From an optimization exercise on the open Yosys and OpenROAD flow, aimed at small area, a short achievable clock period and few clock cycles per item; shortcuts taken in it are not production practice.
At most, simulation tests tie the RTL to the original design; equivalence was not proved.
Some runs may be left out. An edit can pass the tests and still lose a function that they never use.
Function not checked in runs 3, 5 and 12 to 14: the RTL went through the layout flow alone.

==> design.v <==
`default_nettype none
`timescale 1ps/1ps
module krnl_ro_rtl_counter  #(
  parameter integer C_WIDTH  = 4,
  parameter [C_WIDTH-1:0] C_INIT = {C_WIDTH{1'b0}}
)
( 
  input  wire               clk,
  input  wire               clken,
  input  wire               rst,
  input  wire               load,
  input  wire               incr,
  input  wire               decr,
  input  wire [C_WIDTH-1:0] load_value,
  output wire [C_WIDTH-1:0] count,
  output wire               is_zero
);
  localparam [C_WIDTH-1:0] LP_ZERO = {C_WIDTH{1'b0}};
  localparam [C_WIDTH-1:0] LP_ONE = {{C_WIDTH-1{1'b0}},1'b1};
  localparam [C_WIDTH-1:0] LP_MAX = {C_WIDTH{1'b1}};
  reg [C_WIDTH-1:0] count_r;
  reg   is_zero_r;
  assign count = count_r;
  always @(posedge clk) begin 
    if (rst) begin 
      count_r <= C_INIT;
    end
    else if (clken) begin 
      if (load) begin
        count_r <= load_value; 
      end
      else if (incr & ~decr) begin
        count_r <= count_r + 1'b1;
      end
      else if (~incr & decr) begin 
        count_r <= count_r - 1'b1;
      end
      else 
        count_r <= count_r;
    end
  end
  assign is_zero = is_zero_r;
  always @(posedge clk) begin 
    if (rst) begin 
      is_zero_r <= (C_INIT == LP_ZERO);
    end
    else if (clken) begin 
      if (load) begin 
        is_zero_r <= (load_value == LP_ZERO);
      end
      else begin
        is_zero_r <= incr ^ decr ? (decr && (count_r == LP_ONE)) || (incr && (count_r == LP_MAX)) : is_zero_r;
      end
    end
    else begin
      is_zero_r <= is_zero_r;
    end
  end
endmodule
`default_nettype wire
`default_nettype none
module krnl_ro_rtl_fifo #(
  parameter integer DEPTH            = 32,
  parameter integer WIDTH            = 32,
  parameter integer PROG_FULL_THRESH = 16
)
(
  input  wire             clk,
  input  wire             rst,
  input  wire             wr_en,
  input  wire [WIDTH-1:0] din,
  output wire             full,
  output wire             prog_full,
  input  wire             rd_en,
  output wire [WIDTH-1:0] dout,
  output wire             empty
);
localparam integer LP_AW = $clog2(DEPTH);
logic [WIDTH-1:0] mem [0:DEPTH-1];
logic [LP_AW-1:0] wptr;
logic [LP_AW-1:0] rptr;
logic [LP_AW:0]   count;
wire do_wr = wr_en & ~full;
wire do_rd = rd_en & ~empty;
assign full      = (count == DEPTH[LP_AW:0]);
assign empty     = (count == '0);
assign prog_full = (count >= PROG_FULL_THRESH[LP_AW:0]);
assign dout      = mem[rptr];
always @(posedge clk) begin
  if (rst) begin
    wptr  <= '0;
    rptr  <= '0;
    count <= '0;
  end
  else begin
    if (do_wr) wptr <= (wptr == DEPTH[LP_AW-1:0] - 1'b1) ? '0 : wptr + 1'b1;
    if (do_rd) rptr <= (rptr == DEPTH[LP_AW-1:0] - 1'b1) ? '0 : rptr + 1'b1;
    count <= count + {{LP_AW{1'b0}}, do_wr} - {{LP_AW{1'b0}}, do_rd};
  end
end
always @(posedge clk) begin
  if (do_wr) mem[wptr] <= din;
end
endmodule
`default_nettype wire
`default_nettype none
module krnl_ro_rtl_multiply (
  input  wire [31:0] a,
  input  wire [15:0] bneg,   
  input  wire [15:0] bone,   
  input  wire [15:0] btwo,   
  output wire [31:0] p
);
  wire neg0;
  wire one0;
  wire two0;
  wire pp0_0;
  wire pp0_1;
  wire pp0_2;
  wire pp0_3;
  wire pp0_4;
  wire pp0_5;
  wire pp0_6;
  wire pp0_7;
  wire pp0_8;
  wire pp0_9;
  wire pp0_10;
  wire pp0_11;
  wire pp0_12;
  wire pp0_13;
  wire pp0_14;
  wire pp0_15;
  wire pp0_16;
  wire pp0_17;
  wire pp0_18;
  wire pp0_19;
  wire pp0_20;
  wire pp0_21;
  wire pp0_22;
  wire pp0_23;
  wire pp0_24;
  wire pp0_25;
  wire pp0_26;
  wire pp0_27;
  wire pp0_28;
  wire pp0_29;
  wire pp0_30;
  wire pp0_31;
  wire neg1;
  wire one1;
  wire two1;
  wire pp1_0;
  wire pp1_1;
  wire pp1_2;
  wire pp1_3;
  wire pp1_4;
  wire pp1_5;
  wire pp1_6;
  wire pp1_7;
  wire pp1_8;
  wire pp1_9;
  wire pp1_10;
  wire pp1_11;
  wire pp1_12;
  wire pp1_13;
  wire pp1_14;
  wire pp1_15;
  wire pp1_16;
  wire pp1_17;
  wire pp1_18;
  wire pp1_19;
  wire pp1_20;
  wire pp1_21;
  wire pp1_22;
  wire pp1_23;
  wire pp1_24;
  wire pp1_25;
  wire pp1_26;
  wire pp1_27;
  wire pp1_28;
  wire pp1_29;
  wire neg2;
  wire one2;
  wire two2;
  wire pp2_0;
  wire pp2_1;
  wire pp2_2;
  wire pp2_3;
  wire pp2_4;
  wire pp2_5;
  wire pp2_6;
  wire pp2_7;
  wire pp2_8;
  wire pp2_9;
  wire pp2_10;
  wire pp2_11;
  wire pp2_12;
  wire pp2_13;
  wire pp2_14;
  wire pp2_15;
  wire pp2_16;
  wire pp2_17;
  wire pp2_18;
  wire pp2_19;
  wire pp2_20;
  wire pp2_21;
  wire pp2_22;
  wire pp2_23;
  wire pp2_24;
  wire pp2_25;
  wire pp2_26;
  wire pp2_27;
  wire neg3;
  wire one3;
  wire two3;
  wire pp3_0;
  wire pp3_1;
  wire pp3_2;
  wire pp3_3;
  wire pp3_4;
  wire pp3_5;
  wire pp3_6;
  wire pp3_7;
  wire pp3_8;
  wire pp3_9;
  wire pp3_10;
  wire pp3_11;
  wire pp3_12;
  wire pp3_13;
  wire pp3_14;
  wire pp3_15;
  wire pp3_16;
  wire pp3_17;
  wire pp3_18;
  wire pp3_19;
  wire pp3_20;
  wire pp3_21;
  wire pp3_22;
  wire pp3_23;
  wire pp3_24;
  wire pp3_25;
  wire neg4;
  wire one4;
  wire two4;
  wire pp4_0;
  wire pp4_1;
  wire pp4_2;
  wire pp4_3;
  wire pp4_4;
  wire pp4_5;
  wire pp4_6;
  wire pp4_7;
  wire pp4_8;
  wire pp4_9;
  wire pp4_10;
  wire pp4_11;
  wire pp4_12;
  wire pp4_13;
  wire pp4_14;
  wire pp4_15;
  wire pp4_16;
  wire pp4_17;
  wire pp4_18;
  wire pp4_19;
  wire pp4_20;
  wire pp4_21;
  wire pp4_22;
  wire pp4_23;
  wire neg5;
  wire one5;
  wire two5;
  wire pp5_0;
  wire pp5_1;
  wire pp5_2;
  wire pp5_3;
  wire pp5_4;
  wire pp5_5;
  wire pp5_6;
  wire pp5_7;
  wire pp5_8;
  wire pp5_9;
  wire pp5_10;
  wire pp5_11;
  wire pp5_12;
  wire pp5_13;
  wire pp5_14;
  wire pp5_15;
  wire pp5_16;
  wire pp5_17;
  wire pp5_18;
  wire pp5_19;
  wire pp5_20;
  wire pp5_21;
  wire neg6;
  wire one6;
  wire two6;
  wire pp6_0;
  wire pp6_1;
  wire pp6_2;
  wire pp6_3;
  wire pp6_4;
  wire pp6_5;
  wire pp6_6;
  wire pp6_7;
  wire pp6_8;
  wire pp6_9;
  wire pp6_10;
  wire pp6_11;
  wire pp6_12;
  wire pp6_13;
  wire pp6_14;
  wire pp6_15;
  wire pp6_16;
  wire pp6_17;
  wire pp6_18;
  wire pp6_19;
  wire neg7;
  wire one7;
  wire two7;
  wire pp7_0;
  wire pp7_1;
  wire pp7_2;
  wire pp7_3;
  wire pp7_4;
  wire pp7_5;
  wire pp7_6;
  wire pp7_7;
  wire pp7_8;
  wire pp7_9;
  wire pp7_10;
  wire pp7_11;
  wire pp7_12;
  wire pp7_13;
  wire pp7_14;
  wire pp7_15;
  wire pp7_16;
  wire pp7_17;
  wire neg8;
  wire one8;
  wire two8;
  wire pp8_0;
  wire pp8_1;
  wire pp8_2;
  wire pp8_3;
  wire pp8_4;
  wire pp8_5;
  wire pp8_6;
  wire pp8_7;
  wire pp8_8;
  wire pp8_9;
  wire pp8_10;
  wire pp8_11;
  wire pp8_12;
  wire pp8_13;
  wire pp8_14;
  wire pp8_15;
  wire neg9;
  wire one9;
  wire two9;
  wire pp9_0;
  wire pp9_1;
  wire pp9_2;
  wire pp9_3;
  wire pp9_4;
  wire pp9_5;
  wire pp9_6;
  wire pp9_7;
  wire pp9_8;
  wire pp9_9;
  wire pp9_10;
  wire pp9_11;
  wire pp9_12;
  wire pp9_13;
  wire neg10;
  wire one10;
  wire two10;
  wire pp10_0;
  wire pp10_1;
  wire pp10_2;
  wire pp10_3;
  wire pp10_4;
  wire pp10_5;
  wire pp10_6;
  wire pp10_7;
  wire pp10_8;
  wire pp10_9;
  wire pp10_10;
  wire pp10_11;
  wire neg11;
  wire one11;
  wire two11;
  wire pp11_0;
  wire pp11_1;
  wire pp11_2;
  wire pp11_3;
  wire pp11_4;
  wire pp11_5;
  wire pp11_6;
  wire pp11_7;
  wire pp11_8;
  wire pp11_9;
  wire neg12;
  wire one12;
  wire two12;
  wire pp12_0;
  wire pp12_1;
  wire pp12_2;
  wire pp12_3;
  wire pp12_4;
  wire pp12_5;
  wire pp12_6;
  wire pp12_7;
  wire neg13;
  wire one13;
  wire two13;
  wire pp13_0;
  wire pp13_1;
  wire pp13_2;
  wire pp13_3;
  wire pp13_4;
  wire pp13_5;
  wire neg14;
  wire one14;
  wire two14;
  wire pp14_0;
  wire pp14_1;
  wire pp14_2;
  wire pp14_3;
  wire neg15;
  wire one15;
  wire two15;
  wire pp15_0;
  wire pp15_1;
  wire s0;
  wire c0;
  wire s1;
  wire c1;
  wire s2;
  wire c2;
  wire s3;
  wire c3;
  wire s4;
  wire c4;
  wire s5;
  wire c5;
  wire s6;
  wire c6;
  wire s7;
  wire c7;
  wire s8;
  wire c8;
  wire s9;
  wire c9;
  wire s10;
  wire c10;
  wire s11;
  wire c11;
  wire s12;
  wire c12;
  wire s13;
  wire c13;
  wire s14;
  wire c14;
  wire s15;
  wire c15;
  wire s16;
  wire c16;
  wire s17;
  wire c17;
  wire s18;
  wire c18;
  wire s19;
  wire c19;
  wire s20;
  wire c20;
  wire s21;
  wire c21;
  wire s22;
  wire c22;
  wire s23;
  wire c23;
  wire s24;
  wire c24;
  wire s25;
  wire c25;
  wire s26;
  wire c26;
  wire s27;
  wire c27;
  wire s28;
  wire c28;
  wire s29;
  wire c29;
  wire s30;
  wire c30;
  wire s31;
  wire c31;
  wire s32;
  wire c32;
  wire s33;
  wire c33;
  wire s34;
  wire c34;
  wire s35;
  wire c35;
  wire s36;
  wire c36;
  wire s37;
  wire c37;
  wire s38;
  wire c38;
  wire s39;
  wire c39;
  wire s40;
  wire c40;
  wire s41;
  wire c41;
  wire s42;
  wire c42;
  wire s43;
  wire c43;
  wire s44;
  wire c44;
  wire s45;
  wire c45;
  wire s46;
  wire c46;
  wire s47;
  wire c47;
  wire s48;
  wire c48;
  wire s49;
  wire c49;
  wire s50;
  wire c50;
  wire s51;
  wire c51;
  wire s52;
  wire c52;
  wire s53;
  wire c53;
  wire s54;
  wire c54;
  wire s55;
  wire c55;
  wire s56;
  wire c56;
  wire s57;
  wire c57;
  wire s58;
  wire c58;
  wire s59;
  wire c59;
  wire s60;
  wire c60;
  wire s61;
  wire c61;
  wire s62;
  wire c62;
  wire s63;
  wire c63;
  wire s64;
  wire c64;
  wire s65;
  wire c65;
  wire s66;
  wire c66;
  wire s67;
  wire c67;
  wire s68;
  wire c68;
  wire s69;
  wire c69;
  wire s70;
  wire c70;
  wire s71;
  wire c71;
  wire s72;
  wire c72;
  wire s73;
  wire c73;
  wire s74;
  wire c74;
  wire s75;
  wire c75;
  wire s76;
  wire c76;
  wire s77;
  wire c77;
  wire s78;
  wire c78;
  wire s79;
  wire c79;
  wire s80;
  wire c80;
  wire s81;
  wire c81;
  wire s82;
  wire c82;
  wire s83;
  wire c83;
  wire s84;
  wire c84;
  wire s85;
  wire c85;
  wire s86;
  wire c86;
  wire s87;
  wire c87;
  wire s88;
  wire c88;
  wire s89;
  wire c89;
  wire s90;
  wire c90;
  wire s91;
  wire c91;
  wire s92;
  wire c92;
  wire s93;
  wire c93;
  wire s94;
  wire c94;
  wire s95;
  wire c95;
  wire s96;
  wire c96;
  wire s97;
  wire c97;
  wire s98;
  wire c98;
  wire s99;
  wire c99;
  wire s100;
  wire c100;
  wire s101;
  wire c101;
  wire s102;
  wire c102;
  wire s103;
  wire c103;
  wire s104;
  wire c104;
  wire s105;
  wire c105;
  wire s106;
  wire c106;
  wire s107;
  wire c107;
  wire s108;
  wire c108;
  wire s109;
  wire c109;
  wire s110;
  wire c110;
  wire s111;
  wire c111;
  wire s112;
  wire c112;
  wire s113;
  wire c113;
  wire s114;
  wire c114;
  wire s115;
  wire c115;
  wire s116;
  wire c116;
  wire s117;
  wire c117;
  wire s118;
  wire c118;
  wire s119;
  wire c119;
  wire s120;
  wire c120;
  wire s121;
  wire c121;
  wire s122;
  wire c122;
  wire s123;
  wire c123;
  wire s124;
  wire c124;
  wire s125;
  wire c125;
  wire s126;
  wire c126;
  wire s127;
  wire c127;
  wire s128;
  wire c128;
  wire s129;
  wire c129;
  wire s130;
  wire c130;
  wire s131;
  wire c131;
  wire s132;
  wire c132;
  wire s133;
  wire c133;
  wire s134;
  wire c134;
  wire s135;
  wire c135;
  wire s136;
  wire c136;
  wire s137;
  wire c137;
  wire s138;
  wire c138;
  wire s139;
  wire c139;
  wire s140;
  wire c140;
  wire s141;
  wire c141;
  wire s142;
  wire c142;
  wire s143;
  wire c143;
  wire s144;
  wire c144;
  wire s145;
  wire c145;
  wire s146;
  wire c146;
  wire s147;
  wire c147;
  wire s148;
  wire c148;
  wire s149;
  wire c149;
  wire s150;
  wire c150;
  wire s151;
  wire c151;
  wire s152;
  wire c152;
  wire s153;
  wire c153;
  wire s154;
  wire c154;
  wire s155;
  wire c155;
  wire s156;
  wire c156;
  wire s157;
  wire c157;
  wire s158;
  wire c158;
  wire s159;
  wire c159;
  wire s160;
  wire c160;
  wire s161;
  wire c161;
  wire s162;
  wire c162;
  wire s163;
  wire c163;
  wire s164;
  wire c164;
  wire s165;
  wire c165;
  wire s166;
  wire c166;
  wire s167;
  wire c167;
  wire s168;
  wire c168;
  wire s169;
  wire c169;
  wire s170;
  wire c170;
  wire s171;
  wire c171;
  wire s172;
  wire c172;
  wire s173;
  wire c173;
  wire s174;
  wire c174;
  wire s175;
  wire c175;
  wire s176;
  wire c176;
  wire s177;
  wire c177;
  wire s178;
  wire c178;
  wire s179;
  wire c179;
  wire s180;
  wire c180;
  wire s181;
  wire c181;
  wire s182;
  wire c182;
  wire s183;
  wire c183;
  wire s184;
  wire c184;
  wire s185;
  wire c185;
  wire s186;
  wire c186;
  wire s187;
  wire c187;
  wire s188;
  wire c188;
  wire s189;
  wire c189;
  wire s190;
  wire c190;
  wire s191;
  wire c191;
  wire s192;
  wire c192;
  wire s193;
  wire c193;
  wire s194;
  wire c194;
  wire s195;
  wire c195;
  wire s196;
  wire c196;
  wire s197;
  wire c197;
  wire s198;
  wire c198;
  wire s199;
  wire c199;
  wire s200;
  wire c200;
  wire s201;
  wire c201;
  wire s202;
  wire c202;
  wire s203;
  wire c203;
  wire s204;
  wire c204;
  wire s205;
  wire c205;
  wire s206;
  wire c206;
  wire s207;
  wire c207;
  wire s208;
  wire c208;
  wire s209;
  wire c209;
  wire s210;
  wire c210;
  wire s211;
  wire c211;
  wire s212;
  wire c212;
  wire s213;
  wire c213;
  wire s214;
  wire c214;
  wire s215;
  wire c215;
  wire s216;
  wire c216;
  wire s217;
  wire c217;
  wire s218;
  wire c218;
  wire s219;
  wire c219;
  wire s220;
  wire c220;
  wire s221;
  wire c221;
  wire s222;
  wire c222;
  wire s223;
  wire c223;
  wire s224;
  wire c224;
  wire s225;
  wire c225;
  wire s226;
  wire c226;
  wire s227;
  wire c227;
  wire s228;
  wire c228;
  wire s229;
  wire c229;
  wire s230;
  wire c230;
  wire s231;
  wire c231;
  wire s232;
  wire c232;
  wire s233;
  wire c233;
  wire s234;
  wire c234;
  wire s235;
  wire c235;
  wire s236;
  wire c236;
  wire s237;
  wire c237;
  wire s238;
  wire c238;
  wire s239;
  wire c239;
  assign neg0 = bneg[0];
  assign one0 = bone[0];
  assign two0 = btwo[0];
  assign pp0_0 = (one0 & a[0]) ^ neg0;
  assign pp0_1 = ((one0 & a[1]) | (two0 & a[0])) ^ neg0;
  assign pp0_2 = ((one0 & a[2]) | (two0 & a[1])) ^ neg0;
  assign pp0_3 = ((one0 & a[3]) | (two0 & a[2])) ^ neg0;
  assign pp0_4 = ((one0 & a[4]) | (two0 & a[3])) ^ neg0;
  assign pp0_5 = ((one0 & a[5]) | (two0 & a[4])) ^ neg0;
  assign pp0_6 = ((one0 & a[6]) | (two0 & a[5])) ^ neg0;
  assign pp0_7 = ((one0 & a[7]) | (two0 & a[6])) ^ neg0;
  assign pp0_8 = ((one0 & a[8]) | (two0 & a[7])) ^ neg0;
  assign pp0_9 = ((one0 & a[9]) | (two0 & a[8])) ^ neg0;
  assign pp0_10 = ((one0 & a[10]) | (two0 & a[9])) ^ neg0;
  assign pp0_11 = ((one0 & a[11]) | (two0 & a[10])) ^ neg0;
  assign pp0_12 = ((one0 & a[12]) | (two0 & a[11])) ^ neg0;
  assign pp0_13 = ((one0 & a[13]) | (two0 & a[12])) ^ neg0;
  assign pp0_14 = ((one0 & a[14]) | (two0 & a[13])) ^ neg0;
  assign pp0_15 = ((one0 & a[15]) | (two0 & a[14])) ^ neg0;
  assign pp0_16 = ((one0 & a[16]) | (two0 & a[15])) ^ neg0;
  assign pp0_17 = ((one0 & a[17]) | (two0 & a[16])) ^ neg0;
  assign pp0_18 = ((one0 & a[18]) | (two0 & a[17])) ^ neg0;
  assign pp0_19 = ((one0 & a[19]) | (two0 & a[18])) ^ neg0;
  assign pp0_20 = ((one0 & a[20]) | (two0 & a[19])) ^ neg0;
  assign pp0_21 = ((one0 & a[21]) | (two0 & a[20])) ^ neg0;
  assign pp0_22 = ((one0 & a[22]) | (two0 & a[21])) ^ neg0;
  assign pp0_23 = ((one0 & a[23]) | (two0 & a[22])) ^ neg0;
  assign pp0_24 = ((one0 & a[24]) | (two0 & a[23])) ^ neg0;
  assign pp0_25 = ((one0 & a[25]) | (two0 & a[24])) ^ neg0;
  assign pp0_26 = ((one0 & a[26]) | (two0 & a[25])) ^ neg0;
  assign pp0_27 = ((one0 & a[27]) | (two0 & a[26])) ^ neg0;
  assign pp0_28 = ((one0 & a[28]) | (two0 & a[27])) ^ neg0;
  assign pp0_29 = ((one0 & a[29]) | (two0 & a[28])) ^ neg0;
  assign pp0_30 = ((one0 & a[30]) | (two0 & a[29])) ^ neg0;
  assign pp0_31 = ((one0 & a[31]) | (two0 & a[30])) ^ neg0;
  assign neg1 = bneg[1];
  assign one1 = bone[1];
  assign two1 = btwo[1];
  assign pp1_0 = (one1 & a[0]) ^ neg1;
  assign pp1_1 = ((one1 & a[1]) | (two1 & a[0])) ^ neg1;
  assign pp1_2 = ((one1 & a[2]) | (two1 & a[1])) ^ neg1;
  assign pp1_3 = ((one1 & a[3]) | (two1 & a[2])) ^ neg1;
  assign pp1_4 = ((one1 & a[4]) | (two1 & a[3])) ^ neg1;
  assign pp1_5 = ((one1 & a[5]) | (two1 & a[4])) ^ neg1;
  assign pp1_6 = ((one1 & a[6]) | (two1 & a[5])) ^ neg1;
  assign pp1_7 = ((one1 & a[7]) | (two1 & a[6])) ^ neg1;
  assign pp1_8 = ((one1 & a[8]) | (two1 & a[7])) ^ neg1;
  assign pp1_9 = ((one1 & a[9]) | (two1 & a[8])) ^ neg1;
  assign pp1_10 = ((one1 & a[10]) | (two1 & a[9])) ^ neg1;
  assign pp1_11 = ((one1 & a[11]) | (two1 & a[10])) ^ neg1;
  assign pp1_12 = ((one1 & a[12]) | (two1 & a[11])) ^ neg1;
  assign pp1_13 = ((one1 & a[13]) | (two1 & a[12])) ^ neg1;
  assign pp1_14 = ((one1 & a[14]) | (two1 & a[13])) ^ neg1;
  assign pp1_15 = ((one1 & a[15]) | (two1 & a[14])) ^ neg1;
  assign pp1_16 = ((one1 & a[16]) | (two1 & a[15])) ^ neg1;
  assign pp1_17 = ((one1 & a[17]) | (two1 & a[16])) ^ neg1;
  assign pp1_18 = ((one1 & a[18]) | (two1 & a[17])) ^ neg1;
  assign pp1_19 = ((one1 & a[19]) | (two1 & a[18])) ^ neg1;
  assign pp1_20 = ((one1 & a[20]) | (two1 & a[19])) ^ neg1;
  assign pp1_21 = ((one1 & a[21]) | (two1 & a[20])) ^ neg1;
  assign pp1_22 = ((one1 & a[22]) | (two1 & a[21])) ^ neg1;
  assign pp1_23 = ((one1 & a[23]) | (two1 & a[22])) ^ neg1;
  assign pp1_24 = ((one1 & a[24]) | (two1 & a[23])) ^ neg1;
  assign pp1_25 = ((one1 & a[25]) | (two1 & a[24])) ^ neg1;
  assign pp1_26 = ((one1 & a[26]) | (two1 & a[25])) ^ neg1;
  assign pp1_27 = ((one1 & a[27]) | (two1 & a[26])) ^ neg1;
  assign pp1_28 = ((one1 & a[28]) | (two1 & a[27])) ^ neg1;
  assign pp1_29 = ((one1 & a[29]) | (two1 & a[28])) ^ neg1;
  assign neg2 = bneg[2];
  assign one2 = bone[2];
  assign two2 = btwo[2];
  assign pp2_0 = (one2 & a[0]) ^ neg2;
  assign pp2_1 = ((one2 & a[1]) | (two2 & a[0])) ^ neg2;
  assign pp2_2 = ((one2 & a[2]) | (two2 & a[1])) ^ neg2;
  assign pp2_3 = ((one2 & a[3]) | (two2 & a[2])) ^ neg2;
  assign pp2_4 = ((one2 & a[4]) | (two2 & a[3])) ^ neg2;
  assign pp2_5 = ((one2 & a[5]) | (two2 & a[4])) ^ neg2;
  assign pp2_6 = ((one2 & a[6]) | (two2 & a[5])) ^ neg2;
  assign pp2_7 = ((one2 & a[7]) | (two2 & a[6])) ^ neg2;
  assign pp2_8 = ((one2 & a[8]) | (two2 & a[7])) ^ neg2;
  assign pp2_9 = ((one2 & a[9]) | (two2 & a[8])) ^ neg2;
  assign pp2_10 = ((one2 & a[10]) | (two2 & a[9])) ^ neg2;
  assign pp2_11 = ((one2 & a[11]) | (two2 & a[10])) ^ neg2;
  assign pp2_12 = ((one2 & a[12]) | (two2 & a[11])) ^ neg2;
  assign pp2_13 = ((one2 & a[13]) | (two2 & a[12])) ^ neg2;
  assign pp2_14 = ((one2 & a[14]) | (two2 & a[13])) ^ neg2;
  assign pp2_15 = ((one2 & a[15]) | (two2 & a[14])) ^ neg2;
  assign pp2_16 = ((one2 & a[16]) | (two2 & a[15])) ^ neg2;
  assign pp2_17 = ((one2 & a[17]) | (two2 & a[16])) ^ neg2;
  assign pp2_18 = ((one2 & a[18]) | (two2 & a[17])) ^ neg2;
  assign pp2_19 = ((one2 & a[19]) | (two2 & a[18])) ^ neg2;
  assign pp2_20 = ((one2 & a[20]) | (two2 & a[19])) ^ neg2;
  assign pp2_21 = ((one2 & a[21]) | (two2 & a[20])) ^ neg2;
  assign pp2_22 = ((one2 & a[22]) | (two2 & a[21])) ^ neg2;
  assign pp2_23 = ((one2 & a[23]) | (two2 & a[22])) ^ neg2;
  assign pp2_24 = ((one2 & a[24]) | (two2 & a[23])) ^ neg2;
  assign pp2_25 = ((one2 & a[25]) | (two2 & a[24])) ^ neg2;
  assign pp2_26 = ((one2 & a[26]) | (two2 & a[25])) ^ neg2;
  assign pp2_27 = ((one2 & a[27]) | (two2 & a[26])) ^ neg2;
  assign neg3 = bneg[3];
  assign one3 = bone[3];
  assign two3 = btwo[3];
  assign pp3_0 = (one3 & a[0]) ^ neg3;
  assign pp3_1 = ((one3 & a[1]) | (two3 & a[0])) ^ neg3;
  assign pp3_2 = ((one3 & a[2]) | (two3 & a[1])) ^ neg3;
  assign pp3_3 = ((one3 & a[3]) | (two3 & a[2])) ^ neg3;
  assign pp3_4 = ((one3 & a[4]) | (two3 & a[3])) ^ neg3;
  assign pp3_5 = ((one3 & a[5]) | (two3 & a[4])) ^ neg3;
  assign pp3_6 = ((one3 & a[6]) | (two3 & a[5])) ^ neg3;
  assign pp3_7 = ((one3 & a[7]) | (two3 & a[6])) ^ neg3;
  assign pp3_8 = ((one3 & a[8]) | (two3 & a[7])) ^ neg3;
  assign pp3_9 = ((one3 & a[9]) | (two3 & a[8])) ^ neg3;
  assign pp3_10 = ((one3 & a[10]) | (two3 & a[9])) ^ neg3;
  assign pp3_11 = ((one3 & a[11]) | (two3 & a[10])) ^ neg3;
  assign pp3_12 = ((one3 & a[12]) | (two3 & a[11])) ^ neg3;
  assign pp3_13 = ((one3 & a[13]) | (two3 & a[12])) ^ neg3;
  assign pp3_14 = ((one3 & a[14]) | (two3 & a[13])) ^ neg3;
  assign pp3_15 = ((one3 & a[15]) | (two3 & a[14])) ^ neg3;
  assign pp3_16 = ((one3 & a[16]) | (two3 & a[15])) ^ neg3;
  assign pp3_17 = ((one3 & a[17]) | (two3 & a[16])) ^ neg3;
  assign pp3_18 = ((one3 & a[18]) | (two3 & a[17])) ^ neg3;
  assign pp3_19 = ((one3 & a[19]) | (two3 & a[18])) ^ neg3;
  assign pp3_20 = ((one3 & a[20]) | (two3 & a[19])) ^ neg3;
  assign pp3_21 = ((one3 & a[21]) | (two3 & a[20])) ^ neg3;
  assign pp3_22 = ((one3 & a[22]) | (two3 & a[21])) ^ neg3;
  assign pp3_23 = ((one3 & a[23]) | (two3 & a[22])) ^ neg3;
  assign pp3_24 = ((one3 & a[24]) | (two3 & a[23])) ^ neg3;
  assign pp3_25 = ((one3 & a[25]) | (two3 & a[24])) ^ neg3;
  assign neg4 = bneg[4];
  assign one4 = bone[4];
  assign two4 = btwo[4];
  assign pp4_0 = (one4 & a[0]) ^ neg4;
  assign pp4_1 = ((one4 & a[1]) | (two4 & a[0])) ^ neg4;
  assign pp4_2 = ((one4 & a[2]) | (two4 & a[1])) ^ neg4;
  assign pp4_3 = ((one4 & a[3]) | (two4 & a[2])) ^ neg4;
  assign pp4_4 = ((one4 & a[4]) | (two4 & a[3])) ^ neg4;
  assign pp4_5 = ((one4 & a[5]) | (two4 & a[4])) ^ neg4;
  assign pp4_6 = ((one4 & a[6]) | (two4 & a[5])) ^ neg4;
  assign pp4_7 = ((one4 & a[7]) | (two4 & a[6])) ^ neg4;
  assign pp4_8 = ((one4 & a[8]) | (two4 & a[7])) ^ neg4;
  assign pp4_9 = ((one4 & a[9]) | (two4 & a[8])) ^ neg4;
  assign pp4_10 = ((one4 & a[10]) | (two4 & a[9])) ^ neg4;
  assign pp4_11 = ((one4 & a[11]) | (two4 & a[10])) ^ neg4;
  assign pp4_12 = ((one4 & a[12]) | (two4 & a[11])) ^ neg4;
  assign pp4_13 = ((one4 & a[13]) | (two4 & a[12])) ^ neg4;
  assign pp4_14 = ((one4 & a[14]) | (two4 & a[13])) ^ neg4;
  assign pp4_15 = ((one4 & a[15]) | (two4 & a[14])) ^ neg4;
  assign pp4_16 = ((one4 & a[16]) | (two4 & a[15])) ^ neg4;
  assign pp4_17 = ((one4 & a[17]) | (two4 & a[16])) ^ neg4;
  assign pp4_18 = ((one4 & a[18]) | (two4 & a[17])) ^ neg4;
  assign pp4_19 = ((one4 & a[19]) | (two4 & a[18])) ^ neg4;
  assign pp4_20 = ((one4 & a[20]) | (two4 & a[19])) ^ neg4;
  assign pp4_21 = ((one4 & a[21]) | (two4 & a[20])) ^ neg4;
  assign pp4_22 = ((one4 & a[22]) | (two4 & a[21])) ^ neg4;
  assign pp4_23 = ((one4 & a[23]) | (two4 & a[22])) ^ neg4;
  assign neg5 = bneg[5];
  assign one5 = bone[5];
  assign two5 = btwo[5];
  assign pp5_0 = (one5 & a[0]) ^ neg5;
  assign pp5_1 = ((one5 & a[1]) | (two5 & a[0])) ^ neg5;
  assign pp5_2 = ((one5 & a[2]) | (two5 & a[1])) ^ neg5;
  assign pp5_3 = ((one5 & a[3]) | (two5 & a[2])) ^ neg5;
  assign pp5_4 = ((one5 & a[4]) | (two5 & a[3])) ^ neg5;
  assign pp5_5 = ((one5 & a[5]) | (two5 & a[4])) ^ neg5;
  assign pp5_6 = ((one5 & a[6]) | (two5 & a[5])) ^ neg5;
  assign pp5_7 = ((one5 & a[7]) | (two5 & a[6])) ^ neg5;
  assign pp5_8 = ((one5 & a[8]) | (two5 & a[7])) ^ neg5;
  assign pp5_9 = ((one5 & a[9]) | (two5 & a[8])) ^ neg5;
  assign pp5_10 = ((one5 & a[10]) | (two5 & a[9])) ^ neg5;
  assign pp5_11 = ((one5 & a[11]) | (two5 & a[10])) ^ neg5;
  assign pp5_12 = ((one5 & a[12]) | (two5 & a[11])) ^ neg5;
  assign pp5_13 = ((one5 & a[13]) | (two5 & a[12])) ^ neg5;
  assign pp5_14 = ((one5 & a[14]) | (two5 & a[13])) ^ neg5;
  assign pp5_15 = ((one5 & a[15]) | (two5 & a[14])) ^ neg5;
  assign pp5_16 = ((one5 & a[16]) | (two5 & a[15])) ^ neg5;
  assign pp5_17 = ((one5 & a[17]) | (two5 & a[16])) ^ neg5;
  assign pp5_18 = ((one5 & a[18]) | (two5 & a[17])) ^ neg5;
  assign pp5_19 = ((one5 & a[19]) | (two5 & a[18])) ^ neg5;
  assign pp5_20 = ((one5 & a[20]) | (two5 & a[19])) ^ neg5;
  assign pp5_21 = ((one5 & a[21]) | (two5 & a[20])) ^ neg5;
  assign neg6 = bneg[6];
  assign one6 = bone[6];
  assign two6 = btwo[6];
  assign pp6_0 = (one6 & a[0]) ^ neg6;
  assign pp6_1 = ((one6 & a[1]) | (two6 & a[0])) ^ neg6;
  assign pp6_2 = ((one6 & a[2]) | (two6 & a[1])) ^ neg6;
  assign pp6_3 = ((one6 & a[3]) | (two6 & a[2])) ^ neg6;
  assign pp6_4 = ((one6 & a[4]) | (two6 & a[3])) ^ neg6;
  assign pp6_5 = ((one6 & a[5]) | (two6 & a[4])) ^ neg6;
  assign pp6_6 = ((one6 & a[6]) | (two6 & a[5])) ^ neg6;
  assign pp6_7 = ((one6 & a[7]) | (two6 & a[6])) ^ neg6;
  assign pp6_8 = ((one6 & a[8]) | (two6 & a[7])) ^ neg6;
  assign pp6_9 = ((one6 & a[9]) | (two6 & a[8])) ^ neg6;
  assign pp6_10 = ((one6 & a[10]) | (two6 & a[9])) ^ neg6;
  assign pp6_11 = ((one6 & a[11]) | (two6 & a[10])) ^ neg6;
  assign pp6_12 = ((one6 & a[12]) | (two6 & a[11])) ^ neg6;
  assign pp6_13 = ((one6 & a[13]) | (two6 & a[12])) ^ neg6;
  assign pp6_14 = ((one6 & a[14]) | (two6 & a[13])) ^ neg6;
  assign pp6_15 = ((one6 & a[15]) | (two6 & a[14])) ^ neg6;
  assign pp6_16 = ((one6 & a[16]) | (two6 & a[15])) ^ neg6;
  assign pp6_17 = ((one6 & a[17]) | (two6 & a[16])) ^ neg6;
  assign pp6_18 = ((one6 & a[18]) | (two6 & a[17])) ^ neg6;
  assign pp6_19 = ((one6 & a[19]) | (two6 & a[18])) ^ neg6;
  assign neg7 = bneg[7];
  assign one7 = bone[7];
  assign two7 = btwo[7];
  assign pp7_0 = (one7 & a[0]) ^ neg7;
  assign pp7_1 = ((one7 & a[1]) | (two7 & a[0])) ^ neg7;
  assign pp7_2 = ((one7 & a[2]) | (two7 & a[1])) ^ neg7;
  assign pp7_3 = ((one7 & a[3]) | (two7 & a[2])) ^ neg7;
  assign pp7_4 = ((one7 & a[4]) | (two7 & a[3])) ^ neg7;
  assign pp7_5 = ((one7 & a[5]) | (two7 & a[4])) ^ neg7;
  assign pp7_6 = ((one7 & a[6]) | (two7 & a[5])) ^ neg7;
  assign pp7_7 = ((one7 & a[7]) | (two7 & a[6])) ^ neg7;
  assign pp7_8 = ((one7 & a[8]) | (two7 & a[7])) ^ neg7;
  assign pp7_9 = ((one7 & a[9]) | (two7 & a[8])) ^ neg7;
  assign pp7_10 = ((one7 & a[10]) | (two7 & a[9])) ^ neg7;
  assign pp7_11 = ((one7 & a[11]) | (two7 & a[10])) ^ neg7;
  assign pp7_12 = ((one7 & a[12]) | (two7 & a[11])) ^ neg7;
  assign pp7_13 = ((one7 & a[13]) | (two7 & a[12])) ^ neg7;
  assign pp7_14 = ((one7 & a[14]) | (two7 & a[13])) ^ neg7;
  assign pp7_15 = ((one7 & a[15]) | (two7 & a[14])) ^ neg7;
  assign pp7_16 = ((one7 & a[16]) | (two7 & a[15])) ^ neg7;
  assign pp7_17 = ((one7 & a[17]) | (two7 & a[16])) ^ neg7;
  assign neg8 = bneg[8];
  assign one8 = bone[8];
  assign two8 = btwo[8];
  assign pp8_0 = (one8 & a[0]) ^ neg8;
  assign pp8_1 = ((one8 & a[1]) | (two8 & a[0])) ^ neg8;
  assign pp8_2 = ((one8 & a[2]) | (two8 & a[1])) ^ neg8;
  assign pp8_3 = ((one8 & a[3]) | (two8 & a[2])) ^ neg8;
  assign pp8_4 = ((one8 & a[4]) | (two8 & a[3])) ^ neg8;
  assign pp8_5 = ((one8 & a[5]) | (two8 & a[4])) ^ neg8;
  assign pp8_6 = ((one8 & a[6]) | (two8 & a[5])) ^ neg8;
  assign pp8_7 = ((one8 & a[7]) | (two8 & a[6])) ^ neg8;
  assign pp8_8 = ((one8 & a[8]) | (two8 & a[7])) ^ neg8;
  assign pp8_9 = ((one8 & a[9]) | (two8 & a[8])) ^ neg8;
  assign pp8_10 = ((one8 & a[10]) | (two8 & a[9])) ^ neg8;
  assign pp8_11 = ((one8 & a[11]) | (two8 & a[10])) ^ neg8;
  assign pp8_12 = ((one8 & a[12]) | (two8 & a[11])) ^ neg8;
  assign pp8_13 = ((one8 & a[13]) | (two8 & a[12])) ^ neg8;
  assign pp8_14 = ((one8 & a[14]) | (two8 & a[13])) ^ neg8;
  assign pp8_15 = ((one8 & a[15]) | (two8 & a[14])) ^ neg8;
  assign neg9 = bneg[9];
  assign one9 = bone[9];
  assign two9 = btwo[9];
  assign pp9_0 = (one9 & a[0]) ^ neg9;
  assign pp9_1 = ((one9 & a[1]) | (two9 & a[0])) ^ neg9;
  assign pp9_2 = ((one9 & a[2]) | (two9 & a[1])) ^ neg9;
  assign pp9_3 = ((one9 & a[3]) | (two9 & a[2])) ^ neg9;
  assign pp9_4 = ((one9 & a[4]) | (two9 & a[3])) ^ neg9;
  assign pp9_5 = ((one9 & a[5]) | (two9 & a[4])) ^ neg9;
  assign pp9_6 = ((one9 & a[6]) | (two9 & a[5])) ^ neg9;
  assign pp9_7 = ((one9 & a[7]) | (two9 & a[6])) ^ neg9;
  assign pp9_8 = ((one9 & a[8]) | (two9 & a[7])) ^ neg9;
  assign pp9_9 = ((one9 & a[9]) | (two9 & a[8])) ^ neg9;
  assign pp9_10 = ((one9 & a[10]) | (two9 & a[9])) ^ neg9;
  assign pp9_11 = ((one9 & a[11]) | (two9 & a[10])) ^ neg9;
  assign pp9_12 = ((one9 & a[12]) | (two9 & a[11])) ^ neg9;
  assign pp9_13 = ((one9 & a[13]) | (two9 & a[12])) ^ neg9;
  assign neg10 = bneg[10];
  assign one10 = bone[10];
  assign two10 = btwo[10];
  assign pp10_0 = (one10 & a[0]) ^ neg10;
  assign pp10_1 = ((one10 & a[1]) | (two10 & a[0])) ^ neg10;
  assign pp10_2 = ((one10 & a[2]) | (two10 & a[1])) ^ neg10;
  assign pp10_3 = ((one10 & a[3]) | (two10 & a[2])) ^ neg10;
  assign pp10_4 = ((one10 & a[4]) | (two10 & a[3])) ^ neg10;
  assign pp10_5 = ((one10 & a[5]) | (two10 & a[4])) ^ neg10;
  assign pp10_6 = ((one10 & a[6]) | (two10 & a[5])) ^ neg10;
  assign pp10_7 = ((one10 & a[7]) | (two10 & a[6])) ^ neg10;
  assign pp10_8 = ((one10 & a[8]) | (two10 & a[7])) ^ neg10;
  assign pp10_9 = ((one10 & a[9]) | (two10 & a[8])) ^ neg10;
  assign pp10_10 = ((one10 & a[10]) | (two10 & a[9])) ^ neg10;
  assign pp10_11 = ((one10 & a[11]) | (two10 & a[10])) ^ neg10;
  assign neg11 = bneg[11];
  assign one11 = bone[11];
  assign two11 = btwo[11];
  assign pp11_0 = (one11 & a[0]) ^ neg11;
  assign pp11_1 = ((one11 & a[1]) | (two11 & a[0])) ^ neg11;
  assign pp11_2 = ((one11 & a[2]) | (two11 & a[1])) ^ neg11;
  assign pp11_3 = ((one11 & a[3]) | (two11 & a[2])) ^ neg11;
  assign pp11_4 = ((one11 & a[4]) | (two11 & a[3])) ^ neg11;
  assign pp11_5 = ((one11 & a[5]) | (two11 & a[4])) ^ neg11;
  assign pp11_6 = ((one11 & a[6]) | (two11 & a[5])) ^ neg11;
  assign pp11_7 = ((one11 & a[7]) | (two11 & a[6])) ^ neg11;
  assign pp11_8 = ((one11 & a[8]) | (two11 & a[7])) ^ neg11;
  assign pp11_9 = ((one11 & a[9]) | (two11 & a[8])) ^ neg11;
  assign neg12 = bneg[12];
  assign one12 = bone[12];
  assign two12 = btwo[12];
  assign pp12_0 = (one12 & a[0]) ^ neg12;
  assign pp12_1 = ((one12 & a[1]) | (two12 & a[0])) ^ neg12;
  assign pp12_2 = ((one12 & a[2]) | (two12 & a[1])) ^ neg12;
  assign pp12_3 = ((one12 & a[3]) | (two12 & a[2])) ^ neg12;
  assign pp12_4 = ((one12 & a[4]) | (two12 & a[3])) ^ neg12;
  assign pp12_5 = ((one12 & a[5]) | (two12 & a[4])) ^ neg12;
  assign pp12_6 = ((one12 & a[6]) | (two12 & a[5])) ^ neg12;
  assign pp12_7 = ((one12 & a[7]) | (two12 & a[6])) ^ neg12;
  assign neg13 = bneg[13];
  assign one13 = bone[13];
  assign two13 = btwo[13];
  assign pp13_0 = (one13 & a[0]) ^ neg13;
  assign pp13_1 = ((one13 & a[1]) | (two13 & a[0])) ^ neg13;
  assign pp13_2 = ((one13 & a[2]) | (two13 & a[1])) ^ neg13;
  assign pp13_3 = ((one13 & a[3]) | (two13 & a[2])) ^ neg13;
  assign pp13_4 = ((one13 & a[4]) | (two13 & a[3])) ^ neg13;
  assign pp13_5 = ((one13 & a[5]) | (two13 & a[4])) ^ neg13;
  assign neg14 = bneg[14];
  assign one14 = bone[14];
  assign two14 = btwo[14];
  assign pp14_0 = (one14 & a[0]) ^ neg14;
  assign pp14_1 = ((one14 & a[1]) | (two14 & a[0])) ^ neg14;
  assign pp14_2 = ((one14 & a[2]) | (two14 & a[1])) ^ neg14;
  assign pp14_3 = ((one14 & a[3]) | (two14 & a[2])) ^ neg14;
  assign neg15 = bneg[15];
  assign one15 = bone[15];
  assign two15 = btwo[15];
  assign pp15_0 = (one15 & a[0]) ^ neg15;
  assign pp15_1 = ((one15 & a[1]) | (two15 & a[0])) ^ neg15;
  assign s0 = pp0_24 ^ pp1_22;
  assign c0 = pp0_24 & pp1_22;
  assign s1 = pp0_25 ^ pp1_23;
  assign c1 = pp0_25 & pp1_23;
  assign s2 = pp0_26 ^ pp1_24 ^ pp2_22;
  assign c2 = (pp0_26 & pp1_24) | (pp0_26 & pp2_22) | (pp1_24 & pp2_22);
  assign s3 = pp3_20 ^ pp4_18;
  assign c3 = pp3_20 & pp4_18;
  assign s4 = pp0_27 ^ pp1_25 ^ pp2_23;
  assign c4 = (pp0_27 & pp1_25) | (pp0_27 & pp2_23) | (pp1_25 & pp2_23);
  assign s5 = pp3_21 ^ pp4_19;
  assign c5 = pp3_21 & pp4_19;
  assign s6 = pp0_28 ^ pp1_26 ^ pp2_24;
  assign c6 = (pp0_28 & pp1_26) | (pp0_28 & pp2_24) | (pp1_26 & pp2_24);
  assign s7 = pp3_22 ^ pp4_20 ^ pp5_18;
  assign c7 = (pp3_22 & pp4_20) | (pp3_22 & pp5_18) | (pp4_20 & pp5_18);
  assign s8 = pp6_16 ^ pp7_14;
  assign c8 = pp6_16 & pp7_14;
  assign s9 = pp0_29 ^ pp1_27 ^ pp2_25;
  assign c9 = (pp0_29 & pp1_27) | (pp0_29 & pp2_25) | (pp1_27 & pp2_25);
  assign s10 = pp3_23 ^ pp4_21 ^ pp5_19;
  assign c10 = (pp3_23 & pp4_21) | (pp3_23 & pp5_19) | (pp4_21 & pp5_19);
  assign s11 = pp6_17 ^ pp7_15;
  assign c11 = pp6_17 & pp7_15;
  assign s12 = pp0_30 ^ pp1_28 ^ pp2_26;
  assign c12 = (pp0_30 & pp1_28) | (pp0_30 & pp2_26) | (pp1_28 & pp2_26);
  assign s13 = pp3_24 ^ pp4_22 ^ pp5_20;
  assign c13 = (pp3_24 & pp4_22) | (pp3_24 & pp5_20) | (pp4_22 & pp5_20);
  assign s14 = pp6_18 ^ pp7_16 ^ pp8_14;
  assign c14 = (pp6_18 & pp7_16) | (pp6_18 & pp8_14) | (pp7_16 & pp8_14);
  assign s15 = pp9_12 ^ pp10_10;
  assign c15 = pp9_12 & pp10_10;
  assign s16 = pp0_31 ^ pp1_29 ^ pp2_27;
  assign c16 = (pp0_31 & pp1_29) | (pp0_31 & pp2_27) | (pp1_29 & pp2_27);
  assign s17 = pp3_25 ^ pp4_23 ^ pp5_21;
  assign c17 = (pp3_25 & pp4_23) | (pp3_25 & pp5_21) | (pp4_23 & pp5_21);
  assign s18 = pp6_19 ^ pp7_17 ^ pp8_15;
  assign c18 = (pp6_19 & pp7_17) | (pp6_19 & pp8_15) | (pp7_17 & pp8_15);
  assign s19 = pp9_13 ^ pp10_11;
  assign c19 = pp9_13 & pp10_11;
  assign s20 = pp0_16 ^ pp1_14;
  assign c20 = pp0_16 & pp1_14;
  assign s21 = pp0_17 ^ pp1_15;
  assign c21 = pp0_17 & pp1_15;
  assign s22 = pp0_18 ^ pp1_16 ^ pp2_14;
  assign c22 = (pp0_18 & pp1_16) | (pp0_18 & pp2_14) | (pp1_16 & pp2_14);
  assign s23 = pp3_12 ^ pp4_10;
  assign c23 = pp3_12 & pp4_10;
  assign s24 = pp0_19 ^ pp1_17 ^ pp2_15;
  assign c24 = (pp0_19 & pp1_17) | (pp0_19 & pp2_15) | (pp1_17 & pp2_15);
  assign s25 = pp3_13 ^ pp4_11;
  assign c25 = pp3_13 & pp4_11;
  assign s26 = pp0_20 ^ pp1_18 ^ pp2_16;
  assign c26 = (pp0_20 & pp1_18) | (pp0_20 & pp2_16) | (pp1_18 & pp2_16);
  assign s27 = pp3_14 ^ pp4_12 ^ pp5_10;
  assign c27 = (pp3_14 & pp4_12) | (pp3_14 & pp5_10) | (pp4_12 & pp5_10);
  assign s28 = pp6_8 ^ pp7_6;
  assign c28 = pp6_8 & pp7_6;
  assign s29 = pp0_21 ^ pp1_19 ^ pp2_17;
  assign c29 = (pp0_21 & pp1_19) | (pp0_21 & pp2_17) | (pp1_19 & pp2_17);
  assign s30 = pp3_15 ^ pp4_13 ^ pp5_11;
  assign c30 = (pp3_15 & pp4_13) | (pp3_15 & pp5_11) | (pp4_13 & pp5_11);
  assign s31 = pp6_9 ^ pp7_7;
  assign c31 = pp6_9 & pp7_7;
  assign s32 = pp0_22 ^ pp1_20 ^ pp2_18;
  assign c32 = (pp0_22 & pp1_20) | (pp0_22 & pp2_18) | (pp1_20 & pp2_18);
  assign s33 = pp3_16 ^ pp4_14 ^ pp5_12;
  assign c33 = (pp3_16 & pp4_14) | (pp3_16 & pp5_12) | (pp4_14 & pp5_12);
  assign s34 = pp6_10 ^ pp7_8 ^ pp8_6;
  assign c34 = (pp6_10 & pp7_8) | (pp6_10 & pp8_6) | (pp7_8 & pp8_6);
  assign s35 = pp9_4 ^ pp10_2;
  assign c35 = pp9_4 & pp10_2;
  assign s36 = pp0_23 ^ pp1_21 ^ pp2_19;
  assign c36 = (pp0_23 & pp1_21) | (pp0_23 & pp2_19) | (pp1_21 & pp2_19);
  assign s37 = pp3_17 ^ pp4_15 ^ pp5_13;
  assign c37 = (pp3_17 & pp4_15) | (pp3_17 & pp5_13) | (pp4_15 & pp5_13);
  assign s38 = pp6_11 ^ pp7_9 ^ pp8_7;
  assign c38 = (pp6_11 & pp7_9) | (pp6_11 & pp8_7) | (pp7_9 & pp8_7);
  assign s39 = pp9_5 ^ pp10_3;
  assign c39 = pp9_5 & pp10_3;
  assign s40 = s0 ^ pp2_20 ^ pp3_18;
  assign c40 = (s0 & pp2_20) | (s0 & pp3_18) | (pp2_20 & pp3_18);
  assign s41 = pp4_16 ^ pp5_14 ^ pp6_12;
  assign c41 = (pp4_16 & pp5_14) | (pp4_16 & pp6_12) | (pp5_14 & pp6_12);
  assign s42 = pp7_10 ^ pp8_8 ^ pp9_6;
  assign c42 = (pp7_10 & pp8_8) | (pp7_10 & pp9_6) | (pp8_8 & pp9_6);
  assign s43 = pp10_4 ^ pp11_2 ^ pp12_0;
  assign c43 = (pp10_4 & pp11_2) | (pp10_4 & pp12_0) | (pp11_2 & pp12_0);
  assign s44 = s1 ^ pp2_21 ^ pp3_19;
  assign c44 = (s1 & pp2_21) | (s1 & pp3_19) | (pp2_21 & pp3_19);
  assign s45 = pp4_17 ^ pp5_15 ^ pp6_13;
  assign c45 = (pp4_17 & pp5_15) | (pp4_17 & pp6_13) | (pp5_15 & pp6_13);
  assign s46 = pp7_11 ^ pp8_9 ^ pp9_7;
  assign c46 = (pp7_11 & pp8_9) | (pp7_11 & pp9_7) | (pp8_9 & pp9_7);
  assign s47 = pp10_5 ^ pp11_3 ^ pp12_1;
  assign c47 = (pp10_5 & pp11_3) | (pp10_5 & pp12_1) | (pp11_3 & pp12_1);
  assign s48 = s2 ^ s3 ^ pp5_16;
  assign c48 = (s2 & s3) | (s2 & pp5_16) | (s3 & pp5_16);
  assign s49 = pp6_14 ^ pp7_12 ^ pp8_10;
  assign c49 = (pp6_14 & pp7_12) | (pp6_14 & pp8_10) | (pp7_12 & pp8_10);
  assign s50 = pp9_8 ^ pp10_6 ^ pp11_4;
  assign c50 = (pp9_8 & pp10_6) | (pp9_8 & pp11_4) | (pp10_6 & pp11_4);
  assign s51 = pp12_2 ^ pp13_0 ^ neg13;
  assign c51 = (pp12_2 & pp13_0) | (pp12_2 & neg13) | (pp13_0 & neg13);
  assign s52 = s4 ^ s5 ^ pp5_17;
  assign c52 = (s4 & s5) | (s4 & pp5_17) | (s5 & pp5_17);
  assign s53 = pp6_15 ^ pp7_13 ^ pp8_11;
  assign c53 = (pp6_15 & pp7_13) | (pp6_15 & pp8_11) | (pp7_13 & pp8_11);
  assign s54 = pp9_9 ^ pp10_7 ^ pp11_5;
  assign c54 = (pp9_9 & pp10_7) | (pp9_9 & pp11_5) | (pp10_7 & pp11_5);
  assign s55 = pp12_3 ^ pp13_1 ^ c2;
  assign c55 = (pp12_3 & pp13_1) | (pp12_3 & c2) | (pp13_1 & c2);
  assign s56 = s6 ^ s7 ^ s8;
  assign c56 = (s6 & s7) | (s6 & s8) | (s7 & s8);
  assign s57 = pp8_12 ^ pp9_10 ^ pp10_8;
  assign c57 = (pp8_12 & pp9_10) | (pp8_12 & pp10_8) | (pp9_10 & pp10_8);
  assign s58 = pp11_6 ^ pp12_4 ^ pp13_2;
  assign c58 = (pp11_6 & pp12_4) | (pp11_6 & pp13_2) | (pp12_4 & pp13_2);
  assign s59 = pp14_0 ^ neg14 ^ c4;
  assign c59 = (pp14_0 & neg14) | (pp14_0 & c4) | (neg14 & c4);
  assign s60 = s9 ^ s10 ^ s11;
  assign c60 = (s9 & s10) | (s9 & s11) | (s10 & s11);
  assign s61 = pp8_13 ^ pp9_11 ^ pp10_9;
  assign c61 = (pp8_13 & pp9_11) | (pp8_13 & pp10_9) | (pp9_11 & pp10_9);
  assign s62 = pp11_7 ^ pp12_5 ^ pp13_3;
  assign c62 = (pp11_7 & pp12_5) | (pp11_7 & pp13_3) | (pp12_5 & pp13_3);
  assign s63 = pp14_1 ^ c6 ^ c7;
  assign c63 = (pp14_1 & c6) | (pp14_1 & c7) | (c6 & c7);
  assign s64 = s12 ^ s13 ^ s14;
  assign c64 = (s12 & s13) | (s12 & s14) | (s13 & s14);
  assign s65 = s15 ^ pp11_8 ^ pp12_6;
  assign c65 = (s15 & pp11_8) | (s15 & pp12_6) | (pp11_8 & pp12_6);
  assign s66 = pp13_4 ^ pp14_2 ^ pp15_0;
  assign c66 = (pp13_4 & pp14_2) | (pp13_4 & pp15_0) | (pp14_2 & pp15_0);
  assign s67 = neg15 ^ c9 ^ c10;
  assign c67 = (neg15 & c9) | (neg15 & c10) | (c9 & c10);
  assign s68 = s16 ^ s17 ^ s18;
  assign c68 = (s16 & s17) | (s16 & s18) | (s17 & s18);
  assign s69 = s19 ^ pp11_9 ^ pp12_7;
  assign c69 = (s19 & pp11_9) | (s19 & pp12_7) | (pp11_9 & pp12_7);
  assign s70 = pp13_5 ^ pp14_3 ^ pp15_1;
  assign c70 = (pp13_5 & pp14_3) | (pp13_5 & pp15_1) | (pp14_3 & pp15_1);
  assign s71 = c12 ^ c13 ^ c14;
  assign c71 = (c12 & c13) | (c12 & c14) | (c13 & c14);
  assign s72 = pp0_10 ^ pp1_8;
  assign c72 = pp0_10 & pp1_8;
  assign s73 = pp0_11 ^ pp1_9;
  assign c73 = pp0_11 & pp1_9;
  assign s74 = pp0_12 ^ pp1_10 ^ pp2_8;
  assign c74 = (pp0_12 & pp1_10) | (pp0_12 & pp2_8) | (pp1_10 & pp2_8);
  assign s75 = pp3_6 ^ pp4_4;
  assign c75 = pp3_6 & pp4_4;
  assign s76 = pp0_13 ^ pp1_11 ^ pp2_9;
  assign c76 = (pp0_13 & pp1_11) | (pp0_13 & pp2_9) | (pp1_11 & pp2_9);
  assign s77 = pp3_7 ^ pp4_5;
  assign c77 = pp3_7 & pp4_5;
  assign s78 = pp0_14 ^ pp1_12 ^ pp2_10;
  assign c78 = (pp0_14 & pp1_12) | (pp0_14 & pp2_10) | (pp1_12 & pp2_10);
  assign s79 = pp3_8 ^ pp4_6 ^ pp5_4;
  assign c79 = (pp3_8 & pp4_6) | (pp3_8 & pp5_4) | (pp4_6 & pp5_4);
  assign s80 = pp6_2 ^ pp7_0;
  assign c80 = pp6_2 & pp7_0;
  assign s81 = pp0_15 ^ pp1_13 ^ pp2_11;
  assign c81 = (pp0_15 & pp1_13) | (pp0_15 & pp2_11) | (pp1_13 & pp2_11);
  assign s82 = pp3_9 ^ pp4_7 ^ pp5_5;
  assign c82 = (pp3_9 & pp4_7) | (pp3_9 & pp5_5) | (pp4_7 & pp5_5);
  assign s83 = pp6_3 ^ pp7_1;
  assign c83 = pp6_3 & pp7_1;
  assign s84 = s20 ^ pp2_12 ^ pp3_10;
  assign c84 = (s20 & pp2_12) | (s20 & pp3_10) | (pp2_12 & pp3_10);
  assign s85 = pp4_8 ^ pp5_6 ^ pp6_4;
  assign c85 = (pp4_8 & pp5_6) | (pp4_8 & pp6_4) | (pp5_6 & pp6_4);
  assign s86 = pp7_2 ^ pp8_0 ^ neg8;
  assign c86 = (pp7_2 & pp8_0) | (pp7_2 & neg8) | (pp8_0 & neg8);
  assign s87 = s21 ^ pp2_13 ^ pp3_11;
  assign c87 = (s21 & pp2_13) | (s21 & pp3_11) | (pp2_13 & pp3_11);
  assign s88 = pp4_9 ^ pp5_7 ^ pp6_5;
  assign c88 = (pp4_9 & pp5_7) | (pp4_9 & pp6_5) | (pp5_7 & pp6_5);
  assign s89 = pp7_3 ^ pp8_1 ^ c20;
  assign c89 = (pp7_3 & pp8_1) | (pp7_3 & c20) | (pp8_1 & c20);
  assign s90 = s22 ^ s23 ^ pp5_8;
  assign c90 = (s22 & s23) | (s22 & pp5_8) | (s23 & pp5_8);
  assign s91 = pp6_6 ^ pp7_4 ^ pp8_2;
  assign c91 = (pp6_6 & pp7_4) | (pp6_6 & pp8_2) | (pp7_4 & pp8_2);
  assign s92 = pp9_0 ^ neg9 ^ c21;
  assign c92 = (pp9_0 & neg9) | (pp9_0 & c21) | (neg9 & c21);
  assign s93 = s24 ^ s25 ^ pp5_9;
  assign c93 = (s24 & s25) | (s24 & pp5_9) | (s25 & pp5_9);
  assign s94 = pp6_7 ^ pp7_5 ^ pp8_3;
  assign c94 = (pp6_7 & pp7_5) | (pp6_7 & pp8_3) | (pp7_5 & pp8_3);
  assign s95 = pp9_1 ^ c22 ^ c23;
  assign c95 = (pp9_1 & c22) | (pp9_1 & c23) | (c22 & c23);
  assign s96 = s26 ^ s27 ^ s28;
  assign c96 = (s26 & s27) | (s26 & s28) | (s27 & s28);
  assign s97 = pp8_4 ^ pp9_2 ^ pp10_0;
  assign c97 = (pp8_4 & pp9_2) | (pp8_4 & pp10_0) | (pp9_2 & pp10_0);
  assign s98 = neg10 ^ c24 ^ c25;
  assign c98 = (neg10 & c24) | (neg10 & c25) | (c24 & c25);
  assign s99 = s29 ^ s30 ^ s31;
  assign c99 = (s29 & s30) | (s29 & s31) | (s30 & s31);
  assign s100 = pp8_5 ^ pp9_3 ^ pp10_1;
  assign c100 = (pp8_5 & pp9_3) | (pp8_5 & pp10_1) | (pp9_3 & pp10_1);
  assign s101 = c26 ^ c27 ^ c28;
  assign c101 = (c26 & c27) | (c26 & c28) | (c27 & c28);
  assign s102 = s32 ^ s33 ^ s34;
  assign c102 = (s32 & s33) | (s32 & s34) | (s33 & s34);
  assign s103 = s35 ^ pp11_0 ^ neg11;
  assign c103 = (s35 & pp11_0) | (s35 & neg11) | (pp11_0 & neg11);
  assign s104 = c29 ^ c30 ^ c31;
  assign c104 = (c29 & c30) | (c29 & c31) | (c30 & c31);
  assign s105 = s36 ^ s37 ^ s38;
  assign c105 = (s36 & s37) | (s36 & s38) | (s37 & s38);
  assign s106 = s39 ^ pp11_1 ^ c32;
  assign c106 = (s39 & pp11_1) | (s39 & c32) | (pp11_1 & c32);
  assign s107 = c33 ^ c34 ^ c35;
  assign c107 = (c33 & c34) | (c33 & c35) | (c34 & c35);
  assign s108 = s40 ^ s41 ^ s42;
  assign c108 = (s40 & s41) | (s40 & s42) | (s41 & s42);
  assign s109 = s43 ^ neg12 ^ c36;
  assign c109 = (s43 & neg12) | (s43 & c36) | (neg12 & c36);
  assign s110 = c37 ^ c38 ^ c39;
  assign c110 = (c37 & c38) | (c37 & c39) | (c38 & c39);
  assign s111 = s44 ^ s45 ^ s46;
  assign c111 = (s44 & s45) | (s44 & s46) | (s45 & s46);
  assign s112 = s47 ^ c0 ^ c40;
  assign c112 = (s47 & c0) | (s47 & c40) | (c0 & c40);
  assign s113 = c41 ^ c42 ^ c43;
  assign c113 = (c41 & c42) | (c41 & c43) | (c42 & c43);
  assign s114 = s48 ^ s49 ^ s50;
  assign c114 = (s48 & s49) | (s48 & s50) | (s49 & s50);
  assign s115 = s51 ^ c1 ^ c44;
  assign c115 = (s51 & c1) | (s51 & c44) | (c1 & c44);
  assign s116 = c45 ^ c46 ^ c47;
  assign c116 = (c45 & c46) | (c45 & c47) | (c46 & c47);
  assign s117 = s52 ^ s53 ^ s54;
  assign c117 = (s52 & s53) | (s52 & s54) | (s53 & s54);
  assign s118 = s55 ^ c3 ^ c48;
  assign c118 = (s55 & c3) | (s55 & c48) | (c3 & c48);
  assign s119 = c49 ^ c50 ^ c51;
  assign c119 = (c49 & c50) | (c49 & c51) | (c50 & c51);
  assign s120 = s56 ^ s57 ^ s58;
  assign c120 = (s56 & s57) | (s56 & s58) | (s57 & s58);
  assign s121 = s59 ^ c5 ^ c52;
  assign c121 = (s59 & c5) | (s59 & c52) | (c5 & c52);
  assign s122 = c53 ^ c54 ^ c55;
  assign c122 = (c53 & c54) | (c53 & c55) | (c54 & c55);
  assign s123 = s60 ^ s61 ^ s62;
  assign c123 = (s60 & s61) | (s60 & s62) | (s61 & s62);
  assign s124 = s63 ^ c8 ^ c56;
  assign c124 = (s63 & c8) | (s63 & c56) | (c8 & c56);
  assign s125 = c57 ^ c58 ^ c59;
  assign c125 = (c57 & c58) | (c57 & c59) | (c58 & c59);
  assign s126 = s64 ^ s65 ^ s66;
  assign c126 = (s64 & s65) | (s64 & s66) | (s65 & s66);
  assign s127 = s67 ^ c11 ^ c60;
  assign c127 = (s67 & c11) | (s67 & c60) | (c11 & c60);
  assign s128 = c61 ^ c62 ^ c63;
  assign c128 = (c61 & c62) | (c61 & c63) | (c62 & c63);
  assign s129 = s68 ^ s69 ^ s70;
  assign c129 = (s68 & s69) | (s68 & s70) | (s69 & s70);
  assign s130 = s71 ^ c15 ^ c64;
  assign c130 = (s71 & c15) | (s71 & c64) | (c15 & c64);
  assign s131 = c65 ^ c66 ^ c67;
  assign c131 = (c65 & c66) | (c65 & c67) | (c66 & c67);
  assign s132 = pp0_6 ^ pp1_4;
  assign c132 = pp0_6 & pp1_4;
  assign s133 = pp0_7 ^ pp1_5;
  assign c133 = pp0_7 & pp1_5;
  assign s134 = pp0_8 ^ pp1_6 ^ pp2_4;
  assign c134 = (pp0_8 & pp1_6) | (pp0_8 & pp2_4) | (pp1_6 & pp2_4);
  assign s135 = pp3_2 ^ pp4_0;
  assign c135 = pp3_2 & pp4_0;
  assign s136 = pp0_9 ^ pp1_7 ^ pp2_5;
  assign c136 = (pp0_9 & pp1_7) | (pp0_9 & pp2_5) | (pp1_7 & pp2_5);
  assign s137 = pp3_3 ^ pp4_1;
  assign c137 = pp3_3 & pp4_1;
  assign s138 = s72 ^ pp2_6 ^ pp3_4;
  assign c138 = (s72 & pp2_6) | (s72 & pp3_4) | (pp2_6 & pp3_4);
  assign s139 = pp4_2 ^ pp5_0 ^ neg5;
  assign c139 = (pp4_2 & pp5_0) | (pp4_2 & neg5) | (pp5_0 & neg5);
  assign s140 = s73 ^ pp2_7 ^ pp3_5;
  assign c140 = (s73 & pp2_7) | (s73 & pp3_5) | (pp2_7 & pp3_5);
  assign s141 = pp4_3 ^ pp5_1 ^ c72;
  assign c141 = (pp4_3 & pp5_1) | (pp4_3 & c72) | (pp5_1 & c72);
  assign s142 = s74 ^ s75 ^ pp5_2;
  assign c142 = (s74 & s75) | (s74 & pp5_2) | (s75 & pp5_2);
  assign s143 = pp6_0 ^ neg6 ^ c73;
  assign c143 = (pp6_0 & neg6) | (pp6_0 & c73) | (neg6 & c73);
  assign s144 = s76 ^ s77 ^ pp5_3;
  assign c144 = (s76 & s77) | (s76 & pp5_3) | (s77 & pp5_3);
  assign s145 = pp6_1 ^ c74 ^ c75;
  assign c145 = (pp6_1 & c74) | (pp6_1 & c75) | (c74 & c75);
  assign s146 = s78 ^ s79 ^ s80;
  assign c146 = (s78 & s79) | (s78 & s80) | (s79 & s80);
  assign s147 = neg7 ^ c76 ^ c77;
  assign c147 = (neg7 & c76) | (neg7 & c77) | (c76 & c77);
  assign s148 = s81 ^ s82 ^ s83;
  assign c148 = (s81 & s82) | (s81 & s83) | (s82 & s83);
  assign s149 = c78 ^ c79 ^ c80;
  assign c149 = (c78 & c79) | (c78 & c80) | (c79 & c80);
  assign s150 = s84 ^ s85 ^ s86;
  assign c150 = (s84 & s85) | (s84 & s86) | (s85 & s86);
  assign s151 = c81 ^ c82 ^ c83;
  assign c151 = (c81 & c82) | (c81 & c83) | (c82 & c83);
  assign s152 = s87 ^ s88 ^ s89;
  assign c152 = (s87 & s88) | (s87 & s89) | (s88 & s89);
  assign s153 = c84 ^ c85 ^ c86;
  assign c153 = (c84 & c85) | (c84 & c86) | (c85 & c86);
  assign s154 = s90 ^ s91 ^ s92;
  assign c154 = (s90 & s91) | (s90 & s92) | (s91 & s92);
  assign s155 = c87 ^ c88 ^ c89;
  assign c155 = (c87 & c88) | (c87 & c89) | (c88 & c89);
  assign s156 = s93 ^ s94 ^ s95;
  assign c156 = (s93 & s94) | (s93 & s95) | (s94 & s95);
  assign s157 = c90 ^ c91 ^ c92;
  assign c157 = (c90 & c91) | (c90 & c92) | (c91 & c92);
  assign s158 = s96 ^ s97 ^ s98;
  assign c158 = (s96 & s97) | (s96 & s98) | (s97 & s98);
  assign s159 = c93 ^ c94 ^ c95;
  assign c159 = (c93 & c94) | (c93 & c95) | (c94 & c95);
  assign s160 = s99 ^ s100 ^ s101;
  assign c160 = (s99 & s100) | (s99 & s101) | (s100 & s101);
  assign s161 = c96 ^ c97 ^ c98;
  assign c161 = (c96 & c97) | (c96 & c98) | (c97 & c98);
  assign s162 = s102 ^ s103 ^ s104;
  assign c162 = (s102 & s103) | (s102 & s104) | (s103 & s104);
  assign s163 = c99 ^ c100 ^ c101;
  assign c163 = (c99 & c100) | (c99 & c101) | (c100 & c101);
  assign s164 = s105 ^ s106 ^ s107;
  assign c164 = (s105 & s106) | (s105 & s107) | (s106 & s107);
  assign s165 = c102 ^ c103 ^ c104;
  assign c165 = (c102 & c103) | (c102 & c104) | (c103 & c104);
  assign s166 = s108 ^ s109 ^ s110;
  assign c166 = (s108 & s109) | (s108 & s110) | (s109 & s110);
  assign s167 = c105 ^ c106 ^ c107;
  assign c167 = (c105 & c106) | (c105 & c107) | (c106 & c107);
  assign s168 = s111 ^ s112 ^ s113;
  assign c168 = (s111 & s112) | (s111 & s113) | (s112 & s113);
  assign s169 = c108 ^ c109 ^ c110;
  assign c169 = (c108 & c109) | (c108 & c110) | (c109 & c110);
  assign s170 = s114 ^ s115 ^ s116;
  assign c170 = (s114 & s115) | (s114 & s116) | (s115 & s116);
  assign s171 = c111 ^ c112 ^ c113;
  assign c171 = (c111 & c112) | (c111 & c113) | (c112 & c113);
  assign s172 = s117 ^ s118 ^ s119;
  assign c172 = (s117 & s118) | (s117 & s119) | (s118 & s119);
  assign s173 = c114 ^ c115 ^ c116;
  assign c173 = (c114 & c115) | (c114 & c116) | (c115 & c116);
  assign s174 = s120 ^ s121 ^ s122;
  assign c174 = (s120 & s121) | (s120 & s122) | (s121 & s122);
  assign s175 = c117 ^ c118 ^ c119;
  assign c175 = (c117 & c118) | (c117 & c119) | (c118 & c119);
  assign s176 = s123 ^ s124 ^ s125;
  assign c176 = (s123 & s124) | (s123 & s125) | (s124 & s125);
  assign s177 = c120 ^ c121 ^ c122;
  assign c177 = (c120 & c121) | (c120 & c122) | (c121 & c122);
  assign s178 = s126 ^ s127 ^ s128;
  assign c178 = (s126 & s127) | (s126 & s128) | (s127 & s128);
  assign s179 = c123 ^ c124 ^ c125;
  assign c179 = (c123 & c124) | (c123 & c125) | (c124 & c125);
  assign s180 = s129 ^ s130 ^ s131;
  assign c180 = (s129 & s130) | (s129 & s131) | (s130 & s131);
  assign s181 = c126 ^ c127 ^ c128;
  assign c181 = (c126 & c127) | (c126 & c128) | (c127 & c128);
  assign s182 = pp0_4 ^ pp1_2;
  assign c182 = pp0_4 & pp1_2;
  assign s183 = pp0_5 ^ pp1_3;
  assign c183 = pp0_5 & pp1_3;
  assign s184 = s132 ^ pp2_2 ^ pp3_0;
  assign c184 = (s132 & pp2_2) | (s132 & pp3_0) | (pp2_2 & pp3_0);
  assign s185 = s133 ^ pp2_3 ^ pp3_1;
  assign c185 = (s133 & pp2_3) | (s133 & pp3_1) | (pp2_3 & pp3_1);
  assign s186 = s134 ^ s135 ^ neg4;
  assign c186 = (s134 & s135) | (s134 & neg4) | (s135 & neg4);
  assign s187 = s136 ^ s137 ^ c134;
  assign c187 = (s136 & s137) | (s136 & c134) | (s137 & c134);
  assign s188 = s138 ^ s139 ^ c136;
  assign c188 = (s138 & s139) | (s138 & c136) | (s139 & c136);
  assign s189 = s140 ^ s141 ^ c138;
  assign c189 = (s140 & s141) | (s140 & c138) | (s141 & c138);
  assign s190 = s142 ^ s143 ^ c140;
  assign c190 = (s142 & s143) | (s142 & c140) | (s143 & c140);
  assign s191 = s144 ^ s145 ^ c142;
  assign c191 = (s144 & s145) | (s144 & c142) | (s145 & c142);
  assign s192 = s146 ^ s147 ^ c144;
  assign c192 = (s146 & s147) | (s146 & c144) | (s147 & c144);
  assign s193 = s148 ^ s149 ^ c146;
  assign c193 = (s148 & s149) | (s148 & c146) | (s149 & c146);
  assign s194 = s150 ^ s151 ^ c148;
  assign c194 = (s150 & s151) | (s150 & c148) | (s151 & c148);
  assign s195 = s152 ^ s153 ^ c150;
  assign c195 = (s152 & s153) | (s152 & c150) | (s153 & c150);
  assign s196 = s154 ^ s155 ^ c152;
  assign c196 = (s154 & s155) | (s154 & c152) | (s155 & c152);
  assign s197 = s156 ^ s157 ^ c154;
  assign c197 = (s156 & s157) | (s156 & c154) | (s157 & c154);
  assign s198 = s158 ^ s159 ^ c156;
  assign c198 = (s158 & s159) | (s158 & c156) | (s159 & c156);
  assign s199 = s160 ^ s161 ^ c158;
  assign c199 = (s160 & s161) | (s160 & c158) | (s161 & c158);
  assign s200 = s162 ^ s163 ^ c160;
  assign c200 = (s162 & s163) | (s162 & c160) | (s163 & c160);
  assign s201 = s164 ^ s165 ^ c162;
  assign c201 = (s164 & s165) | (s164 & c162) | (s165 & c162);
  assign s202 = s166 ^ s167 ^ c164;
  assign c202 = (s166 & s167) | (s166 & c164) | (s167 & c164);
  assign s203 = s168 ^ s169 ^ c166;
  assign c203 = (s168 & s169) | (s168 & c166) | (s169 & c166);
  assign s204 = s170 ^ s171 ^ c168;
  assign c204 = (s170 & s171) | (s170 & c168) | (s171 & c168);
  assign s205 = s172 ^ s173 ^ c170;
  assign c205 = (s172 & s173) | (s172 & c170) | (s173 & c170);
  assign s206 = s174 ^ s175 ^ c172;
  assign c206 = (s174 & s175) | (s174 & c172) | (s175 & c172);
  assign s207 = s176 ^ s177 ^ c174;
  assign c207 = (s176 & s177) | (s176 & c174) | (s177 & c174);
  assign s208 = s178 ^ s179 ^ c176;
  assign c208 = (s178 & s179) | (s178 & c176) | (s179 & c176);
  assign s209 = s180 ^ s181 ^ c178;
  assign c209 = (s180 & s181) | (s180 & c178) | (s181 & c178);
  assign s210 = pp0_2 ^ pp1_0;
  assign c210 = pp0_2 & pp1_0;
  assign s211 = pp0_3 ^ pp1_1;
  assign c211 = pp0_3 & pp1_1;
  assign s212 = s182 ^ pp2_0 ^ neg2;
  assign c212 = (s182 & pp2_0) | (s182 & neg2) | (pp2_0 & neg2);
  assign s213 = s183 ^ pp2_1 ^ c182;
  assign c213 = (s183 & pp2_1) | (s183 & c182) | (pp2_1 & c182);
  assign s214 = s184 ^ neg3 ^ c183;
  assign c214 = (s184 & neg3) | (s184 & c183) | (neg3 & c183);
  assign s215 = s185 ^ c132 ^ c184;
  assign c215 = (s185 & c132) | (s185 & c184) | (c132 & c184);
  assign s216 = s186 ^ c133 ^ c185;
  assign c216 = (s186 & c133) | (s186 & c185) | (c133 & c185);
  assign s217 = s187 ^ c135 ^ c186;
  assign c217 = (s187 & c135) | (s187 & c186) | (c135 & c186);
  assign s218 = s188 ^ c137 ^ c187;
  assign c218 = (s188 & c137) | (s188 & c187) | (c137 & c187);
  assign s219 = s189 ^ c139 ^ c188;
  assign c219 = (s189 & c139) | (s189 & c188) | (c139 & c188);
  assign s220 = s190 ^ c141 ^ c189;
  assign c220 = (s190 & c141) | (s190 & c189) | (c141 & c189);
  assign s221 = s191 ^ c143 ^ c190;
  assign c221 = (s191 & c143) | (s191 & c190) | (c143 & c190);
  assign s222 = s192 ^ c145 ^ c191;
  assign c222 = (s192 & c145) | (s192 & c191) | (c145 & c191);
  assign s223 = s193 ^ c147 ^ c192;
  assign c223 = (s193 & c147) | (s193 & c192) | (c147 & c192);
  assign s224 = s194 ^ c149 ^ c193;
  assign c224 = (s194 & c149) | (s194 & c193) | (c149 & c193);
  assign s225 = s195 ^ c151 ^ c194;
  assign c225 = (s195 & c151) | (s195 & c194) | (c151 & c194);
  assign s226 = s196 ^ c153 ^ c195;
  assign c226 = (s196 & c153) | (s196 & c195) | (c153 & c195);
  assign s227 = s197 ^ c155 ^ c196;
  assign c227 = (s197 & c155) | (s197 & c196) | (c155 & c196);
  assign s228 = s198 ^ c157 ^ c197;
  assign c228 = (s198 & c157) | (s198 & c197) | (c157 & c197);
  assign s229 = s199 ^ c159 ^ c198;
  assign c229 = (s199 & c159) | (s199 & c198) | (c159 & c198);
  assign s230 = s200 ^ c161 ^ c199;
  assign c230 = (s200 & c161) | (s200 & c199) | (c161 & c199);
  assign s231 = s201 ^ c163 ^ c200;
  assign c231 = (s201 & c163) | (s201 & c200) | (c163 & c200);
  assign s232 = s202 ^ c165 ^ c201;
  assign c232 = (s202 & c165) | (s202 & c201) | (c165 & c201);
  assign s233 = s203 ^ c167 ^ c202;
  assign c233 = (s203 & c167) | (s203 & c202) | (c167 & c202);
  assign s234 = s204 ^ c169 ^ c203;
  assign c234 = (s204 & c169) | (s204 & c203) | (c169 & c203);
  assign s235 = s205 ^ c171 ^ c204;
  assign c235 = (s205 & c171) | (s205 & c204) | (c171 & c204);
  assign s236 = s206 ^ c173 ^ c205;
  assign c236 = (s206 & c173) | (s206 & c205) | (c173 & c205);
  assign s237 = s207 ^ c175 ^ c206;
  assign c237 = (s207 & c175) | (s207 & c206) | (c175 & c206);
  assign s238 = s208 ^ c177 ^ c207;
  assign c238 = (s208 & c177) | (s208 & c207) | (c177 & c207);
  assign s239 = s209 ^ c179 ^ c208;
  assign c239 = (s209 & c179) | (s209 & c208) | (c179 & c208);
  wire [31:0] r0 = {s239, s238, s237, s236, s235, s234, s233, s232, s231, s230, s229, s228, s227, s226, s225, s224, s223, s222, s221, s220, s219, s218, s217, s216, s215, s214, s213, s212, s211, s210, pp0_1, pp0_0};
  wire [31:0] r1 = {c238, c237, c236, c235, c234, c233, c232, c231, c230, c229, c228, c227, c226, c225, c224, c223, c222, c221, c220, c219, c218, c217, c216, c215, c214, c213, c212, c211, c210, neg1, 1'b0, neg0};
  assign p = r0 + r1;
endmodule
`default_nettype wire
`default_nettype none
module krnl_ro_rtl_axi_read_master #( 
  parameter integer C_ID_WIDTH         = 2,    
  parameter integer C_ADDR_WIDTH       = 64,
  parameter integer C_DATA_WIDTH       = 32,
  parameter integer C_NUM_CHANNELS     = 4,    
  parameter integer C_LENGTH_WIDTH     = 32,  
  parameter integer C_BURST_LEN        = 256,  
  parameter integer C_LOG_BURST_LEN    = 8,
  parameter integer C_MAX_OUTSTANDING  = 3 
)
(
  input  wire                                          aclk,
  input  wire                                          areset,
  input  wire                                          ctrl_start, 
  output wire                                          ctrl_done, 
  input  wire [C_NUM_CHANNELS-1:0][C_ADDR_WIDTH-1:0]   ctrl_offset,
  input  wire                     [C_LENGTH_WIDTH-1:0] ctrl_length,
  input  wire [C_NUM_CHANNELS-1:0]                     ctrl_prog_full,
  output wire                                          arvalid,
  input  wire                                          arready,
  output wire [C_ADDR_WIDTH-1:0]                       araddr,
  output wire [C_ID_WIDTH-1:0]                         arid,
  output wire [7:0]                                    arlen,
  output wire [2:0]                                    arsize,
  input  wire                                          rvalid,
  output wire                                          rready,
  input  wire [C_DATA_WIDTH - 1:0]                     rdata,
  input  wire                                          rlast,
  input  wire [C_ID_WIDTH - 1:0]                       rid,
  input  wire [1:0]                                    rresp,
  output wire [C_NUM_CHANNELS-1:0]                     m_tvalid,
  input  wire [C_NUM_CHANNELS-1:0]                     m_tready,
  output wire [C_NUM_CHANNELS-1:0][C_DATA_WIDTH-1:0]   m_tdata
);
localparam integer LP_MAX_OUTSTANDING_CNTR_WIDTH = $clog2(C_MAX_OUTSTANDING+1); 
localparam integer LP_TRANSACTION_CNTR_WIDTH = C_LENGTH_WIDTH-C_LOG_BURST_LEN;
logic [C_NUM_CHANNELS-1:0]            done;
logic [LP_TRANSACTION_CNTR_WIDTH-1:0] num_full_bursts;
logic                                 num_partial_bursts;
logic                                 start;
logic [LP_TRANSACTION_CNTR_WIDTH-1:0] num_transactions;
logic                                 has_partial_burst;
logic [C_LOG_BURST_LEN-1:0]           final_burst_len;
logic                                 single_transaction;
logic                                 ar_idle;
logic                                 ar_done;
logic                                                         fifo_stall;
logic                                                         arxfer;
logic                                                         arvalid_r; 
logic [C_NUM_CHANNELS-1:0][C_ADDR_WIDTH-1:0]                  addr;
logic [C_ID_WIDTH-1:0]                                        id;
logic [LP_TRANSACTION_CNTR_WIDTH-1:0]                         ar_transactions_to_go;
logic                                                         ar_final_transaction;
logic [C_NUM_CHANNELS-1:0]                                    incr_ar_to_r_cnt;
logic [C_NUM_CHANNELS-1:0]                                    decr_ar_to_r_cnt;
logic [C_NUM_CHANNELS-1:0]                                    stall_ar;
logic [C_NUM_CHANNELS-1:0][LP_MAX_OUTSTANDING_CNTR_WIDTH-1:0] outstanding_vacancy_count;
logic [C_NUM_CHANNELS-1:0]                                tvalid;
logic [C_NUM_CHANNELS-1:0][C_DATA_WIDTH-1:0]              tdata;
logic                                                     rxfer;
logic [C_NUM_CHANNELS-1:0]                                decr_r_transaction_cntr;
logic [C_NUM_CHANNELS-1:0][LP_TRANSACTION_CNTR_WIDTH-1:0] r_transactions_to_go;
logic [C_NUM_CHANNELS-1:0]                                r_final_transaction;
always @(posedge aclk) begin
  for (int i = 0; i < C_NUM_CHANNELS; i++) begin 
    done[i] <= rxfer & rlast & (rid == i) & r_final_transaction[i] ? 1'b1 : 
          ctrl_done ? 1'b0 : done[i]; 
  end
end
assign ctrl_done = &done;
assign num_full_bursts = ctrl_length[C_LOG_BURST_LEN+:C_LENGTH_WIDTH-C_LOG_BURST_LEN];
assign num_partial_bursts = ctrl_length[0+:C_LOG_BURST_LEN] ? 1'b1 : 1'b0; 
always @(posedge aclk) begin 
  start <= ctrl_start;
  num_transactions <= (num_partial_bursts == 1'b0) ? num_full_bursts - 1'b1 : num_full_bursts;
  has_partial_burst <= num_partial_bursts;
  final_burst_len <=  ctrl_length[0+:C_LOG_BURST_LEN] - 1'b1;
end
assign single_transaction = (num_transactions == {LP_TRANSACTION_CNTR_WIDTH{1'b0}}) ? 1'b1 : 1'b0;
assign arvalid = arvalid_r;
assign araddr = addr[id];
assign arlen  = ar_final_transaction || (start & single_transaction) ? final_burst_len : C_BURST_LEN - 1;
assign arsize = $clog2((C_DATA_WIDTH/8));
assign arid   = id;
assign arxfer = arvalid & arready;
assign fifo_stall = ctrl_prog_full[id];
always @(posedge aclk) begin 
  if (areset) begin 
    arvalid_r <= 1'b0;
  end
  else begin
    arvalid_r <= ~ar_idle & ~stall_ar[id] & ~arvalid_r & ~fifo_stall ? 1'b1 : 
                 arready ? 1'b0 : arvalid_r;
  end
end
always @(posedge aclk) begin 
  if (areset) begin 
    ar_idle <= 1'b1; 
  end
  else begin 
    ar_idle <= start   ? 1'b0 :
               ar_done ? 1'b1 : 
                         ar_idle;
  end
end
always @(posedge aclk) begin 
  if (start) begin 
    id <= C_NUM_CHANNELS[C_ID_WIDTH-1:0] - 1'b1;
  end
  else begin
    id <= ~arxfer      ? id :
          (id == '0)   ? C_NUM_CHANNELS[C_ID_WIDTH-1:0] - 1'b1 :
                         id - 1'b1; 
  end
end
always @(posedge aclk) begin 
  for (int i = 0; i < C_NUM_CHANNELS; i++) begin
    addr[i] <= ctrl_start          ? ctrl_offset[i] :
               arxfer && (id == i) ? addr[i] + C_BURST_LEN*C_DATA_WIDTH/8 : 
                                     addr[i];
  end
end
krnl_ro_rtl_counter #(
  .C_WIDTH ( LP_TRANSACTION_CNTR_WIDTH         ) ,
  .C_INIT  ( {LP_TRANSACTION_CNTR_WIDTH{1'b0}} ) 
)
inst_ar_transaction_cntr ( 
  .clk        ( aclk                   ) ,
  .clken      ( 1'b1                   ) ,
  .rst        ( areset                 ) ,
  .load       ( start                  ) ,
  .incr       ( 1'b0                   ) ,
  .decr       ( arxfer && id == '0     ) ,
  .load_value ( num_transactions       ) ,
  .count      ( ar_transactions_to_go  ) ,
  .is_zero    ( ar_final_transaction   ) 
);
assign ar_done = ar_final_transaction && arxfer && id == 1'b0;
always_comb begin 
  for (int i = 0; i < C_NUM_CHANNELS; i++) begin 
    incr_ar_to_r_cnt[i] = rxfer & rlast & (rid == i);
    decr_ar_to_r_cnt[i] = arxfer & (arid == i);
  end
end
krnl_ro_rtl_counter #(
  .C_WIDTH ( LP_MAX_OUTSTANDING_CNTR_WIDTH                       ) ,
  .C_INIT  ( C_MAX_OUTSTANDING[0+:LP_MAX_OUTSTANDING_CNTR_WIDTH] ) 
)
inst_ar_to_r_transaction_cntr[C_NUM_CHANNELS-1:0] ( 
  .clk        ( aclk                           ) ,
  .clken      ( 1'b1                           ) ,
  .rst        ( areset                         ) ,
  .load       ( 1'b0                           ) ,
  .incr       ( incr_ar_to_r_cnt               ) ,
  .decr       ( decr_ar_to_r_cnt               ) ,
  .load_value ( {LP_MAX_OUTSTANDING_CNTR_WIDTH{1'b0}} ) ,
  .count      ( outstanding_vacancy_count      ) ,
  .is_zero    ( stall_ar                       ) 
);
assign m_tvalid = tvalid;
assign m_tdata = tdata;
always_comb begin 
  for (int i = 0; i < C_NUM_CHANNELS; i++) begin
    tvalid[i] = rvalid && (rid == i); 
    tdata[i] = rdata;
  end
end
assign rready = 1'b1;
assign rxfer = rready & rvalid;
always_comb begin 
  for (int i = 0; i < C_NUM_CHANNELS; i++) begin 
    decr_r_transaction_cntr[i] = rxfer & rlast & (rid == i);
  end
end
krnl_ro_rtl_counter #(
  .C_WIDTH ( LP_TRANSACTION_CNTR_WIDTH         ) ,
  .C_INIT  ( {LP_TRANSACTION_CNTR_WIDTH{1'b0}} ) 
)
inst_r_transaction_cntr[C_NUM_CHANNELS-1:0] ( 
  .clk        ( aclk                          ) ,
  .clken      ( 1'b1                          ) ,
  .rst        ( areset                        ) ,
  .load       ( start                         ) ,
  .incr       ( 1'b0                          ) ,
  .decr       ( decr_r_transaction_cntr       ) ,
  .load_value ( num_transactions              ) ,
  .count      ( r_transactions_to_go          ) ,
  .is_zero    ( r_final_transaction           ) 
);
endmodule
`default_nettype wire
`default_nettype none
module krnl_ro_rtl_axi_write_master #(
  parameter integer C_ADDR_WIDTH       = 64,
  parameter integer C_DATA_WIDTH       = 32,
  parameter integer C_MAX_LENGTH_WIDTH = 32,
  parameter integer C_BURST_LEN        = 256,
  parameter integer C_LOG_BURST_LEN    = 8
)
(
  input wire                          ctrl_start,
  input wire [C_ADDR_WIDTH-1:0]       ctrl_offset,
  input wire [C_MAX_LENGTH_WIDTH-1:0] ctrl_length,
  output wire                         ctrl_done,
  input wire                          s_tvalid,
  input wire  [C_DATA_WIDTH-1:0]      s_tdata,
  output wire                         s_tready,
  input wire                          aclk,
  input wire                          areset,
  output wire [C_ADDR_WIDTH-1:0]      awaddr,
  output wire [7:0]                   awlen,
  output wire [2:0]                   awsize,
  output wire                         awvalid,
  input wire                          awready,
  output wire [C_DATA_WIDTH-1:0]      wdata,
  output wire [C_DATA_WIDTH/8-1:0]    wstrb,
  output wire                         wlast,
  output wire                         wvalid,
  input wire                          wready,
  input wire [1:0]                    bresp,
  input wire                          bvalid,
  output wire                         bready
);
localparam integer LP_LOG_MAX_W_TO_AW = 8;  
localparam integer LP_TRANSACTION_CNTR_WIDTH = C_MAX_LENGTH_WIDTH-C_LOG_BURST_LEN;
logic [LP_TRANSACTION_CNTR_WIDTH-1:0] num_full_bursts;
logic                                 num_partial_bursts;
logic                                 start;
logic [LP_TRANSACTION_CNTR_WIDTH-1:0] num_transactions;
logic                                 has_partial_burst;
logic [C_LOG_BURST_LEN-1:0]           final_burst_len;
logic                                 single_transaction;
logic                                 wxfer;        
logic                                 wfirst;
logic                                 load_burst_cntr;
logic [C_LOG_BURST_LEN-1:0]           wxfers_to_go;   
logic [LP_TRANSACTION_CNTR_WIDTH-1:0] w_transactions_to_go;
logic                                 w_final_transaction;
logic                                 w_almost_final_transaction;
logic                                 awxfer;
logic                                 awvalid_r; 
logic [C_ADDR_WIDTH-1:0]              addr;
logic                                 wfirst_d1; 
logic                                 wfirst_pulse;
logic [LP_LOG_MAX_W_TO_AW-1:0]        dbg_w_to_aw_outstanding;
logic                                 idle_aw;
logic [LP_TRANSACTION_CNTR_WIDTH-1:0] aw_transactions_to_go;
logic                                 aw_final_transaction;
wire                                  bxfer;
logic [LP_TRANSACTION_CNTR_WIDTH-1:0] b_transactions_to_go;
logic                                 b_final_transaction;
assign num_full_bursts = ctrl_length[C_LOG_BURST_LEN+:C_MAX_LENGTH_WIDTH-C_LOG_BURST_LEN];
assign num_partial_bursts = ctrl_length[0+:C_LOG_BURST_LEN] ? 1'b1 : 1'b0; 
always @(posedge aclk) begin 
  start <= ctrl_start;
  num_transactions <= (num_partial_bursts == 1'b0) ? num_full_bursts - 1'b1 : num_full_bursts;
  has_partial_burst <= num_partial_bursts;
  final_burst_len <=  ctrl_length[0+:C_LOG_BURST_LEN] - 1'b1;
end
assign ctrl_done = bxfer & b_final_transaction;
assign single_transaction = (num_transactions == {LP_TRANSACTION_CNTR_WIDTH{1'b0}}) ? 1'b1 : 1'b0;
assign wvalid        = s_tvalid;
assign wdata         = s_tdata;
assign wstrb         = {(C_DATA_WIDTH/8){1'b1}};
assign s_tready = wready;
assign wxfer = wvalid & wready; 
always @(posedge aclk) begin 
  if (areset) begin 
    wfirst <= 1'b1;
  end
  else begin
    wfirst <= wxfer ? wlast : wfirst;
  end
end
assign load_burst_cntr = (wxfer & wlast & w_almost_final_transaction & ~w_final_transaction) || (start & single_transaction);
krnl_ro_rtl_counter #(
  .C_WIDTH ( C_LOG_BURST_LEN         ) ,
  .C_INIT  ( {C_LOG_BURST_LEN{1'b1}} ) 
)
inst_burst_cntr ( 
  .clk        ( aclk            ) ,
  .clken      ( 1'b1            ) ,
  .rst        ( areset          ) ,
  .load       ( load_burst_cntr ) ,
  .incr       ( 1'b0            ) ,
  .decr       ( wxfer           ) ,
  .load_value ( final_burst_len ) ,
  .count      ( wxfers_to_go    ) ,
  .is_zero    ( wlast           ) 
);
krnl_ro_rtl_counter #(
  .C_WIDTH ( LP_TRANSACTION_CNTR_WIDTH         ) ,
  .C_INIT  ( {LP_TRANSACTION_CNTR_WIDTH{1'b0}} ) 
)
inst_w_transaction_cntr ( 
  .clk        ( aclk                 ) ,
  .clken      ( 1'b1                 ) ,
  .rst        ( areset               ) ,
  .load       ( start                ) ,
  .incr       ( 1'b0                 ) ,
  .decr       ( wxfer & wlast        ) ,
  .load_value ( num_transactions     ) ,
  .count      ( w_transactions_to_go ) ,
  .is_zero    ( w_final_transaction  ) 
);
always @(posedge aclk) begin
  w_almost_final_transaction <= (w_transactions_to_go == 1) ? 1'b1 : 1'b0;
end
assign awvalid = awvalid_r;
assign awxfer = awvalid & awready;
always @(posedge aclk) begin 
  if (areset) begin 
    awvalid_r <= 1'b0;
  end
  else begin
    awvalid_r <= ~idle_aw & ~awvalid_r ? 1'b1 : 
                 awready               ? 1'b0 : 
                                         awvalid_r;
  end
end
assign awaddr = addr;
always @(posedge aclk) begin 
  addr <= ctrl_start ? ctrl_offset :
          awxfer     ? addr + C_BURST_LEN*C_DATA_WIDTH/8 : 
                       addr;
end
assign awlen   = aw_final_transaction || (start & single_transaction) ? final_burst_len : C_BURST_LEN - 1;
assign awsize  = $clog2((C_DATA_WIDTH/8));
krnl_ro_rtl_counter #(
  .C_WIDTH (LP_LOG_MAX_W_TO_AW),
  .C_INIT ({LP_LOG_MAX_W_TO_AW{1'b0}})
)
inst_w_to_aw_cntr ( 
  .clk        ( aclk                    ) ,
  .clken      ( 1'b1                    ) ,
  .rst        ( areset                  ) ,
  .load       ( 1'b0                    ) ,
  .incr       ( wfirst_pulse            ) ,
  .decr       ( awxfer                  ) ,
  .load_value (                         ) ,
  .count      ( dbg_w_to_aw_outstanding ) ,
  .is_zero    ( idle_aw                 ) 
);
always @(posedge aclk) begin 
  wfirst_d1 <= wvalid & wfirst; 
end
always @(posedge aclk) begin 
  wfirst_pulse <= wvalid & wfirst & ~wfirst_d1;
end
krnl_ro_rtl_counter #(
  .C_WIDTH ( LP_TRANSACTION_CNTR_WIDTH         ) ,
  .C_INIT  ( {LP_TRANSACTION_CNTR_WIDTH{1'b0}} ) 
)
inst_aw_transaction_cntr ( 
  .clk        ( aclk                   ) ,
  .clken      ( 1'b1                   ) ,
  .rst        ( areset                 ) ,
  .load       ( start                  ) ,
  .incr       ( 1'b0                   ) ,
  .decr       ( awxfer                 ) ,
  .load_value ( num_transactions       ) ,
  .count      ( aw_transactions_to_go  ) ,
  .is_zero    ( aw_final_transaction   ) 
);
assign bready = 1'b1;
assign bxfer = bready & bvalid;
krnl_ro_rtl_counter #(
  .C_WIDTH ( LP_TRANSACTION_CNTR_WIDTH         ) ,
  .C_INIT  ( {LP_TRANSACTION_CNTR_WIDTH{1'b0}} ) 
)
inst_b_transaction_cntr ( 
  .clk        ( aclk                 ) ,
  .clken      ( 1'b1                 ) ,
  .rst        ( areset               ) ,
  .load       ( start                ) ,
  .incr       ( 1'b0                 ) ,
  .decr       ( bxfer                ) ,
  .load_value ( num_transactions     ) ,
  .count      ( b_transactions_to_go ) ,
  .is_zero    ( b_final_transaction  ) 
);
endmodule
`default_nettype wire
`default_nettype none
module krnl_ro_rtl_control_s_axi #(
  parameter integer C_S_AXI_ADDR_WIDTH = 7,
  parameter integer C_S_AXI_DATA_WIDTH = 32
)(
  input  wire                            ACLK,
  input  wire                            ARESET,       
  input  wire                            ARESET_NEXT,  
  input  wire [C_S_AXI_ADDR_WIDTH-1:0]   AWADDR,
  input  wire                            AWVALID,
  output wire                            AWREADY,
  input  wire [C_S_AXI_DATA_WIDTH-1:0]   WDATA,
  input  wire [C_S_AXI_DATA_WIDTH/8-1:0] WSTRB,
  input  wire                            WVALID,
  output wire                            WREADY,
  output wire [1:0]                      BRESP,
  output wire                            BVALID,
  input  wire                            BREADY,
  input  wire [C_S_AXI_ADDR_WIDTH-1:0]   ARADDR,
  input  wire                            ARVALID,
  output wire                            ARREADY,
  output wire [C_S_AXI_DATA_WIDTH-1:0]   RDATA,
  output wire [1:0]                      RRESP,
  output wire                            RVALID,
  input  wire                            RREADY,
  output wire                            interrupt,
  output wire                            ap_start_pulse,  
  input  wire                            ap_done,         
  output wire [63:0]                     a,
  output wire [63:0]                     b,
  output wire [63:0]                     c,
  output wire [31:0]                     length_r,
  output wire [63:0]                     ro_in
);
localparam [6:0]
  ADDR_AP_CTRL       = 7'h00,
  ADDR_GIE           = 7'h04,
  ADDR_IER           = 7'h08,
  ADDR_ISR           = 7'h0c,
  ADDR_A_DATA_0      = 7'h10,
  ADDR_A_DATA_1      = 7'h14,
  ADDR_B_DATA_0      = 7'h1c,
  ADDR_B_DATA_1      = 7'h20,
  ADDR_D_DATA_0      = 7'h28,
  ADDR_D_DATA_1      = 7'h2c,
  ADDR_C_DATA_0      = 7'h34,
  ADDR_C_DATA_1      = 7'h38,
  ADDR_LENGTH_R      = 7'h40,
  ADDR_RO_IN_DATA_0  = 7'h48,
  ADDR_RO_IN_DATA_1  = 7'h4c,
  ADDR_RO_OUT_DATA_0 = 7'h54,
  ADDR_RO_OUT_DATA_1 = 7'h58;
reg        w_idle;       
reg        awready_r;    
reg        wready_r;     
reg        bvalid_r;     
reg  [6:0] waddr;
wire aw_hs = AWVALID & awready_r;
wire w_hs  = WVALID & wready_r;
wire w_idle_next = ARESET | (w_idle & ~AWVALID) | (bvalid_r & BREADY);
always @(posedge ACLK) begin
  if (ARESET) begin
    w_idle   <= 1'b1;
    wready_r <= 1'b0;
    bvalid_r <= 1'b0;
  end
  else begin
    w_idle   <= w_idle_next;
    wready_r <= aw_hs | (wready_r & ~WVALID);
    bvalid_r <= w_hs | (bvalid_r & ~BREADY);
  end
  awready_r <= ~ARESET_NEXT & w_idle_next;
  if (aw_hs) waddr <= AWADDR;
end
assign AWREADY = awready_r;
assign WREADY  = wready_r;
assign BVALID  = bvalid_r;
assign BRESP   = 2'b00;
reg         int_ap_start;
reg         int_ap_done;
reg         int_ap_idle;
reg         int_auto_restart;
reg         int_gie;
reg  [1:0]  int_ier;
reg  [1:0]  int_isr;
reg         int_irq;
reg         start_pulse;
reg  [63:0] int_a, int_b, int_c, int_d, int_ro_in, int_ro_out;
reg  [31:0] int_length_r;
wire wr_ctrl = w_hs && waddr == ADDR_AP_CTRL && WSTRB[0];
wire wr_gie  = w_hs && waddr == ADDR_GIE     && WSTRB[0];
wire wr_ier  = w_hs && waddr == ADDR_IER     && WSTRB[0];
wire wr_isr  = w_hs && waddr == ADDR_ISR     && WSTRB[0];
wire set_start = wr_ctrl && WDATA[0] && !int_ap_start;
reg        r_idle;     
reg        arready_r;  
reg        r_sel;      
reg        rvalid_r;
reg  [6:0] raddr;
reg  [31:0] rdata_r;
wire rd_ctrl = r_sel && raddr == ADDR_AP_CTRL;
wire       gie_next = wr_gie ? WDATA[0] : int_gie;
wire [1:0] isr_next;
assign isr_next[0] = (int_ier[0] & ap_done) ? 1'b1 :
                     wr_isr ? int_isr[0] ^ WDATA[0] : int_isr[0];
assign isr_next[1] = (int_ier[1] & ap_done) ? 1'b1 :
                     wr_isr ? int_isr[1] ^ WDATA[1] : int_isr[1];
always @(posedge ACLK) begin
  if (ARESET) begin
    int_ap_start     <= 1'b0;
    int_ap_done      <= 1'b0;
    int_ap_idle      <= 1'b1;
    int_auto_restart <= 1'b0;
    int_gie          <= 1'b0;
    int_ier          <= 2'b0;
    int_isr          <= 2'b0;
    int_irq          <= 1'b0;
    start_pulse      <= 1'b0;
  end
  else begin
    if (wr_ctrl && WDATA[0])
      int_ap_start <= 1'b1;
    else if (ap_done)
      int_ap_start <= int_auto_restart;
    if (ap_done)
      int_ap_done <= 1'b1;
    else if (rd_ctrl)
      int_ap_done <= 1'b0;
    if (ap_done)
      int_ap_idle <= 1'b1;
    else if (set_start)
      int_ap_idle <= 1'b0;
    if (wr_ctrl)
      int_auto_restart <= WDATA[7];
    int_gie     <= gie_next;
    if (wr_ier)
      int_ier <= WDATA[1:0];
    int_isr     <= isr_next;
    int_irq     <= gie_next & (|isr_next);
    start_pulse <= set_start;
  end
end
function automatic [31:0] wmerge(input [31:0] old, input [31:0] d, input [3:0] s);
  wmerge = { s[3] ? d[31:24] : old[31:24], s[2] ? d[23:16] : old[23:16],
             s[1] ? d[15:8]  : old[15:8],  s[0] ? d[7:0]   : old[7:0] };
endfunction
always @(posedge ACLK) begin
  if (ARESET) begin
    int_a        <= 64'b0;
    int_b        <= 64'b0;
    int_c        <= 64'b0;
    int_d        <= 64'b0;
    int_ro_in    <= 64'b0;
    int_ro_out   <= 64'b0;
    int_length_r <= 32'b0;
  end
  else if (w_hs) begin
    case (waddr)
      ADDR_A_DATA_0:      int_a[31:0]       <= wmerge(int_a[31:0],       WDATA, WSTRB);
      ADDR_A_DATA_1:      int_a[63:32]      <= wmerge(int_a[63:32],      WDATA, WSTRB);
      ADDR_B_DATA_0:      int_b[31:0]       <= wmerge(int_b[31:0],       WDATA, WSTRB);
      ADDR_B_DATA_1:      int_b[63:32]      <= wmerge(int_b[63:32],      WDATA, WSTRB);
      ADDR_C_DATA_0:      int_c[31:0]       <= wmerge(int_c[31:0],       WDATA, WSTRB);
      ADDR_C_DATA_1:      int_c[63:32]      <= wmerge(int_c[63:32],      WDATA, WSTRB);
      ADDR_D_DATA_0:      int_d[31:0]       <= wmerge(int_d[31:0],       WDATA, WSTRB);
      ADDR_D_DATA_1:      int_d[63:32]      <= wmerge(int_d[63:32],      WDATA, WSTRB);
      ADDR_LENGTH_R:      int_length_r      <= wmerge(int_length_r,      WDATA, WSTRB);
      ADDR_RO_IN_DATA_0:  int_ro_in[31:0]   <= wmerge(int_ro_in[31:0],   WDATA, WSTRB);
      ADDR_RO_IN_DATA_1:  int_ro_in[63:32]  <= wmerge(int_ro_in[63:32],  WDATA, WSTRB);
      ADDR_RO_OUT_DATA_0: int_ro_out[31:0]  <= wmerge(int_ro_out[31:0],  WDATA, WSTRB);
      ADDR_RO_OUT_DATA_1: int_ro_out[63:32] <= wmerge(int_ro_out[63:32], WDATA, WSTRB);
      default: ;
    endcase
  end
end
assign interrupt      = int_irq;
assign ap_start_pulse = start_pulse;
assign a              = int_a;
assign b              = int_b;
assign c              = int_c;
assign length_r       = int_length_r;
assign ro_in          = int_ro_in;
wire ar_hs = ARVALID & arready_r;
wire r_idle_next = ARESET | (r_idle & ~ARVALID) | (rvalid_r & RREADY);
always @(posedge ACLK) begin
  if (ARESET) begin
    r_idle   <= 1'b1;
    r_sel    <= 1'b0;
    rvalid_r <= 1'b0;
  end
  else begin
    r_idle   <= r_idle_next;
    r_sel    <= ar_hs;
    rvalid_r <= r_sel | (rvalid_r & ~RREADY);
  end
  arready_r <= ~ARESET_NEXT & r_idle_next;
  if (ar_hs) raddr <= ARADDR;
  if (r_sel) begin
    case (raddr)
      ADDR_AP_CTRL:       rdata_r <= {24'b0, int_auto_restart, 3'b0, ap_done,
                                      int_ap_idle, int_ap_done, int_ap_start};
      ADDR_GIE:           rdata_r <= {31'b0, int_gie};
      ADDR_IER:           rdata_r <= {30'b0, int_ier};
      ADDR_ISR:           rdata_r <= {30'b0, int_isr};
      ADDR_A_DATA_0:      rdata_r <= int_a[31:0];
      ADDR_A_DATA_1:      rdata_r <= int_a[63:32];
      ADDR_B_DATA_0:      rdata_r <= int_b[31:0];
      ADDR_B_DATA_1:      rdata_r <= int_b[63:32];
      ADDR_C_DATA_0:      rdata_r <= int_c[31:0];
      ADDR_C_DATA_1:      rdata_r <= int_c[63:32];
      ADDR_D_DATA_0:      rdata_r <= int_d[31:0];
      ADDR_D_DATA_1:      rdata_r <= int_d[63:32];
      ADDR_LENGTH_R:      rdata_r <= int_length_r;
      ADDR_RO_IN_DATA_0:  rdata_r <= int_ro_in[31:0];
      ADDR_RO_IN_DATA_1:  rdata_r <= int_ro_in[63:32];
      ADDR_RO_OUT_DATA_0: rdata_r <= int_ro_out[31:0];
      ADDR_RO_OUT_DATA_1: rdata_r <= int_ro_out[63:32];
      default:            rdata_r <= 32'b0;
    endcase
  end
end
assign ARREADY = arready_r;
assign RVALID  = rvalid_r;
assign RDATA   = rdata_r;
assign RRESP   = 2'b00;
endmodule
`default_nettype wire
`default_nettype none
`timescale 1 ns / 1 ps 
module krnl_ro_rtl_int #( 
  parameter integer  C_S_AXI_CONTROL_DATA_WIDTH = 32,
  parameter integer  C_S_AXI_CONTROL_ADDR_WIDTH = 7,
  parameter integer  C_M_AXI_GMEM_ID_WIDTH = 1,
  parameter integer  C_M_AXI_GMEM_ADDR_WIDTH = 64,
  parameter integer  C_M_AXI_GMEM_DATA_WIDTH = 32
)
(
  input  wire  ap_clk,
  input  wire  ap_rst_n,
  output wire                                 m_axi_gmem_AWVALID,
  input  wire                                 m_axi_gmem_AWREADY,
  output wire [C_M_AXI_GMEM_ADDR_WIDTH-1:0]   m_axi_gmem_AWADDR,
  output wire [C_M_AXI_GMEM_ID_WIDTH - 1:0]   m_axi_gmem_AWID,
  output wire [7:0]                           m_axi_gmem_AWLEN,
  output wire [2:0]                           m_axi_gmem_AWSIZE,
  output wire [1:0]                           m_axi_gmem_AWBURST,
  output wire [1:0]                           m_axi_gmem_AWLOCK,
  output wire [3:0]                           m_axi_gmem_AWCACHE,
  output wire [2:0]                           m_axi_gmem_AWPROT,
  output wire [3:0]                           m_axi_gmem_AWQOS,
  output wire [3:0]                           m_axi_gmem_AWREGION,
  output wire                                 m_axi_gmem_WVALID,
  input  wire                                 m_axi_gmem_WREADY,
  output wire [C_M_AXI_GMEM_DATA_WIDTH-1:0]   m_axi_gmem_WDATA,
  output wire [C_M_AXI_GMEM_DATA_WIDTH/8-1:0] m_axi_gmem_WSTRB,
  output wire                                 m_axi_gmem_WLAST,
  output wire                                 m_axi_gmem_ARVALID,
  input  wire                                 m_axi_gmem_ARREADY,
  output wire [C_M_AXI_GMEM_ADDR_WIDTH-1:0]   m_axi_gmem_ARADDR,
  output wire [C_M_AXI_GMEM_ID_WIDTH-1:0]     m_axi_gmem_ARID,
  output wire [7:0]                           m_axi_gmem_ARLEN,
  output wire [2:0]                           m_axi_gmem_ARSIZE,
  output wire [1:0]                           m_axi_gmem_ARBURST,
  output wire [1:0]                           m_axi_gmem_ARLOCK,
  output wire [3:0]                           m_axi_gmem_ARCACHE,
  output wire [2:0]                           m_axi_gmem_ARPROT,
  output wire [3:0]                           m_axi_gmem_ARQOS,
  output wire [3:0]                           m_axi_gmem_ARREGION,
  input  wire                                 m_axi_gmem_RVALID,
  output wire                                 m_axi_gmem_RREADY,
  input  wire [C_M_AXI_GMEM_DATA_WIDTH - 1:0] m_axi_gmem_RDATA,
  input  wire                                 m_axi_gmem_RLAST,
  input  wire [C_M_AXI_GMEM_ID_WIDTH - 1:0]   m_axi_gmem_RID,
  input  wire [1:0]                           m_axi_gmem_RRESP,
  input  wire                                 m_axi_gmem_BVALID,
  output wire                                 m_axi_gmem_BREADY,
  input  wire [1:0]                           m_axi_gmem_BRESP,
  input  wire [C_M_AXI_GMEM_ID_WIDTH - 1:0]   m_axi_gmem_BID,
  input  wire                                    s_axi_control_AWVALID,
  output wire                                    s_axi_control_AWREADY,
  input  wire [C_S_AXI_CONTROL_ADDR_WIDTH-1:0]   s_axi_control_AWADDR,
  input  wire                                    s_axi_control_WVALID,
  output wire                                    s_axi_control_WREADY,
  input  wire [C_S_AXI_CONTROL_DATA_WIDTH-1:0]   s_axi_control_WDATA,
  input  wire [C_S_AXI_CONTROL_DATA_WIDTH/8-1:0] s_axi_control_WSTRB,
  input  wire                                    s_axi_control_ARVALID,
  output wire                                    s_axi_control_ARREADY,
  input  wire [C_S_AXI_CONTROL_ADDR_WIDTH-1:0]   s_axi_control_ARADDR,
  output wire                                    s_axi_control_RVALID,
  input  wire                                    s_axi_control_RREADY,
  output wire [C_S_AXI_CONTROL_DATA_WIDTH-1:0]   s_axi_control_RDATA,
  output wire [1:0]                              s_axi_control_RRESP,
  output wire                                    s_axi_control_BVALID,
  input  wire                                    s_axi_control_BREADY,
  output wire [1:0]                              s_axi_control_BRESP,
  output wire                                    interrupt 
);
localparam integer LP_RD_BURST_LEN = 2;    
localparam integer LP_LOG_RD_BURST = 1;
localparam integer LP_WQ_DEPTH     = 2;    
localparam integer LP_LEN_W        = 13;   
logic        areset;
logic        start;
logic        done;
logic [63:0] a, b, c, ro_in;
logic [31:0] length_r;
wire  [LP_LEN_W-1:0] len = length_r[LP_LEN_W-1:0];
always @(posedge ap_clk) begin
  areset <= ~ap_rst_n;
end
krnl_ro_rtl_control_s_axi #(
  .C_S_AXI_ADDR_WIDTH ( C_S_AXI_CONTROL_ADDR_WIDTH ),
  .C_S_AXI_DATA_WIDTH ( C_S_AXI_CONTROL_DATA_WIDTH )
)
inst_krnl_ro_control_s_axi (
  .ACLK           ( ap_clk                ),
  .ARESET         ( areset                ),
  .ARESET_NEXT    ( ~ap_rst_n             ),
  .AWADDR         ( s_axi_control_AWADDR  ),
  .AWVALID        ( s_axi_control_AWVALID ),
  .AWREADY        ( s_axi_control_AWREADY ),
  .WDATA          ( s_axi_control_WDATA   ),
  .WSTRB          ( s_axi_control_WSTRB   ),
  .WVALID         ( s_axi_control_WVALID  ),
  .WREADY         ( s_axi_control_WREADY  ),
  .BRESP          ( s_axi_control_BRESP   ),
  .BVALID         ( s_axi_control_BVALID  ),
  .BREADY         ( s_axi_control_BREADY  ),
  .ARADDR         ( s_axi_control_ARADDR  ),
  .ARVALID        ( s_axi_control_ARVALID ),
  .ARREADY        ( s_axi_control_ARREADY ),
  .RDATA          ( s_axi_control_RDATA   ),
  .RRESP          ( s_axi_control_RRESP   ),
  .RVALID         ( s_axi_control_RVALID  ),
  .RREADY         ( s_axi_control_RREADY  ),
  .interrupt      ( interrupt             ),
  .ap_start_pulse ( start                 ),
  .ap_done        ( done                  ),
  .a              ( a                     ),
  .b              ( b                     ),
  .c              ( c                     ),
  .length_r       ( length_r              ),
  .ro_in          ( ro_in                 )
);
assign m_axi_gmem_AWID     = {C_M_AXI_GMEM_ID_WIDTH{1'b0}};
assign m_axi_gmem_AWSIZE   = 3'd2;
assign m_axi_gmem_AWBURST  = 2'b01;
assign m_axi_gmem_AWLOCK   = 2'b00;
assign m_axi_gmem_AWCACHE  = 4'b0011;
assign m_axi_gmem_AWPROT   = 3'b000;
assign m_axi_gmem_AWQOS    = 4'b0000;
assign m_axi_gmem_AWREGION = 4'b0000;
assign m_axi_gmem_ARSIZE   = 3'd2;
assign m_axi_gmem_ARBURST  = 2'b01;
assign m_axi_gmem_ARLOCK   = 2'b00;
assign m_axi_gmem_ARCACHE  = 4'b0011;
assign m_axi_gmem_ARPROT   = 3'b000;
assign m_axi_gmem_ARQOS    = 4'b0000;
assign m_axi_gmem_ARREGION = 4'b0000;
assign m_axi_gmem_WSTRB    = {C_M_AXI_GMEM_DATA_WIDTH/8{1'b1}};
assign m_axi_gmem_BREADY   = 1'b1;
logic                arvalid_r;
logic                awvalid_r;
logic [63:2]         axaddr_r;
logic [7:0]          axlen_r;
logic [1:0]          axid_r;
logic                ax_more;   
logic [1:0]          ax_sel;    
logic [LP_LEN_W-2:0] ax_off;    
logic [LP_LEN_W-1:0] ax_rem;    
wire                ax_hs    = (arvalid_r & m_axi_gmem_ARREADY) | (awvalid_r & m_axi_gmem_AWREADY);
wire                ax_load  = start | (ax_hs & ax_more);
wire [LP_LEN_W-1:0] ax_rem_c = start ? len : ax_rem;
wire                ax_wr    = (ax_sel == 2'd3);
wire                rd_last  = (ax_rem_c <= LP_RD_BURST_LEN);
wire                wr_last  = (ax_rem_c <= 13'd256);
logic [63:0]        ax_base;
always_comb begin
  case (ax_sel)
    2'd0:    ax_base = ro_in;
    2'd1:    ax_base = a;
    2'd2:    ax_base = b;
    default: ax_base = c;
  endcase
end
always @(posedge ap_clk) begin
  if (areset) begin
    arvalid_r <= 1'b0;
    awvalid_r <= 1'b0;
    ax_more   <= 1'b0;
    ax_sel    <= 2'd0;
    ax_off    <= '0;
  end
  else begin
    if (ax_load) begin
      arvalid_r <= ~ax_wr;
      awvalid_r <= ax_wr;
    end
    else if (ax_hs) begin
      arvalid_r <= 1'b0;
      awvalid_r <= 1'b0;
    end
    if (ax_load) begin
      ax_more <= ~(ax_wr & wr_last);
      ax_rem  <= ax_rem_c;
      if (ax_wr) begin
        ax_sel <= wr_last ? 2'd0 : 2'd3;
        ax_off <= wr_last ? '0 : ax_off + 12'd256;
        ax_rem <= ax_rem_c - 13'd256;
      end
      else if (ax_sel == 2'd2) begin
        ax_sel <= rd_last ? 2'd3 : 2'd0;
        ax_off <= rd_last ? '0 : ax_off + LP_RD_BURST_LEN;
        ax_rem <= rd_last ? len : ax_rem_c - LP_RD_BURST_LEN;
      end
      else begin
        ax_sel <= ax_sel + 1'b1;
      end
    end
  end
  if (ax_load) begin
    axaddr_r <= ax_base[63:2] + {50'b0, ax_off};
    axlen_r  <= ax_wr ? (wr_last ? ax_rem_c[7:0] - 1'b1 : 8'hFF)
                      : (rd_last ? {7'b0, ax_rem_c[LP_LOG_RD_BURST-1:0] - 1'b1} : LP_RD_BURST_LEN - 1);
    axid_r   <= ax_sel;
  end
end
assign m_axi_gmem_ARVALID = arvalid_r;
assign m_axi_gmem_ARADDR  = {axaddr_r, 2'b00};
assign m_axi_gmem_ARLEN   = axlen_r;
assign m_axi_gmem_ARID    = axid_r;
assign m_axi_gmem_AWVALID = awvalid_r;
assign m_axi_gmem_AWADDR  = {axaddr_r, 2'b00};
assign m_axi_gmem_AWLEN   = axlen_r;
logic        rready_r;
logic        r_x, r_y, r_z;    
logic [15:0] r_neg, r_one, r_two;
logic [31:0] slot0, slot1;
logic [1:0]  q_n;
logic [31:0] prod;
logic [31:0] r_raw;
wire  [32:0] rdx = {m_axi_gmem_RDATA, 1'b0};
wire         r_in = m_axi_gmem_RVALID & rready_r;
always @(posedge ap_clk) begin
  for (int j = 0; j < 16; j++) begin
    r_neg[j] <= rdx[2*j+2];
    r_one[j] <= rdx[2*j+1] ^ rdx[2*j];
    r_two[j] <= (rdx[2*j+2] & ~rdx[2*j+1] & ~rdx[2*j]) | (~rdx[2*j+2] & rdx[2*j+1] & rdx[2*j]);
  end
  if (areset) begin
    r_x <= 1'b0;
    r_y <= 1'b0;
    r_z <= 1'b0;
  end
  else begin
    r_x <= r_in & (m_axi_gmem_RID == 2'd0);
    r_y <= r_in & (m_axi_gmem_RID == 2'd1);
    r_z <= r_in & (m_axi_gmem_RID == 2'd2);
  end
end
always_comb begin
  for (int j = 0; j < 16; j++) begin
    r_raw[2*j+1] = r_neg[j];
    r_raw[2*j]   = r_one[j] ^ ((j > 0) ? r_neg[(j > 0) ? j-1 : 0] : 1'b0);
  end
end
krnl_ro_rtl_multiply inst_mul (
  .a    ( slot0 ),
  .bneg ( r_neg ),
  .bone ( r_one ),
  .btwo ( r_two ),
  .p    ( prod  )
);
always @(posedge ap_clk) begin
  if (areset | start)
    q_n <= 2'd0;
  else
    q_n <= q_n + r_x - r_z;
  if (r_x && q_n == 2'd0)
    slot0 <= r_raw;
  else if (r_y && q_n == 2'd1)
    slot0 <= prod;
  else if ((r_y || r_z) && q_n == 2'd2)
    slot0 <= slot1;
  if (r_x && q_n == 2'd1)
    slot1 <= r_raw;
  else if (r_y && q_n == 2'd2)
    slot1 <= prod;
end
wire                 res_v = r_z;
logic [LP_LEN_W-1:0] w_rem;
logic [7:0]          w_cnt;
wire                 res_l = (w_rem == 1) | (w_cnt == 8'hFF);
always @(posedge ap_clk) begin
  if (start) begin
    w_rem <= len;
    w_cnt <= '0;
  end
  else if (res_v) begin
    w_rem <= w_rem - 1'b1;
    w_cnt <= w_cnt + 1'b1;
  end
end
localparam integer LP_WQ_AW = (LP_WQ_DEPTH > 1) ? $clog2(LP_WQ_DEPTH) : 1;
logic                  wvalid_r;
logic [31:0]           wdata_r;
logic                  wlast_r;
logic [32:0]           wq [LP_WQ_DEPTH];
logic [LP_WQ_AW-1:0]   wq_wp, wq_rp;
logic [LP_WQ_AW:0]     wq_n;
wire w_take    = ~wvalid_r | m_axi_gmem_WREADY;
wire wq_empty  = (wq_n == 0);
wire wq_pop    = w_take & ~wq_empty;
wire res_to_w  = w_take & wq_empty & res_v;
wire wq_push   = res_v & ~res_to_w;
wire [LP_WQ_AW:0] wq_n_next = wq_n + wq_push - wq_pop;
wire wvalid_next = w_take ? (~wq_empty | res_v) : 1'b1;
wire in_z        = m_axi_gmem_RVALID & rready_r & (m_axi_gmem_RID == 2'd2);
always @(posedge ap_clk) begin
  if (areset) begin
    wvalid_r <= 1'b0;
    wq_n     <= '0;
    wq_wp    <= '0;
    wq_rp    <= '0;
    rready_r <= 1'b0;
  end
  else begin
    wvalid_r <= wvalid_next;
    wq_n     <= wq_n_next;
    if (wq_push) wq_wp <= (wq_wp == LP_WQ_DEPTH-1) ? '0 : wq_wp + 1'b1;
    if (wq_pop)  wq_rp <= (wq_rp == LP_WQ_DEPTH-1) ? '0 : wq_rp + 1'b1;
    rready_r <= ({1'b0, wq_n_next} + wvalid_next + in_z) <= LP_WQ_DEPTH;
  end
  if (res_v) wq[wq_wp] <= {res_l, prod};
  if (wq_pop)
    {wlast_r, wdata_r} <= wq[wq_rp];
  else if (res_to_w)
    {wlast_r, wdata_r} <= {res_l, prod};
end
assign m_axi_gmem_RREADY = rready_r;
assign m_axi_gmem_WVALID = wvalid_r;
assign m_axi_gmem_WDATA  = wdata_r;
assign m_axi_gmem_WLAST  = wlast_r;
logic       busy;
logic [4:0] b_left;
assign done = busy & m_axi_gmem_BVALID & (b_left == 5'd1);
always @(posedge ap_clk) begin
  if (areset)
    busy <= 1'b0;
  else if (start)
    busy <= 1'b1;
  else if (done)
    busy <= 1'b0;
  if (start)
    b_left <= (len + 13'd255) >> 8;
  else if (m_axi_gmem_BVALID)
    b_left <= b_left - 1'b1;
end
endmodule
`default_nettype wire
`default_nettype none
`timescale 1 ns / 1 ps 
module krnl_ro_rtl #( 
  parameter integer  C_S_AXI_CONTROL_DATA_WIDTH = 32,
  parameter integer  C_S_AXI_CONTROL_ADDR_WIDTH = 7,
  parameter integer  C_M_AXI_GMEM_ID_WIDTH = 2,
  parameter integer  C_M_AXI_GMEM_ADDR_WIDTH = 64,
  parameter integer  C_M_AXI_GMEM_DATA_WIDTH = 32
)
(
  input  wire  ap_clk,
  input  wire  ap_rst_n,
  output wire                                 m_axi_gmem_AWVALID,
  input  wire                                 m_axi_gmem_AWREADY,
  output wire [C_M_AXI_GMEM_ADDR_WIDTH-1:0]   m_axi_gmem_AWADDR,
  output wire [C_M_AXI_GMEM_ID_WIDTH - 1:0]   m_axi_gmem_AWID,
  output wire [7:0]                           m_axi_gmem_AWLEN,
  output wire [2:0]                           m_axi_gmem_AWSIZE,
  output wire [1:0]                           m_axi_gmem_AWBURST,
  output wire [1:0]                           m_axi_gmem_AWLOCK,
  output wire [3:0]                           m_axi_gmem_AWCACHE,
  output wire [2:0]                           m_axi_gmem_AWPROT,
  output wire [3:0]                           m_axi_gmem_AWQOS,
  output wire [3:0]                           m_axi_gmem_AWREGION,
  output wire                                 m_axi_gmem_WVALID,
  input  wire                                 m_axi_gmem_WREADY,
  output wire [C_M_AXI_GMEM_DATA_WIDTH-1:0]   m_axi_gmem_WDATA,
  output wire [C_M_AXI_GMEM_DATA_WIDTH/8-1:0] m_axi_gmem_WSTRB,
  output wire                                 m_axi_gmem_WLAST,
  output wire                                 m_axi_gmem_ARVALID,
  input  wire                                 m_axi_gmem_ARREADY,
  output wire [C_M_AXI_GMEM_ADDR_WIDTH-1:0]   m_axi_gmem_ARADDR,
  output wire [C_M_AXI_GMEM_ID_WIDTH-1:0]     m_axi_gmem_ARID,
  output wire [7:0]                           m_axi_gmem_ARLEN,
  output wire [2:0]                           m_axi_gmem_ARSIZE,
  output wire [1:0]                           m_axi_gmem_ARBURST,
  output wire [1:0]                           m_axi_gmem_ARLOCK,
  output wire [3:0]                           m_axi_gmem_ARCACHE,
  output wire [2:0]                           m_axi_gmem_ARPROT,
  output wire [3:0]                           m_axi_gmem_ARQOS,
  output wire [3:0]                           m_axi_gmem_ARREGION,
  input  wire                                 m_axi_gmem_RVALID,
  output wire                                 m_axi_gmem_RREADY,
  input  wire [C_M_AXI_GMEM_DATA_WIDTH - 1:0] m_axi_gmem_RDATA,
  input  wire                                 m_axi_gmem_RLAST,
  input  wire [C_M_AXI_GMEM_ID_WIDTH - 1:0]   m_axi_gmem_RID,
  input  wire [1:0]                           m_axi_gmem_RRESP,
  input  wire                                 m_axi_gmem_BVALID,
  output wire                                 m_axi_gmem_BREADY,
  input  wire [1:0]                           m_axi_gmem_BRESP,
  input  wire [C_M_AXI_GMEM_ID_WIDTH - 1:0]   m_axi_gmem_BID,
  input  wire                                    s_axi_control_AWVALID,
  output wire                                    s_axi_control_AWREADY,
  input  wire [C_S_AXI_CONTROL_ADDR_WIDTH-1:0]   s_axi_control_AWADDR,
  input  wire                                    s_axi_control_WVALID,
  output wire                                    s_axi_control_WREADY,
  input  wire [C_S_AXI_CONTROL_DATA_WIDTH-1:0]   s_axi_control_WDATA,
  input  wire [C_S_AXI_CONTROL_DATA_WIDTH/8-1:0] s_axi_control_WSTRB,
  input  wire                                    s_axi_control_ARVALID,
  output wire                                    s_axi_control_ARREADY,
  input  wire [C_S_AXI_CONTROL_ADDR_WIDTH-1:0]   s_axi_control_ARADDR,
  output wire                                    s_axi_control_RVALID,
  input  wire                                    s_axi_control_RREADY,
  output wire [C_S_AXI_CONTROL_DATA_WIDTH-1:0]   s_axi_control_RDATA,
  output wire [1:0]                              s_axi_control_RRESP,
  output wire                                    s_axi_control_BVALID,
  input  wire                                    s_axi_control_BREADY,
  output wire [1:0]                              s_axi_control_BRESP,
  output wire                                    interrupt 
);
krnl_ro_rtl_int #(
  .C_S_AXI_CONTROL_DATA_WIDTH  ( C_S_AXI_CONTROL_DATA_WIDTH ),
  .C_S_AXI_CONTROL_ADDR_WIDTH  ( C_S_AXI_CONTROL_ADDR_WIDTH ),
  .C_M_AXI_GMEM_ID_WIDTH       ( C_M_AXI_GMEM_ID_WIDTH ),
  .C_M_AXI_GMEM_ADDR_WIDTH     ( C_M_AXI_GMEM_ADDR_WIDTH ),
  .C_M_AXI_GMEM_DATA_WIDTH     ( C_M_AXI_GMEM_DATA_WIDTH )
)
inst_krnl_ro_rtl_int (
  .ap_clk                 ( ap_clk ),
  .ap_rst_n               ( ap_rst_n ),
  .m_axi_gmem_AWVALID     ( m_axi_gmem_AWVALID ),
  .m_axi_gmem_AWREADY     ( m_axi_gmem_AWREADY ),
  .m_axi_gmem_AWADDR      ( m_axi_gmem_AWADDR ),
  .m_axi_gmem_AWID        ( m_axi_gmem_AWID ),
  .m_axi_gmem_AWLEN       ( m_axi_gmem_AWLEN ),
  .m_axi_gmem_AWSIZE      ( m_axi_gmem_AWSIZE ),
  .m_axi_gmem_AWBURST     ( m_axi_gmem_AWBURST ),
  .m_axi_gmem_AWLOCK      ( m_axi_gmem_AWLOCK ),
  .m_axi_gmem_AWCACHE     ( m_axi_gmem_AWCACHE ),
  .m_axi_gmem_AWPROT      ( m_axi_gmem_AWPROT ),
  .m_axi_gmem_AWQOS       ( m_axi_gmem_AWQOS ),
  .m_axi_gmem_AWREGION    ( m_axi_gmem_AWREGION ),
  .m_axi_gmem_WVALID      ( m_axi_gmem_WVALID ),
  .m_axi_gmem_WREADY      ( m_axi_gmem_WREADY ),
  .m_axi_gmem_WDATA       ( m_axi_gmem_WDATA ),
  .m_axi_gmem_WSTRB       ( m_axi_gmem_WSTRB ),
  .m_axi_gmem_WLAST       ( m_axi_gmem_WLAST ),
  .m_axi_gmem_ARVALID     ( m_axi_gmem_ARVALID ),
  .m_axi_gmem_ARREADY     ( m_axi_gmem_ARREADY ),
  .m_axi_gmem_ARADDR      ( m_axi_gmem_ARADDR ),
  .m_axi_gmem_ARID        ( m_axi_gmem_ARID ),
  .m_axi_gmem_ARLEN       ( m_axi_gmem_ARLEN ),
  .m_axi_gmem_ARSIZE      ( m_axi_gmem_ARSIZE ),
  .m_axi_gmem_ARBURST     ( m_axi_gmem_ARBURST ),
  .m_axi_gmem_ARLOCK      ( m_axi_gmem_ARLOCK ),
  .m_axi_gmem_ARCACHE     ( m_axi_gmem_ARCACHE ),
  .m_axi_gmem_ARPROT      ( m_axi_gmem_ARPROT ),
  .m_axi_gmem_ARQOS       ( m_axi_gmem_ARQOS ),
  .m_axi_gmem_ARREGION    ( m_axi_gmem_ARREGION ),
  .m_axi_gmem_RVALID      ( m_axi_gmem_RVALID ),
  .m_axi_gmem_RREADY      ( m_axi_gmem_RREADY ),
  .m_axi_gmem_RDATA       ( m_axi_gmem_RDATA ),
  .m_axi_gmem_RLAST       ( m_axi_gmem_RLAST ),
  .m_axi_gmem_RID         ( m_axi_gmem_RID ),
  .m_axi_gmem_RRESP       ( m_axi_gmem_RRESP ),
  .m_axi_gmem_BVALID      ( m_axi_gmem_BVALID ),
  .m_axi_gmem_BREADY      ( m_axi_gmem_BREADY ),
  .m_axi_gmem_BRESP       ( m_axi_gmem_BRESP ),
  .m_axi_gmem_BID         ( m_axi_gmem_BID ),
  .s_axi_control_AWVALID  ( s_axi_control_AWVALID ),
  .s_axi_control_AWREADY  ( s_axi_control_AWREADY ),
  .s_axi_control_AWADDR   ( s_axi_control_AWADDR ),
  .s_axi_control_WVALID   ( s_axi_control_WVALID ),
  .s_axi_control_WREADY   ( s_axi_control_WREADY ),
  .s_axi_control_WDATA    ( s_axi_control_WDATA ),
  .s_axi_control_WSTRB    ( s_axi_control_WSTRB ),
  .s_axi_control_ARVALID  ( s_axi_control_ARVALID ),
  .s_axi_control_ARREADY  ( s_axi_control_ARREADY ),
  .s_axi_control_ARADDR   ( s_axi_control_ARADDR ),
  .s_axi_control_RVALID   ( s_axi_control_RVALID ),
  .s_axi_control_RREADY   ( s_axi_control_RREADY ),
  .s_axi_control_RDATA    ( s_axi_control_RDATA ),
  .s_axi_control_RRESP    ( s_axi_control_RRESP ),
  .s_axi_control_BVALID   ( s_axi_control_BVALID ),
  .s_axi_control_BREADY   ( s_axi_control_BREADY ),
  .s_axi_control_BRESP    ( s_axi_control_BRESP ),
  .interrupt              ( interrupt )
);
endmodule
`default_nettype wire
==> flow/run.sh <==
#!/bin/bash
# The standard layout, with repair_timing asked to leave setup slack
# SETUP_SLACK_MARGIN ns at the design's clock period, so that the layout
# is timed for a shorter period than the one it is checked at. The SDC and
# every other step are the standard flow's own.
set -euo pipefail
bash standard.sh SETUP_SLACK_MARGIN=14 finish > flow_make.log 2>&1
==> standard.sh <==
#!/bin/bash
# synth_recipe.tcl (not shown) runs the flow's synth.tcl, then flattens the netlist and writes it again
# the make line also repeats each setting of config.mk as NAME=value (left out here)
make -C /OpenROAD-flow-scripts/flow DESIGN_CONFIG=/design/flow/config.mk WORK_HOME=/design/flow/orfs CLKGATE_MAP_FILE= SYNTH_SCRIPT=/design/flow/synth_recipe.tcl "${@:-finish}"
==> config.mk <==
export PLATFORM = sky130hd
export DESIGN_NAME = krnl_ro_rtl
export DESIGN_NICKNAME = krnl_ro_rtl
export VERILOG_FILES = /design/flow/design.v
export SDC_FILE = /design/flow/constraint.sdc
export NUM_CORES = 4
export LEC_CHECK = 0
export ABC_AREA = 1
export CAP_MARGIN = 30
export CORE_MARGIN = 2
export CORE_UTILIZATION = 40
export SLEW_MARGIN = 20
==> constraint.sdc <==
create_clock -name core_clock -period 20.0 [get_ports {ap_clk}]
set_input_delay 4.0000 -clock core_clock [delete_from_list [all_inputs] [get_ports {ap_clk}]]
set_output_delay 4.0000 -clock core_clock [all_outputs]
set_load 0.01 [all_outputs]
Fig. 1: run 1, port wiring
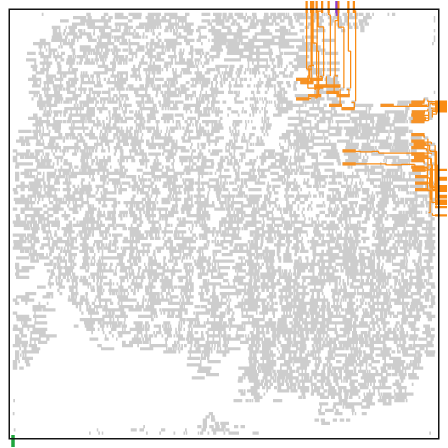
m_axi_gmem_BREADY -> purple  # bits 1, direction output, end cells 1, buffers 0, wire 2.60 um
m_axi_gmem_WDATA -> orange  # bits 32, direction output, end cells 32, buffers 32, wire 1540 um
m_axi_gmem_BID -> green  # bits 2, direction input, end cells 0, buffers 0
PortBufs: 312
I/O pin total: 379

Fig. 2: run 1, layout detail
Scale bar: 10 um. Region (75, 254) to (105, 284) um. Cells in gray, sequential cells in the stronger gray; small squares are vias.
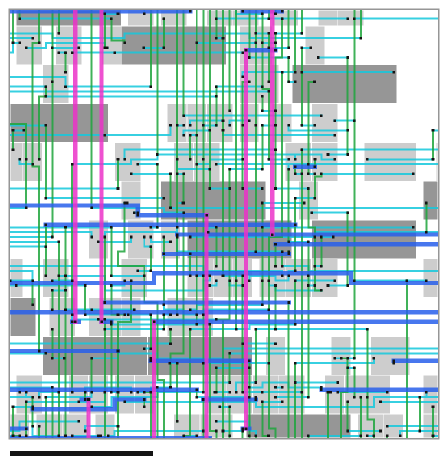
M4 -> magenta
M3 -> blue
M2 -> green
M1 -> cyan
most frequent = o21ai_0 (11), nor2_1 (10)
cells with their middle in the window = 71
netlist names of flops here include = inst_krnl_ro_rtl_int.inst_krnl_ro_control_s_axi.int_b (4), inst_krnl_ro_rtl_int.inst_krnl_ro_control_s_axi.int_a (2), inst_krnl_ro_rtl_int.inst_krnl_ro_control_s_axi.int_c (2)
sequential cells in the window = 9

==> flow_summary.ini, run 1 <==
[global_routing]
met3_usage = 0.0545
grt_max_degree = 117
top_usage_layer = met2
use_met2 = 0.453
grt_pass1_vias = 42700

[sta]
grt_setup_unrepaired = yes
setup_viol = 0
relSlewSlack = 0.166
fin_tns_setup_ps = 0
fin_ws_ps = 13900

[synth]
synth_edf_count = 312
yosysTopAreaCell = dfxtp_1
yosys-top-cells-count = nand2_1 (870), inv_1 (846), o21ai_0 (568), dfxtp_1 (521), nor2_1 (485)
synth.most_common_cell = nand2_1
syn_inst = 6227
yosysWarnings = 2
synth.top_cell.area_share = 0.207
synthArstFlopShare = 0
synth_area_um2 = 50300

[finish]
postLayoutCoreUtil = 0.482
drive_above_1_share = 0.109
nNetsFinal = 6861

[routing]
vias = 45800
firstDrtPassIters = 6
ant_nets = 0
drc = 0

[setup_path]
r2r_start = inst_krnl_ro_rtl_int.slot0[18]
cp_max_fo = 5
crit_type = reg -> reg
path_cells = clkinvlp_4 -> buf_4 -> o22ai_2 -> xor2_2 -> fa_1 -> fa_1 -> fa_1 -> fa_1 -> inv_1 -> fa_1 -> inv_1 -> fa_2 -> ha_4 -> a21oi_4 -> o21ai_0 -> a221oi_2 -> nand3_2 -> nand3_1 -> o21ai_0
crit_buf_inv = 4
cp_slowest_cell = fa_2
r2r_slack_ps = 13900
crit_top_cell = fa_1

[place]
postPlaceCellArea_um2 = 54400
globalplace.congestion = 0.942

[clock_tree]
cts-root-buf = clkbuf_16
cts.sinks = 833
cts_tree = done
cts.htree.levels = 3
cts_hold_buf = 0

[floorplan]
dieWidth_um = 359
fp.dieArea_um2 = 129000
floorplan.initialDensity = 0.402

[status]
outcome = no timing/DRC/antenna violations
Testbench counts for the RTL of run 1, summed over its fixed seeds: cycles 18,687, items 5,627.
Fig. 3: run 1, placed cells, one color a class
Scale bar: 100 um.
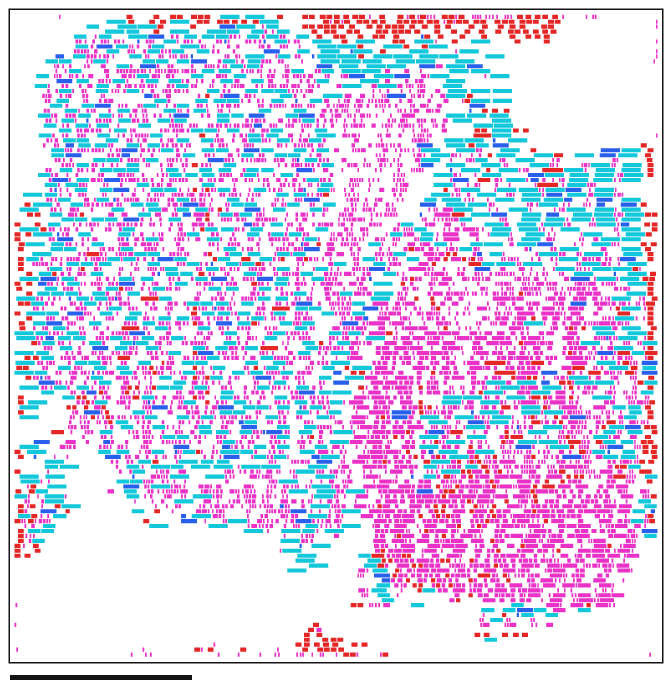
clock drivers and dummy loads -> blue  # cells 174
sequential cells -> cyan  # cells 833
remaining logic cells -> magenta  # cells 4996
remaining buffers and delay cells -> red  # cells 554
Design Area, Final: 60300 um^2
Seq/total area: 0.329
Core Footprint: 125000 um^2

[run 1: area by class of cell]
type                            instances  area, um^2
Timing Repair Buffer                  554        5500
Inverter                              891        3520
Antenna cell                            3        7.51
Sequential cell                       833       19800
Tap cell                             1650        2060
Fill cell                           12100       64900
Multi-Input combinational cell       4098       26300
Timing Repair inverter                  7        52.6
Clock inverter                         29         332
Clock buffer                          145        2770
[run 1: cells by family after synthesis]
family	count (synthesis)	synth area share
compound gates	1615	0.182
mux	20	0.00438
flops	833	0.393
fa+ha+maj	278	0.0975
other cells	2	0.000149
simple gates	1734	0.143
buf+inv	1354	0.112
xor+xnor	391	0.0680
[run 1: cells in the final DEF (no fill, tap or decap), types with 43 or more instances in the layout]
cell type,instances
nand2_1,854
inv_1,803
o21ai_0,553
dfxtp_1,501
nor2_1,468
a21oi_1,408
xor2_1,328
o22ai_1,323
clkdlybuf4s50_1,312
edfxtp_1,312
buf_4,189
fa_1,177
nand3_1,170
clkbuf_16,96
o21ai_1,69
ha_1,69
o211ai_1,60
conb_1,60
a221oi_1,55
nor3_1,48
nand4_1,46
xnor2_1,43
[run 1: through the flow]
step | hold WS [ps] | cells
floorplan | 424 | 6285
global placement | 433 | 7853
detailed placement | 437 | 7865
CTS | 446 | 8132
global route | 460 | 8207
finish | 442 | 8210
[run 1: worst min-delay path: stages, from the launching register on]
cell     delay, ps
dfxtp_1        310
inv_1           40
a21oi_1         50
[run 1: how the worst min path moves through the flow]
stage | end | cells after the start | slack (ps) | start
4_1_cts | register | 2 | 450 | register
6_report | register | 2 | 440 | register
3_3_place_gp | register | 2 | 430 | register
2_1_floorplan | register | 2 | 420 | register
5_1_grt | register | 2 | 460 | register
3_5_place_dp | register | 2 | 440 | register
[run 1: flip-flops by register name, summed over array words and instances, names as in the netlist, 8 cells and up, named ones only]
register and count:
inst_krnl_ro_rtl_int.wq 66, inst_krnl_ro_rtl_int.inst_krnl_ro_control_s_axi.int_a 64, inst_krnl_ro_rtl_int.inst_krnl_ro_control_s_axi.int_b 64, inst_krnl_ro_rtl_int.inst_krnl_ro_control_s_axi.int_c 64
inst_krnl_ro_rtl_int.inst_krnl_ro_control_s_axi.int_d 64, inst_krnl_ro_rtl_int.inst_krnl_ro_control_s_axi.int_ro_in 64, inst_krnl_ro_rtl_int.inst_krnl_ro_control_s_axi.int_ro_out 64, inst_krnl_ro_rtl_int.axaddr_r 62
inst_krnl_ro_rtl_int.inst_krnl_ro_control_s_axi.int_length_r 32, inst_krnl_ro_rtl_int.inst_krnl_ro_control_s_axi.rdata_r 32, inst_krnl_ro_rtl_int.slot0 32, inst_krnl_ro_rtl_int.slot1 32
inst_krnl_ro_rtl_int.wdata_r 32, inst_krnl_ro_rtl_int.r_neg 16, inst_krnl_ro_rtl_int.r_one 16, inst_krnl_ro_rtl_int.r_two 16
inst_krnl_ro_rtl_int.ax_rem 13, inst_krnl_ro_rtl_int.w_rem 13, inst_krnl_ro_rtl_int.ax_off 11, inst_krnl_ro_rtl_int.axlen_r 8
inst_krnl_ro_rtl_int.w_cnt 8
[run 1: layer usage]
metal,vias up,wire [um]
li1,21100,-
met1,21700,74600
met2,2404,85900
met3,518,16600
met4,4,10500
met5,-,21
[run 1: timing repair]
action                                  4_1_cts  5_1_grt
cloned                                       10        1
resized for setup                           188      153
endpoints found under the setup margin      284      260
setup buffers                                83       68
pin swaps                                    48       46
==> inputs of run 2 (changes only) <==
--- a/config.mk
+++ b/config.mk
@@ -9,4 +9,4 @@
 export CAP_MARGIN = 30
 export CORE_MARGIN = 2
-export CORE_UTILIZATION = 40
+export CORE_UTILIZATION = 60
 export SLEW_MARGIN = 20
Fig. 4: run 2, layout detail
Scale bar: 10 um. Region (58, 205) to (88, 235) um. Cells in gray, sequential cells in the stronger gray; small squares are vias.
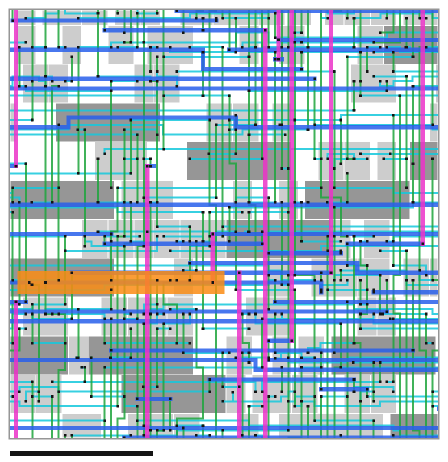
M2 -> green
M4 -> magenta
M3 -> blue
M5 -> orange
M1 -> cyan
sequential cells in the window = 11
cells with their middle in the window = 70
most frequent = o21ai_0 (15), dfxtp_1 (11), nand2_1 (9)
netlist names of flops here include = inst_krnl_ro_rtl_int.inst_krnl_ro_control_s_axi.int_ro_in (4), inst_krnl_ro_rtl_int.inst_krnl_ro_control_s_axi.int_b (3), inst_krnl_ro_rtl_int.inst_krnl_ro_control_s_axi.int_c (3)

Fig. 5: run 2, port wiring
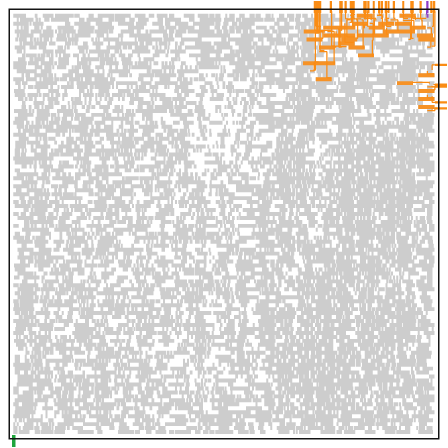
m_axi_gmem_BREADY -> purple  # bits 1, direction output, end cells 1, buffers 0, wire 3.40 um
m_axi_gmem_WDATA -> orange  # bits 32, direction output, end cells 32, buffers 32, wire 801 um
m_axi_gmem_BID -> green  # bits 2, direction input, end cells 0, buffers 0

Fig. 6: run 2, sequential cells grouped by signal name
Scale bar: 100 um. Other sequential cells in the stronger gray, the rest of the logic in the fainter gray.
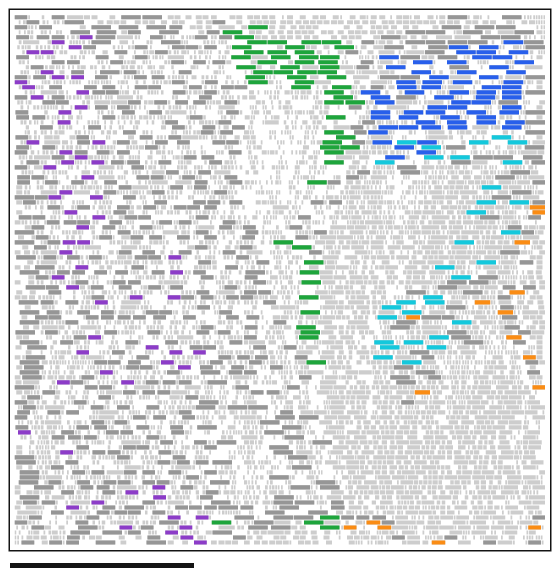
inst_krnl_ro_rtl_int.wq -> blue  # sequential cells 66, where upper right
inst_krnl_ro_rtl_int.r_one -> orange  # sequential cells 16
inst_krnl_ro_rtl_int.slot1 -> cyan  # sequential cells 32, where middle right
inst_krnl_ro_rtl_int.inst_krnl_ro_control_s_axi.int_d -> purple  # sequential cells 64, where a vertical strip on the left
inst_krnl_ro_rtl_int.axaddr_r -> green  # sequential cells 62
Seq/total area: 0.332
Core Util, Final: 0.718
Reg area: 19900 um^2

==> run 2 against run 1 <==
Compared with the run above:
- still clean
- die area decreased by 33%
- setup slack got worse by 53 ps
- cell count decreased by 7.4%
- synthesized cell count unchanged
- area after synthesis unchanged
- sequential share of layout area increased by 0.29 points
- routed wire length decreased by 3.7%
- sequential cell count unchanged
- core utilization increased by 24 points
- highest routed layer unchanged
==> flow_summary.ini, run 2 <==
[synth]
yosysWarnings = 2
synth_area_um2 = 50300
synth.top_cell.area_share = 0.207
synth_edf_count = 312
syn_inst = 6227

[clock_tree]
cts_tree = done
cts-root-buf = clkbuf_16

[place]
globalplace.congestion = 1.02
io_buffers = 312

[global_routing]
grt_pass1_vias = 43500
met3_usage = 0.0792

[sta]
whs_ps = 449
grt_setup_unrepaired = yes
fin_tns_setup_ps = 0

[floorplan]
core-area_um2 = 83300
dieWidth_um = 294

[finish]
nNetsFinal = 6830
fillers = 6471

[setup_path]
crit_top_cell = fa_1
cp_slowest_cell = fa_1

[routing]
ant_nets = 0
drc = 0
vias = 46700

[status]
outcome = no timing/DRC/antenna violations
==> run 2: cell counts after synthesis <==
Identical to the previous run, type by type.
==> run 2: path summary, 6_finish.rpt <==
path,from,end,slack [ps],cells after the start
max,inst_krnl_ro_rtl_int.r_one[0],inst_krnl_ro_rtl_int.wdata_r[29],13850,22
min,register,register,450,2
max reg2reg,inst_krnl_ro_rtl_int.r_one[0],inst_krnl_ro_rtl_int.wdata_r[29],13850,22
min reg2reg,register,register,450,2
==> run 2: cell type report <==
type                       instances  share of cell area
antenna                            2           0.0000837
clock buffer                     120              0.0423
clock inverter                    46             0.00989
inverter                         891              0.0589
multi-input combinational       4098               0.445
sequential                       833               0.332
tap                             1080              0.0226
timing repair buffer             530              0.0886
timing repair inverter             6            0.000711
==> run 2: tightest hold or removal path: stages, from the launching register on <==
cell and delay [ps]:
dfxtp_1 310, inv_1 50, a21oi_1 50
==> run 2: cells by family after synthesis <==
logic type	after synthesis	share of synthesized area
AND/OR/NAND/NOR	1734	0.143
AO/OA/AOI/OAI	1615	0.182
adder cells (fa/ha/maj)	278	0.0975
multiplexers	20	0.00438
flip-flops	833	0.393
buffers and inverters	1354	0.112
other	2	0.000149
XOR/XNOR	391	0.0680
==> run 2: routing by layer <==
metal / vias to the layer above / wire, um
met5: - / 25
met4: 4 / 14400
met3: 798 / 19600
met2: 3041 / 82200
met1: 21800 / 64600
li1: 21000 / -
==> run 2: through the flow <==
| step | worst slack (ps) | std cells |
|---|---|---|
| after floorplan | 13830 | 6285 |
| after global placement | 13030 | 7284 |
| after detailed placement | 13000 | 7290 |
| after CTS | 13950 | 7537 |
| after global routing | 13670 | 7604 |
| final | 13850 | 7606 |
==> run 2: timing repair <==
item / CTS / global route
setup buffers: 73 / 59
gates cloned: 8 / 3
pin swaps: 29 / 82
endpoints found under the setup margin: 118 / 311
gates resized for setup: 165 / 265
==> inputs of run 3 (changes only) <==
--- a/design.v
+++ b/design.v
@@ -110,5 +110,6 @@
   input  wire [15:0] bone,   
   input  wire [15:0] btwo,   
-  output wire [31:0] p
+  output wire [31:0] s,    
+  output wire [31:0] c
 );
   wire neg0;
@@ -1712,7 +1713,6 @@
   assign s239 = s209 ^ c179 ^ c208;
   assign c239 = (s209 & c179) | (s209 & c208) | (c179 & c208);
-  wire [31:0] r0 = {s239, s238, s237, s236, s235, s234, s233, s232, s231, s230, s229, s228, s227, s226, s225, s224, s223, s222, s221, s220, s219, s218, s217, s216, s215, s214, s213, s212, s211, s210, pp0_1, pp0_0};
-  wire [31:0] r1 = {c238, c237, c236, c235, c234, c233, c232, c231, c230, c229, c228, c227, c226, c225, c224, c223, c222, c221, c220, c219, c218, c217, c216, c215, c214, c213, c212, c211, c210, neg1, 1'b0, neg0};
-  assign p = r0 + r1;
+  assign s = {s239, s238, s237, s236, s235, s234, s233, s232, s231, s230, s229, s228, s227, s226, s225, s224, s223, s222, s221, s220, s219, s218, s217, s216, s215, s214, s213, s212, s211, s210, pp0_1, pp0_0};
+  assign c = {c238, c237, c236, c235, c234, c233, c232, c231, c230, c229, c228, c227, c226, c225, c224, c223, c222, c221, c220, c219, c218, c217, c216, c215, c214, c213, c212, c211, c210, neg1, 1'b0, neg0};
 endmodule
 `default_nettype wire
@@ -2247,4 +2247,15 @@
              s[1] ? d[15:8]  : old[15:8],  s[0] ? d[7:0]   : old[7:0] };
 endfunction
+reg        wr_arg;
+reg [31:0] wr_data;
+reg [3:0]  wr_strb;
+always @(posedge ACLK) begin
+  wr_data <= WDATA;
+  wr_strb <= WSTRB;
+  if (ARESET)
+    wr_arg <= 1'b0;
+  else
+    wr_arg <= w_hs;
+end
 always @(posedge ACLK) begin
   if (ARESET) begin
@@ -2257,19 +2268,19 @@
     int_length_r <= 32'b0;
   end
-  else if (w_hs) begin
+  else if (wr_arg) begin
     case (waddr)
-      ADDR_A_DATA_0:      int_a[31:0]       <= wmerge(int_a[31:0],       WDATA, WSTRB);
-      ADDR_A_DATA_1:      int_a[63:32]      <= wmerge(int_a[63:32],      WDATA, WSTRB);
-      ADDR_B_DATA_0:      int_b[31:0]       <= wmerge(int_b[31:0],       WDATA, WSTRB);
-      ADDR_B_DATA_1:      int_b[63:32]      <= wmerge(int_b[63:32],      WDATA, WSTRB);
-      ADDR_C_DATA_0:      int_c[31:0]       <= wmerge(int_c[31:0],       WDATA, WSTRB);
-      ADDR_C_DATA_1:      int_c[63:32]      <= wmerge(int_c[63:32],      WDATA, WSTRB);
-      ADDR_D_DATA_0:      int_d[31:0]       <= wmerge(int_d[31:0],       WDATA, WSTRB);
-      ADDR_D_DATA_1:      int_d[63:32]      <= wmerge(int_d[63:32],      WDATA, WSTRB);
-      ADDR_LENGTH_R:      int_length_r      <= wmerge(int_length_r,      WDATA, WSTRB);
-      ADDR_RO_IN_DATA_0:  int_ro_in[31:0]   <= wmerge(int_ro_in[31:0],   WDATA, WSTRB);
-      ADDR_RO_IN_DATA_1:  int_ro_in[63:32]  <= wmerge(int_ro_in[63:32],  WDATA, WSTRB);
-      ADDR_RO_OUT_DATA_0: int_ro_out[31:0]  <= wmerge(int_ro_out[31:0],  WDATA, WSTRB);
-      ADDR_RO_OUT_DATA_1: int_ro_out[63:32] <= wmerge(int_ro_out[63:32], WDATA, WSTRB);
+      ADDR_A_DATA_0:      int_a[31:0]       <= wmerge(int_a[31:0],       wr_data, wr_strb);
+      ADDR_A_DATA_1:      int_a[63:32]      <= wmerge(int_a[63:32],      wr_data, wr_strb);
+      ADDR_B_DATA_0:      int_b[31:0]       <= wmerge(int_b[31:0],       wr_data, wr_strb);
+      ADDR_B_DATA_1:      int_b[63:32]      <= wmerge(int_b[63:32],      wr_data, wr_strb);
+      ADDR_C_DATA_0:      int_c[31:0]       <= wmerge(int_c[31:0],       wr_data, wr_strb);
+      ADDR_C_DATA_1:      int_c[63:32]      <= wmerge(int_c[63:32],      wr_data, wr_strb);
+      ADDR_D_DATA_0:      int_d[31:0]       <= wmerge(int_d[31:0],       wr_data, wr_strb);
+      ADDR_D_DATA_1:      int_d[63:32]      <= wmerge(int_d[63:32],      wr_data, wr_strb);
+      ADDR_LENGTH_R:      int_length_r      <= wmerge(int_length_r,      wr_data, wr_strb);
+      ADDR_RO_IN_DATA_0:  int_ro_in[31:0]   <= wmerge(int_ro_in[31:0],   wr_data, wr_strb);
+      ADDR_RO_IN_DATA_1:  int_ro_in[63:32]  <= wmerge(int_ro_in[63:32],  wr_data, wr_strb);
+      ADDR_RO_OUT_DATA_0: int_ro_out[31:0]  <= wmerge(int_ro_out[31:0],  wr_data, wr_strb);
+      ADDR_RO_OUT_DATA_1: int_ro_out[63:32] <= wmerge(int_ro_out[63:32], wr_data, wr_strb);
       default: ;
     endcase
@@ -2538,9 +2549,12 @@
 logic        r_x, r_y, r_z;    
 logic [15:0] r_neg, r_one, r_two;
+logic        m_y, m_z;         
+logic [31:0] m_s, m_c;
+logic        last_x;           
 logic [31:0] slot0, slot1;
 logic [1:0]  q_n;
-logic [31:0] prod;
 logic [31:0] r_raw;
-wire  [32:0] rdx = {m_axi_gmem_RDATA, 1'b0};
+logic [31:0] mul_s, mul_c;
+wire  [32:0] rdx  = {m_axi_gmem_RDATA, 1'b0};
 wire         r_in = m_axi_gmem_RVALID & rready_r;
 always @(posedge ap_clk) begin
@@ -2551,7 +2565,10 @@
   end
   if (areset) begin
-    r_x <= 1'b0;
-    r_y <= 1'b0;
-    r_z <= 1'b0;
+    r_x    <= 1'b0;
+    r_y    <= 1'b0;
+    r_z    <= 1'b0;
+    m_y    <= 1'b0;
+    m_z    <= 1'b0;
+    last_x <= 1'b0;
   end
   else begin
@@ -2559,5 +2576,10 @@
     r_y <= r_in & (m_axi_gmem_RID == 2'd1);
     r_z <= r_in & (m_axi_gmem_RID == 2'd2);
+    m_y <= r_y;
+    m_z <= r_z;
+    if (r_in) last_x <= (m_axi_gmem_RID == 2'd0);
   end
+  m_s <= mul_s;
+  m_c <= mul_c;
 end
 always_comb begin
@@ -2572,23 +2594,27 @@
   .bone ( r_one ),
   .btwo ( r_two ),
-  .p    ( prod  )
+  .s    ( mul_s ),
+  .c    ( mul_c )
 );
+wire [31:0] prod = m_s + m_c;
+wire       q_pop  = r_y | r_z;
+wire [1:0] q_left = q_n - q_pop;
 always @(posedge ap_clk) begin
   if (areset | start)
     q_n <= 2'd0;
   else
-    q_n <= q_n + r_x - r_z;
-  if (r_x && q_n == 2'd0)
+    q_n <= q_left + (r_x | m_y);
+  if (r_x && q_left == 2'd0)
     slot0 <= r_raw;
-  else if (r_y && q_n == 2'd1)
+  else if (m_y && q_left == 2'd0)
     slot0 <= prod;
-  else if ((r_y || r_z) && q_n == 2'd2)
+  else if (q_pop)
     slot0 <= slot1;
-  if (r_x && q_n == 2'd1)
+  if (r_x && q_left == 2'd1)
     slot1 <= r_raw;
-  else if (r_y && q_n == 2'd2)
+  else if (m_y && q_left == 2'd1)
     slot1 <= prod;
 end
-wire                 res_v = r_z;
+wire                 res_v = m_z;
 logic [LP_LEN_W-1:0] w_rem;
 logic [7:0]          w_cnt;
@@ -2618,5 +2644,13 @@
 wire [LP_WQ_AW:0] wq_n_next = wq_n + wq_push - wq_pop;
 wire wvalid_next = w_take ? (~wq_empty | res_v) : 1'b1;
-wire in_z        = m_axi_gmem_RVALID & rready_r & (m_axi_gmem_RID == 2'd2);
+wire in_z        = r_in & (m_axi_gmem_RID == 2'd2);
+wire in_y_single = r_in & (m_axi_gmem_RID == 2'd1) & m_axi_gmem_RLAST & last_x;
+wire [2:0] held   = wvalid_r + wq_n;
+wire [2:0] held_k = held + m_z + r_z;
+wire       w_pop  = wvalid_r & m_axi_gmem_WREADY;
+wire       rready_next = !in_y_single &&
+                         ((held_k <= LP_WQ_DEPTH - 1) ||
+                          (held_k == LP_WQ_DEPTH     && (!in_z || w_pop)) ||
+                          (held_k == LP_WQ_DEPTH + 1 && !in_z && w_pop));
 always @(posedge ap_clk) begin
   if (areset) begin
@@ -2632,5 +2666,5 @@
     if (wq_push) wq_wp <= (wq_wp == LP_WQ_DEPTH-1) ? '0 : wq_wp + 1'b1;
     if (wq_pop)  wq_rp <= (wq_rp == LP_WQ_DEPTH-1) ? '0 : wq_rp + 1'b1;
-    rready_r <= ({1'b0, wq_n_next} + wvalid_next + in_z) <= LP_WQ_DEPTH;
+    rready_r <= rready_next;
   end
   if (res_v) wq[wq_wp] <= {res_l, prod};
==> flow/run.sh (replaced) <==
#!/bin/bash
# The standard layout with two changes to how it is made:
# - repair_timing is asked to leave SETUP_SLACK_MARGIN ns of setup slack at
#   the design's clock period, so the layout is timed for a shorter period
#   than the one it is checked at (the SDC is the standard flow's own, unchanged);
# - every input and output port still gets a buffer, but a plain buf cell
#   that the resizer may size up, not the delay buffer buffer_ports picks.
set -euo pipefail
bash standard.sh SETUP_SLACK_MARGIN=15.5 \
  "BUFFER_PORTS_ARGS=-buffer_cell sky130_fd_sc_hd__buf_1" finish > flow_make.log 2>&1
--- a/config.mk
+++ b/config.mk
@@ -9,4 +9,4 @@
 export CAP_MARGIN = 30
 export CORE_MARGIN = 2
-export CORE_UTILIZATION = 60
+export CORE_UTILIZATION = 40
 export SLEW_MARGIN = 20
Fig. 7: run 3, the routed nets
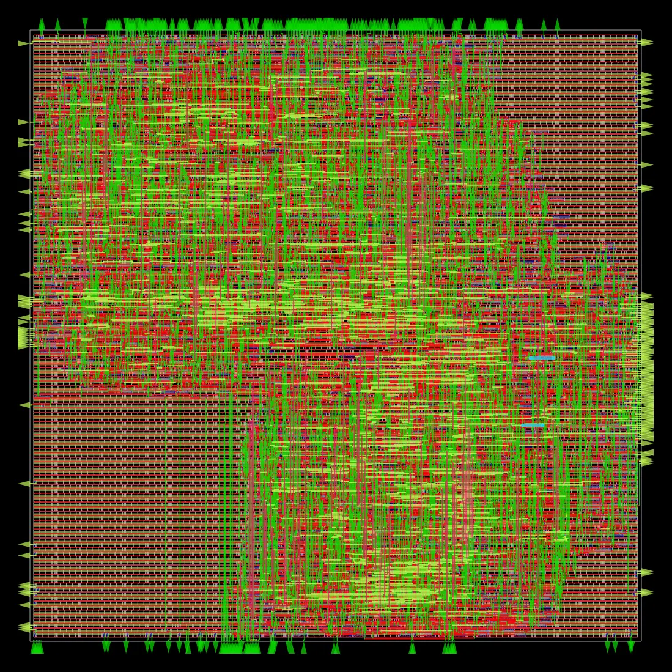
average routed wire per standard cell: 21.9 um
Via Count: 47600
Metal-1 WL: 80100 um
met3 wire len: 18400 um

Fig. 8: run 3, placed cells, one color a class
Scale bar: 100 um.
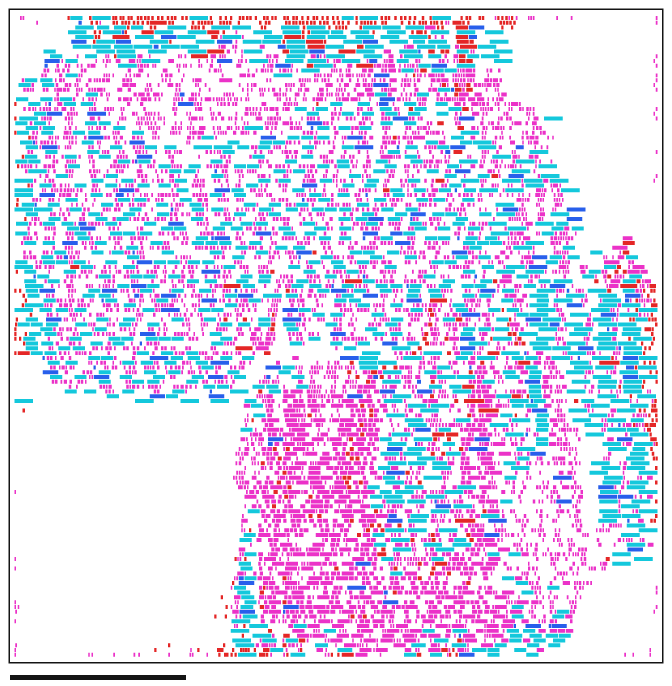
sequential cells -> cyan  # cells 936
clock drivers and dummy loads -> blue  # cells 194
remaining logic cells -> magenta  # cells 5352
remaining buffers and delay cells -> red  # cells 500
Core Util, Final: 0.463
Seq/total area: 0.355
Design Area, Final: 61700 um^2
Core Footprint: 133000 um^2

Fig. 9: run 3, port wiring
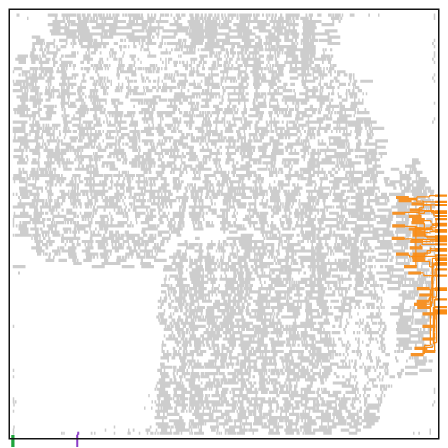
m_axi_gmem_WDATA -> orange  # bits 32, direction output, end cells 32, buffers 32, wire 833 um
m_axi_gmem_BID -> green  # bits 2, direction input, end cells 0, buffers 0
m_axi_gmem_BREADY -> purple  # bits 1, direction output, end cells 1, buffers 0, wire 3.40 um
PortBufs: 313

==> run 3 against run 2 <==
Compared with the run above:
- area after synthesis increased by 6.7%
- sequential cell count increased by 103
- critical path depth decreased by 21
- hold slack got worse by 4.9 ps
- routed wire length increased by 6.1%
- sequential share of layout area increased by 2.4 points
- clock skew increased by 20 ps
- register-to-register slack improved by 1600 ps
- global-route usage decreased by 13 points
- fmax increased by 13%
- critical path type is now reg -> out
- highest routed layer unchanged
==> flow_summary.ini, run 3 <==
[floorplan]
pin_count = 379
floorplan.initialDensity = 0.403
fp.dieArea_um2 = 137000

[finish]
top_register = inst_krnl_ro_rtl_int.wq
final_common_cell = nand2_1
nNetsFinal = 7275
final_cell_mix = nand2_1 (1005), inv_1 (865), o21ai_0 (655), dfxtp_1 (590), nor2_1 (565)

[clock_tree]
cts-root-buf = clkbuf_16
cts.sinks = 936
cts.htree.levels = 3
cts_tree = done

[sta]
whs_ps = 444
setup_viol = 0
fin_tns_setup_ps = 0
grt_setup_unrepaired = yes

[synth]
synth.top_cell.area_share = 0.233
yosysTopAreaCell = dfxtp_1
synth_xor_area_frac = 0.0581
synth_edf_count = 312
synthArstFlopShare = 0
synth_area_um2 = 53700
synth.most_common_cell = nand2_1
synthAdderAreaFrac = 0.0918
yosysWarnings = 2
yosys-top-cells-count = nand2_1 (1016), inv_1 (907), o21ai_0 (680), dfxtp_1 (624), nor2_1 (576)
synth_top_family_by_area = simple AND/OR/NAND/NOR gates
syn_inst = 6690

[status]
outcome = no timing/DRC/antenna violations

[setup_path]
cp-endpoint = s_axi_control_RDATA[3]
crit_type = reg -> out
cp_max_fo = 1
path_cells = buf_1
cp_slowest_cell = edfxtp_1
r2r_start = inst_krnl_ro_rtl_int.slot0[21]
critical_path_depth = 1
rr_worst_depth = 21

[global_routing]
grt_pass1_vias = 44600

[routing]
drc = 0
firstDrtPassIters = 9
[run 3: metrics by stage]
step / instance area, um^2 / setup WS, ps / std cells
global route: 61700 / 14500 / 8752
detailed placement: 55700 / 14230 / 8424
floorplan: 54400 / 14060 / 6747
finish: 61700 / 14550 / 8755
CTS: 60700 / 14520 / 8704
global placement: 55600 / 14300 / 8421
[run 3: worst min-delay path by stage]
stage                                  start                           to  slack, ps  cells past startpoint
4_1_cts                             register                     register        450                      2
2_1_floorplan  inst_krnl_ro_rtl_int.r_neg[0]  inst_krnl_ro_rtl_int.m_c[0]        330                      0
5_1_grt                             register                     register        470                      2
6_report                            register                     register        440                      2
3_3_place_gp                        register                     register        430                      2
3_5_place_dp                        register                     register        440                      2
[run 3: final cells by class]
| cell class | instances | area, um^2 |
|---|---|---|
| multi-input cells | 4394 | 26600 |
| flip-flops and latches | 936 | 21900 |
| diodes | 5 | 12.5 |
| clock inverters | 65 | 816 |
| clock buffers | 129 | 2780 |
| inverters | 947 | 3730 |
| repair buffers | 500 | 3610 |
| fillers | 13000 | 71500 |
| repair inverters | 11 | 55.1 |
| well taps | 1768 | 2210 |
[run 3: logic make-up (layout without fill, tap and decap cells)]
group,count (synthesis),after routing
and+or+nand+nor,2082,2083
AOI/OAI and AO/OA,1589,1589
buffers and inverters,1418,1652
DFF,936,936
xor gates and xnor gates,356,356
adders and majority gates,280,280
muxes,27,27
other,2,64
[run 3: what timing repair did]
| action | 4_1_cts | 5_1_grt |
|---|---|---|
| resized for setup | 187 | 289 |
| hold endpoints to repair | 0 | 0 |
| pin swaps | 23 | 34 |
| cloned | 24 | 3 |
| buffers inserted | 62 | 39 |
| setup endpoints to repair | 407 | 352 |
[run 3: layer usage]
layer | routed length (um) | part of all wire | GRT usage
met5 | 25 | 0.00013 | 0
met4 | 8330 | 0.043 | 0.107
met3 | 18400 | 0.096 | 0.0478
met2 | 84900 | 0.44 | 0.418
met1 | 80100 | 0.42 | 0.373
==> inputs of run 4 (changes only) <==
--- a/design.v
+++ b/design.v
@@ -2481,8 +2481,7 @@
 logic [1:0]          ax_sel;    
 logic [LP_LEN_W-2:0] ax_off;    
-logic [LP_LEN_W-1:0] ax_rem;    
 wire                ax_hs    = (arvalid_r & m_axi_gmem_ARREADY) | (awvalid_r & m_axi_gmem_AWREADY);
 wire                ax_load  = start | (ax_hs & ax_more);
-wire [LP_LEN_W-1:0] ax_rem_c = start ? len : ax_rem;
+wire [LP_LEN_W-1:0] ax_rem_c = len - {1'b0, ax_off};    
 wire                ax_wr    = (ax_sel == 2'd3);
 wire                rd_last  = (ax_rem_c <= LP_RD_BURST_LEN);
@@ -2516,14 +2515,11 @@
     if (ax_load) begin
       ax_more <= ~(ax_wr & wr_last);
-      ax_rem  <= ax_rem_c;
       if (ax_wr) begin
         ax_sel <= wr_last ? 2'd0 : 2'd3;
         ax_off <= wr_last ? '0 : ax_off + 12'd256;
-        ax_rem <= ax_rem_c - 13'd256;
       end
       else if (ax_sel == 2'd2) begin
         ax_sel <= rd_last ? 2'd3 : 2'd0;
         ax_off <= rd_last ? '0 : ax_off + LP_RD_BURST_LEN;
-        ax_rem <= rd_last ? len : ax_rem_c - LP_RD_BURST_LEN;
       end
       else begin
@@ -2678,18 +2674,18 @@
 assign m_axi_gmem_WDATA  = wdata_r;
 assign m_axi_gmem_WLAST  = wlast_r;
-logic       busy;
-logic [4:0] b_left;
-assign done = busy & m_axi_gmem_BVALID & (b_left == 5'd1);
+logic       b_last;    
+logic [4:0] b_left;    
+assign done = b_last & m_axi_gmem_BVALID;
 always @(posedge ap_clk) begin
-  if (areset)
-    busy <= 1'b0;
-  else if (start)
-    busy <= 1'b1;
-  else if (done)
-    busy <= 1'b0;
   if (start)
     b_left <= (len + 13'd255) >> 8;
   else if (m_axi_gmem_BVALID)
     b_left <= b_left - 1'b1;
+  if (areset)
+    b_last <= 1'b0;
+  else if (start)
+    b_last <= (len <= 13'd256);
+  else if (m_axi_gmem_BVALID)
+    b_last <= b_last ? 1'b0 : (b_left == 5'd2);
 end
 endmodule
--- a/config.mk
+++ b/config.mk
@@ -11,2 +11,3 @@
 export CORE_UTILIZATION = 40
 export SLEW_MARGIN = 20
+export TNS_END_PERCENT = 0
Fig. 10: run 4, placed cells, one color a class
Scale bar: 100 um.
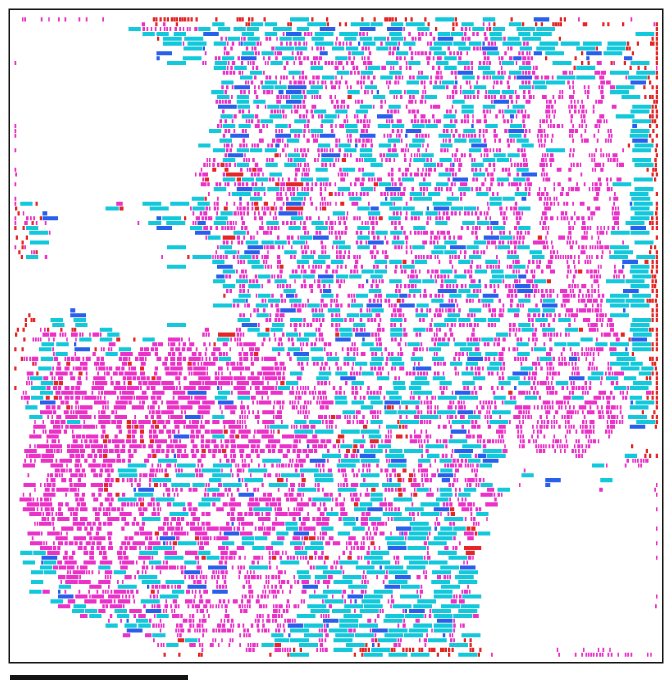
remaining logic cells -> magenta  # cells 5021
clock drivers and dummy loads -> blue  # cells 195
sequential cells -> cyan  # cells 923
remaining buffers and delay cells -> red  # cells 432
Design Area, Final: 58400 um^2
Rows: 132
Seq/total area: 0.368
Core Footprint: 130000 um^2

Fig. 11: run 4, the routed nets
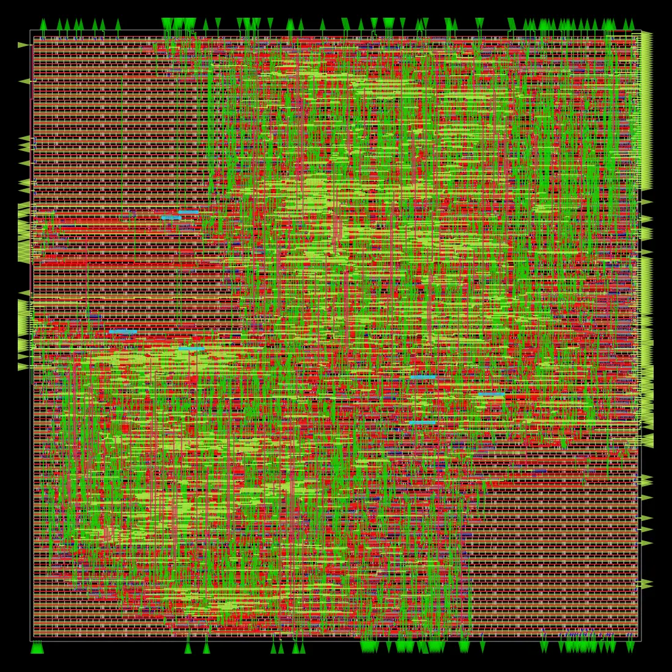
routed wire length: 187000 um
DR top layer: met5
All-Layer GR Usage: 0.273
met3 wire len: 20300 um
Metal-1 WL: 79400 um

Fig. 12: run 4, pin placement
Pins as bars across the die edge, other pins in gray.
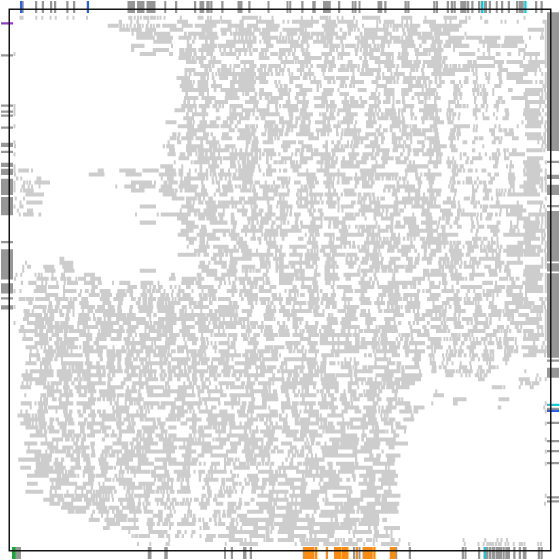
m_axi_gmem_WDATA -> orange  # pins 32, direction output, edge bottom
m_axi_gmem_AWPROT -> blue  # pins 3, direction output, edge 2 top, 1 right
ap_clk -> purple  # pins 1, direction input, edge left
m_axi_gmem_BID -> green  # pins 2, direction input, edge bottom
m_axi_gmem_AWREGION -> cyan  # pins 4, direction output, edge 2 top, 1 right, 1 bottom
Die W: 366 um
Die H: 366 um

==> run 4 against run 3 <==
Compared with the run above:
- cell count fell by 5.0%
- sequential share of layout area grew 1.3 points
- routed wire length fell by 2.3%
- sequential cell count decreased by 13
- hold slack improved by 1.6 ps
- critical endpoint is now m_axi_gmem_AWADDR[44]
- highest routed layer unchanged
==> flow_summary.ini, run 4 <==
[status]
outcome = no timing/DRC/antenna violations

[finish]
drive_above_1_share = 0.0677
fillers = 12800
final_cell_mix = inv_1 (896), nand2_1 (738), o21ai_0 (625), dfxtp_1 (610), nor2_1 (506)
final_common_cell = inv_1
largest_register_ffs = 66
top_register = inst_krnl_ro_rtl_int.wq
area_growth_pct = 11.6
seqCellArea_um2 = 21500
multi_input_area_um2 = 25200

[routing]
firstDrtPassIters = 8
drc = 0
vias = 46100
ant_nets = 0

[place]
globalplace.congestion = 0.917
io_buffers = 313

[setup_path]
r2r_slack_ps = 14740
cp_slowest_cell = edfxtp_1
crit_type = reg -> out
crit_buf_inv = 1
cp-endpoint = m_axi_gmem_AWADDR[44]
r2r_start = inst_krnl_ro_rtl_int.r_one[8]
crit_path_start = inst_krnl_ro_rtl_int.axaddr_r[44]
path_cells = clkbuf_2

[sta]
relSlewSlack = 0.280
whs_ps = 446
grt_setup_unrepaired = yes
fin_tns_setup_ps = 0

[clock_tree]
cts-root-buf = clkbuf_16
clockBufferDepth = 3
cts_tree = done
cts_made_buffers = 104
cts_hold_buf = 0
cts.sinks = 923
cts.htree.levels = 3

[synth]
synth_edf_count = 299
synth.most_common_cell = inv_1
yosys-top-cells-count = inv_1 (915), nand2_1 (744), o21ai_0 (625), dfxtp_1 (624), nor2_1 (511)
synthArstFlopShare = 0
yosysWarnings = 2
syn_inst = 6346
synth.top_cell.area_share = 0.239
synth_area_um2 = 52300

[floorplan]
floorplan.initialDensity = 0.404
fp.dieArea_um2 = 134000
pin_count = 379

[global_routing]
grt_pass1_vias = 42400
Testbench counts for the RTL of run 4, summed over its fixed seeds: cycles 18,719, items 5,627.
## run 4: cell types whose count changed in the layout (fill, tap and decap cells not counted), moves of 41 or more
cell and change:
nand2_1 -267, buf_1 +208, clkbuf_2 -184, nand3_1 -114, nor2_1 -59, a21oi_1 +47
nand4_1 +41
## run 4: logic make-up (layout without fill, tap and decap cells)
group,count (synthesis),after routing,synth area share
AO/OA/AOI/OAI,1699,1699,0.183
AND/OR/NAND/NOR,1606,1606,0.128
buffers and inverters,1420,1587,0.113
flip-flops,923,923,0.410
XOR/XNOR,386,386,0.0646
adder cells (fa/ha/maj),287,287,0.0960
multiplexers,23,23,0.00488
other,2,66,0.000144
## run 4: layout make-up
| class | count | area share |
|---|---|---|
| multi-input cells | 4061 | 0.432 |
| repair inverters | 5 | 0.000429 |
| well taps | 1742 | 0.0373 |
| flip-flops and latches | 923 | 0.368 |
| clock buffers | 143 | 0.0504 |
| repair buffers | 432 | 0.0381 |
| diodes | 6 | 0.000257 |
| inverters | 955 | 0.0632 |
| clock inverters | 52 | 0.00958 |
## run 4: timing repair
action	in CTS	in global routing
gates cloned	3	2
setup buffers	9	29
setup endpoints to repair	413	451
pin swaps	0	1
gates resized for setup	14	39
## run 4: worst min path at each step
| stage | startpoint | endpoint | slack, ps | depth (start not counted) |
|---|---|---|---|---|
| floorplan | inst_krnl_ro_rtl_int.r_neg[0] | inst_krnl_ro_rtl_int.m_c[0] | 330 | 0 |
| detailed placement | register | register | 440 | 2 |
| global placement | register | register | 430 | 2 |
| global route | register | register | 450 | 2 |
| finish | register | register | 450 | 2 |
| CTS | register | register | 450 | 2 |
## run 4: through the flow
stage	instance area (um^2)	std cells	worst slack [ps]	utilization
floorplan	52600	6404	13950	-
CTS	57900	8277	14530	0.447
detailed placement	54300	8070	13860	0.419
global placement	54200	8065	13870	0.418
global route	58400	8314	14550	0.450
finish	58400	8319	14580	0.450
## run 4: routing by layer
layer	vias to the layer above	share of wire	track usage
met3	399	0.11	0.0591
li1	21200	-	-
met2	2471	0.43	0.413
met5	-	0.00047	0
met1	22000	0.42	0.384
met4	14	0.035	0.0980
==> inputs of run 5 (changes only) <==
--- a/design.v
+++ b/design.v
@@ -2544,5 +2544,5 @@
 logic        rready_r;
 logic        r_x, r_y, r_z;    
-logic [15:0] r_neg, r_one, r_two;
+logic [31:0] r_d;
 logic        m_y, m_z;         
 logic [31:0] m_s, m_c;
@@ -2550,14 +2550,9 @@
 logic [31:0] slot0, slot1;
 logic [1:0]  q_n;
-logic [31:0] r_raw;
+logic [15:0] b_neg, b_one, b_two;
 logic [31:0] mul_s, mul_c;
-wire  [32:0] rdx  = {m_axi_gmem_RDATA, 1'b0};
 wire         r_in = m_axi_gmem_RVALID & rready_r;
 always @(posedge ap_clk) begin
-  for (int j = 0; j < 16; j++) begin
-    r_neg[j] <= rdx[2*j+2];
-    r_one[j] <= rdx[2*j+1] ^ rdx[2*j];
-    r_two[j] <= (rdx[2*j+2] & ~rdx[2*j+1] & ~rdx[2*j]) | (~rdx[2*j+2] & rdx[2*j+1] & rdx[2*j]);
-  end
+  r_d <= m_axi_gmem_RDATA;
   if (areset) begin
     r_x    <= 1'b0;
@@ -2579,15 +2574,17 @@
   m_c <= mul_c;
 end
+wire [32:0] rdx = {r_d, 1'b0};
 always_comb begin
   for (int j = 0; j < 16; j++) begin
-    r_raw[2*j+1] = r_neg[j];
-    r_raw[2*j]   = r_one[j] ^ ((j > 0) ? r_neg[(j > 0) ? j-1 : 0] : 1'b0);
+    b_neg[j] = rdx[2*j+2];
+    b_one[j] = rdx[2*j+1] ^ rdx[2*j];
+    b_two[j] = (rdx[2*j+2] & ~rdx[2*j+1] & ~rdx[2*j]) | (~rdx[2*j+2] & rdx[2*j+1] & rdx[2*j]);
   end
 end
 krnl_ro_rtl_multiply inst_mul (
   .a    ( slot0 ),
-  .bneg ( r_neg ),
-  .bone ( r_one ),
-  .btwo ( r_two ),
+  .bneg ( b_neg ),
+  .bone ( b_one ),
+  .btwo ( b_two ),
   .s    ( mul_s ),
   .c    ( mul_c )
@@ -2602,5 +2599,5 @@
     q_n <= q_left + (r_x | m_y);
   if (r_x && q_left == 2'd0)
-    slot0 <= r_raw;
+    slot0 <= r_d;
   else if (m_y && q_left == 2'd0)
     slot0 <= prod;
@@ -2608,5 +2605,5 @@
     slot0 <= slot1;
   if (r_x && q_left == 2'd1)
-    slot1 <= r_raw;
+    slot1 <= r_d;
   else if (m_y && q_left == 2'd1)
     slot1 <= prod;
@@ -2674,18 +2671,18 @@
 assign m_axi_gmem_WDATA  = wdata_r;
 assign m_axi_gmem_WLAST  = wlast_r;
-logic       b_last;    
-logic [4:0] b_left;    
-assign done = b_last & m_axi_gmem_BVALID;
+logic       busy;
+logic [4:0] b_left;
+assign done = busy & m_axi_gmem_BVALID & (b_left == 5'd1);
 always @(posedge ap_clk) begin
+  if (areset)
+    busy <= 1'b0;
+  else if (start)
+    busy <= 1'b1;
+  else if (done)
+    busy <= 1'b0;
   if (start)
     b_left <= (len + 13'd255) >> 8;
   else if (m_axi_gmem_BVALID)
     b_left <= b_left - 1'b1;
-  if (areset)
-    b_last <= 1'b0;
-  else if (start)
-    b_last <= (len <= 13'd256);
-  else if (m_axi_gmem_BVALID)
-    b_last <= b_last ? 1'b0 : (b_left == 5'd2);
 end
 endmodule
Fig. 13: run 5, placed cells, one color a class
Scale bar: 100 um.
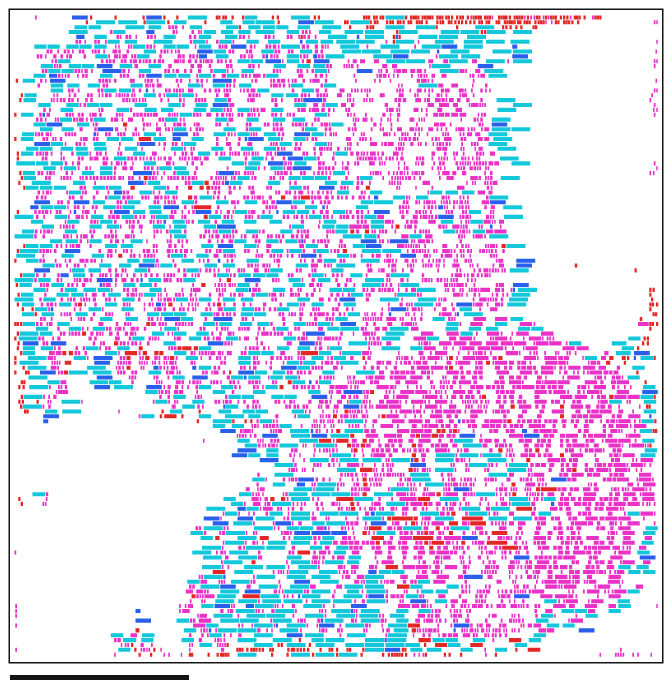
clock drivers and dummy loads -> blue  # cells 189
sequential cells -> cyan  # cells 907
remaining buffers and delay cells -> red  # cells 459
remaining logic cells -> magenta  # cells 5029
Seq/total area: 0.359
Design Area, Final: 59000 um^2
Core Util, Final: 0.456
Core Footprint: 129000 um^2

Fig. 14: run 5, layout detail
Scale bar: 10 um. Region (76, 258) to (106, 288) um. Cells in gray, sequential cells in the stronger gray; small squares are vias.
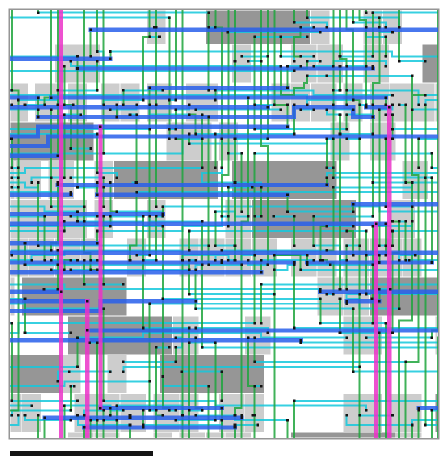
M3 -> blue
M1 -> cyan
M4 -> magenta
M2 -> green
most frequent = nand2_1 (14), o21ai_0 (12), dfxtp_1 (9)
cells with their middle in the window = 73
sequential cells in the window = 9
netlist names of flops here include = inst_krnl_ro_rtl_int.inst_krnl_ro_control_s_axi.int_b (3), inst_krnl_ro_rtl_int.inst_krnl_ro_control_s_axi.int_a (2), inst_krnl_ro_rtl_int.inst_krnl_ro_control_s_axi.int_c (2)

Fig. 15: run 5, the routed nets
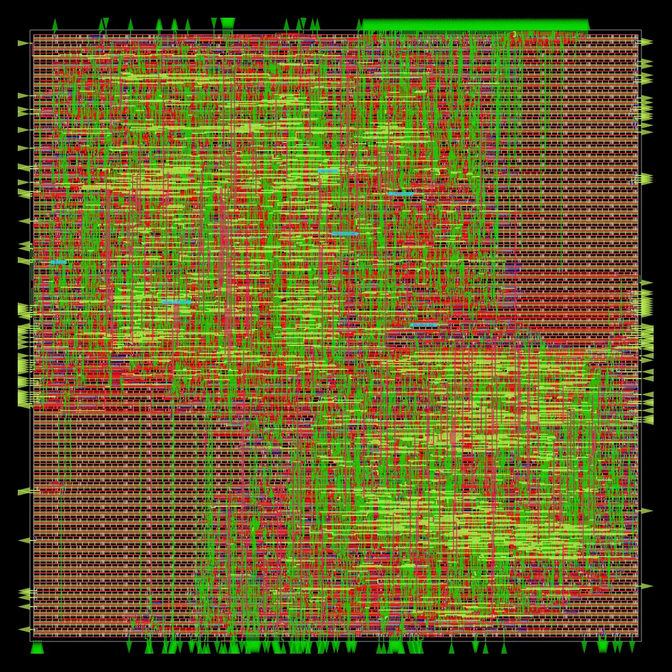
Via Count: 45800
Metal-1 WL: 77500 um
met3 wire len: 19600 um

==> run 5 against run 4 <==
Compared with the run above:
- fmax decreased by 0.49%
- setup slack got worse by 27 ps
- die area decreased by 0.59%
- first-iteration DRC count decreased by 9.6%
- sequential share of layout area decreased by 0.92 points
- routed wire length decreased by 0.24%
- global-route usage decreased by 0.14 points
- via count decreased by 0.52%
- critical endpoint is now s_axi_control_RDATA[4]
- highest routed layer unchanged
==> flow_summary.ini, run 5 <==
[status]
outcome = no timing/DRC/antenna violations

[routing]
drt-total-wl_um = 187000
firstDrtPassIters = 6
ant_nets = 0
wl_per_cell_um = 22.4

[floorplan]
rows = 132
floorplan.initialDensity = 0.402
die_h_um = 365
fp.dieArea_um2 = 133000
dieWidth_um = 365

[setup_path]
crit_buf_inv = 1
cp_max_fo = 1
crit_type = reg -> out
path_cells = clkbuf_2
r2r_start = inst_krnl_ro_rtl_int.r_d[7]

[clock_tree]
cts-root-buf = clkbuf_16
cts.htree.levels = 3
cts_tree = done
cts_made_buffers = 101

[synth]
yosysTopAreaCell = dfxtp_1
synth_edf_count = 299
synthAdderAreaFrac = 0.0970
synth_xor_area_frac = 0.0626
yosys-top-cells-count = inv_1 (871), nand2_1 (837), o21ai_0 (620), dfxtp_1 (608), nor2_1 (485)
synth_area_um2 = 52000
synth.top_cell.area_share = 0.234
muxShareOfSynthArea = 0.00135
synth-simple-area-share = 0.140
synthArstFlopShare = 0
syn_inst = 6339
synth.most_common_cell = inv_1
synth_compound_area_frac = 0.181

[global_routing]
grt_use_total = 0.272
grt_pass1_vias = 42500
grt_max_degree = 170
grt-ovfl-total = 0

[sta]
fin_ws_ps = 14550
setup_viol = 0
relSlewSlack = 0.275
fin_tns_setup_ps = 0
grt_setup_unrepaired = yes

[finish]
fillers = 12700
nNetsFinal = 6889
multi_input_area_um2 = 25600
seqCellArea_um2 = 21200
final_common_cell = inv_1
drive_above_1_share = 0.0756
area_growth_pct = 13.5
final_cell_mix = inv_1 (859), nand2_1 (821), o21ai_0 (614), dfxtp_1 (594), nor2_1 (478)
top_register = inst_krnl_ro_rtl_int.wq

[place]
dp_slack_ps = 13390
run 5: cell count changes in the layout (fill, tap and decap cells not counted), sizes merged, moves of 20 or more:
| cell | previous run | this run |
|---|---|---|
| nand2 | 754 | 843 |
| nand3 | 178 | 221 |
| inv | 923 | 888 |
| xor2 | 356 | 325 |
| nor2 | 537 | 509 |
| o21ai | 685 | 661 |
| buf | 428 | 448 |
| mux2 | 20 | 0 |
run 5: worst reg2reg max path: stages (launching register included):
cell and delay (ps):
dfxtp_4 390, buf_12 130, clkinvlp_4 170, buf_8 180
nand3_2 90, nand2_4 70, clkinvlp_4 110, buf_6 170
o22ai_2 100, xor2_2 220, fa_2 600, fa_1 450
fa_1 470, fa_1 530, fa_2 400, xor2_2 230
xor2_1 210, nand3b_1 140, nand2_1 90, inv_1 70
nand3_1 90, nand2_1 80, nand2_1 50, nand2_1 60
nand2_1 60, inv_1 50, nor2_1 40
run 5: final cells by class:
class,instances,area share
clock buffer,132,0.0490
clock inverter,57,0.0122
antenna,3,0.000127
sequential,907,0.359
tap,1742,0.0369
inverter,916,0.0599
timing repair buffer,459,0.0479
timing repair inverter,3,0.000254
multi-input combinational,4110,0.435
run 5: repair_timing:
action | CTS | global route
cloned | 7 | 5
setup buffers | 9 | 39
setup endpoints to repair | 411 | 424
pin swaps | 5 | 20
endpoints found under the hold margin | 0 | 0
gates resized for setup | 82 | 68
run 5: final timing paths:
path / endpoint / slack, ps / cells past startpoint
worst max-delay path: s_axi_control_RDATA[4] / 14550 / 1
worst min-delay path: register / 450 / 2
worst max register to register: inst_krnl_ro_rtl_int.m_s[31] / 14650 / 26
worst min register to register: register / 450 / 2
run 5: cell families (layout without fill, tap and decap cells):
| logic type | after synthesis | in the layout |
|---|---|---|
| AND/OR/NAND/NOR | 1721 | 1721 |
| flip-flops | 907 | 907 |
| other | 2 | 64 |
| AO/OA/AOI/OAI | 1662 | 1662 |
| adder cells (fa/ha/maj) | 288 | 288 |
| buffers and inverters | 1381 | 1567 |
| multiplexers | 7 | 7 |
| XOR/XNOR | 371 | 371 |
run 5: per-layer routing:
metal | vias up | part of all wire | track usage
met3 | 431 | 0.10 | 0.0669
met2 | 2305 | 0.44 | 0.413
li1 | 21200 | - | -
met1 | 21900 | 0.41 | 0.371
met5 | - | 0.00039 | 0
met4 | 12 | 0.043 | 0.107
run 5: through the flow:
step	utilization	area, um^2	hold slack [ps]	instances
after floorplan	-	52300	326	6398
after global placement	0.417	53900	433	8058
after detailed placement	0.419	54100	438	8074
after CTS	0.451	58300	448	8279
after global routing	0.456	59000	463	8326
final	0.456	59000	447	8329
==> inputs of run 6 (changes only) <==
--- a/design.v
+++ b/design.v
@@ -2481,6 +2481,8 @@
 logic [1:0]          ax_sel;    
 logic [LP_LEN_W-2:0] ax_off;    
+logic               ar_go;      
+logic               aw_go;      
 wire                ax_hs    = (arvalid_r & m_axi_gmem_ARREADY) | (awvalid_r & m_axi_gmem_AWREADY);
-wire                ax_load  = start | (ax_hs & ax_more);
+wire                ax_load  = start | (ar_go & m_axi_gmem_ARREADY) | (aw_go & m_axi_gmem_AWREADY);
 wire [LP_LEN_W-1:0] ax_rem_c = len - {1'b0, ax_off};    
 wire                ax_wr    = (ax_sel == 2'd3);
@@ -2496,8 +2498,13 @@
   endcase
 end
+wire arvalid_n = ax_load ? ~ax_wr : (arvalid_r & ~ax_hs);
+wire awvalid_n = ax_load ?  ax_wr : (awvalid_r & ~ax_hs);
+wire ax_more_n = ax_load ? ~(ax_wr & wr_last) : ax_more;
 always @(posedge ap_clk) begin
   if (areset) begin
     arvalid_r <= 1'b0;
     awvalid_r <= 1'b0;
+    ar_go     <= 1'b0;
+    aw_go     <= 1'b0;
     ax_more   <= 1'b0;
     ax_sel    <= 2'd0;
@@ -2505,14 +2512,10 @@
   end
   else begin
+    arvalid_r <= arvalid_n;
+    awvalid_r <= awvalid_n;
+    ar_go     <= arvalid_n & ax_more_n;
+    aw_go     <= awvalid_n & ax_more_n;
+    ax_more   <= ax_more_n;
     if (ax_load) begin
-      arvalid_r <= ~ax_wr;
-      awvalid_r <= ax_wr;
-    end
-    else if (ax_hs) begin
-      arvalid_r <= 1'b0;
-      awvalid_r <= 1'b0;
-    end
-    if (ax_load) begin
-      ax_more <= ~(ax_wr & wr_last);
       if (ax_wr) begin
         ax_sel <= wr_last ? 2'd0 : 2'd3;
@@ -2544,5 +2547,5 @@
 logic        rready_r;
 logic        r_x, r_y, r_z;    
-logic [31:0] r_d;
+logic [15:0] r_neg, r_one, r_two;
 logic        m_y, m_z;         
 logic [31:0] m_s, m_c;
@@ -2550,9 +2553,14 @@
 logic [31:0] slot0, slot1;
 logic [1:0]  q_n;
-logic [15:0] b_neg, b_one, b_two;
+logic [31:0] r_raw;
 logic [31:0] mul_s, mul_c;
+wire  [32:0] rdx  = {m_axi_gmem_RDATA, 1'b0};
 wire         r_in = m_axi_gmem_RVALID & rready_r;
 always @(posedge ap_clk) begin
-  r_d <= m_axi_gmem_RDATA;
+  for (int j = 0; j < 16; j++) begin
+    r_neg[j] <= rdx[2*j+2];
+    r_one[j] <= rdx[2*j+1] ^ rdx[2*j];
+    r_two[j] <= (rdx[2*j+2] & ~rdx[2*j+1] & ~rdx[2*j]) | (~rdx[2*j+2] & rdx[2*j+1] & rdx[2*j]);
+  end
   if (areset) begin
     r_x    <= 1'b0;
@@ -2574,17 +2582,15 @@
   m_c <= mul_c;
 end
-wire [32:0] rdx = {r_d, 1'b0};
 always_comb begin
   for (int j = 0; j < 16; j++) begin
-    b_neg[j] = rdx[2*j+2];
-    b_one[j] = rdx[2*j+1] ^ rdx[2*j];
-    b_two[j] = (rdx[2*j+2] & ~rdx[2*j+1] & ~rdx[2*j]) | (~rdx[2*j+2] & rdx[2*j+1] & rdx[2*j]);
+    r_raw[2*j+1] = r_neg[j];
+    r_raw[2*j]   = r_one[j] ^ ((j > 0) ? r_neg[(j > 0) ? j-1 : 0] : 1'b0);
   end
 end
 krnl_ro_rtl_multiply inst_mul (
   .a    ( slot0 ),
-  .bneg ( b_neg ),
-  .bone ( b_one ),
-  .btwo ( b_two ),
+  .bneg ( r_neg ),
+  .bone ( r_one ),
+  .btwo ( r_two ),
   .s    ( mul_s ),
   .c    ( mul_c )
@@ -2599,5 +2605,5 @@
     q_n <= q_left + (r_x | m_y);
   if (r_x && q_left == 2'd0)
-    slot0 <= r_d;
+    slot0 <= r_raw;
   else if (m_y && q_left == 2'd0)
     slot0 <= prod;
@@ -2605,5 +2611,5 @@
     slot0 <= slot1;
   if (r_x && q_left == 2'd1)
-    slot1 <= r_d;
+    slot1 <= r_raw;
   else if (m_y && q_left == 2'd1)
     slot1 <= prod;
@@ -2635,5 +2641,6 @@
 wire res_to_w  = w_take & wq_empty & res_v;
 wire wq_push   = res_v & ~res_to_w;
-wire [LP_WQ_AW:0] wq_n_next = wq_n + wq_push - wq_pop;
+wire [LP_WQ_AW:0] wq_n_next = (wq_push == wq_pop) ? wq_n :
+                              wq_push ? wq_n + 1'b1 : wq_n - 1'b1;
 wire wvalid_next = w_take ? (~wq_empty | res_v) : 1'b1;
 wire in_z        = r_in & (m_axi_gmem_RID == 2'd2);
@@ -2671,18 +2678,18 @@
 assign m_axi_gmem_WDATA  = wdata_r;
 assign m_axi_gmem_WLAST  = wlast_r;
-logic       busy;
-logic [4:0] b_left;
-assign done = busy & m_axi_gmem_BVALID & (b_left == 5'd1);
+logic       b_last;    
+logic [4:0] b_left;    
+assign done = b_last & m_axi_gmem_BVALID;
 always @(posedge ap_clk) begin
-  if (areset)
-    busy <= 1'b0;
-  else if (start)
-    busy <= 1'b1;
-  else if (done)
-    busy <= 1'b0;
   if (start)
     b_left <= (len + 13'd255) >> 8;
   else if (m_axi_gmem_BVALID)
     b_left <= b_left - 1'b1;
+  if (areset)
+    b_last <= 1'b0;
+  else if (start)
+    b_last <= (len <= 13'd256);
+  else if (m_axi_gmem_BVALID)
+    b_last <= b_last ? 1'b0 : (b_left == 5'd2);
 end
 endmodule
==> flow/run.sh (replaced) <==
#!/bin/bash
# The standard layout with three changes to how it is made:
# - repair_timing is asked to leave SETUP_SLACK_MARGIN ns of setup slack at
#   the design's clock period, so the layout is timed for a shorter period
#   than the one it is checked at (the SDC is the standard flow's own, unchanged);
# - every input and output port still gets a buffer, but a plain buf cell
#   that the resizer may size up, not the delay buffer buffer_ports picks;
# - clock tree synthesis clusters up to 30 sinks within 40 um per buffer
#   and adds no dummy loads, so the tree has fewer buffers.
set -euo pipefail
bash standard.sh SETUP_SLACK_MARGIN=15.5 \
  "BUFFER_PORTS_ARGS=-buffer_cell sky130_fd_sc_hd__buf_1" \
  "CTS_ARGS=-sink_clustering_enable -repair_clock_nets -dont_use_dummy_load -sink_clustering_size 30 -sink_clustering_max_diameter 40" \
  finish > flow_make.log 2>&1
Fig. 16: run 6, the routed nets
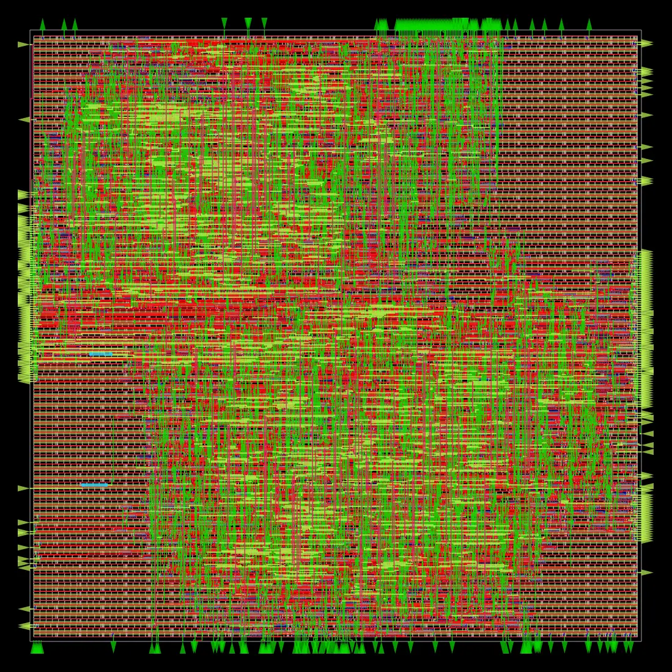
met3 wire len: 19900 um
Metal-1 WL: 78100 um
All-Layer GR Usage: 0.272
Via Count: 45600

Fig. 17: run 6, placed cells, one color a class
Scale bar: 100 um.
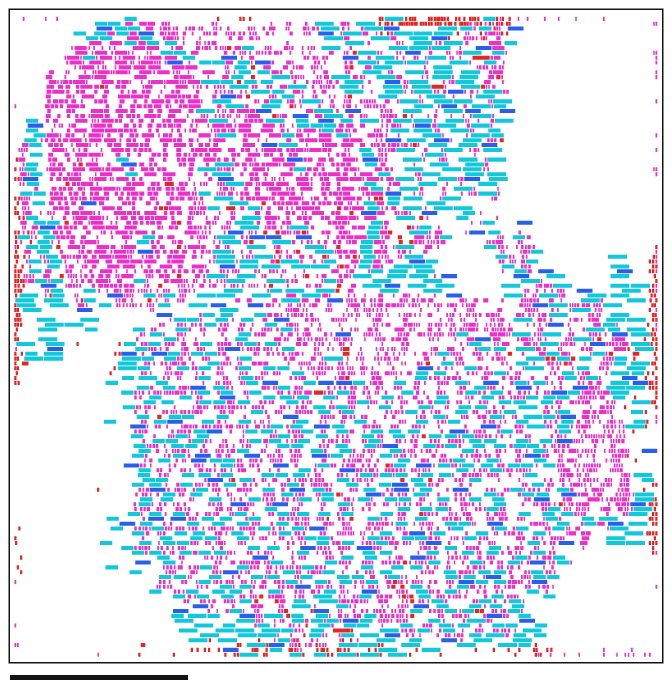
remaining logic cells -> magenta  # cells 5015
sequential cells -> cyan  # cells 925
clock-net drivers -> blue  # cells 150
remaining buffers and delay cells -> red  # cells 410
Seq/total area: 0.369
Core Footprint: 129000 um^2

Fig. 18: run 6, port wiring
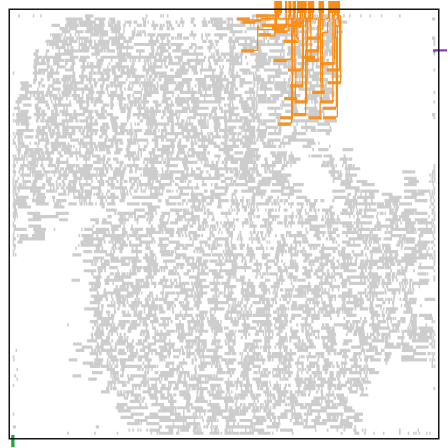
m_axi_gmem_BREADY -> purple  # bits 1, direction output, end cells 1, buffers 0, wire 3.20 um
m_axi_gmem_WDATA -> orange  # bits 32, direction output, end cells 32, buffers 32, wire 1680 um
m_axi_gmem_BID -> green  # bits 2, direction input, end cells 0, buffers 0

==> run 6 against run 5 <==
Compared with the run above:
- still clean
- first-iteration DRC count fell by 1.7%
- setup slack got worse by 12 ps
- critical path depth did not move
- global-route usage barely moved
- routed wire length fell by 1.1%
- design area fell by 1.3%
==> flow_summary.ini, run 6 <==
[status]
outcome = no timing/DRC/antenna violations

[global_routing]
grt-ovfl-total = 0
grt_util_met1 = 0.374
met3_usage = 0.0661
use_met2 = 0.400
grt_max_degree = 159
grt_pass1_vias = 42700
top_usage_layer = met2

[floorplan]
fp.dieArea_um2 = 133000
rows = 132
dieWidth_um = 365
floorplan.initialDensity = 0.403

[clock_tree]
cts.htree.levels = 4
cts-root-buf = clkbuf_16
clockBufferDepth = 3
cts_made_buffers = 150
cts.sinks = 925

[sta]
setup_viol = 0
relSlewSlack = 0.242
fin_tns_setup_ps = 0

[synth]
yosysWarnings = 2
yosysTopAreaCell = dfxtp_1
synthArstFlopShare = 0
syn_inst = 6348
synth_area_um2 = 52200
yosys-top-cells-count = inv_1 (902), nand2_1 (805), dfxtp_1 (626), o21ai_0 (625), nor2_1 (508)

[finish]
top_register = inst_krnl_ro_rtl_int.wq
final_cell_mix = inv_1 (897), nand2_1 (800), o21ai_0 (625), dfxtp_1 (621), nor2_1 (503)
nNetsFinal = 6890
drive_above_1_share = 0.0572
largest_register_ffs = 66
finish.instance_area_um2 = 58300
seqCellArea_um2 = 21500
stdcell_count = 8245

[setup_path]
crit_type = reg -> out
cp_slowest_cell = edfxtp_1
cp_max_fo = 2
crit_buf_inv = 1

[routing]
drt-total-wl_um = 185000
firstDrtPassIters = 7
wl_per_cell_um = 22.4

[place]
globalplace.congestion = 0.928
postPlaceCellArea_um2 = 54300
Testbench counts for the RTL of run 6, summed over its fixed seeds: cycles 18,719, items 5,627.
==> run 6: repair_timing <==
item / CTS / global route
setup buffers: 2 / 11
setup endpoints to repair: 402 / 437
resized for setup: 2 / 17
gates cloned: 0 / 0
hold endpoints to repair: 0 / 0
==> run 6: cells by family after synthesis <==
family / share of synthesized area
AND/OR/NAND/NOR: 0.135
AO/OA/AOI/OAI: 0.175
buffers and inverters: 0.112
flip-flops: 0.412
XOR/XNOR: 0.0646
adder cells (fa/ha/maj): 0.0957
multiplexers: 0.00527
other: 0.000144
==> run 6: path summary, 6_finish.rpt <==
kind	from	to	cells after the start
hold reg to reg	inst_krnl_ro_rtl_int.r_y	inst_krnl_ro_rtl_int.m_y	2
hold / removal	inst_krnl_ro_rtl_int.r_y	inst_krnl_ro_rtl_int.m_y	2
setup / recovery	inst_krnl_ro_rtl_int.axaddr_r[56]	m_axi_gmem_ARADDR[56]	1
setup reg to reg	inst_krnl_ro_rtl_int.r_one[7]	inst_krnl_ro_rtl_int.m_s[31]	19
==> run 6: worst reg2reg max path: cells and delay by family (launching register included) <==
| kind | cells | cell delay, ps |
|---|---|---|
| AO/OA/AOI/OAI | 2 | 480 |
| XOR/XNOR | 2 | 400 |
| adder cells (fa/ha/maj) | 5 | 2550 |
| buffers and inverters | 4 | 590 |
| flip-flops | 1 | 510 |
| AND/OR/NAND/NOR | 6 | 650 |
==> run 6: layout make-up <==
cell class	instances	area share
repair buffers	410	0.0343
multi-input cells	4070	0.433
diodes	3	0.000129
inverters	945	0.0616
flip-flops and latches	925	0.369
well taps	1742	0.0374
clock buffers	150	0.0644
==> run 6: stage by stage <==
step / hold WS (ps) / setup WS, ps / utilization
finish: 441 / 14540 / 0.450
CTS: 444 / 14500 / 0.449
global placement: 433 / 14120 / 0.418
detailed placement: 438 / 14070 / 0.419
global route: 461 / 14510 / 0.450
floorplan: 329 / 14490 / -
==> run 6: per-layer routing <==
| layer | part of all wire | vias up | wire (um) |
|---|---|---|---|
| met5 | 0.00014 | - | 25 |
| met4 | 0.047 | 4 | 8780 |
| met1 | 0.42 | 21700 | 78100 |
| met3 | 0.11 | 442 | 19900 |
| met2 | 0.42 | 2366 | 78100 |
| li1 | - | 21100 | - |
==> inputs of run 7 (changes only) <==
--- a/flow/run.sh
+++ b/flow/run.sh
@@ -6,9 +6,9 @@
 # - every input and output port still gets a buffer, but a plain buf cell
 #   that the resizer may size up, not the delay buffer buffer_ports picks;
-# - clock tree synthesis clusters up to 30 sinks within 40 um per buffer
+# - clock tree synthesis clusters up to 25 sinks within 60 um per buffer
 #   and adds no dummy loads, so the tree has fewer buffers.
 set -euo pipefail
 bash standard.sh SETUP_SLACK_MARGIN=15.5 \
   "BUFFER_PORTS_ARGS=-buffer_cell sky130_fd_sc_hd__buf_1" \
-  "CTS_ARGS=-sink_clustering_enable -repair_clock_nets -dont_use_dummy_load -sink_clustering_size 30 -sink_clustering_max_diameter 40" \
+  "CTS_ARGS=-sink_clustering_enable -repair_clock_nets -dont_use_dummy_load -sink_clustering_size 25 -sink_clustering_max_diameter 60" \
   finish > flow_make.log 2>&1
Fig. 19: run 7, layout detail
Scale bar: 10 um. Region (76, 259) to (106, 289) um. Cells in gray, sequential cells in the stronger gray; small squares are vias.
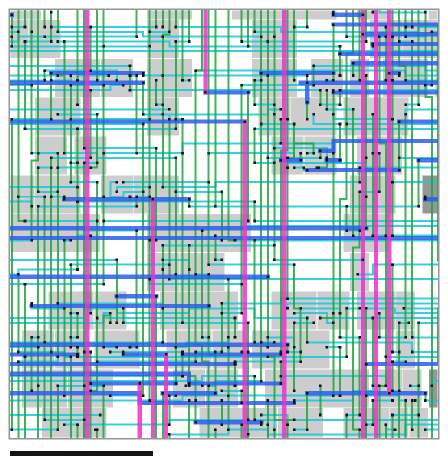
M1 -> cyan
M4 -> magenta
M3 -> blue
M2 -> green
sequential cells in the window = 0
most frequent = xor2_1 (24), o22ai_1 (23), inv_1 (5)
cells with their middle in the window = 62

Fig. 20: run 7, sequential cells grouped by signal name
Scale bar: 100 um. Other sequential cells in the stronger gray, the rest of the logic in the fainter gray.
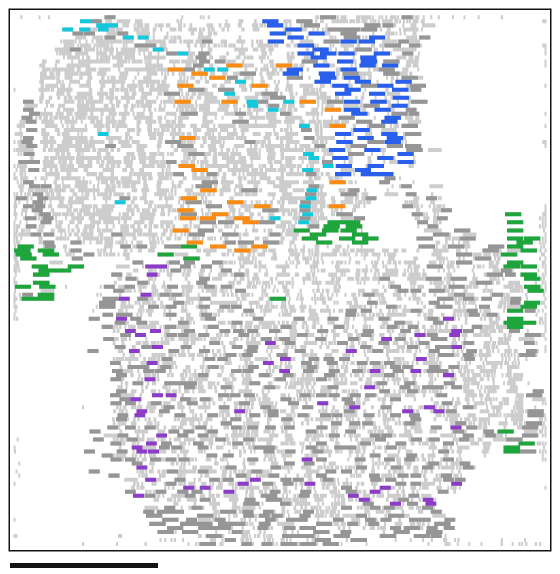
inst_krnl_ro_rtl_int.slot1 -> orange  # sequential cells 32
inst_krnl_ro_rtl_int.axaddr_r -> green  # sequential cells 62, where a horizontal strip, middle
inst_krnl_ro_rtl_int.m_c -> cyan  # sequential cells 31
inst_krnl_ro_rtl_int.wq -> blue  # sequential cells 66
inst_krnl_ro_rtl_int.inst_krnl_ro_control_s_axi.int_d -> purple  # sequential cells 64
not colored = 670
Seq/total area: 0.378
Reg area: 21500 um^2
Core Util, Final: 0.440

Fig. 21: run 7, placed cells, one color a class
Scale bar: 100 um.
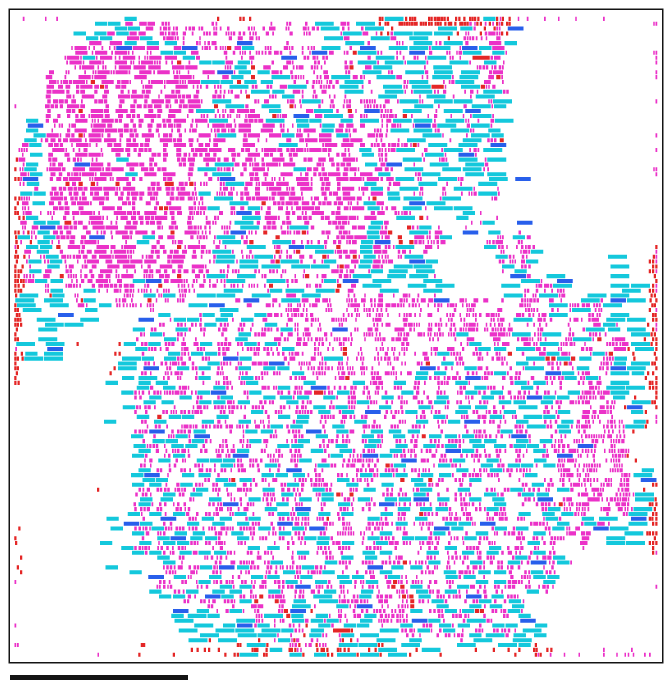
remaining logic cells -> magenta  # cells 5016
remaining buffers and delay cells -> red  # cells 414
sequential cells -> cyan  # cells 925
clock-net drivers -> blue  # cells 97
Design Area, Final: 56900 um^2

==> run 7 against run 6 <==
Compared with the run above:
- clock skew down 1.0 ps
- sequential share of layout area rose by 0.85 points
- critical path depth unchanged
- via count fell by 0.24%
- non-clock buffer count up 4
- register-to-register slack lost 50 ps
- critical path type unchanged
- critical endpoint unchanged
==> flow_summary.ini, run 7 <==
[status]
outcome = no timing/DRC/antenna violations

[floorplan]
pin_count = 379
rows = 132
core-area_um2 = 129000
floorplan.initialDensity = 0.403
dieWidth_um = 365
die_h_um = 365
fp.dieArea_um2 = 133000

[finish]
area_growth_pct = 9.02
largest_register_ffs = 66
drive_above_1_share = 0.0505
fillers = 12900
final_cell_mix = inv_1 (895), nand2_1 (800), o21ai_0 (625), dfxtp_1 (620), nor2_1 (503)
top_register = inst_krnl_ro_rtl_int.wq

[global_routing]
grt_pass1_vias = 42200
grt_use_total = 0.270
grt-ovfl-total = 0

[synth]
yosys-top-cells-count = inv_1 (902), nand2_1 (805), dfxtp_1 (626), o21ai_0 (625), nor2_1 (508)
syn_inst = 6348
synth-simple-area-share = 0.135
synth_top_family_by_area = compound AO/OA/AOI/OAI gates
synth.top_cell.area_share = 0.240
synth_compound_area_frac = 0.175
synth_edf_count = 299
synth.most_common_cell = inv_1
synthAdderAreaFrac = 0.0957
synth_xor_area_frac = 0.0646

[setup_path]
r2r_slack_ps = 14670
cp_max_fo = 2
critical_path_depth = 1
crit_buf_inv = 1
path_cells = clkbuf_2
rr_worst_depth = 19
cp_slowest_cell = edfxtp_1

[worst_hold_path]
whs_path_depth = 2

[place]
io_buffers = 313
dp_slack_ps = 14070
globalplace.congestion = 0.928

[clock_tree]
clockBufferDepth = 3
cts_tree = done
cts_made_buffers = 97
cts.sinks = 925
cts.htree.levels = 3
cts-root-buf = clkbuf_16

[routing]
wl_per_cell_um = 22.4
firstDrtPassIters = 6
ant_nets = 0
drc = 0
drt-total-wl_um = 184000

[sta]
fin_tns_setup_ps = 0
fin_ws_ps = 14560
grt_setup_unrepaired = yes
whs_ps = 405
[run 7: path summary, 6_finish.rpt]
path                                                          end                         startpoint
worst min-delay path                                     register                           register
worst max register to register  inst_krnl_ro_rtl_int.axaddr_r[39]     inst_krnl_ro_rtl_int.ax_sel[0]
worst min register to register                           register                           register
worst max-delay path                        m_axi_gmem_ARADDR[56]  inst_krnl_ro_rtl_int.axaddr_r[56]
[run 7: timing repair]
action                     CTS  global route
gates cloned                 0             1
hold buffers                 0             0
buffers inserted             4            14
gates resized for setup      3            14
setup endpoints to repair  407           448
[run 7: layout make-up]
type | count | area [um^2] | share of cell area
multi-input cells | 4070 | 25200 | 0.443
diodes | 3 | 7.51 | 0.000132
well taps | 1742 | 2180 | 0.0383
flip-flops and latches | 925 | 21500 | 0.378
repair inverters | 1 | 5.00 | 0.0000879
clock buffers | 97 | 2430 | 0.0426
inverters | 945 | 3600 | 0.0632
repair buffers | 414 | 2000 | 0.0352
[run 7: cells by family after synthesis]
group,Yosys count
AO/OA/AOI/OAI,1629
XOR/XNOR,385
adder cells (fa/ha/maj),285
buffers and inverters,1411
flip-flops,925
multiplexers,25
other,2
AND/OR/NAND/NOR,1686
[run 7: through the flow]
stage | utilization | instances
floorplan | - | 6406
global placement | 0.418 | 8068
detailed placement | 0.419 | 8076
CTS | 0.438 | 8177
global route | 0.440 | 8194
finish | 0.440 | 8197
[run 7: layer usage]
metal / global-route usage / part of all wire / up-vias
li1: - / - / 21000
met1: 0.375 / 0.42 / 21700
met2: 0.399 / 0.42 / 2358
met3: 0.0629 / 0.10 / 448
met4: 0.119 / 0.050 / 4
met5: 0 / 0.00014 / -
==> inputs of run 8 (changes only) <==
--- a/config.mk
+++ b/config.mk
@@ -6,5 +6,4 @@
 export NUM_CORES = 4
 export LEC_CHECK = 0
-export ABC_AREA = 1
 export CAP_MARGIN = 30
 export CORE_MARGIN = 2
Fig. 22: run 8, sequential cells grouped by signal name
Scale bar: 100 um. Other sequential cells in the stronger gray, the rest of the logic in the fainter gray.
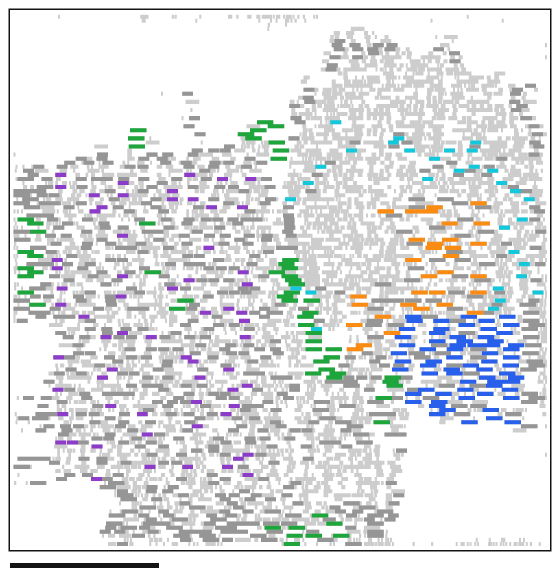
inst_krnl_ro_rtl_int.wq -> blue  # sequential cells 66
inst_krnl_ro_rtl_int.m_c -> cyan  # sequential cells 31
inst_krnl_ro_rtl_int.inst_krnl_ro_control_s_axi.int_d -> purple  # sequential cells 64
inst_krnl_ro_rtl_int.axaddr_r -> green  # sequential cells 62
inst_krnl_ro_rtl_int.slot1 -> orange  # sequential cells 32, where middle right
not colored = 670
Seq/total area: 0.385
Core Util, Final: 0.438

Fig. 23: run 8, port wiring
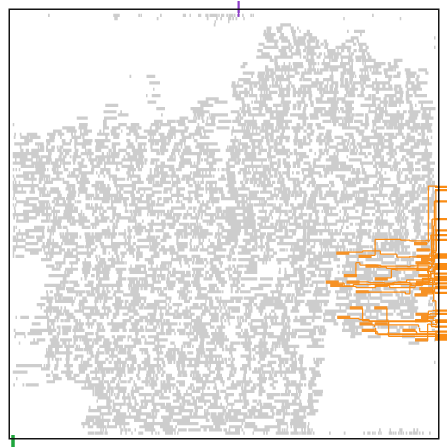
m_axi_gmem_BREADY -> purple  # bits 1, direction output, end cells 1, buffers 0, wire 4.60 um
m_axi_gmem_BID -> green  # bits 2, direction input, end cells 0, buffers 0
m_axi_gmem_WDATA -> orange  # bits 32, direction output, end cells 32, buffers 32, wire 1570 um

Fig. 24: run 8, layout detail
Scale bar: 10 um. Region (76, 257) to (106, 287) um. Cells in gray, sequential cells in the stronger gray; small squares are vias.
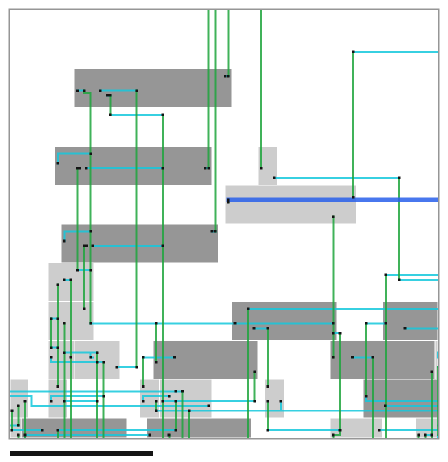
M3 -> blue
M2 -> green
M1 -> cyan
netlist names of flops here include = inst_krnl_ro_rtl_int.axaddr_r (3), inst_krnl_ro_rtl_int.inst_krnl_ro_control_s_axi.int_a (2), inst_krnl_ro_rtl_int.inst_krnl_ro_control_s_axi.int_c (2)
cells with their middle in the window = 24
sequential cells in the window = 10
most frequent = dfxtp_1 (7), edfxtp_1 (3)

==> run 8 against run 7 <==
Compared with the run above:
- core utilization down 0.18 points
- first-iteration DRC count down 2.1%
- critical path type unchanged
- still clean
- largest cell class unchanged
- clock skew down 19 ps
- die area down 1.7%
- via count down 8.5%
- fmax down 0.30%
- register-to-register slack better by 50 ps
- highest routed layer unchanged
==> flow_summary.ini, run 8 <==
[status]
outcome = no timing/DRC/antenna violations

[routing]
drt-total-wl_um = 177000
wl_per_cell_um = 25.2
firstDrtPassIters = 8
ant_nets = 0
drc = 0
vias = 41600

[floorplan]
fp.dieArea_um2 = 131000
die_h_um = 362
rows = 131
pin_count = 379
core-area_um2 = 128000
floorplan.initialDensity = 0.402

[finish]
top_register = inst_krnl_ro_rtl_int.wq
final_common_cell = dfxtp_1
drive_above_1_share = 0.0664
nNetsFinal = 5736
fillers = 12200
area_growth_pct = 8.83
largest_register_ffs = 66

[setup_path]
r2r_start = inst_krnl_ro_rtl_int.ax_sel[1]
rr_worst_depth = 12
r2r_slack_ps = 14720
r2r-end = inst_krnl_ro_rtl_int.axaddr_r[55]
crit_type = reg -> out

[global_routing]
grt_max_degree = 89
grt-ovfl-total = 0
grt_pass1_vias = 39500
grt_use_total = 0.262

[clock_tree]
cts.htree.levels = 3
cts_made_buffers = 89
cts_hold_buf = 0
cts_tree = done
cts-root-buf = clkbuf_16

[synth]
yosysTopAreaCell = dfxtp_1
synth.top_cell.area_share = 0.244
synth_area_um2 = 51300
synthArstFlopShare = 0
syn_inst = 5286
synth_edf_count = 299
yosysWarnings = 2
yosys-top-cells-count = dfxtp_1 (626), nand2_1 (549), a21oi_1 (409), nand3_1 (363), a22oi_1 (343)

[sta]
setup_viol = 0
grt_setup_unrepaired = yes

[place]
io_buffers = 313
globalplace.congestion = 0.895

[worst_hold_path]
whs_path_depth = 2
-- run 8: critical path, stage by stage, from the launching register on --
cell and delay [ps]:
edfxtp_1 420, buf_12 170, buf_1 120
-- run 8: kinds of logic after synthesis --
family,count (synthesis),synth area share
other cells,2,0.000146
compound gates,1136,0.145
mux,242,0.0638
flops,925,0.419
xor+xnor,455,0.0776
simple gates,1429,0.126
buf+inv,811,0.0703
fa+ha+maj,286,0.0976
-- run 8: final cells by class --
type	count	area (um^2)	share of cell area
multi-input cells	3608	26600	0.476
clock buffers	89	2230	0.0399
inverters	282	1070	0.0192
flip-flops and latches	925	21500	0.385
well taps	1662	2080	0.0372
diodes	4	10.0	0.000179
repair buffers	442	2330	0.0417
-- run 8: per-layer routing --
layer / vias up / share of wire / GRT usage
met5: - / 0.00026 / 0
met4: 8 / 0.047 / 0.121
met3: 509 / 0.10 / 0.0599
met2: 2240 / 0.46 / 0.415
met1: 20400 / 0.39 / 0.339
li1: 18500 / - / -
-- run 8: repair_timing --
action | CTS | global route
buffers inserted | 4 | 5
endpoints found under the setup margin | 442 | 456
hold endpoints to repair | 0 | 0
resized for setup | 7 | 10
-- run 8: how the worst max path moves through the flow --
| stage | slack (ps) | from | endpoint |
|---|---|---|---|
| floorplan | 14460 | m_axi_gmem_ARREADY | inst_krnl_ro_rtl_int.ax_off[11] |
| global placement | 14000 | m_axi_gmem_ARREADY | inst_krnl_ro_rtl_int.ax_off[3] |
| detailed placement | 13930 | m_axi_gmem_ARREADY | inst_krnl_ro_rtl_int.ax_off[3] |
| CTS | 14500 | inst_krnl_ro_rtl_int.axaddr_r[42] | m_axi_gmem_AWADDR[42] |
| global route | 14500 | inst_krnl_ro_rtl_int.axaddr_r[21] | m_axi_gmem_ARADDR[21] |
| finish | 14550 | inst_krnl_ro_rtl_int.axaddr_r[16] | m_axi_gmem_ARADDR[16] |
-- run 8: through the flow --
stage	area, um^2	std cells	worst slack, ps	utilization	hold WS (ps)
after global placement	53300	6905	14000	0.418	442
after detailed placement	53400	6910	13930	0.419	446
after global routing	55800	7008	14500	0.438	474
final	55900	7012	14550	0.438	454
after CTS	55800	7003	14500	0.437	454
after floorplan	51600	5344	14460	-	329
==> inputs of run 9 (changes only) <==
--- a/config.mk
+++ b/config.mk
@@ -8,5 +8,5 @@
 export CAP_MARGIN = 30
 export CORE_MARGIN = 2
-export CORE_UTILIZATION = 40
+export CORE_UTILIZATION = 50
 export SLEW_MARGIN = 20
 export TNS_END_PERCENT = 0
Fig. 25: run 9, sequential cells grouped by signal name
Scale bar: 100 um. Other sequential cells in the stronger gray, the rest of the logic in the fainter gray.
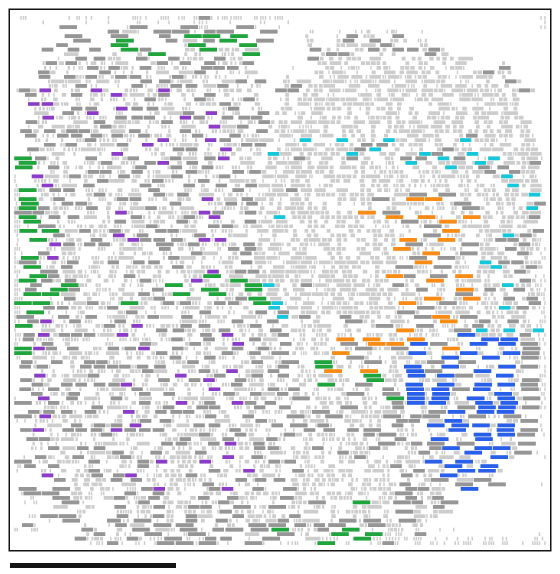
inst_krnl_ro_rtl_int.wq -> blue  # sequential cells 66, where lower right
inst_krnl_ro_rtl_int.slot1 -> orange  # sequential cells 32, where middle right
inst_krnl_ro_rtl_int.inst_krnl_ro_control_s_axi.int_d -> purple  # sequential cells 64
inst_krnl_ro_rtl_int.m_c -> cyan  # sequential cells 31
inst_krnl_ro_rtl_int.axaddr_r -> green  # sequential cells 62
not colored = 670
Core Util, Final: 0.546
Seq/total area: 0.388

Fig. 26: run 9, the routed nets
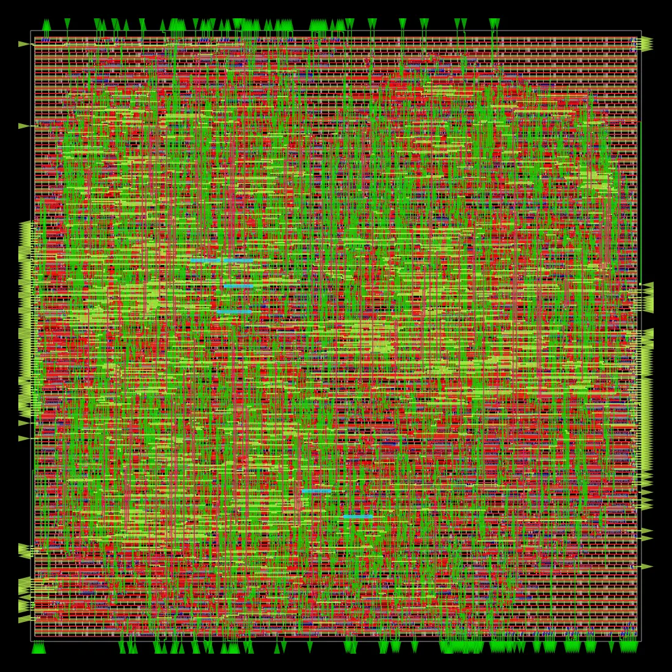
Via Count: 41100
met3 wire len: 16100 um

Fig. 27: run 9, port wiring
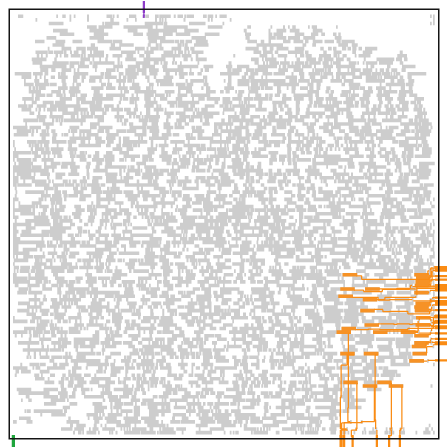
m_axi_gmem_WDATA -> orange  # bits 32, direction output, end cells 32, buffers 32, wire 1110 um
m_axi_gmem_BID -> green  # bits 2, direction input, end cells 0, buffers 0
m_axi_gmem_BREADY -> purple  # bits 1, direction output, end cells 1, buffers 0, wire 4.70 um

==> run 9 against run 8 <==
Compared with the run above:
- critical path depth down 1
- clock-buffer cell count unchanged
- setup slack worse by 13 ps
- fmax down 0.23%
- highest routed layer unchanged
- critical endpoint is now m_axi_gmem_ARADDR[36]
- clock skew down 9.3 ps
- cell count down 4.2%
- sequential cell count unchanged
==> flow_summary.ini, run 9 <==
[place]
io_buffers = 313

[sta]
fin_tns_setup_ps = 0
setup_viol = 0
grt_setup_unrepaired = yes
whs_ps = 454

[clock_tree]
clockBufferDepth = 3
cts.sinks = 925
cts-root-buf = clkbuf_16
cts_made_buffers = 89

[routing]
drt-total-wl_um = 169000
wl_per_cell_um = 25.2
drc = 0
firstDrtPassIters = 9

[synth]
synth.most_common_cell = dfxtp_1
synth_top_family_by_area = compound AO/OA/AOI/OAI gates
synth_xor_area_frac = 0.0776
muxShareOfSynthArea = 0.0638
synth-simple-area-share = 0.126
synthArstFlopShare = 0
synth_compound_area_frac = 0.145
yosysTopAreaCell = dfxtp_1
yosys-top-cells-count = dfxtp_1 (626), nand2_1 (549), a21oi_1 (409), nand3_1 (363), a22oi_1 (343)
yosysWarnings = 2

[finish]
seqCellArea_um2 = 21500
nNetsFinal = 5734
multi_input_area_um2 = 26600
fillers = 9203
area_growth_pct = 8.18
drive_above_1_share = 0.0657

[status]
outcome = no timing/DRC/antenna violations

[setup_path]
cp_max_fo = 2
cp_slowest_cell = edfxtp_1
critical-path-top-delay-family = flip-flops
path_cells = buf_1
crit_type = reg -> out

[floorplan]
rows = 117
fp.dieArea_um2 = 105000
pin_count = 379
die_h_um = 324

[global_routing]
grt_use_total = 0.314
grt_max_degree = 91
grt_pass1_vias = 39200
-- run 9: cell families (layout without fill, tap and decap cells) --
group           count (synthesis)  in the layout
compound gates               1136           1136
xor+xnor                      455            455
fa+ha+maj                     286            286
buf+inv                       811            811
flops                         925            925
mux                           242            242
other cells                     2             62
simple gates                 1429           1429
-- run 9: path summary, 6_finish.rpt --
kind	startpoint	end	slack [ps]	cells past startpoint
max	inst_krnl_ro_rtl_int.axaddr_r[36]	m_axi_gmem_ARADDR[36]	14530	1
min	register	register	450	2
max reg2reg	inst_krnl_ro_rtl_int.ax_sel[1]	inst_krnl_ro_rtl_int.axaddr_r[63]	14870	12
min reg2reg	register	register	450	2
-- run 9: metrics by stage --
step | instances | area (um^2) | util | worst slack [ps]
2_1_floorplan | 5344 | 51600 | - | 14460
3_3_place_gp | 6609 | 53000 | 0.521 | 13980
3_5_place_dp | 6614 | 53100 | 0.522 | 13960
4_1_cts | 6710 | 55400 | 0.545 | 14550
5_1_grt | 6712 | 55500 | 0.546 | 14480
6_report | 6714 | 55500 | 0.546 | 14530
-- run 9: final cells by class --
cell class                      instances  area share
Antenna cell                            2   0.0000901
Clock buffer                           89      0.0401
Inverter                              282      0.0195
Multi-Input combinational cell       3608       0.480
Sequential cell                       925       0.388
Tap cell                             1368      0.0308
Timing Repair Buffer                  440      0.0417
-- run 9: repair_timing --
item | 4_1_cts | 5_1_grt
setup buffers | 7 | 0
hold endpoints to repair | 0 | 0
hold buffers | 0 | 0
endpoints found under the setup margin | 449 | 454
pin swaps | 0 | 0
gates resized for setup | 2 | 3
-- run 9: metal layers --
layer | vias up | GRT usage | share of wire
met3 | 421 | 0.0636 | 0.095
met1 | 20100 | 0.414 | 0.39
met4 | 12 | 0.129 | 0.044
met2 | 2083 | 0.504 | 0.47
li1 | 18500 | - | -
met5 | - | 0 | 0.00050
==> inputs of run 10 (changes only) <==
--- a/flow/run.sh
+++ b/flow/run.sh
@@ -9,5 +9,5 @@
 #   and adds no dummy loads, so the tree has fewer buffers.
 set -euo pipefail
-bash standard.sh SETUP_SLACK_MARGIN=15.5 \
+bash standard.sh SETUP_SLACK_MARGIN=15 \
   "BUFFER_PORTS_ARGS=-buffer_cell sky130_fd_sc_hd__buf_1" \
   "CTS_ARGS=-sink_clustering_enable -repair_clock_nets -dont_use_dummy_load -sink_clustering_size 25 -sink_clustering_max_diameter 60" \
--- a/config.mk
+++ b/config.mk
@@ -8,5 +8,5 @@
 export CAP_MARGIN = 30
 export CORE_MARGIN = 2
-export CORE_UTILIZATION = 50
+export CORE_UTILIZATION = 40
 export SLEW_MARGIN = 20
 export TNS_END_PERCENT = 0
Fig. 28: run 10, placed cells, one color a class
Scale bar: 100 um.
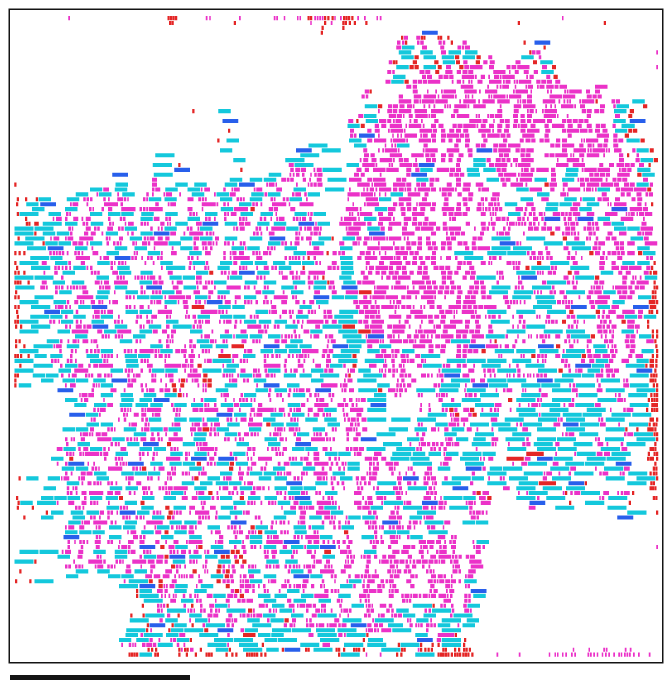
sequential cells -> cyan  # cells 925
remaining buffers and delay cells -> red  # cells 442
remaining logic cells -> magenta  # cells 3890
clock-net drivers -> blue  # cells 89
Design Area, Final: 55900 um^2
Rows: 131
Seq/total area: 0.385
Core Footprint: 128000 um^2
Core Util, Final: 0.438

Fig. 29: run 10, the routed nets
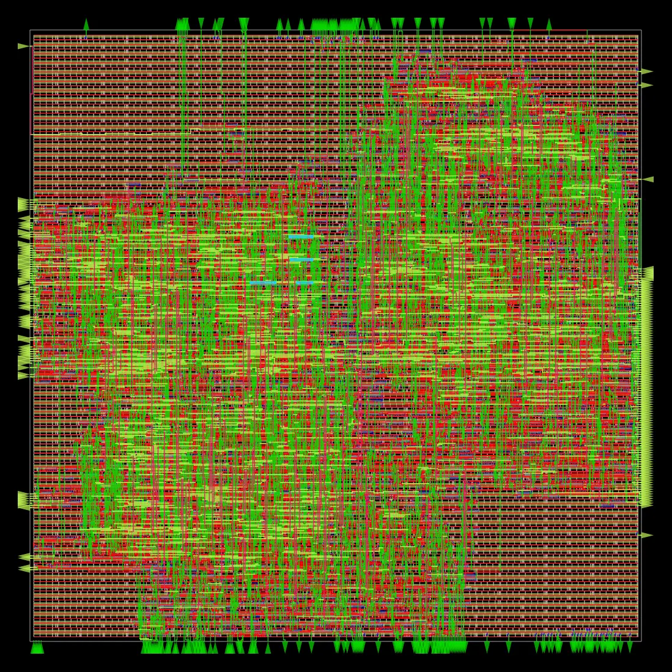
average routed wire per standard cell: 25.2 um
Via Count: 41600
routed wire length: 177000 um
met3 wire len: 18300 um
Metal-1 WL: 69600 um

==> run 10 against run 9 <==
Compared with the run above:
- highest routed layer unchanged
- first-iteration DRC count is 3.8% higher
- largest cell class unchanged
- sequential cell count stayed put
- setup slack better by 13 ps
- hold slack better by 0.71 ps
- design area is 0.60% higher
- non-clock buffer count rose by 2
- critical path depth rose by 1
- critical path type unchanged
- via count up 1.4%
==> flow_summary.ini, run 10 <==
[status]
outcome = no timing/DRC/antenna violations

[sta]
setup_viol = 0
fin_tns_setup_ps = 0

[finish]
drive_above_1_share = 0.0664
final_cell_mix = dfxtp_1 (616), nand2_1 (548), a21oi_1 (408), nand3_1 (363), a22oi_1 (343)
largest_register_ffs = 66
nNetsFinal = 5736
area_growth_pct = 8.83
top_register = inst_krnl_ro_rtl_int.wq
final_common_cell = dfxtp_1

[synth]
synth-simple-area-share = 0.126
muxShareOfSynthArea = 0.0638
yosys-top-cells-count = dfxtp_1 (626), nand2_1 (549), a21oi_1 (409), nand3_1 (363), a22oi_1 (343)
synth_area_um2 = 51300
synthAdderAreaFrac = 0.0976
yosysTopAreaCell = dfxtp_1
synth_edf_count = 299
synth_top_family_by_area = compound AO/OA/AOI/OAI gates
synth.top_cell.area_share = 0.244
synth_xor_area_frac = 0.0776
yosysWarnings = 2
synth_compound_area_frac = 0.145
syn_inst = 5286
synth.most_common_cell = dfxtp_1

[global_routing]
grt-ovfl-total = 0
grt_max_degree = 89
grt_pass1_vias = 39500

[floorplan]
die_h_um = 362
floorplan.initialDensity = 0.402
fp.dieArea_um2 = 131000
dieWidth_um = 362
pin_count = 379

[clock_tree]
cts_made_buffers = 89
cts-root-buf = clkbuf_16
clockBufferDepth = 3
cts.htree.levels = 3
cts.sinks = 925
cts_tree = done

[routing]
firstDrtPassIters = 8
drc = 0
ant_nets = 0

[setup_path]
crit_type = reg -> out
cp_max_fo = 2
crit_path_start = inst_krnl_ro_rtl_int.axaddr_r[16]

[place]
postPlaceCellArea_um2 = 53400
run 10: routing by layer:
| layer | share of wire | global-route usage |
|---|---|---|
| met4 | 0.047 | 0.121 |
| met2 | 0.46 | 0.415 |
| met3 | 0.10 | 0.0599 |
| met1 | 0.39 | 0.339 |
| met5 | 0.00026 | 0 |
run 10: stage by stage:
step                hold slack [ps]  instances  utilization  setup slack [ps]
finish                          454       7012        0.438             14550
global route                    474       7008        0.438             14500
CTS                             454       7003        0.437             14500
detailed placement              446       6910        0.419             13930
global placement                442       6905        0.418             14000
floorplan                       329       5344            -             14460
run 10: worst max-delay path: stages (launching register included):
cell      delay (ps)
edfxtp_1         420
buf_12           170
buf_1            120
run 10: timing repair:
| action | in CTS | in global routing |
|---|---|---|
| setup endpoints to repair | 269 | 332 |
| gates cloned | 0 | 0 |
| gates resized for setup | 7 | 10 |
| hold buffers | 0 | 0 |
| setup buffers | 4 | 5 |
run 10: final timing paths:
check,end,slack [ps],cells past startpoint
worst max-delay path,m_axi_gmem_ARADDR[16],14550,2
worst min-delay path,register,450,2
worst min register to register,register,450,2
worst max register to register,inst_krnl_ro_rtl_int.axaddr_r[55],14720,12
run 10: cells by family (layout without fill, tap and decap cells):
kind of cell | count (synthesis) | in the layout
AO/OA/AOI/OAI | 1136 | 1136
XOR/XNOR | 455 | 455
adder cells (fa/ha/maj) | 286 | 286
buffers and inverters | 811 | 813
flip-flops | 925 | 925
multiplexers | 242 | 242
other | 2 | 64
AND/OR/NAND/NOR | 1429 | 1429
run 10: layout make-up:
type | count | area [um^2]
diodes | 4 | 10.0
repair buffers | 442 | 2330
clock buffers | 89 | 2230
well taps | 1662 | 2080
multi-input cells | 3608 | 26600
flip-flops and latches | 925 | 21500
inverters | 282 | 1070
fillers | 12200 | 71700
==> inputs of run 11 (changes only) <==
==> flow/run.sh (replaced) <==
#!/bin/bash
# The standard layout with three changes to how it is made:
# - repair_timing is asked to leave SETUP_SLACK_MARGIN ns of setup slack at
#   the design's clock period, so the layout is timed for a shorter period
#   than the one it is checked at (the SDC is the standard flow's own, unchanged);
# - every input and output port still gets a buffer, but a plain buf cell
#   that the resizer may size up, not the delay buffer buffer_ports picks;
# - clock tree synthesis clusters up to 30 sinks within 75 um per buffer
#   and adds no dummy loads, so the tree has fewer buffers.
set -euo pipefail
bash standard.sh SETUP_SLACK_MARGIN=15.5 \
  "BUFFER_PORTS_ARGS=-buffer_cell sky130_fd_sc_hd__buf_1" \
  "CTS_ARGS=-sink_clustering_enable -repair_clock_nets -dont_use_dummy_load -sink_clustering_size 30 -sink_clustering_max_diameter 75" \
  finish > flow_make.log 2>&1
Fig. 30: run 11, layout detail
Scale bar: 10 um. Region (76, 257) to (106, 287) um. Cells in gray, sequential cells in the stronger gray; small squares are vias.
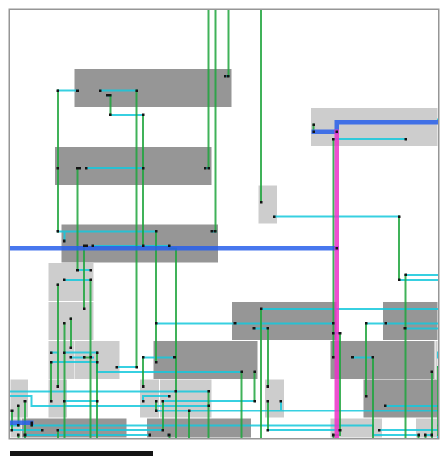
M4 -> magenta
M1 -> cyan
M3 -> blue
M2 -> green
sequential cells in the window = 10
cells with their middle in the window = 24
most frequent = dfxtp_1 (7), edfxtp_1 (3)
netlist names of flops here include = inst_krnl_ro_rtl_int.axaddr_r (3), inst_krnl_ro_rtl_int.inst_krnl_ro_control_s_axi.int_a (2), inst_krnl_ro_rtl_int.inst_krnl_ro_control_s_axi.int_c (2)

Fig. 31: run 11, the routed nets
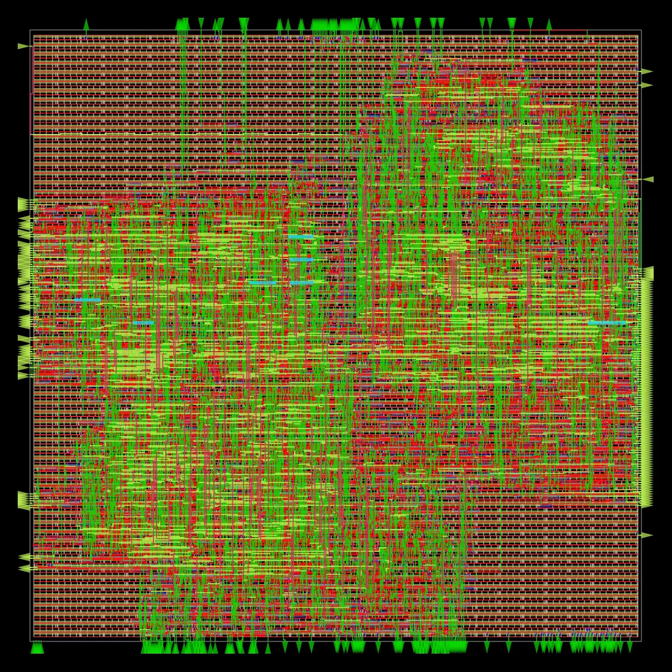
Metal-1 WL: 69400 um
met3 wire len: 18100 um
average routed wire per standard cell: 25.2 um
metal2 WL: 80600 um

Fig. 32: run 11, port wiring
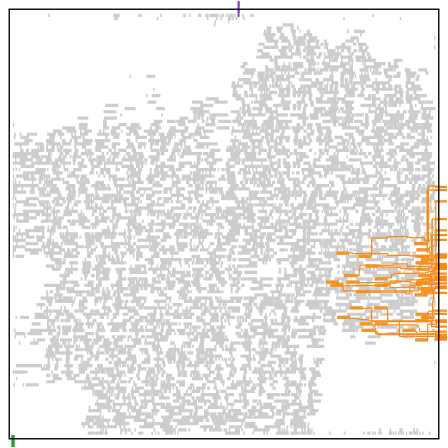
m_axi_gmem_WDATA -> orange  # bits 32, direction output, end cells 32, buffers 32, wire 1570 um
m_axi_gmem_BREADY -> purple  # bits 1, direction output, end cells 1, buffers 0, wire 4.60 um
m_axi_gmem_BID -> green  # bits 2, direction input, end cells 0, buffers 0

==> run 11 against run 10 <==
Compared with the run above:
- clock-buffer cell count down 33
- die area stayed put
- core utilization decreased by 0.73 points
- setup slack got worse by 49 ps
- area after synthesis is the same
- cell count shrank 0.57%
- critical path type unchanged
- critical endpoint is now m_axi_gmem_AWADDR[39]
- largest cell class unchanged
==> flow_summary.ini, run 11 <==
[setup_path]
crit_path_start = inst_krnl_ro_rtl_int.axaddr_r[39]
rr_worst_depth = 15
cp_max_fo = 2
path_cells = clkbuf_2
cp_slowest_cell = edfxtp_1
cp-endpoint = m_axi_gmem_AWADDR[39]
critical-path-top-delay-family = flip-flops
critical_path_depth = 1

[synth]
synth_edf_count = 299
synth.top_cell.area_share = 0.244
synth_top_family_by_area = compound AO/OA/AOI/OAI gates
yosysWarnings = 2
synth_xor_area_frac = 0.0776
synth_compound_area_frac = 0.145
yosysTopAreaCell = dfxtp_1
synth_area_um2 = 51300
yosys-top-cells-count = dfxtp_1 (626), nand2_1 (549), a21oi_1 (409), nand3_1 (363), a22oi_1 (343)

[clock_tree]
cts.htree.levels = 2
cts.sinks = 925
cts_hold_buf = 0
cts_tree = done
cts-root-buf = clkbuf_16

[finish]
fillers = 12300
stdcell_count = 6972
multi_input_area_um2 = 26600
seqCellArea_um2 = 21500
largest_register_ffs = 66

[global_routing]
grt-ovfl-total = 0
grt_max_degree = 89
grt_use_total = 0.259

[status]
outcome = no timing/DRC/antenna violations

[sta]
fin_tns_setup_ps = 0
setup_viol = 0
whs_ps = 458
grt_setup_unrepaired = yes

[floorplan]
die_h_um = 362
fp.dieArea_um2 = 131000
pin_count = 379

[routing]
drt-total-wl_um = 176000
ant_nets = 0

[place]
io_buffers = 313
[run 11: cell counts after synthesis]
Identical to the previous run, type by type.
[run 11: cell type report]
type | instances | share of cell area
sequential | 925 | 0.392
inverter | 282 | 0.0195
timing repair buffer | 436 | 0.0406
antenna | 3 | 0.000137
tap | 1662 | 0.0379
clock buffer | 56 | 0.0255
multi-input combinational | 3608 | 0.484
[run 11: worst min path at each step]
stage	cells after the start	slack [ps]	start	to
after global placement	2	440	register	register
after detailed placement	2	450	register	register
after CTS	2	460	register	register
after floorplan	0	330	inst_krnl_ro_rtl_int.r_neg[0]	inst_krnl_ro_rtl_int.m_c[0]
after global routing	1	470	inst_krnl_ro_rtl_int.r_y	inst_krnl_ro_rtl_int.m_y
final	2	460	register	register
[run 11: metrics by stage]
step | instance area [um^2] | setup WS [ps] | util
global route | 54900 | 14470 | 0.431
global placement | 53300 | 14000 | 0.418
floorplan | 51600 | 14460 | -
detailed placement | 53400 | 13930 | 0.419
finish | 54900 | 14500 | 0.431
CTS | 54900 | 14490 | 0.431
[run 11: layer usage]
layer	global-route usage	share of wire	routed length, um
met1	0.337	0.40	69400
met2	0.415	0.46	80600
met3	0.0585	0.10	18100
met4	0.106	0.042	7430
met5	0	0.00054	94
[run 11: cells by family after synthesis]
group                    Yosys count
AO/OA/AOI/OAI                   1136
buffers and inverters            811
adder cells (fa/ha/maj)          286
XOR/XNOR                         455
other                              2
flip-flops                       925
AND/OR/NAND/NOR                 1429
multiplexers                     242
[run 11: repair_timing]
action,4_1_cts,5_1_grt
resized for setup,7,4
setup endpoints to repair,441,458
pin swaps,0,0
setup buffers,3,0
--- run 12: outline of the changes from run 11 ---
design.v: 2836 -> 2786 lines; modules unchanged: 5
  krnl_ro_rtl_multiply: edited, 1611 -> 1609 lines
  krnl_ro_rtl_control_s_axi: edited, 236 -> 225 lines
  krnl_ro_rtl_int: edited, 353 -> 316 lines
==> run.sh (new file) <==
#!/bin/bash
# synth_recipe.tcl (not shown) runs the flow's synth.tcl, then flattens the netlist and writes it again
# the make line also repeats each setting of config.mk as NAME=value (left out here)
make -C /OpenROAD-flow-scripts/flow DESIGN_CONFIG=/design/flow/config.mk WORK_HOME=/design/flow/orfs CLKGATE_MAP_FILE= SYNTH_SCRIPT=/design/flow/synth_recipe.tcl finish
--- a/config.mk
+++ b/config.mk
@@ -6,7 +6,6 @@
 export NUM_CORES = 4
 export LEC_CHECK = 0
-export CAP_MARGIN = 30
+export CAP_MARGIN = 20
 export CORE_MARGIN = 2
 export CORE_UTILIZATION = 40
 export SLEW_MARGIN = 20
-export TNS_END_PERCENT = 0
removed: flow/run.sh
removed: standard.sh
Fig. 33: run 12, port wiring
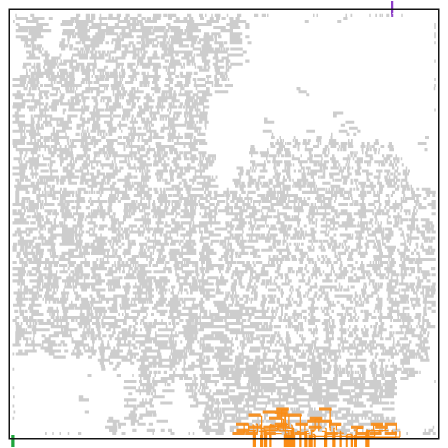
m_axi_gmem_WDATA -> orange  # bits 32, direction output, end cells 32, buffers 32, wire 788 um
m_axi_gmem_BID -> green  # bits 2, direction input, end cells 0, buffers 0
m_axi_gmem_BREADY -> purple  # bits 1, direction output, end cells 1, buffers 0, wire 4.00 um
PortBufs: 308

Fig. 34: run 12, sequential cells grouped by signal name
Scale bar: 100 um. Other sequential cells in the stronger gray, the rest of the logic in the fainter gray.
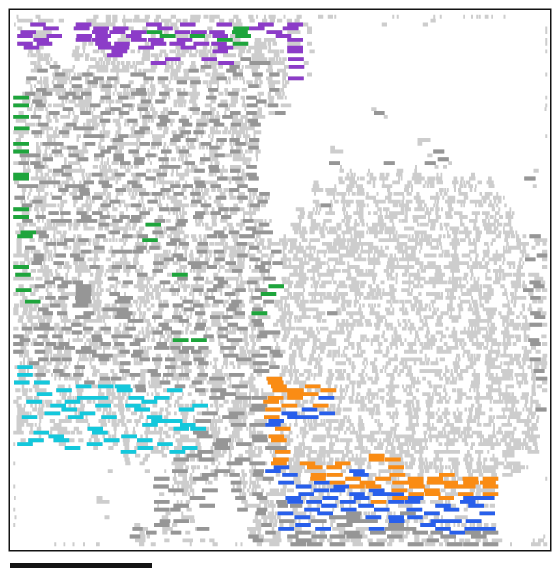
inst_krnl_ro_rtl_int.araddr_r -> purple  # sequential cells 62
inst_krnl_ro_rtl_int.wq -> blue  # sequential cells 66
inst_krnl_ro_rtl_int.inst_krnl_ro_control_s_axi.rdata_r -> green  # sequential cells 32
inst_krnl_ro_rtl_int.slot -> orange  # sequential cells 64
inst_krnl_ro_rtl_int.aw_hi -> cyan  # sequential cells 54, where lower left
not colored = 609
Core Util, Final: 0.454
Reg area: 21600 um^2

Fig. 35: run 12, layout detail
Scale bar: 10 um. Region (80, 271) to (110, 301) um. Cells in gray, sequential cells in the stronger gray; small squares are vias.
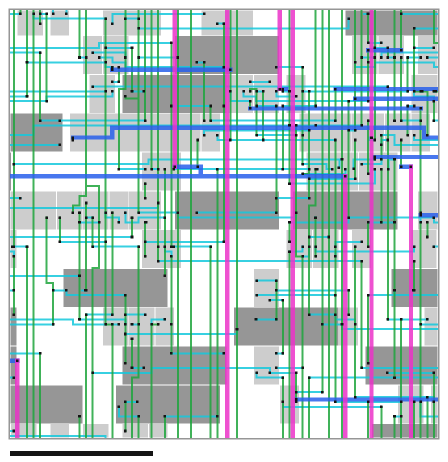
M2 -> green
M1 -> cyan
M3 -> blue
M4 -> magenta
cells with their middle in the window = 53
most frequent = dfxtp_1 (12), nand3_1 (11)
netlist names of flops here include = inst_krnl_ro_rtl_int.inst_krnl_ro_control_s_axi.int_d (4), inst_krnl_ro_rtl_int.inst_krnl_ro_control_s_axi.int_a (2), inst_krnl_ro_rtl_int.inst_krnl_ro_control_s_axi.int_b (2)
sequential cells in the window = 12

==> run 12 against run 11 <==
Compared with the run above:
- still clean on timing, DRC and antenna
- first-iteration DRC count is 38% higher
- via count is 23% higher
- core utilization is 2.3 points higher
- critical path depth is 21 higher
- design area is 17% higher
- synthesized cell count is 25% higher
- cell count is 22% higher
- global-route usage is 1.6 points higher
- area after synthesis is 11% higher
- register-to-register slack worse by 3500 ps
- sequential cell count is 38 lower
- largest cell class unchanged
==> flow_summary.ini, run 12 <==
[clock_tree]
cts_tree = done
ctsResizeCount = 0
cts-root-buf = clkbuf_16
cts_hold_buf = 0
clockBufferDepth = 3
cts.htree.levels = 3
cts.sinks = 887
cts_setup_buffers = 0

[setup_path]
path_cells = buf_4 -> mux2_2 -> and2_1 -> o22ai_1 -> nor2_1 -> nor2_1 -> a221oi_1 -> fa_1 -> fa_1 -> fa_1 -> inv_1 -> fa_1 -> inv_1 -> fa_1 -> ha_1 -> and3_1 -> nand2_1 -> or3_1 -> o21ai_0 -> a31oi_1 -> o211a_1 -> a211oi_1
critical-path-top-delay-family = adder cells
crit_buf_inv = 3
cp_slowest_cell = o21ai_0
cpPeakStageDelay_ps = 810
crit_top_cell = fa_1

[routing]
vias = 50800
drc = 0
drt-total-wl_um = 208000
wl_per_cell_um = 24.3
firstDrtPassIters = 8
ant_nets = 0

[finish]
top_register = inst_krnl_ro_rtl_int.wq
final_cell_mix = nand2_1 (843), a21oi_1 (616), nor2_1 (555), dfxtp_1 (479), nand3_1 (404)
final_common_cell = nand2_1
largest_register_ffs = 66
stdcell_count = 8531
area_growth_pct = 12.7
nNetsFinal = 6933

[floorplan]
floorplan.initialDensity = 0.403
rows = 138
core-area_um2 = 142000
pin_count = 379
dieWidth_um = 382
die_h_um = 382
fp.dieArea_um2 = 146000

[global_routing]
grt-ovfl-total = 0
grt_pass1_vias = 47000

[place]
dp_cells = 8342
globalplace.congestion = 0.960
dp_slack_ps = 11350

[status]
outcome = no timing/DRC/antenna violations

[synth]
synth.most_common_cell = nand2_1
synth_edf_count = 381
syn_inst = 6627
yosysTopAreaCell = edfxtp_1
synth_area_um2 = 57000
yosys-top-cells-count = nand2_1 (843), a21oi_1 (616), nor2_1 (593), clkbuf_1 (528), dfxtp_1 (506)
synth.top_cell.area_share = 0.201
synthArstFlopShare = 0

[sta]
relSlewSlack = 0.207
grt_setup_unrepaired = no
setup_viol = 0
fin_tns_setup_ps = 0
fin_ws_ps = 11240
==> run 12: cell types whose count changed after synthesis, sizes merged, moves of 120 or more <==
cell | before | now
a21oi | 409 | 616
dfxtp | 626 | 506
o21ai | 113 | 321
nor2 | 275 | 593
o22ai | 16 | 141
nand2 | 550 | 843
maj3 | 1 | 137
a22oi | 343 | 97
clkbuf | 342 | 528
==> run 12: path summary, 6_finish.rpt <==
path	from	endpoint	slack, ps	cells past startpoint
setup reg to reg	inst_krnl_ro_rtl_int.r_k	inst_krnl_ro_rtl_int.wdata_r[30]	11240	22
hold reg to reg	register	register	460	2
setup / recovery	inst_krnl_ro_rtl_int.r_k	inst_krnl_ro_rtl_int.wdata_r[30]	11240	22
hold / removal	register	register	460	2
==> run 12: cells by family after synthesis <==
group | Yosys count | synth area share
xor gates and xnor gates | 265 | 0.0417
DFF | 887 | 0.378
buffers and inverters | 922 | 0.0666
other | 2 | 0.000132
muxes | 303 | 0.0547
adders and majority gates | 413 | 0.110
and+or+nand+nor | 2185 | 0.169
AOI/OAI and AO/OA | 1650 | 0.180
==> run 12: through the flow <==
stage	hold slack, ps	cell area [um^2]
after floorplan	436	57200
after global placement	441	60900
after detailed placement	446	60900
after CTS	454	64200
after global routing	468	64200
final	456	64200
==> run 12: area by class of cell <==
class,instances,area [um^2]
fillers,13800,77300
inverters,250,938
clock buffers,139,2720
clock inverters,44,529
well taps,1890,2360
multi-input cells,4881,32000
flip-flops and latches,887,21600
repair buffers,436,4060
diodes,4,10.0
==> run 12: worst reg2reg max path: stages, from the launching register on <==
cell,delay (ps)
dfxtp_2,610
buf_4,410
mux2_2,320
and2_1,750
o22ai_1,160
nor2_1,130
nor2_1,50
a221oi_1,310
fa_1,540
fa_1,530
fa_1,540
inv_1,60
fa_1,530
inv_1,60
fa_1,530
ha_1,430
and3_1,210
nand2_1,80
or3_1,360
o21ai_0,810
a31oi_1,320
o211a_1,300
a211oi_1,450
==> run 12: metal layers <==
metal / vias up / global-route usage / routed length [um]
li1: 23300 / - / -
met1: 24400 / 0.337 / 78000
met2: 2562 / 0.450 / 97700
met3: 509 / 0.0569 / 19100
met4: 10 / 0.151 / 12600
met5: - / 0.000992 / 70
==> inputs of run 13 (changes only) <==
--- a/config.mk
+++ b/config.mk
@@ -6,4 +6,5 @@
 export NUM_CORES = 4
 export LEC_CHECK = 0
+export ABC_AREA = 1
 export CAP_MARGIN = 20
 export CORE_MARGIN = 2
Fig. 36: run 13, sequential cells grouped by signal name
Scale bar: 100 um. Other sequential cells in the stronger gray, the rest of the logic in the fainter gray.
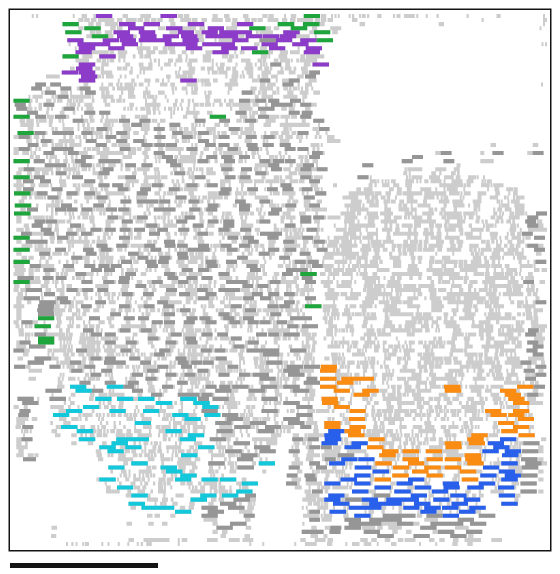
inst_krnl_ro_rtl_int.slot -> orange  # sequential cells 64, where lower right
inst_krnl_ro_rtl_int.wq -> blue  # sequential cells 66, where lower right
inst_krnl_ro_rtl_int.araddr_r -> purple  # sequential cells 62
inst_krnl_ro_rtl_int.aw_hi -> cyan  # sequential cells 54, where lower left
inst_krnl_ro_rtl_int.inst_krnl_ro_control_s_axi.rdata_r -> green  # sequential cells 32
Seq/total area: 0.362
Core Util, Final: 0.461
Reg area: 21600 um^2

Fig. 37: run 13, the routed nets
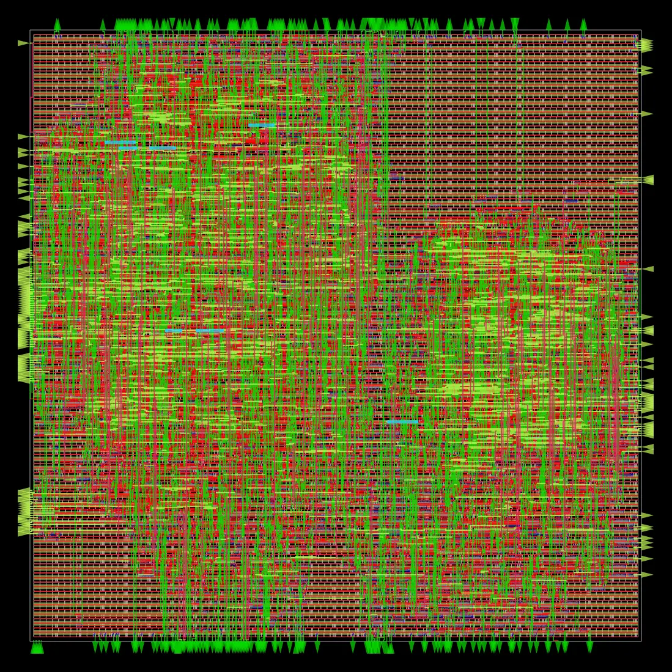
average routed wire per standard cell: 23.0 um
Via Count: 45500
Metal-1 WL: 71700 um
met3 wire len: 16300 um
All-Layer GR Usage: 0.279

Fig. 38: run 13, port wiring
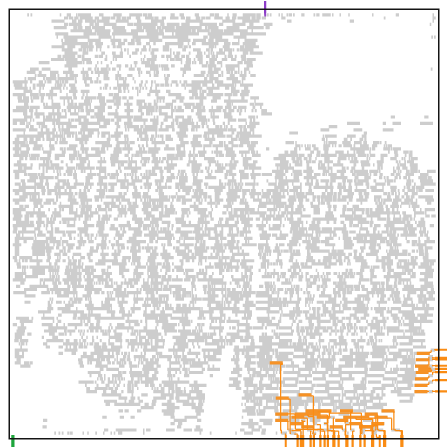
m_axi_gmem_BREADY -> purple  # bits 1, direction output, end cells 1, buffers 0, wire 3.40 um
m_axi_gmem_BID -> green  # bits 2, direction input, end cells 0, buffers 0
m_axi_gmem_WDATA -> orange  # bits 32, direction output, end cells 32, buffers 32, wire 737 um

==> run 13 against run 12 <==
Compared with the run above:
- global-route usage grew 0.45 points
- non-clock buffer count down 55
- still clean
- critical path depth rose by 3
- cell count is 3.6% lower
- fmax rose by 0.92%
- core utilization increased by 0.75 points
- clock skew rose by 7.8 ps
- first-iteration DRC count decreased by 26%
- setup slack improved by 80 ps
- critical path type unchanged
- area after synthesis down 8.8%
==> flow_summary.ini, run 13 <==
[setup_path]
r2r_start = inst_krnl_ro_rtl_int.r_d[1]
cp_max_fo = 34
crit_path_start = inst_krnl_ro_rtl_int.r_d[1]
rr_worst_depth = 25
crit_type = reg -> reg
r2r-end = inst_krnl_ro_rtl_int.wdata_r[28]
cp-endpoint = inst_krnl_ro_rtl_int.wdata_r[28]

[status]
outcome = no timing/DRC/antenna violations

[synth]
synth_edf_count = 381
syn_inst = 6256
synth.most_common_cell = nand2_1
yosysTopAreaCell = edfxtp_1
synth_area_um2 = 52000
synthArstFlopShare = 0

[floorplan]
floorplan.initialDensity = 0.402
fp.dieArea_um2 = 133000
dieWidth_um = 364
rows = 132
core-area_um2 = 129000
pin_count = 379

[clock_tree]
cts_made_buffers = 100
clockBufferDepth = 3
cts_hold_buf = 0
cts-root-buf = clkbuf_16
cts.htree.levels = 3
cts.sinks = 887
cts_tree = done
ctsResizeCount = 0

[global_routing]
grt_max_degree = 147
grt-ovfl-total = 0
grt_pass1_vias = 42800

[sta]
fin_ws_ps = 11320
grt_setup_unrepaired = no
relSlewSlack = 0.185

[place]
dp_slack_ps = 11480
io_buffers = 308

[routing]
firstDrtPassIters = 6
ant_nets = 0
drt-total-wl_um = 189000
drc = 0

[worst_hold_path]
whs_path_depth = 2

[finish]
final_common_cell = nand2_1
area_growth_pct = 14.7
drive_above_1_share = 0.0522
stdcell_count = 8226
==> run 13: changes by cell type after synthesis, moves of 213 or more <==
cell	previous run	this run
o22ai_1	141	364
inv_1	247	839
mux2i_1	248	2
clkbuf_1	528	270
nand3_1	404	191
xor2_1	90	360
==> run 13: cell families after synthesis <==
family,after synthesis,synth area share
xor+xnor,417,0.0703
buf+inv,1293,0.101
simple gates,1821,0.148
mux,2,0.000385
fa+ha+maj,276,0.0939
other cells,2,0.000144
flops,887,0.415
compound gates,1558,0.171
==> run 13: critical path, delay by kind of cell, from the launching register on <==
kind                     cells  cell delay, ps
XOR/XNOR                     2             790
AO/OA/AOI/OAI                2             650
adder cells (fa/ha/maj)      6            3020
flip-flops                   1             310
buffers and inverters        5            1980
AND/OR/NAND/NOR             10            1700
==> run 13: worst min path at each step <==
| stage | start | slack [ps] | endpoint |
|---|---|---|---|
| after detailed placement | register | 440 | register |
| after floorplan | register | 420 | register |
| after global placement | register | 430 | register |
| final | register | 450 | register |
| after global routing | register | 470 | register |
| after CTS | register | 450 | register |
==> run 13: area by class of cell <==
cell class,instances,area [um^2],area share
multi-input cells,4139,25500,0.427
flip-flops and latches,887,21600,0.362
repair buffers,381,3660,0.0613
inverters,887,3340,0.0560
clock buffers,134,2840,0.0475
well taps,1742,2180,0.0365
clock inverters,53,551,0.00923
diodes,3,7.51,0.000126
==> run 13: per-layer routing <==
metal  vias to the layer above  routed length, um  share of wire  GRT usage
li1                      21100                  -              -          -
met1                     21700              71700           0.38      0.345
met2                      2204              88700           0.47      0.459
met3                       480              16300          0.086     0.0513
met4                        14              12300          0.065      0.156
met5                         -                 92        0.00049          0
==> run 13: stage by stage <==
stage               hold slack [ps]  area [um^2]
floorplan                       424        52200
global placement                433        56200
detailed placement              439        56200
CTS                             449        59600
global route                    465        59600
finish                          449        59600
--- run 14: outline of the changes from run 13 ---
design.v: 2786 -> 1353 lines; modules unchanged: 5
  krnl_ro_rtl_multiply: edited, 1609 -> 25 lines
  krnl_ro_rtl_control_s_axi: edited, 225 -> 407 lines
  krnl_ro_rtl_int: edited, 316 -> 286 lines
==> module krnl_ro_rtl_multiply as of run 14 <==
module krnl_ro_rtl_multiply #(
  parameter integer C_DATA_WIDTH   = 32,  
  parameter integer C_NUM_CHANNELS_MULT = 3    
)
(
  input wire                                         aclk,
  input wire                                         areset,
  input wire  [C_NUM_CHANNELS_MULT-1:0]                   s_tvalid,
  input wire  [C_NUM_CHANNELS_MULT-1:0][C_DATA_WIDTH-1:0] s_tdata,
  output wire [C_NUM_CHANNELS_MULT-1:0]                   s_tready,
  output wire                                        m_tvalid,
  output wire [C_DATA_WIDTH-1:0]                     m_tdata,
  input  wire                                        m_tready
);
logic [C_DATA_WIDTH-1:0] acc;
always_comb begin 
  acc = s_tdata[0]; 
  for (int i = 1; i < C_NUM_CHANNELS_MULT; i++) begin 
    acc = acc * s_tdata[i]; 
  end
end
assign m_tvalid = &s_tvalid;
assign m_tdata = acc;
assign s_tready = m_tready & m_tvalid ? {C_NUM_CHANNELS_MULT{1'b1}} : {C_NUM_CHANNELS_MULT{1'b0}};
endmodule
--- a/config.mk
+++ b/config.mk
@@ -6,5 +6,4 @@
 export NUM_CORES = 4
 export LEC_CHECK = 0
-export ABC_AREA = 1
 export CAP_MARGIN = 20
 export CORE_MARGIN = 2
Fig. 39: run 14, the routed nets
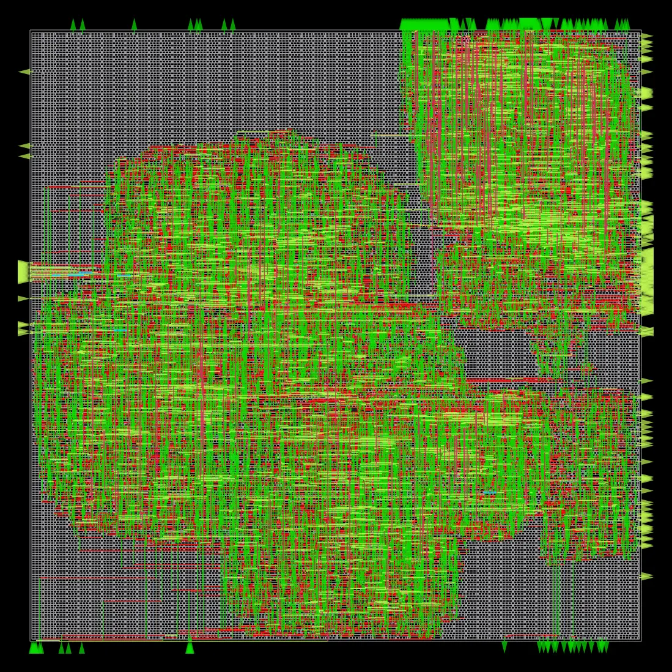
met3 wire len: 44100 um
All-Layer GR Usage: 0.218
average routed wire per standard cell: 26.8 um
Via Count: 120000
metal2 WL: 265000 um

Fig. 40: run 14, placed cells, one color a class
Scale bar: 200 um.
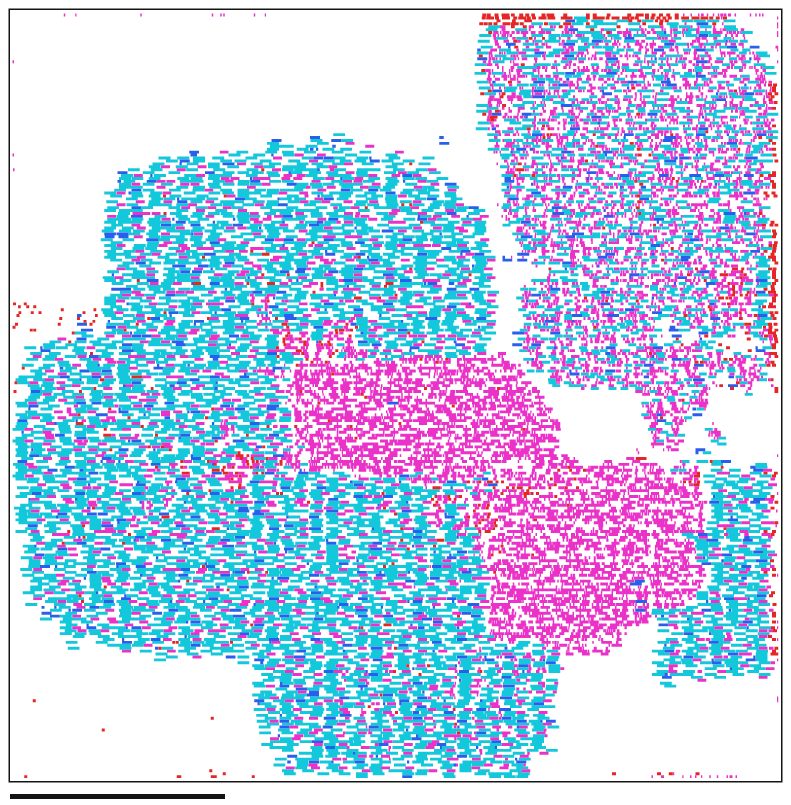
sequential cells -> cyan  # cells 4313
remaining buffers and delay cells -> red  # cells 654
remaining logic cells -> magenta  # cells 8878
clock drivers and dummy loads -> blue  # cells 815
Core Footprint: 509000 um^2
Design Area, Final: 231000 um^2
Core Util, Final: 0.454
Seq/total area: 0.532

Fig. 41: run 14, sequential cells grouped by signal name
Scale bar: 200 um. Other sequential cells in the stronger gray, the rest of the logic in the fainter gray.
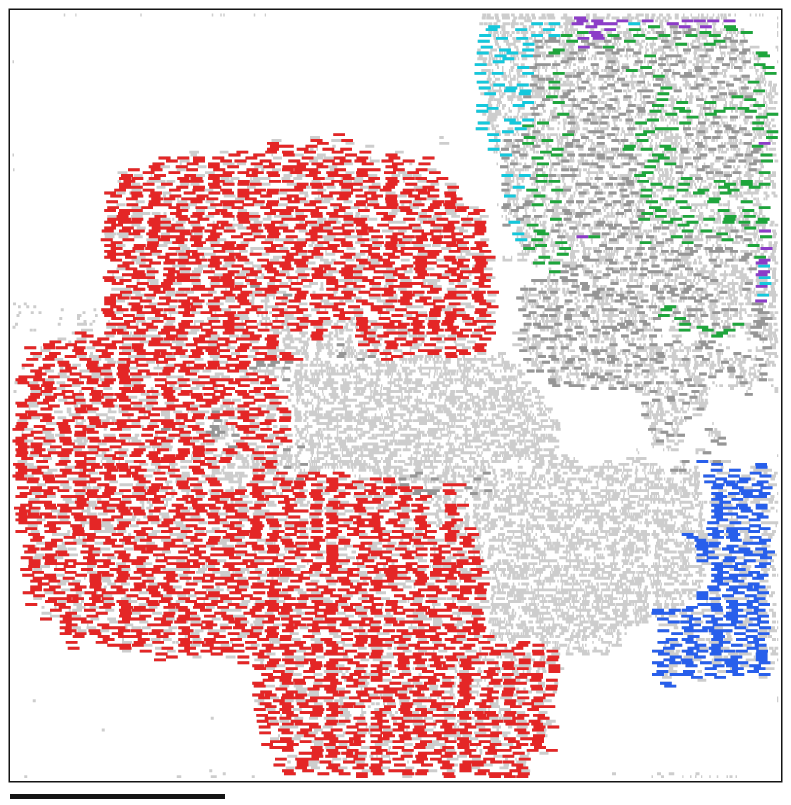
inst_krnl_ro_rtl_int.inst_krnl_ro_control_s_axi.rdata -> purple  # sequential cells 32
inst_krnl_ro_rtl_int.inst_rd_fifo.mem -> red  # sequential cells 3072
inst_krnl_ro_rtl_int.inst_wr_fifo.mem -> blue  # sequential cells 256, where lower right
inst_krnl_ro_rtl_int.inst_axi_write_master.addr -> cyan  # sequential cells 64
inst_krnl_ro_rtl_int.inst_axi_read_master.addr -> green  # sequential cells 192, where upper right
Reg area: 123000 um^2

==> run 14 against run 13 <==
Compared with the run above:
- setup slack got worse by 10000 ps
- critical path depth rose by 33
- via count increased to 2.6 times the previous value
- die area grew to 3.9 times the previous value
- area after synthesis increased to 3.9 times the previous value
- fmax shrank 54%
- critical path type unchanged
- highest routed layer unchanged
==> flow_summary.ini, run 14 <==
[global_routing]
grt_pass1_vias = 119000
grt_max_degree = 169

[clock_tree]
cts-root-buf = clkbuf_16
clockBufferDepth = 4
cts.sinks = 4313
ctsResizeCount = 0
cts_hold_buf = 0
cts.htree.levels = 5

[floorplan]
dieWidth_um = 719
floorplan.initialDensity = 0.402
fp.dieArea_um2 = 516000
die_h_um = 719
rows = 262

[routing]
drc = 0
ant_nets = 0
firstDrtPassIters = 6
drt-total-wl_um = 574000

[synth]
yosys-top-cells-count = edfxtp_1 (3623), nand2_1 (1631), mux4_2 (971), inv_1 (903), fa_1 (820)
yosysTopAreaCell = edfxtp_1
synth_top_family_by_area = multiplexers
synth.top_cell.area_share = 0.533
synth.most_common_cell = edfxtp_1
synth_compound_area_frac = 0.0390
muxShareOfSynthArea = 0.121
syn_inst = 13900
synth-simple-area-share = 0.0799

[finish]
nNetsFinal = 15500
drive_above_1_share = 0.157
fillers = 44500
area_growth_pct = 13.0
multi_input_area_um2 = 76000
final_cell_mix = edfxtp_1 (3623), nand2_1 (1627), mux4_2 (971), inv_1 (900), fa_1 (820)

[setup_path]
crit_type = reg -> reg
r2r_slack_ps = 960
cp_slowest_cell = dfxtp_4
cp_max_fo = 34

[sta]
relSlewSlack = 0.177
setup_viol = 0

[place]
io_buffers = 306
globalplace.congestion = 0.861

[worst_hold_path]
whs_path_depth = 1

[status]
outcome = no timing/DRC/antenna violations
==> run 14: how the worst max path moves through the flow <==
| stage | depth (start not counted) | slack (ps) | endpoint | startpoint |
|---|---|---|---|---|
| 2_1_floorplan | 63 | 1810 | inst_krnl_ro_rtl_int.inst_wr_fifo.mem[0][31] | register |
| 3_3_place_gp | 58 | 1090 | inst_krnl_ro_rtl_int.inst_wr_fifo.mem[4][31] | register |
| 3_5_place_dp | 58 | 980 | inst_krnl_ro_rtl_int.inst_wr_fifo.mem[4][31] | register |
| 4_1_cts | 58 | 980 | inst_krnl_ro_rtl_int.inst_wr_fifo.mem[0][31] | register |
| 5_1_grt | 58 | 80 | inst_krnl_ro_rtl_int.inst_wr_fifo.mem[0][31] | register |
| 6_report | 58 | 960 | inst_krnl_ro_rtl_int.inst_wr_fifo.mem[0][31] | register |
==> run 14: metrics by stage <==
stage | std cells | worst slack [ps] | hold WS [ps]
after floorplan | 14000 | 1810 | 364
after global placement | 20600 | 1090 | 374
after detailed placement | 20600 | 977 | 376
after CTS | 21400 | 983 | 385
after global routing | 21400 | 84.6 | 396
final | 21400 | 963 | 381
==> run 14: kinds of logic after synthesis <==
logic type	count (synthesis)
AO/OA/AOI/OAI	1377
XOR/XNOR	563
adder cells (fa/ha/maj)	1160
buffers and inverters	1713
flip-flops	4313
multiplexers	1238
other	2
AND/OR/NAND/NOR	3567
==> run 14: worst max-delay path, delay by kind of cell, from the launching register on <==
family / cells / cell delay (ps)
xor+xnor: 17 / 4740
flops: 1 / 710
buf+inv: 8 / 1210
fa+ha+maj: 17 / 7680
compound gates: 6 / 1370
simple gates: 7 / 1530
mux: 3 / 1480
==> run 14: layout make-up <==
type	instances	area share
inverter	907	0.0148
multi-input combinational	7971	0.329
timing repair buffer	654	0.0252
clock inverter	274	0.0122
antenna	18	0.000195
clock buffer	541	0.0502
tap	6732	0.0365
sequential	4313	0.532
==> run 14: layer usage <==
metal / GRT usage / share of wire / vias to the layer above
met4: 0.0680 / 0.036 / 12
met3: 0.0319 / 0.077 / 853
met2: 0.346 / 0.46 / 4886
li1: - / - / 51600
met1: 0.310 / 0.42 / 63100
met5: 0 / 0.00013 / -

## what the ideal ports hide
Ports are ideal in the flow. The routed layouts listed here were re-timed in OpenROAD. Step 1 (the two cells are an assumption about what drives the block):
set clk [get_ports {ap_clk}]
set_driving_cell -lib_cell sky130_fd_sc_hd__clkbuf_16 $clk
set_driving_cell -lib_cell sky130_fd_sc_hd__buf_2 [delete_from_list [all_inputs] $clk]
Step 2 also shifts input and output timing later by t, the mid clock arrival at the registers, as if the neighbouring blocks saw the same clock. a / b / c = no drivers / after step 1 / after step 2; a / b = the first two.
run	shift t [ns]	setup WS [ns]	clock arrival spread, ns	slew at the worst register clock pin (ns)	worst data-port slew with drivers (ns)
run 1	0.795	13.903 / 13.903 / 13.315	0.043 / 0.043	0.07 / 0.07	0.16
run 2	0.746	13.850 / 13.850 / 13.369	0.063 / 0.063	0.07 / 0.07	0.06
run 3	0.816	14.545 / 14.460 / 14.457	0.087 / 0.087	0.07 / 0.07	0.16
run 4	0.806	14.581 / 14.507 / 13.955	0.052 / 0.052	0.07 / 0.07	0.16
run 5	0.806	14.554 / 14.470 / 14.107	0.078 / 0.078	0.07 / 0.07	0.15
run 6	0.816	14.542 / 14.465 / 14.047	0.116 / 0.115	0.07 / 0.07	0.08
run 7	0.774	14.563 / 14.485 / 14.039	0.114 / 0.114	0.08 / 0.08	0.08
run 8	0.766	14.547 / 14.476 / 13.939	0.099 / 0.099	0.09 / 0.09	0.18
run 9	0.733	14.534 / 14.461 / 14.073	0.090 / 0.091	0.10 / 0.10	0.16
run 10	0.766	14.547 / 14.476 / 13.939	0.099 / 0.099	0.09 / 0.09	0.18
run 11	0.758	14.497 / 14.427 / 13.943	0.120 / 0.120	0.12 / 0.12	0.19
run 12	0.812	11.243 / 11.243 / 11.243	0.082 / 0.083	0.08 / 0.08	0.19
run 13	0.785	11.323 / 11.323 / 11.323	0.099 / 0.099	0.07 / 0.07	0.18
run 14	1.107	0.963 / 0.963 / 0.963	0.133 / 0.133	0.07 / 0.07	0.18
After both steps every run listed still meets setup and hold. For run 4, which loses most, drivers alone change the setup slack by -0.074 ns; drivers and shift together by -0.626 ns.
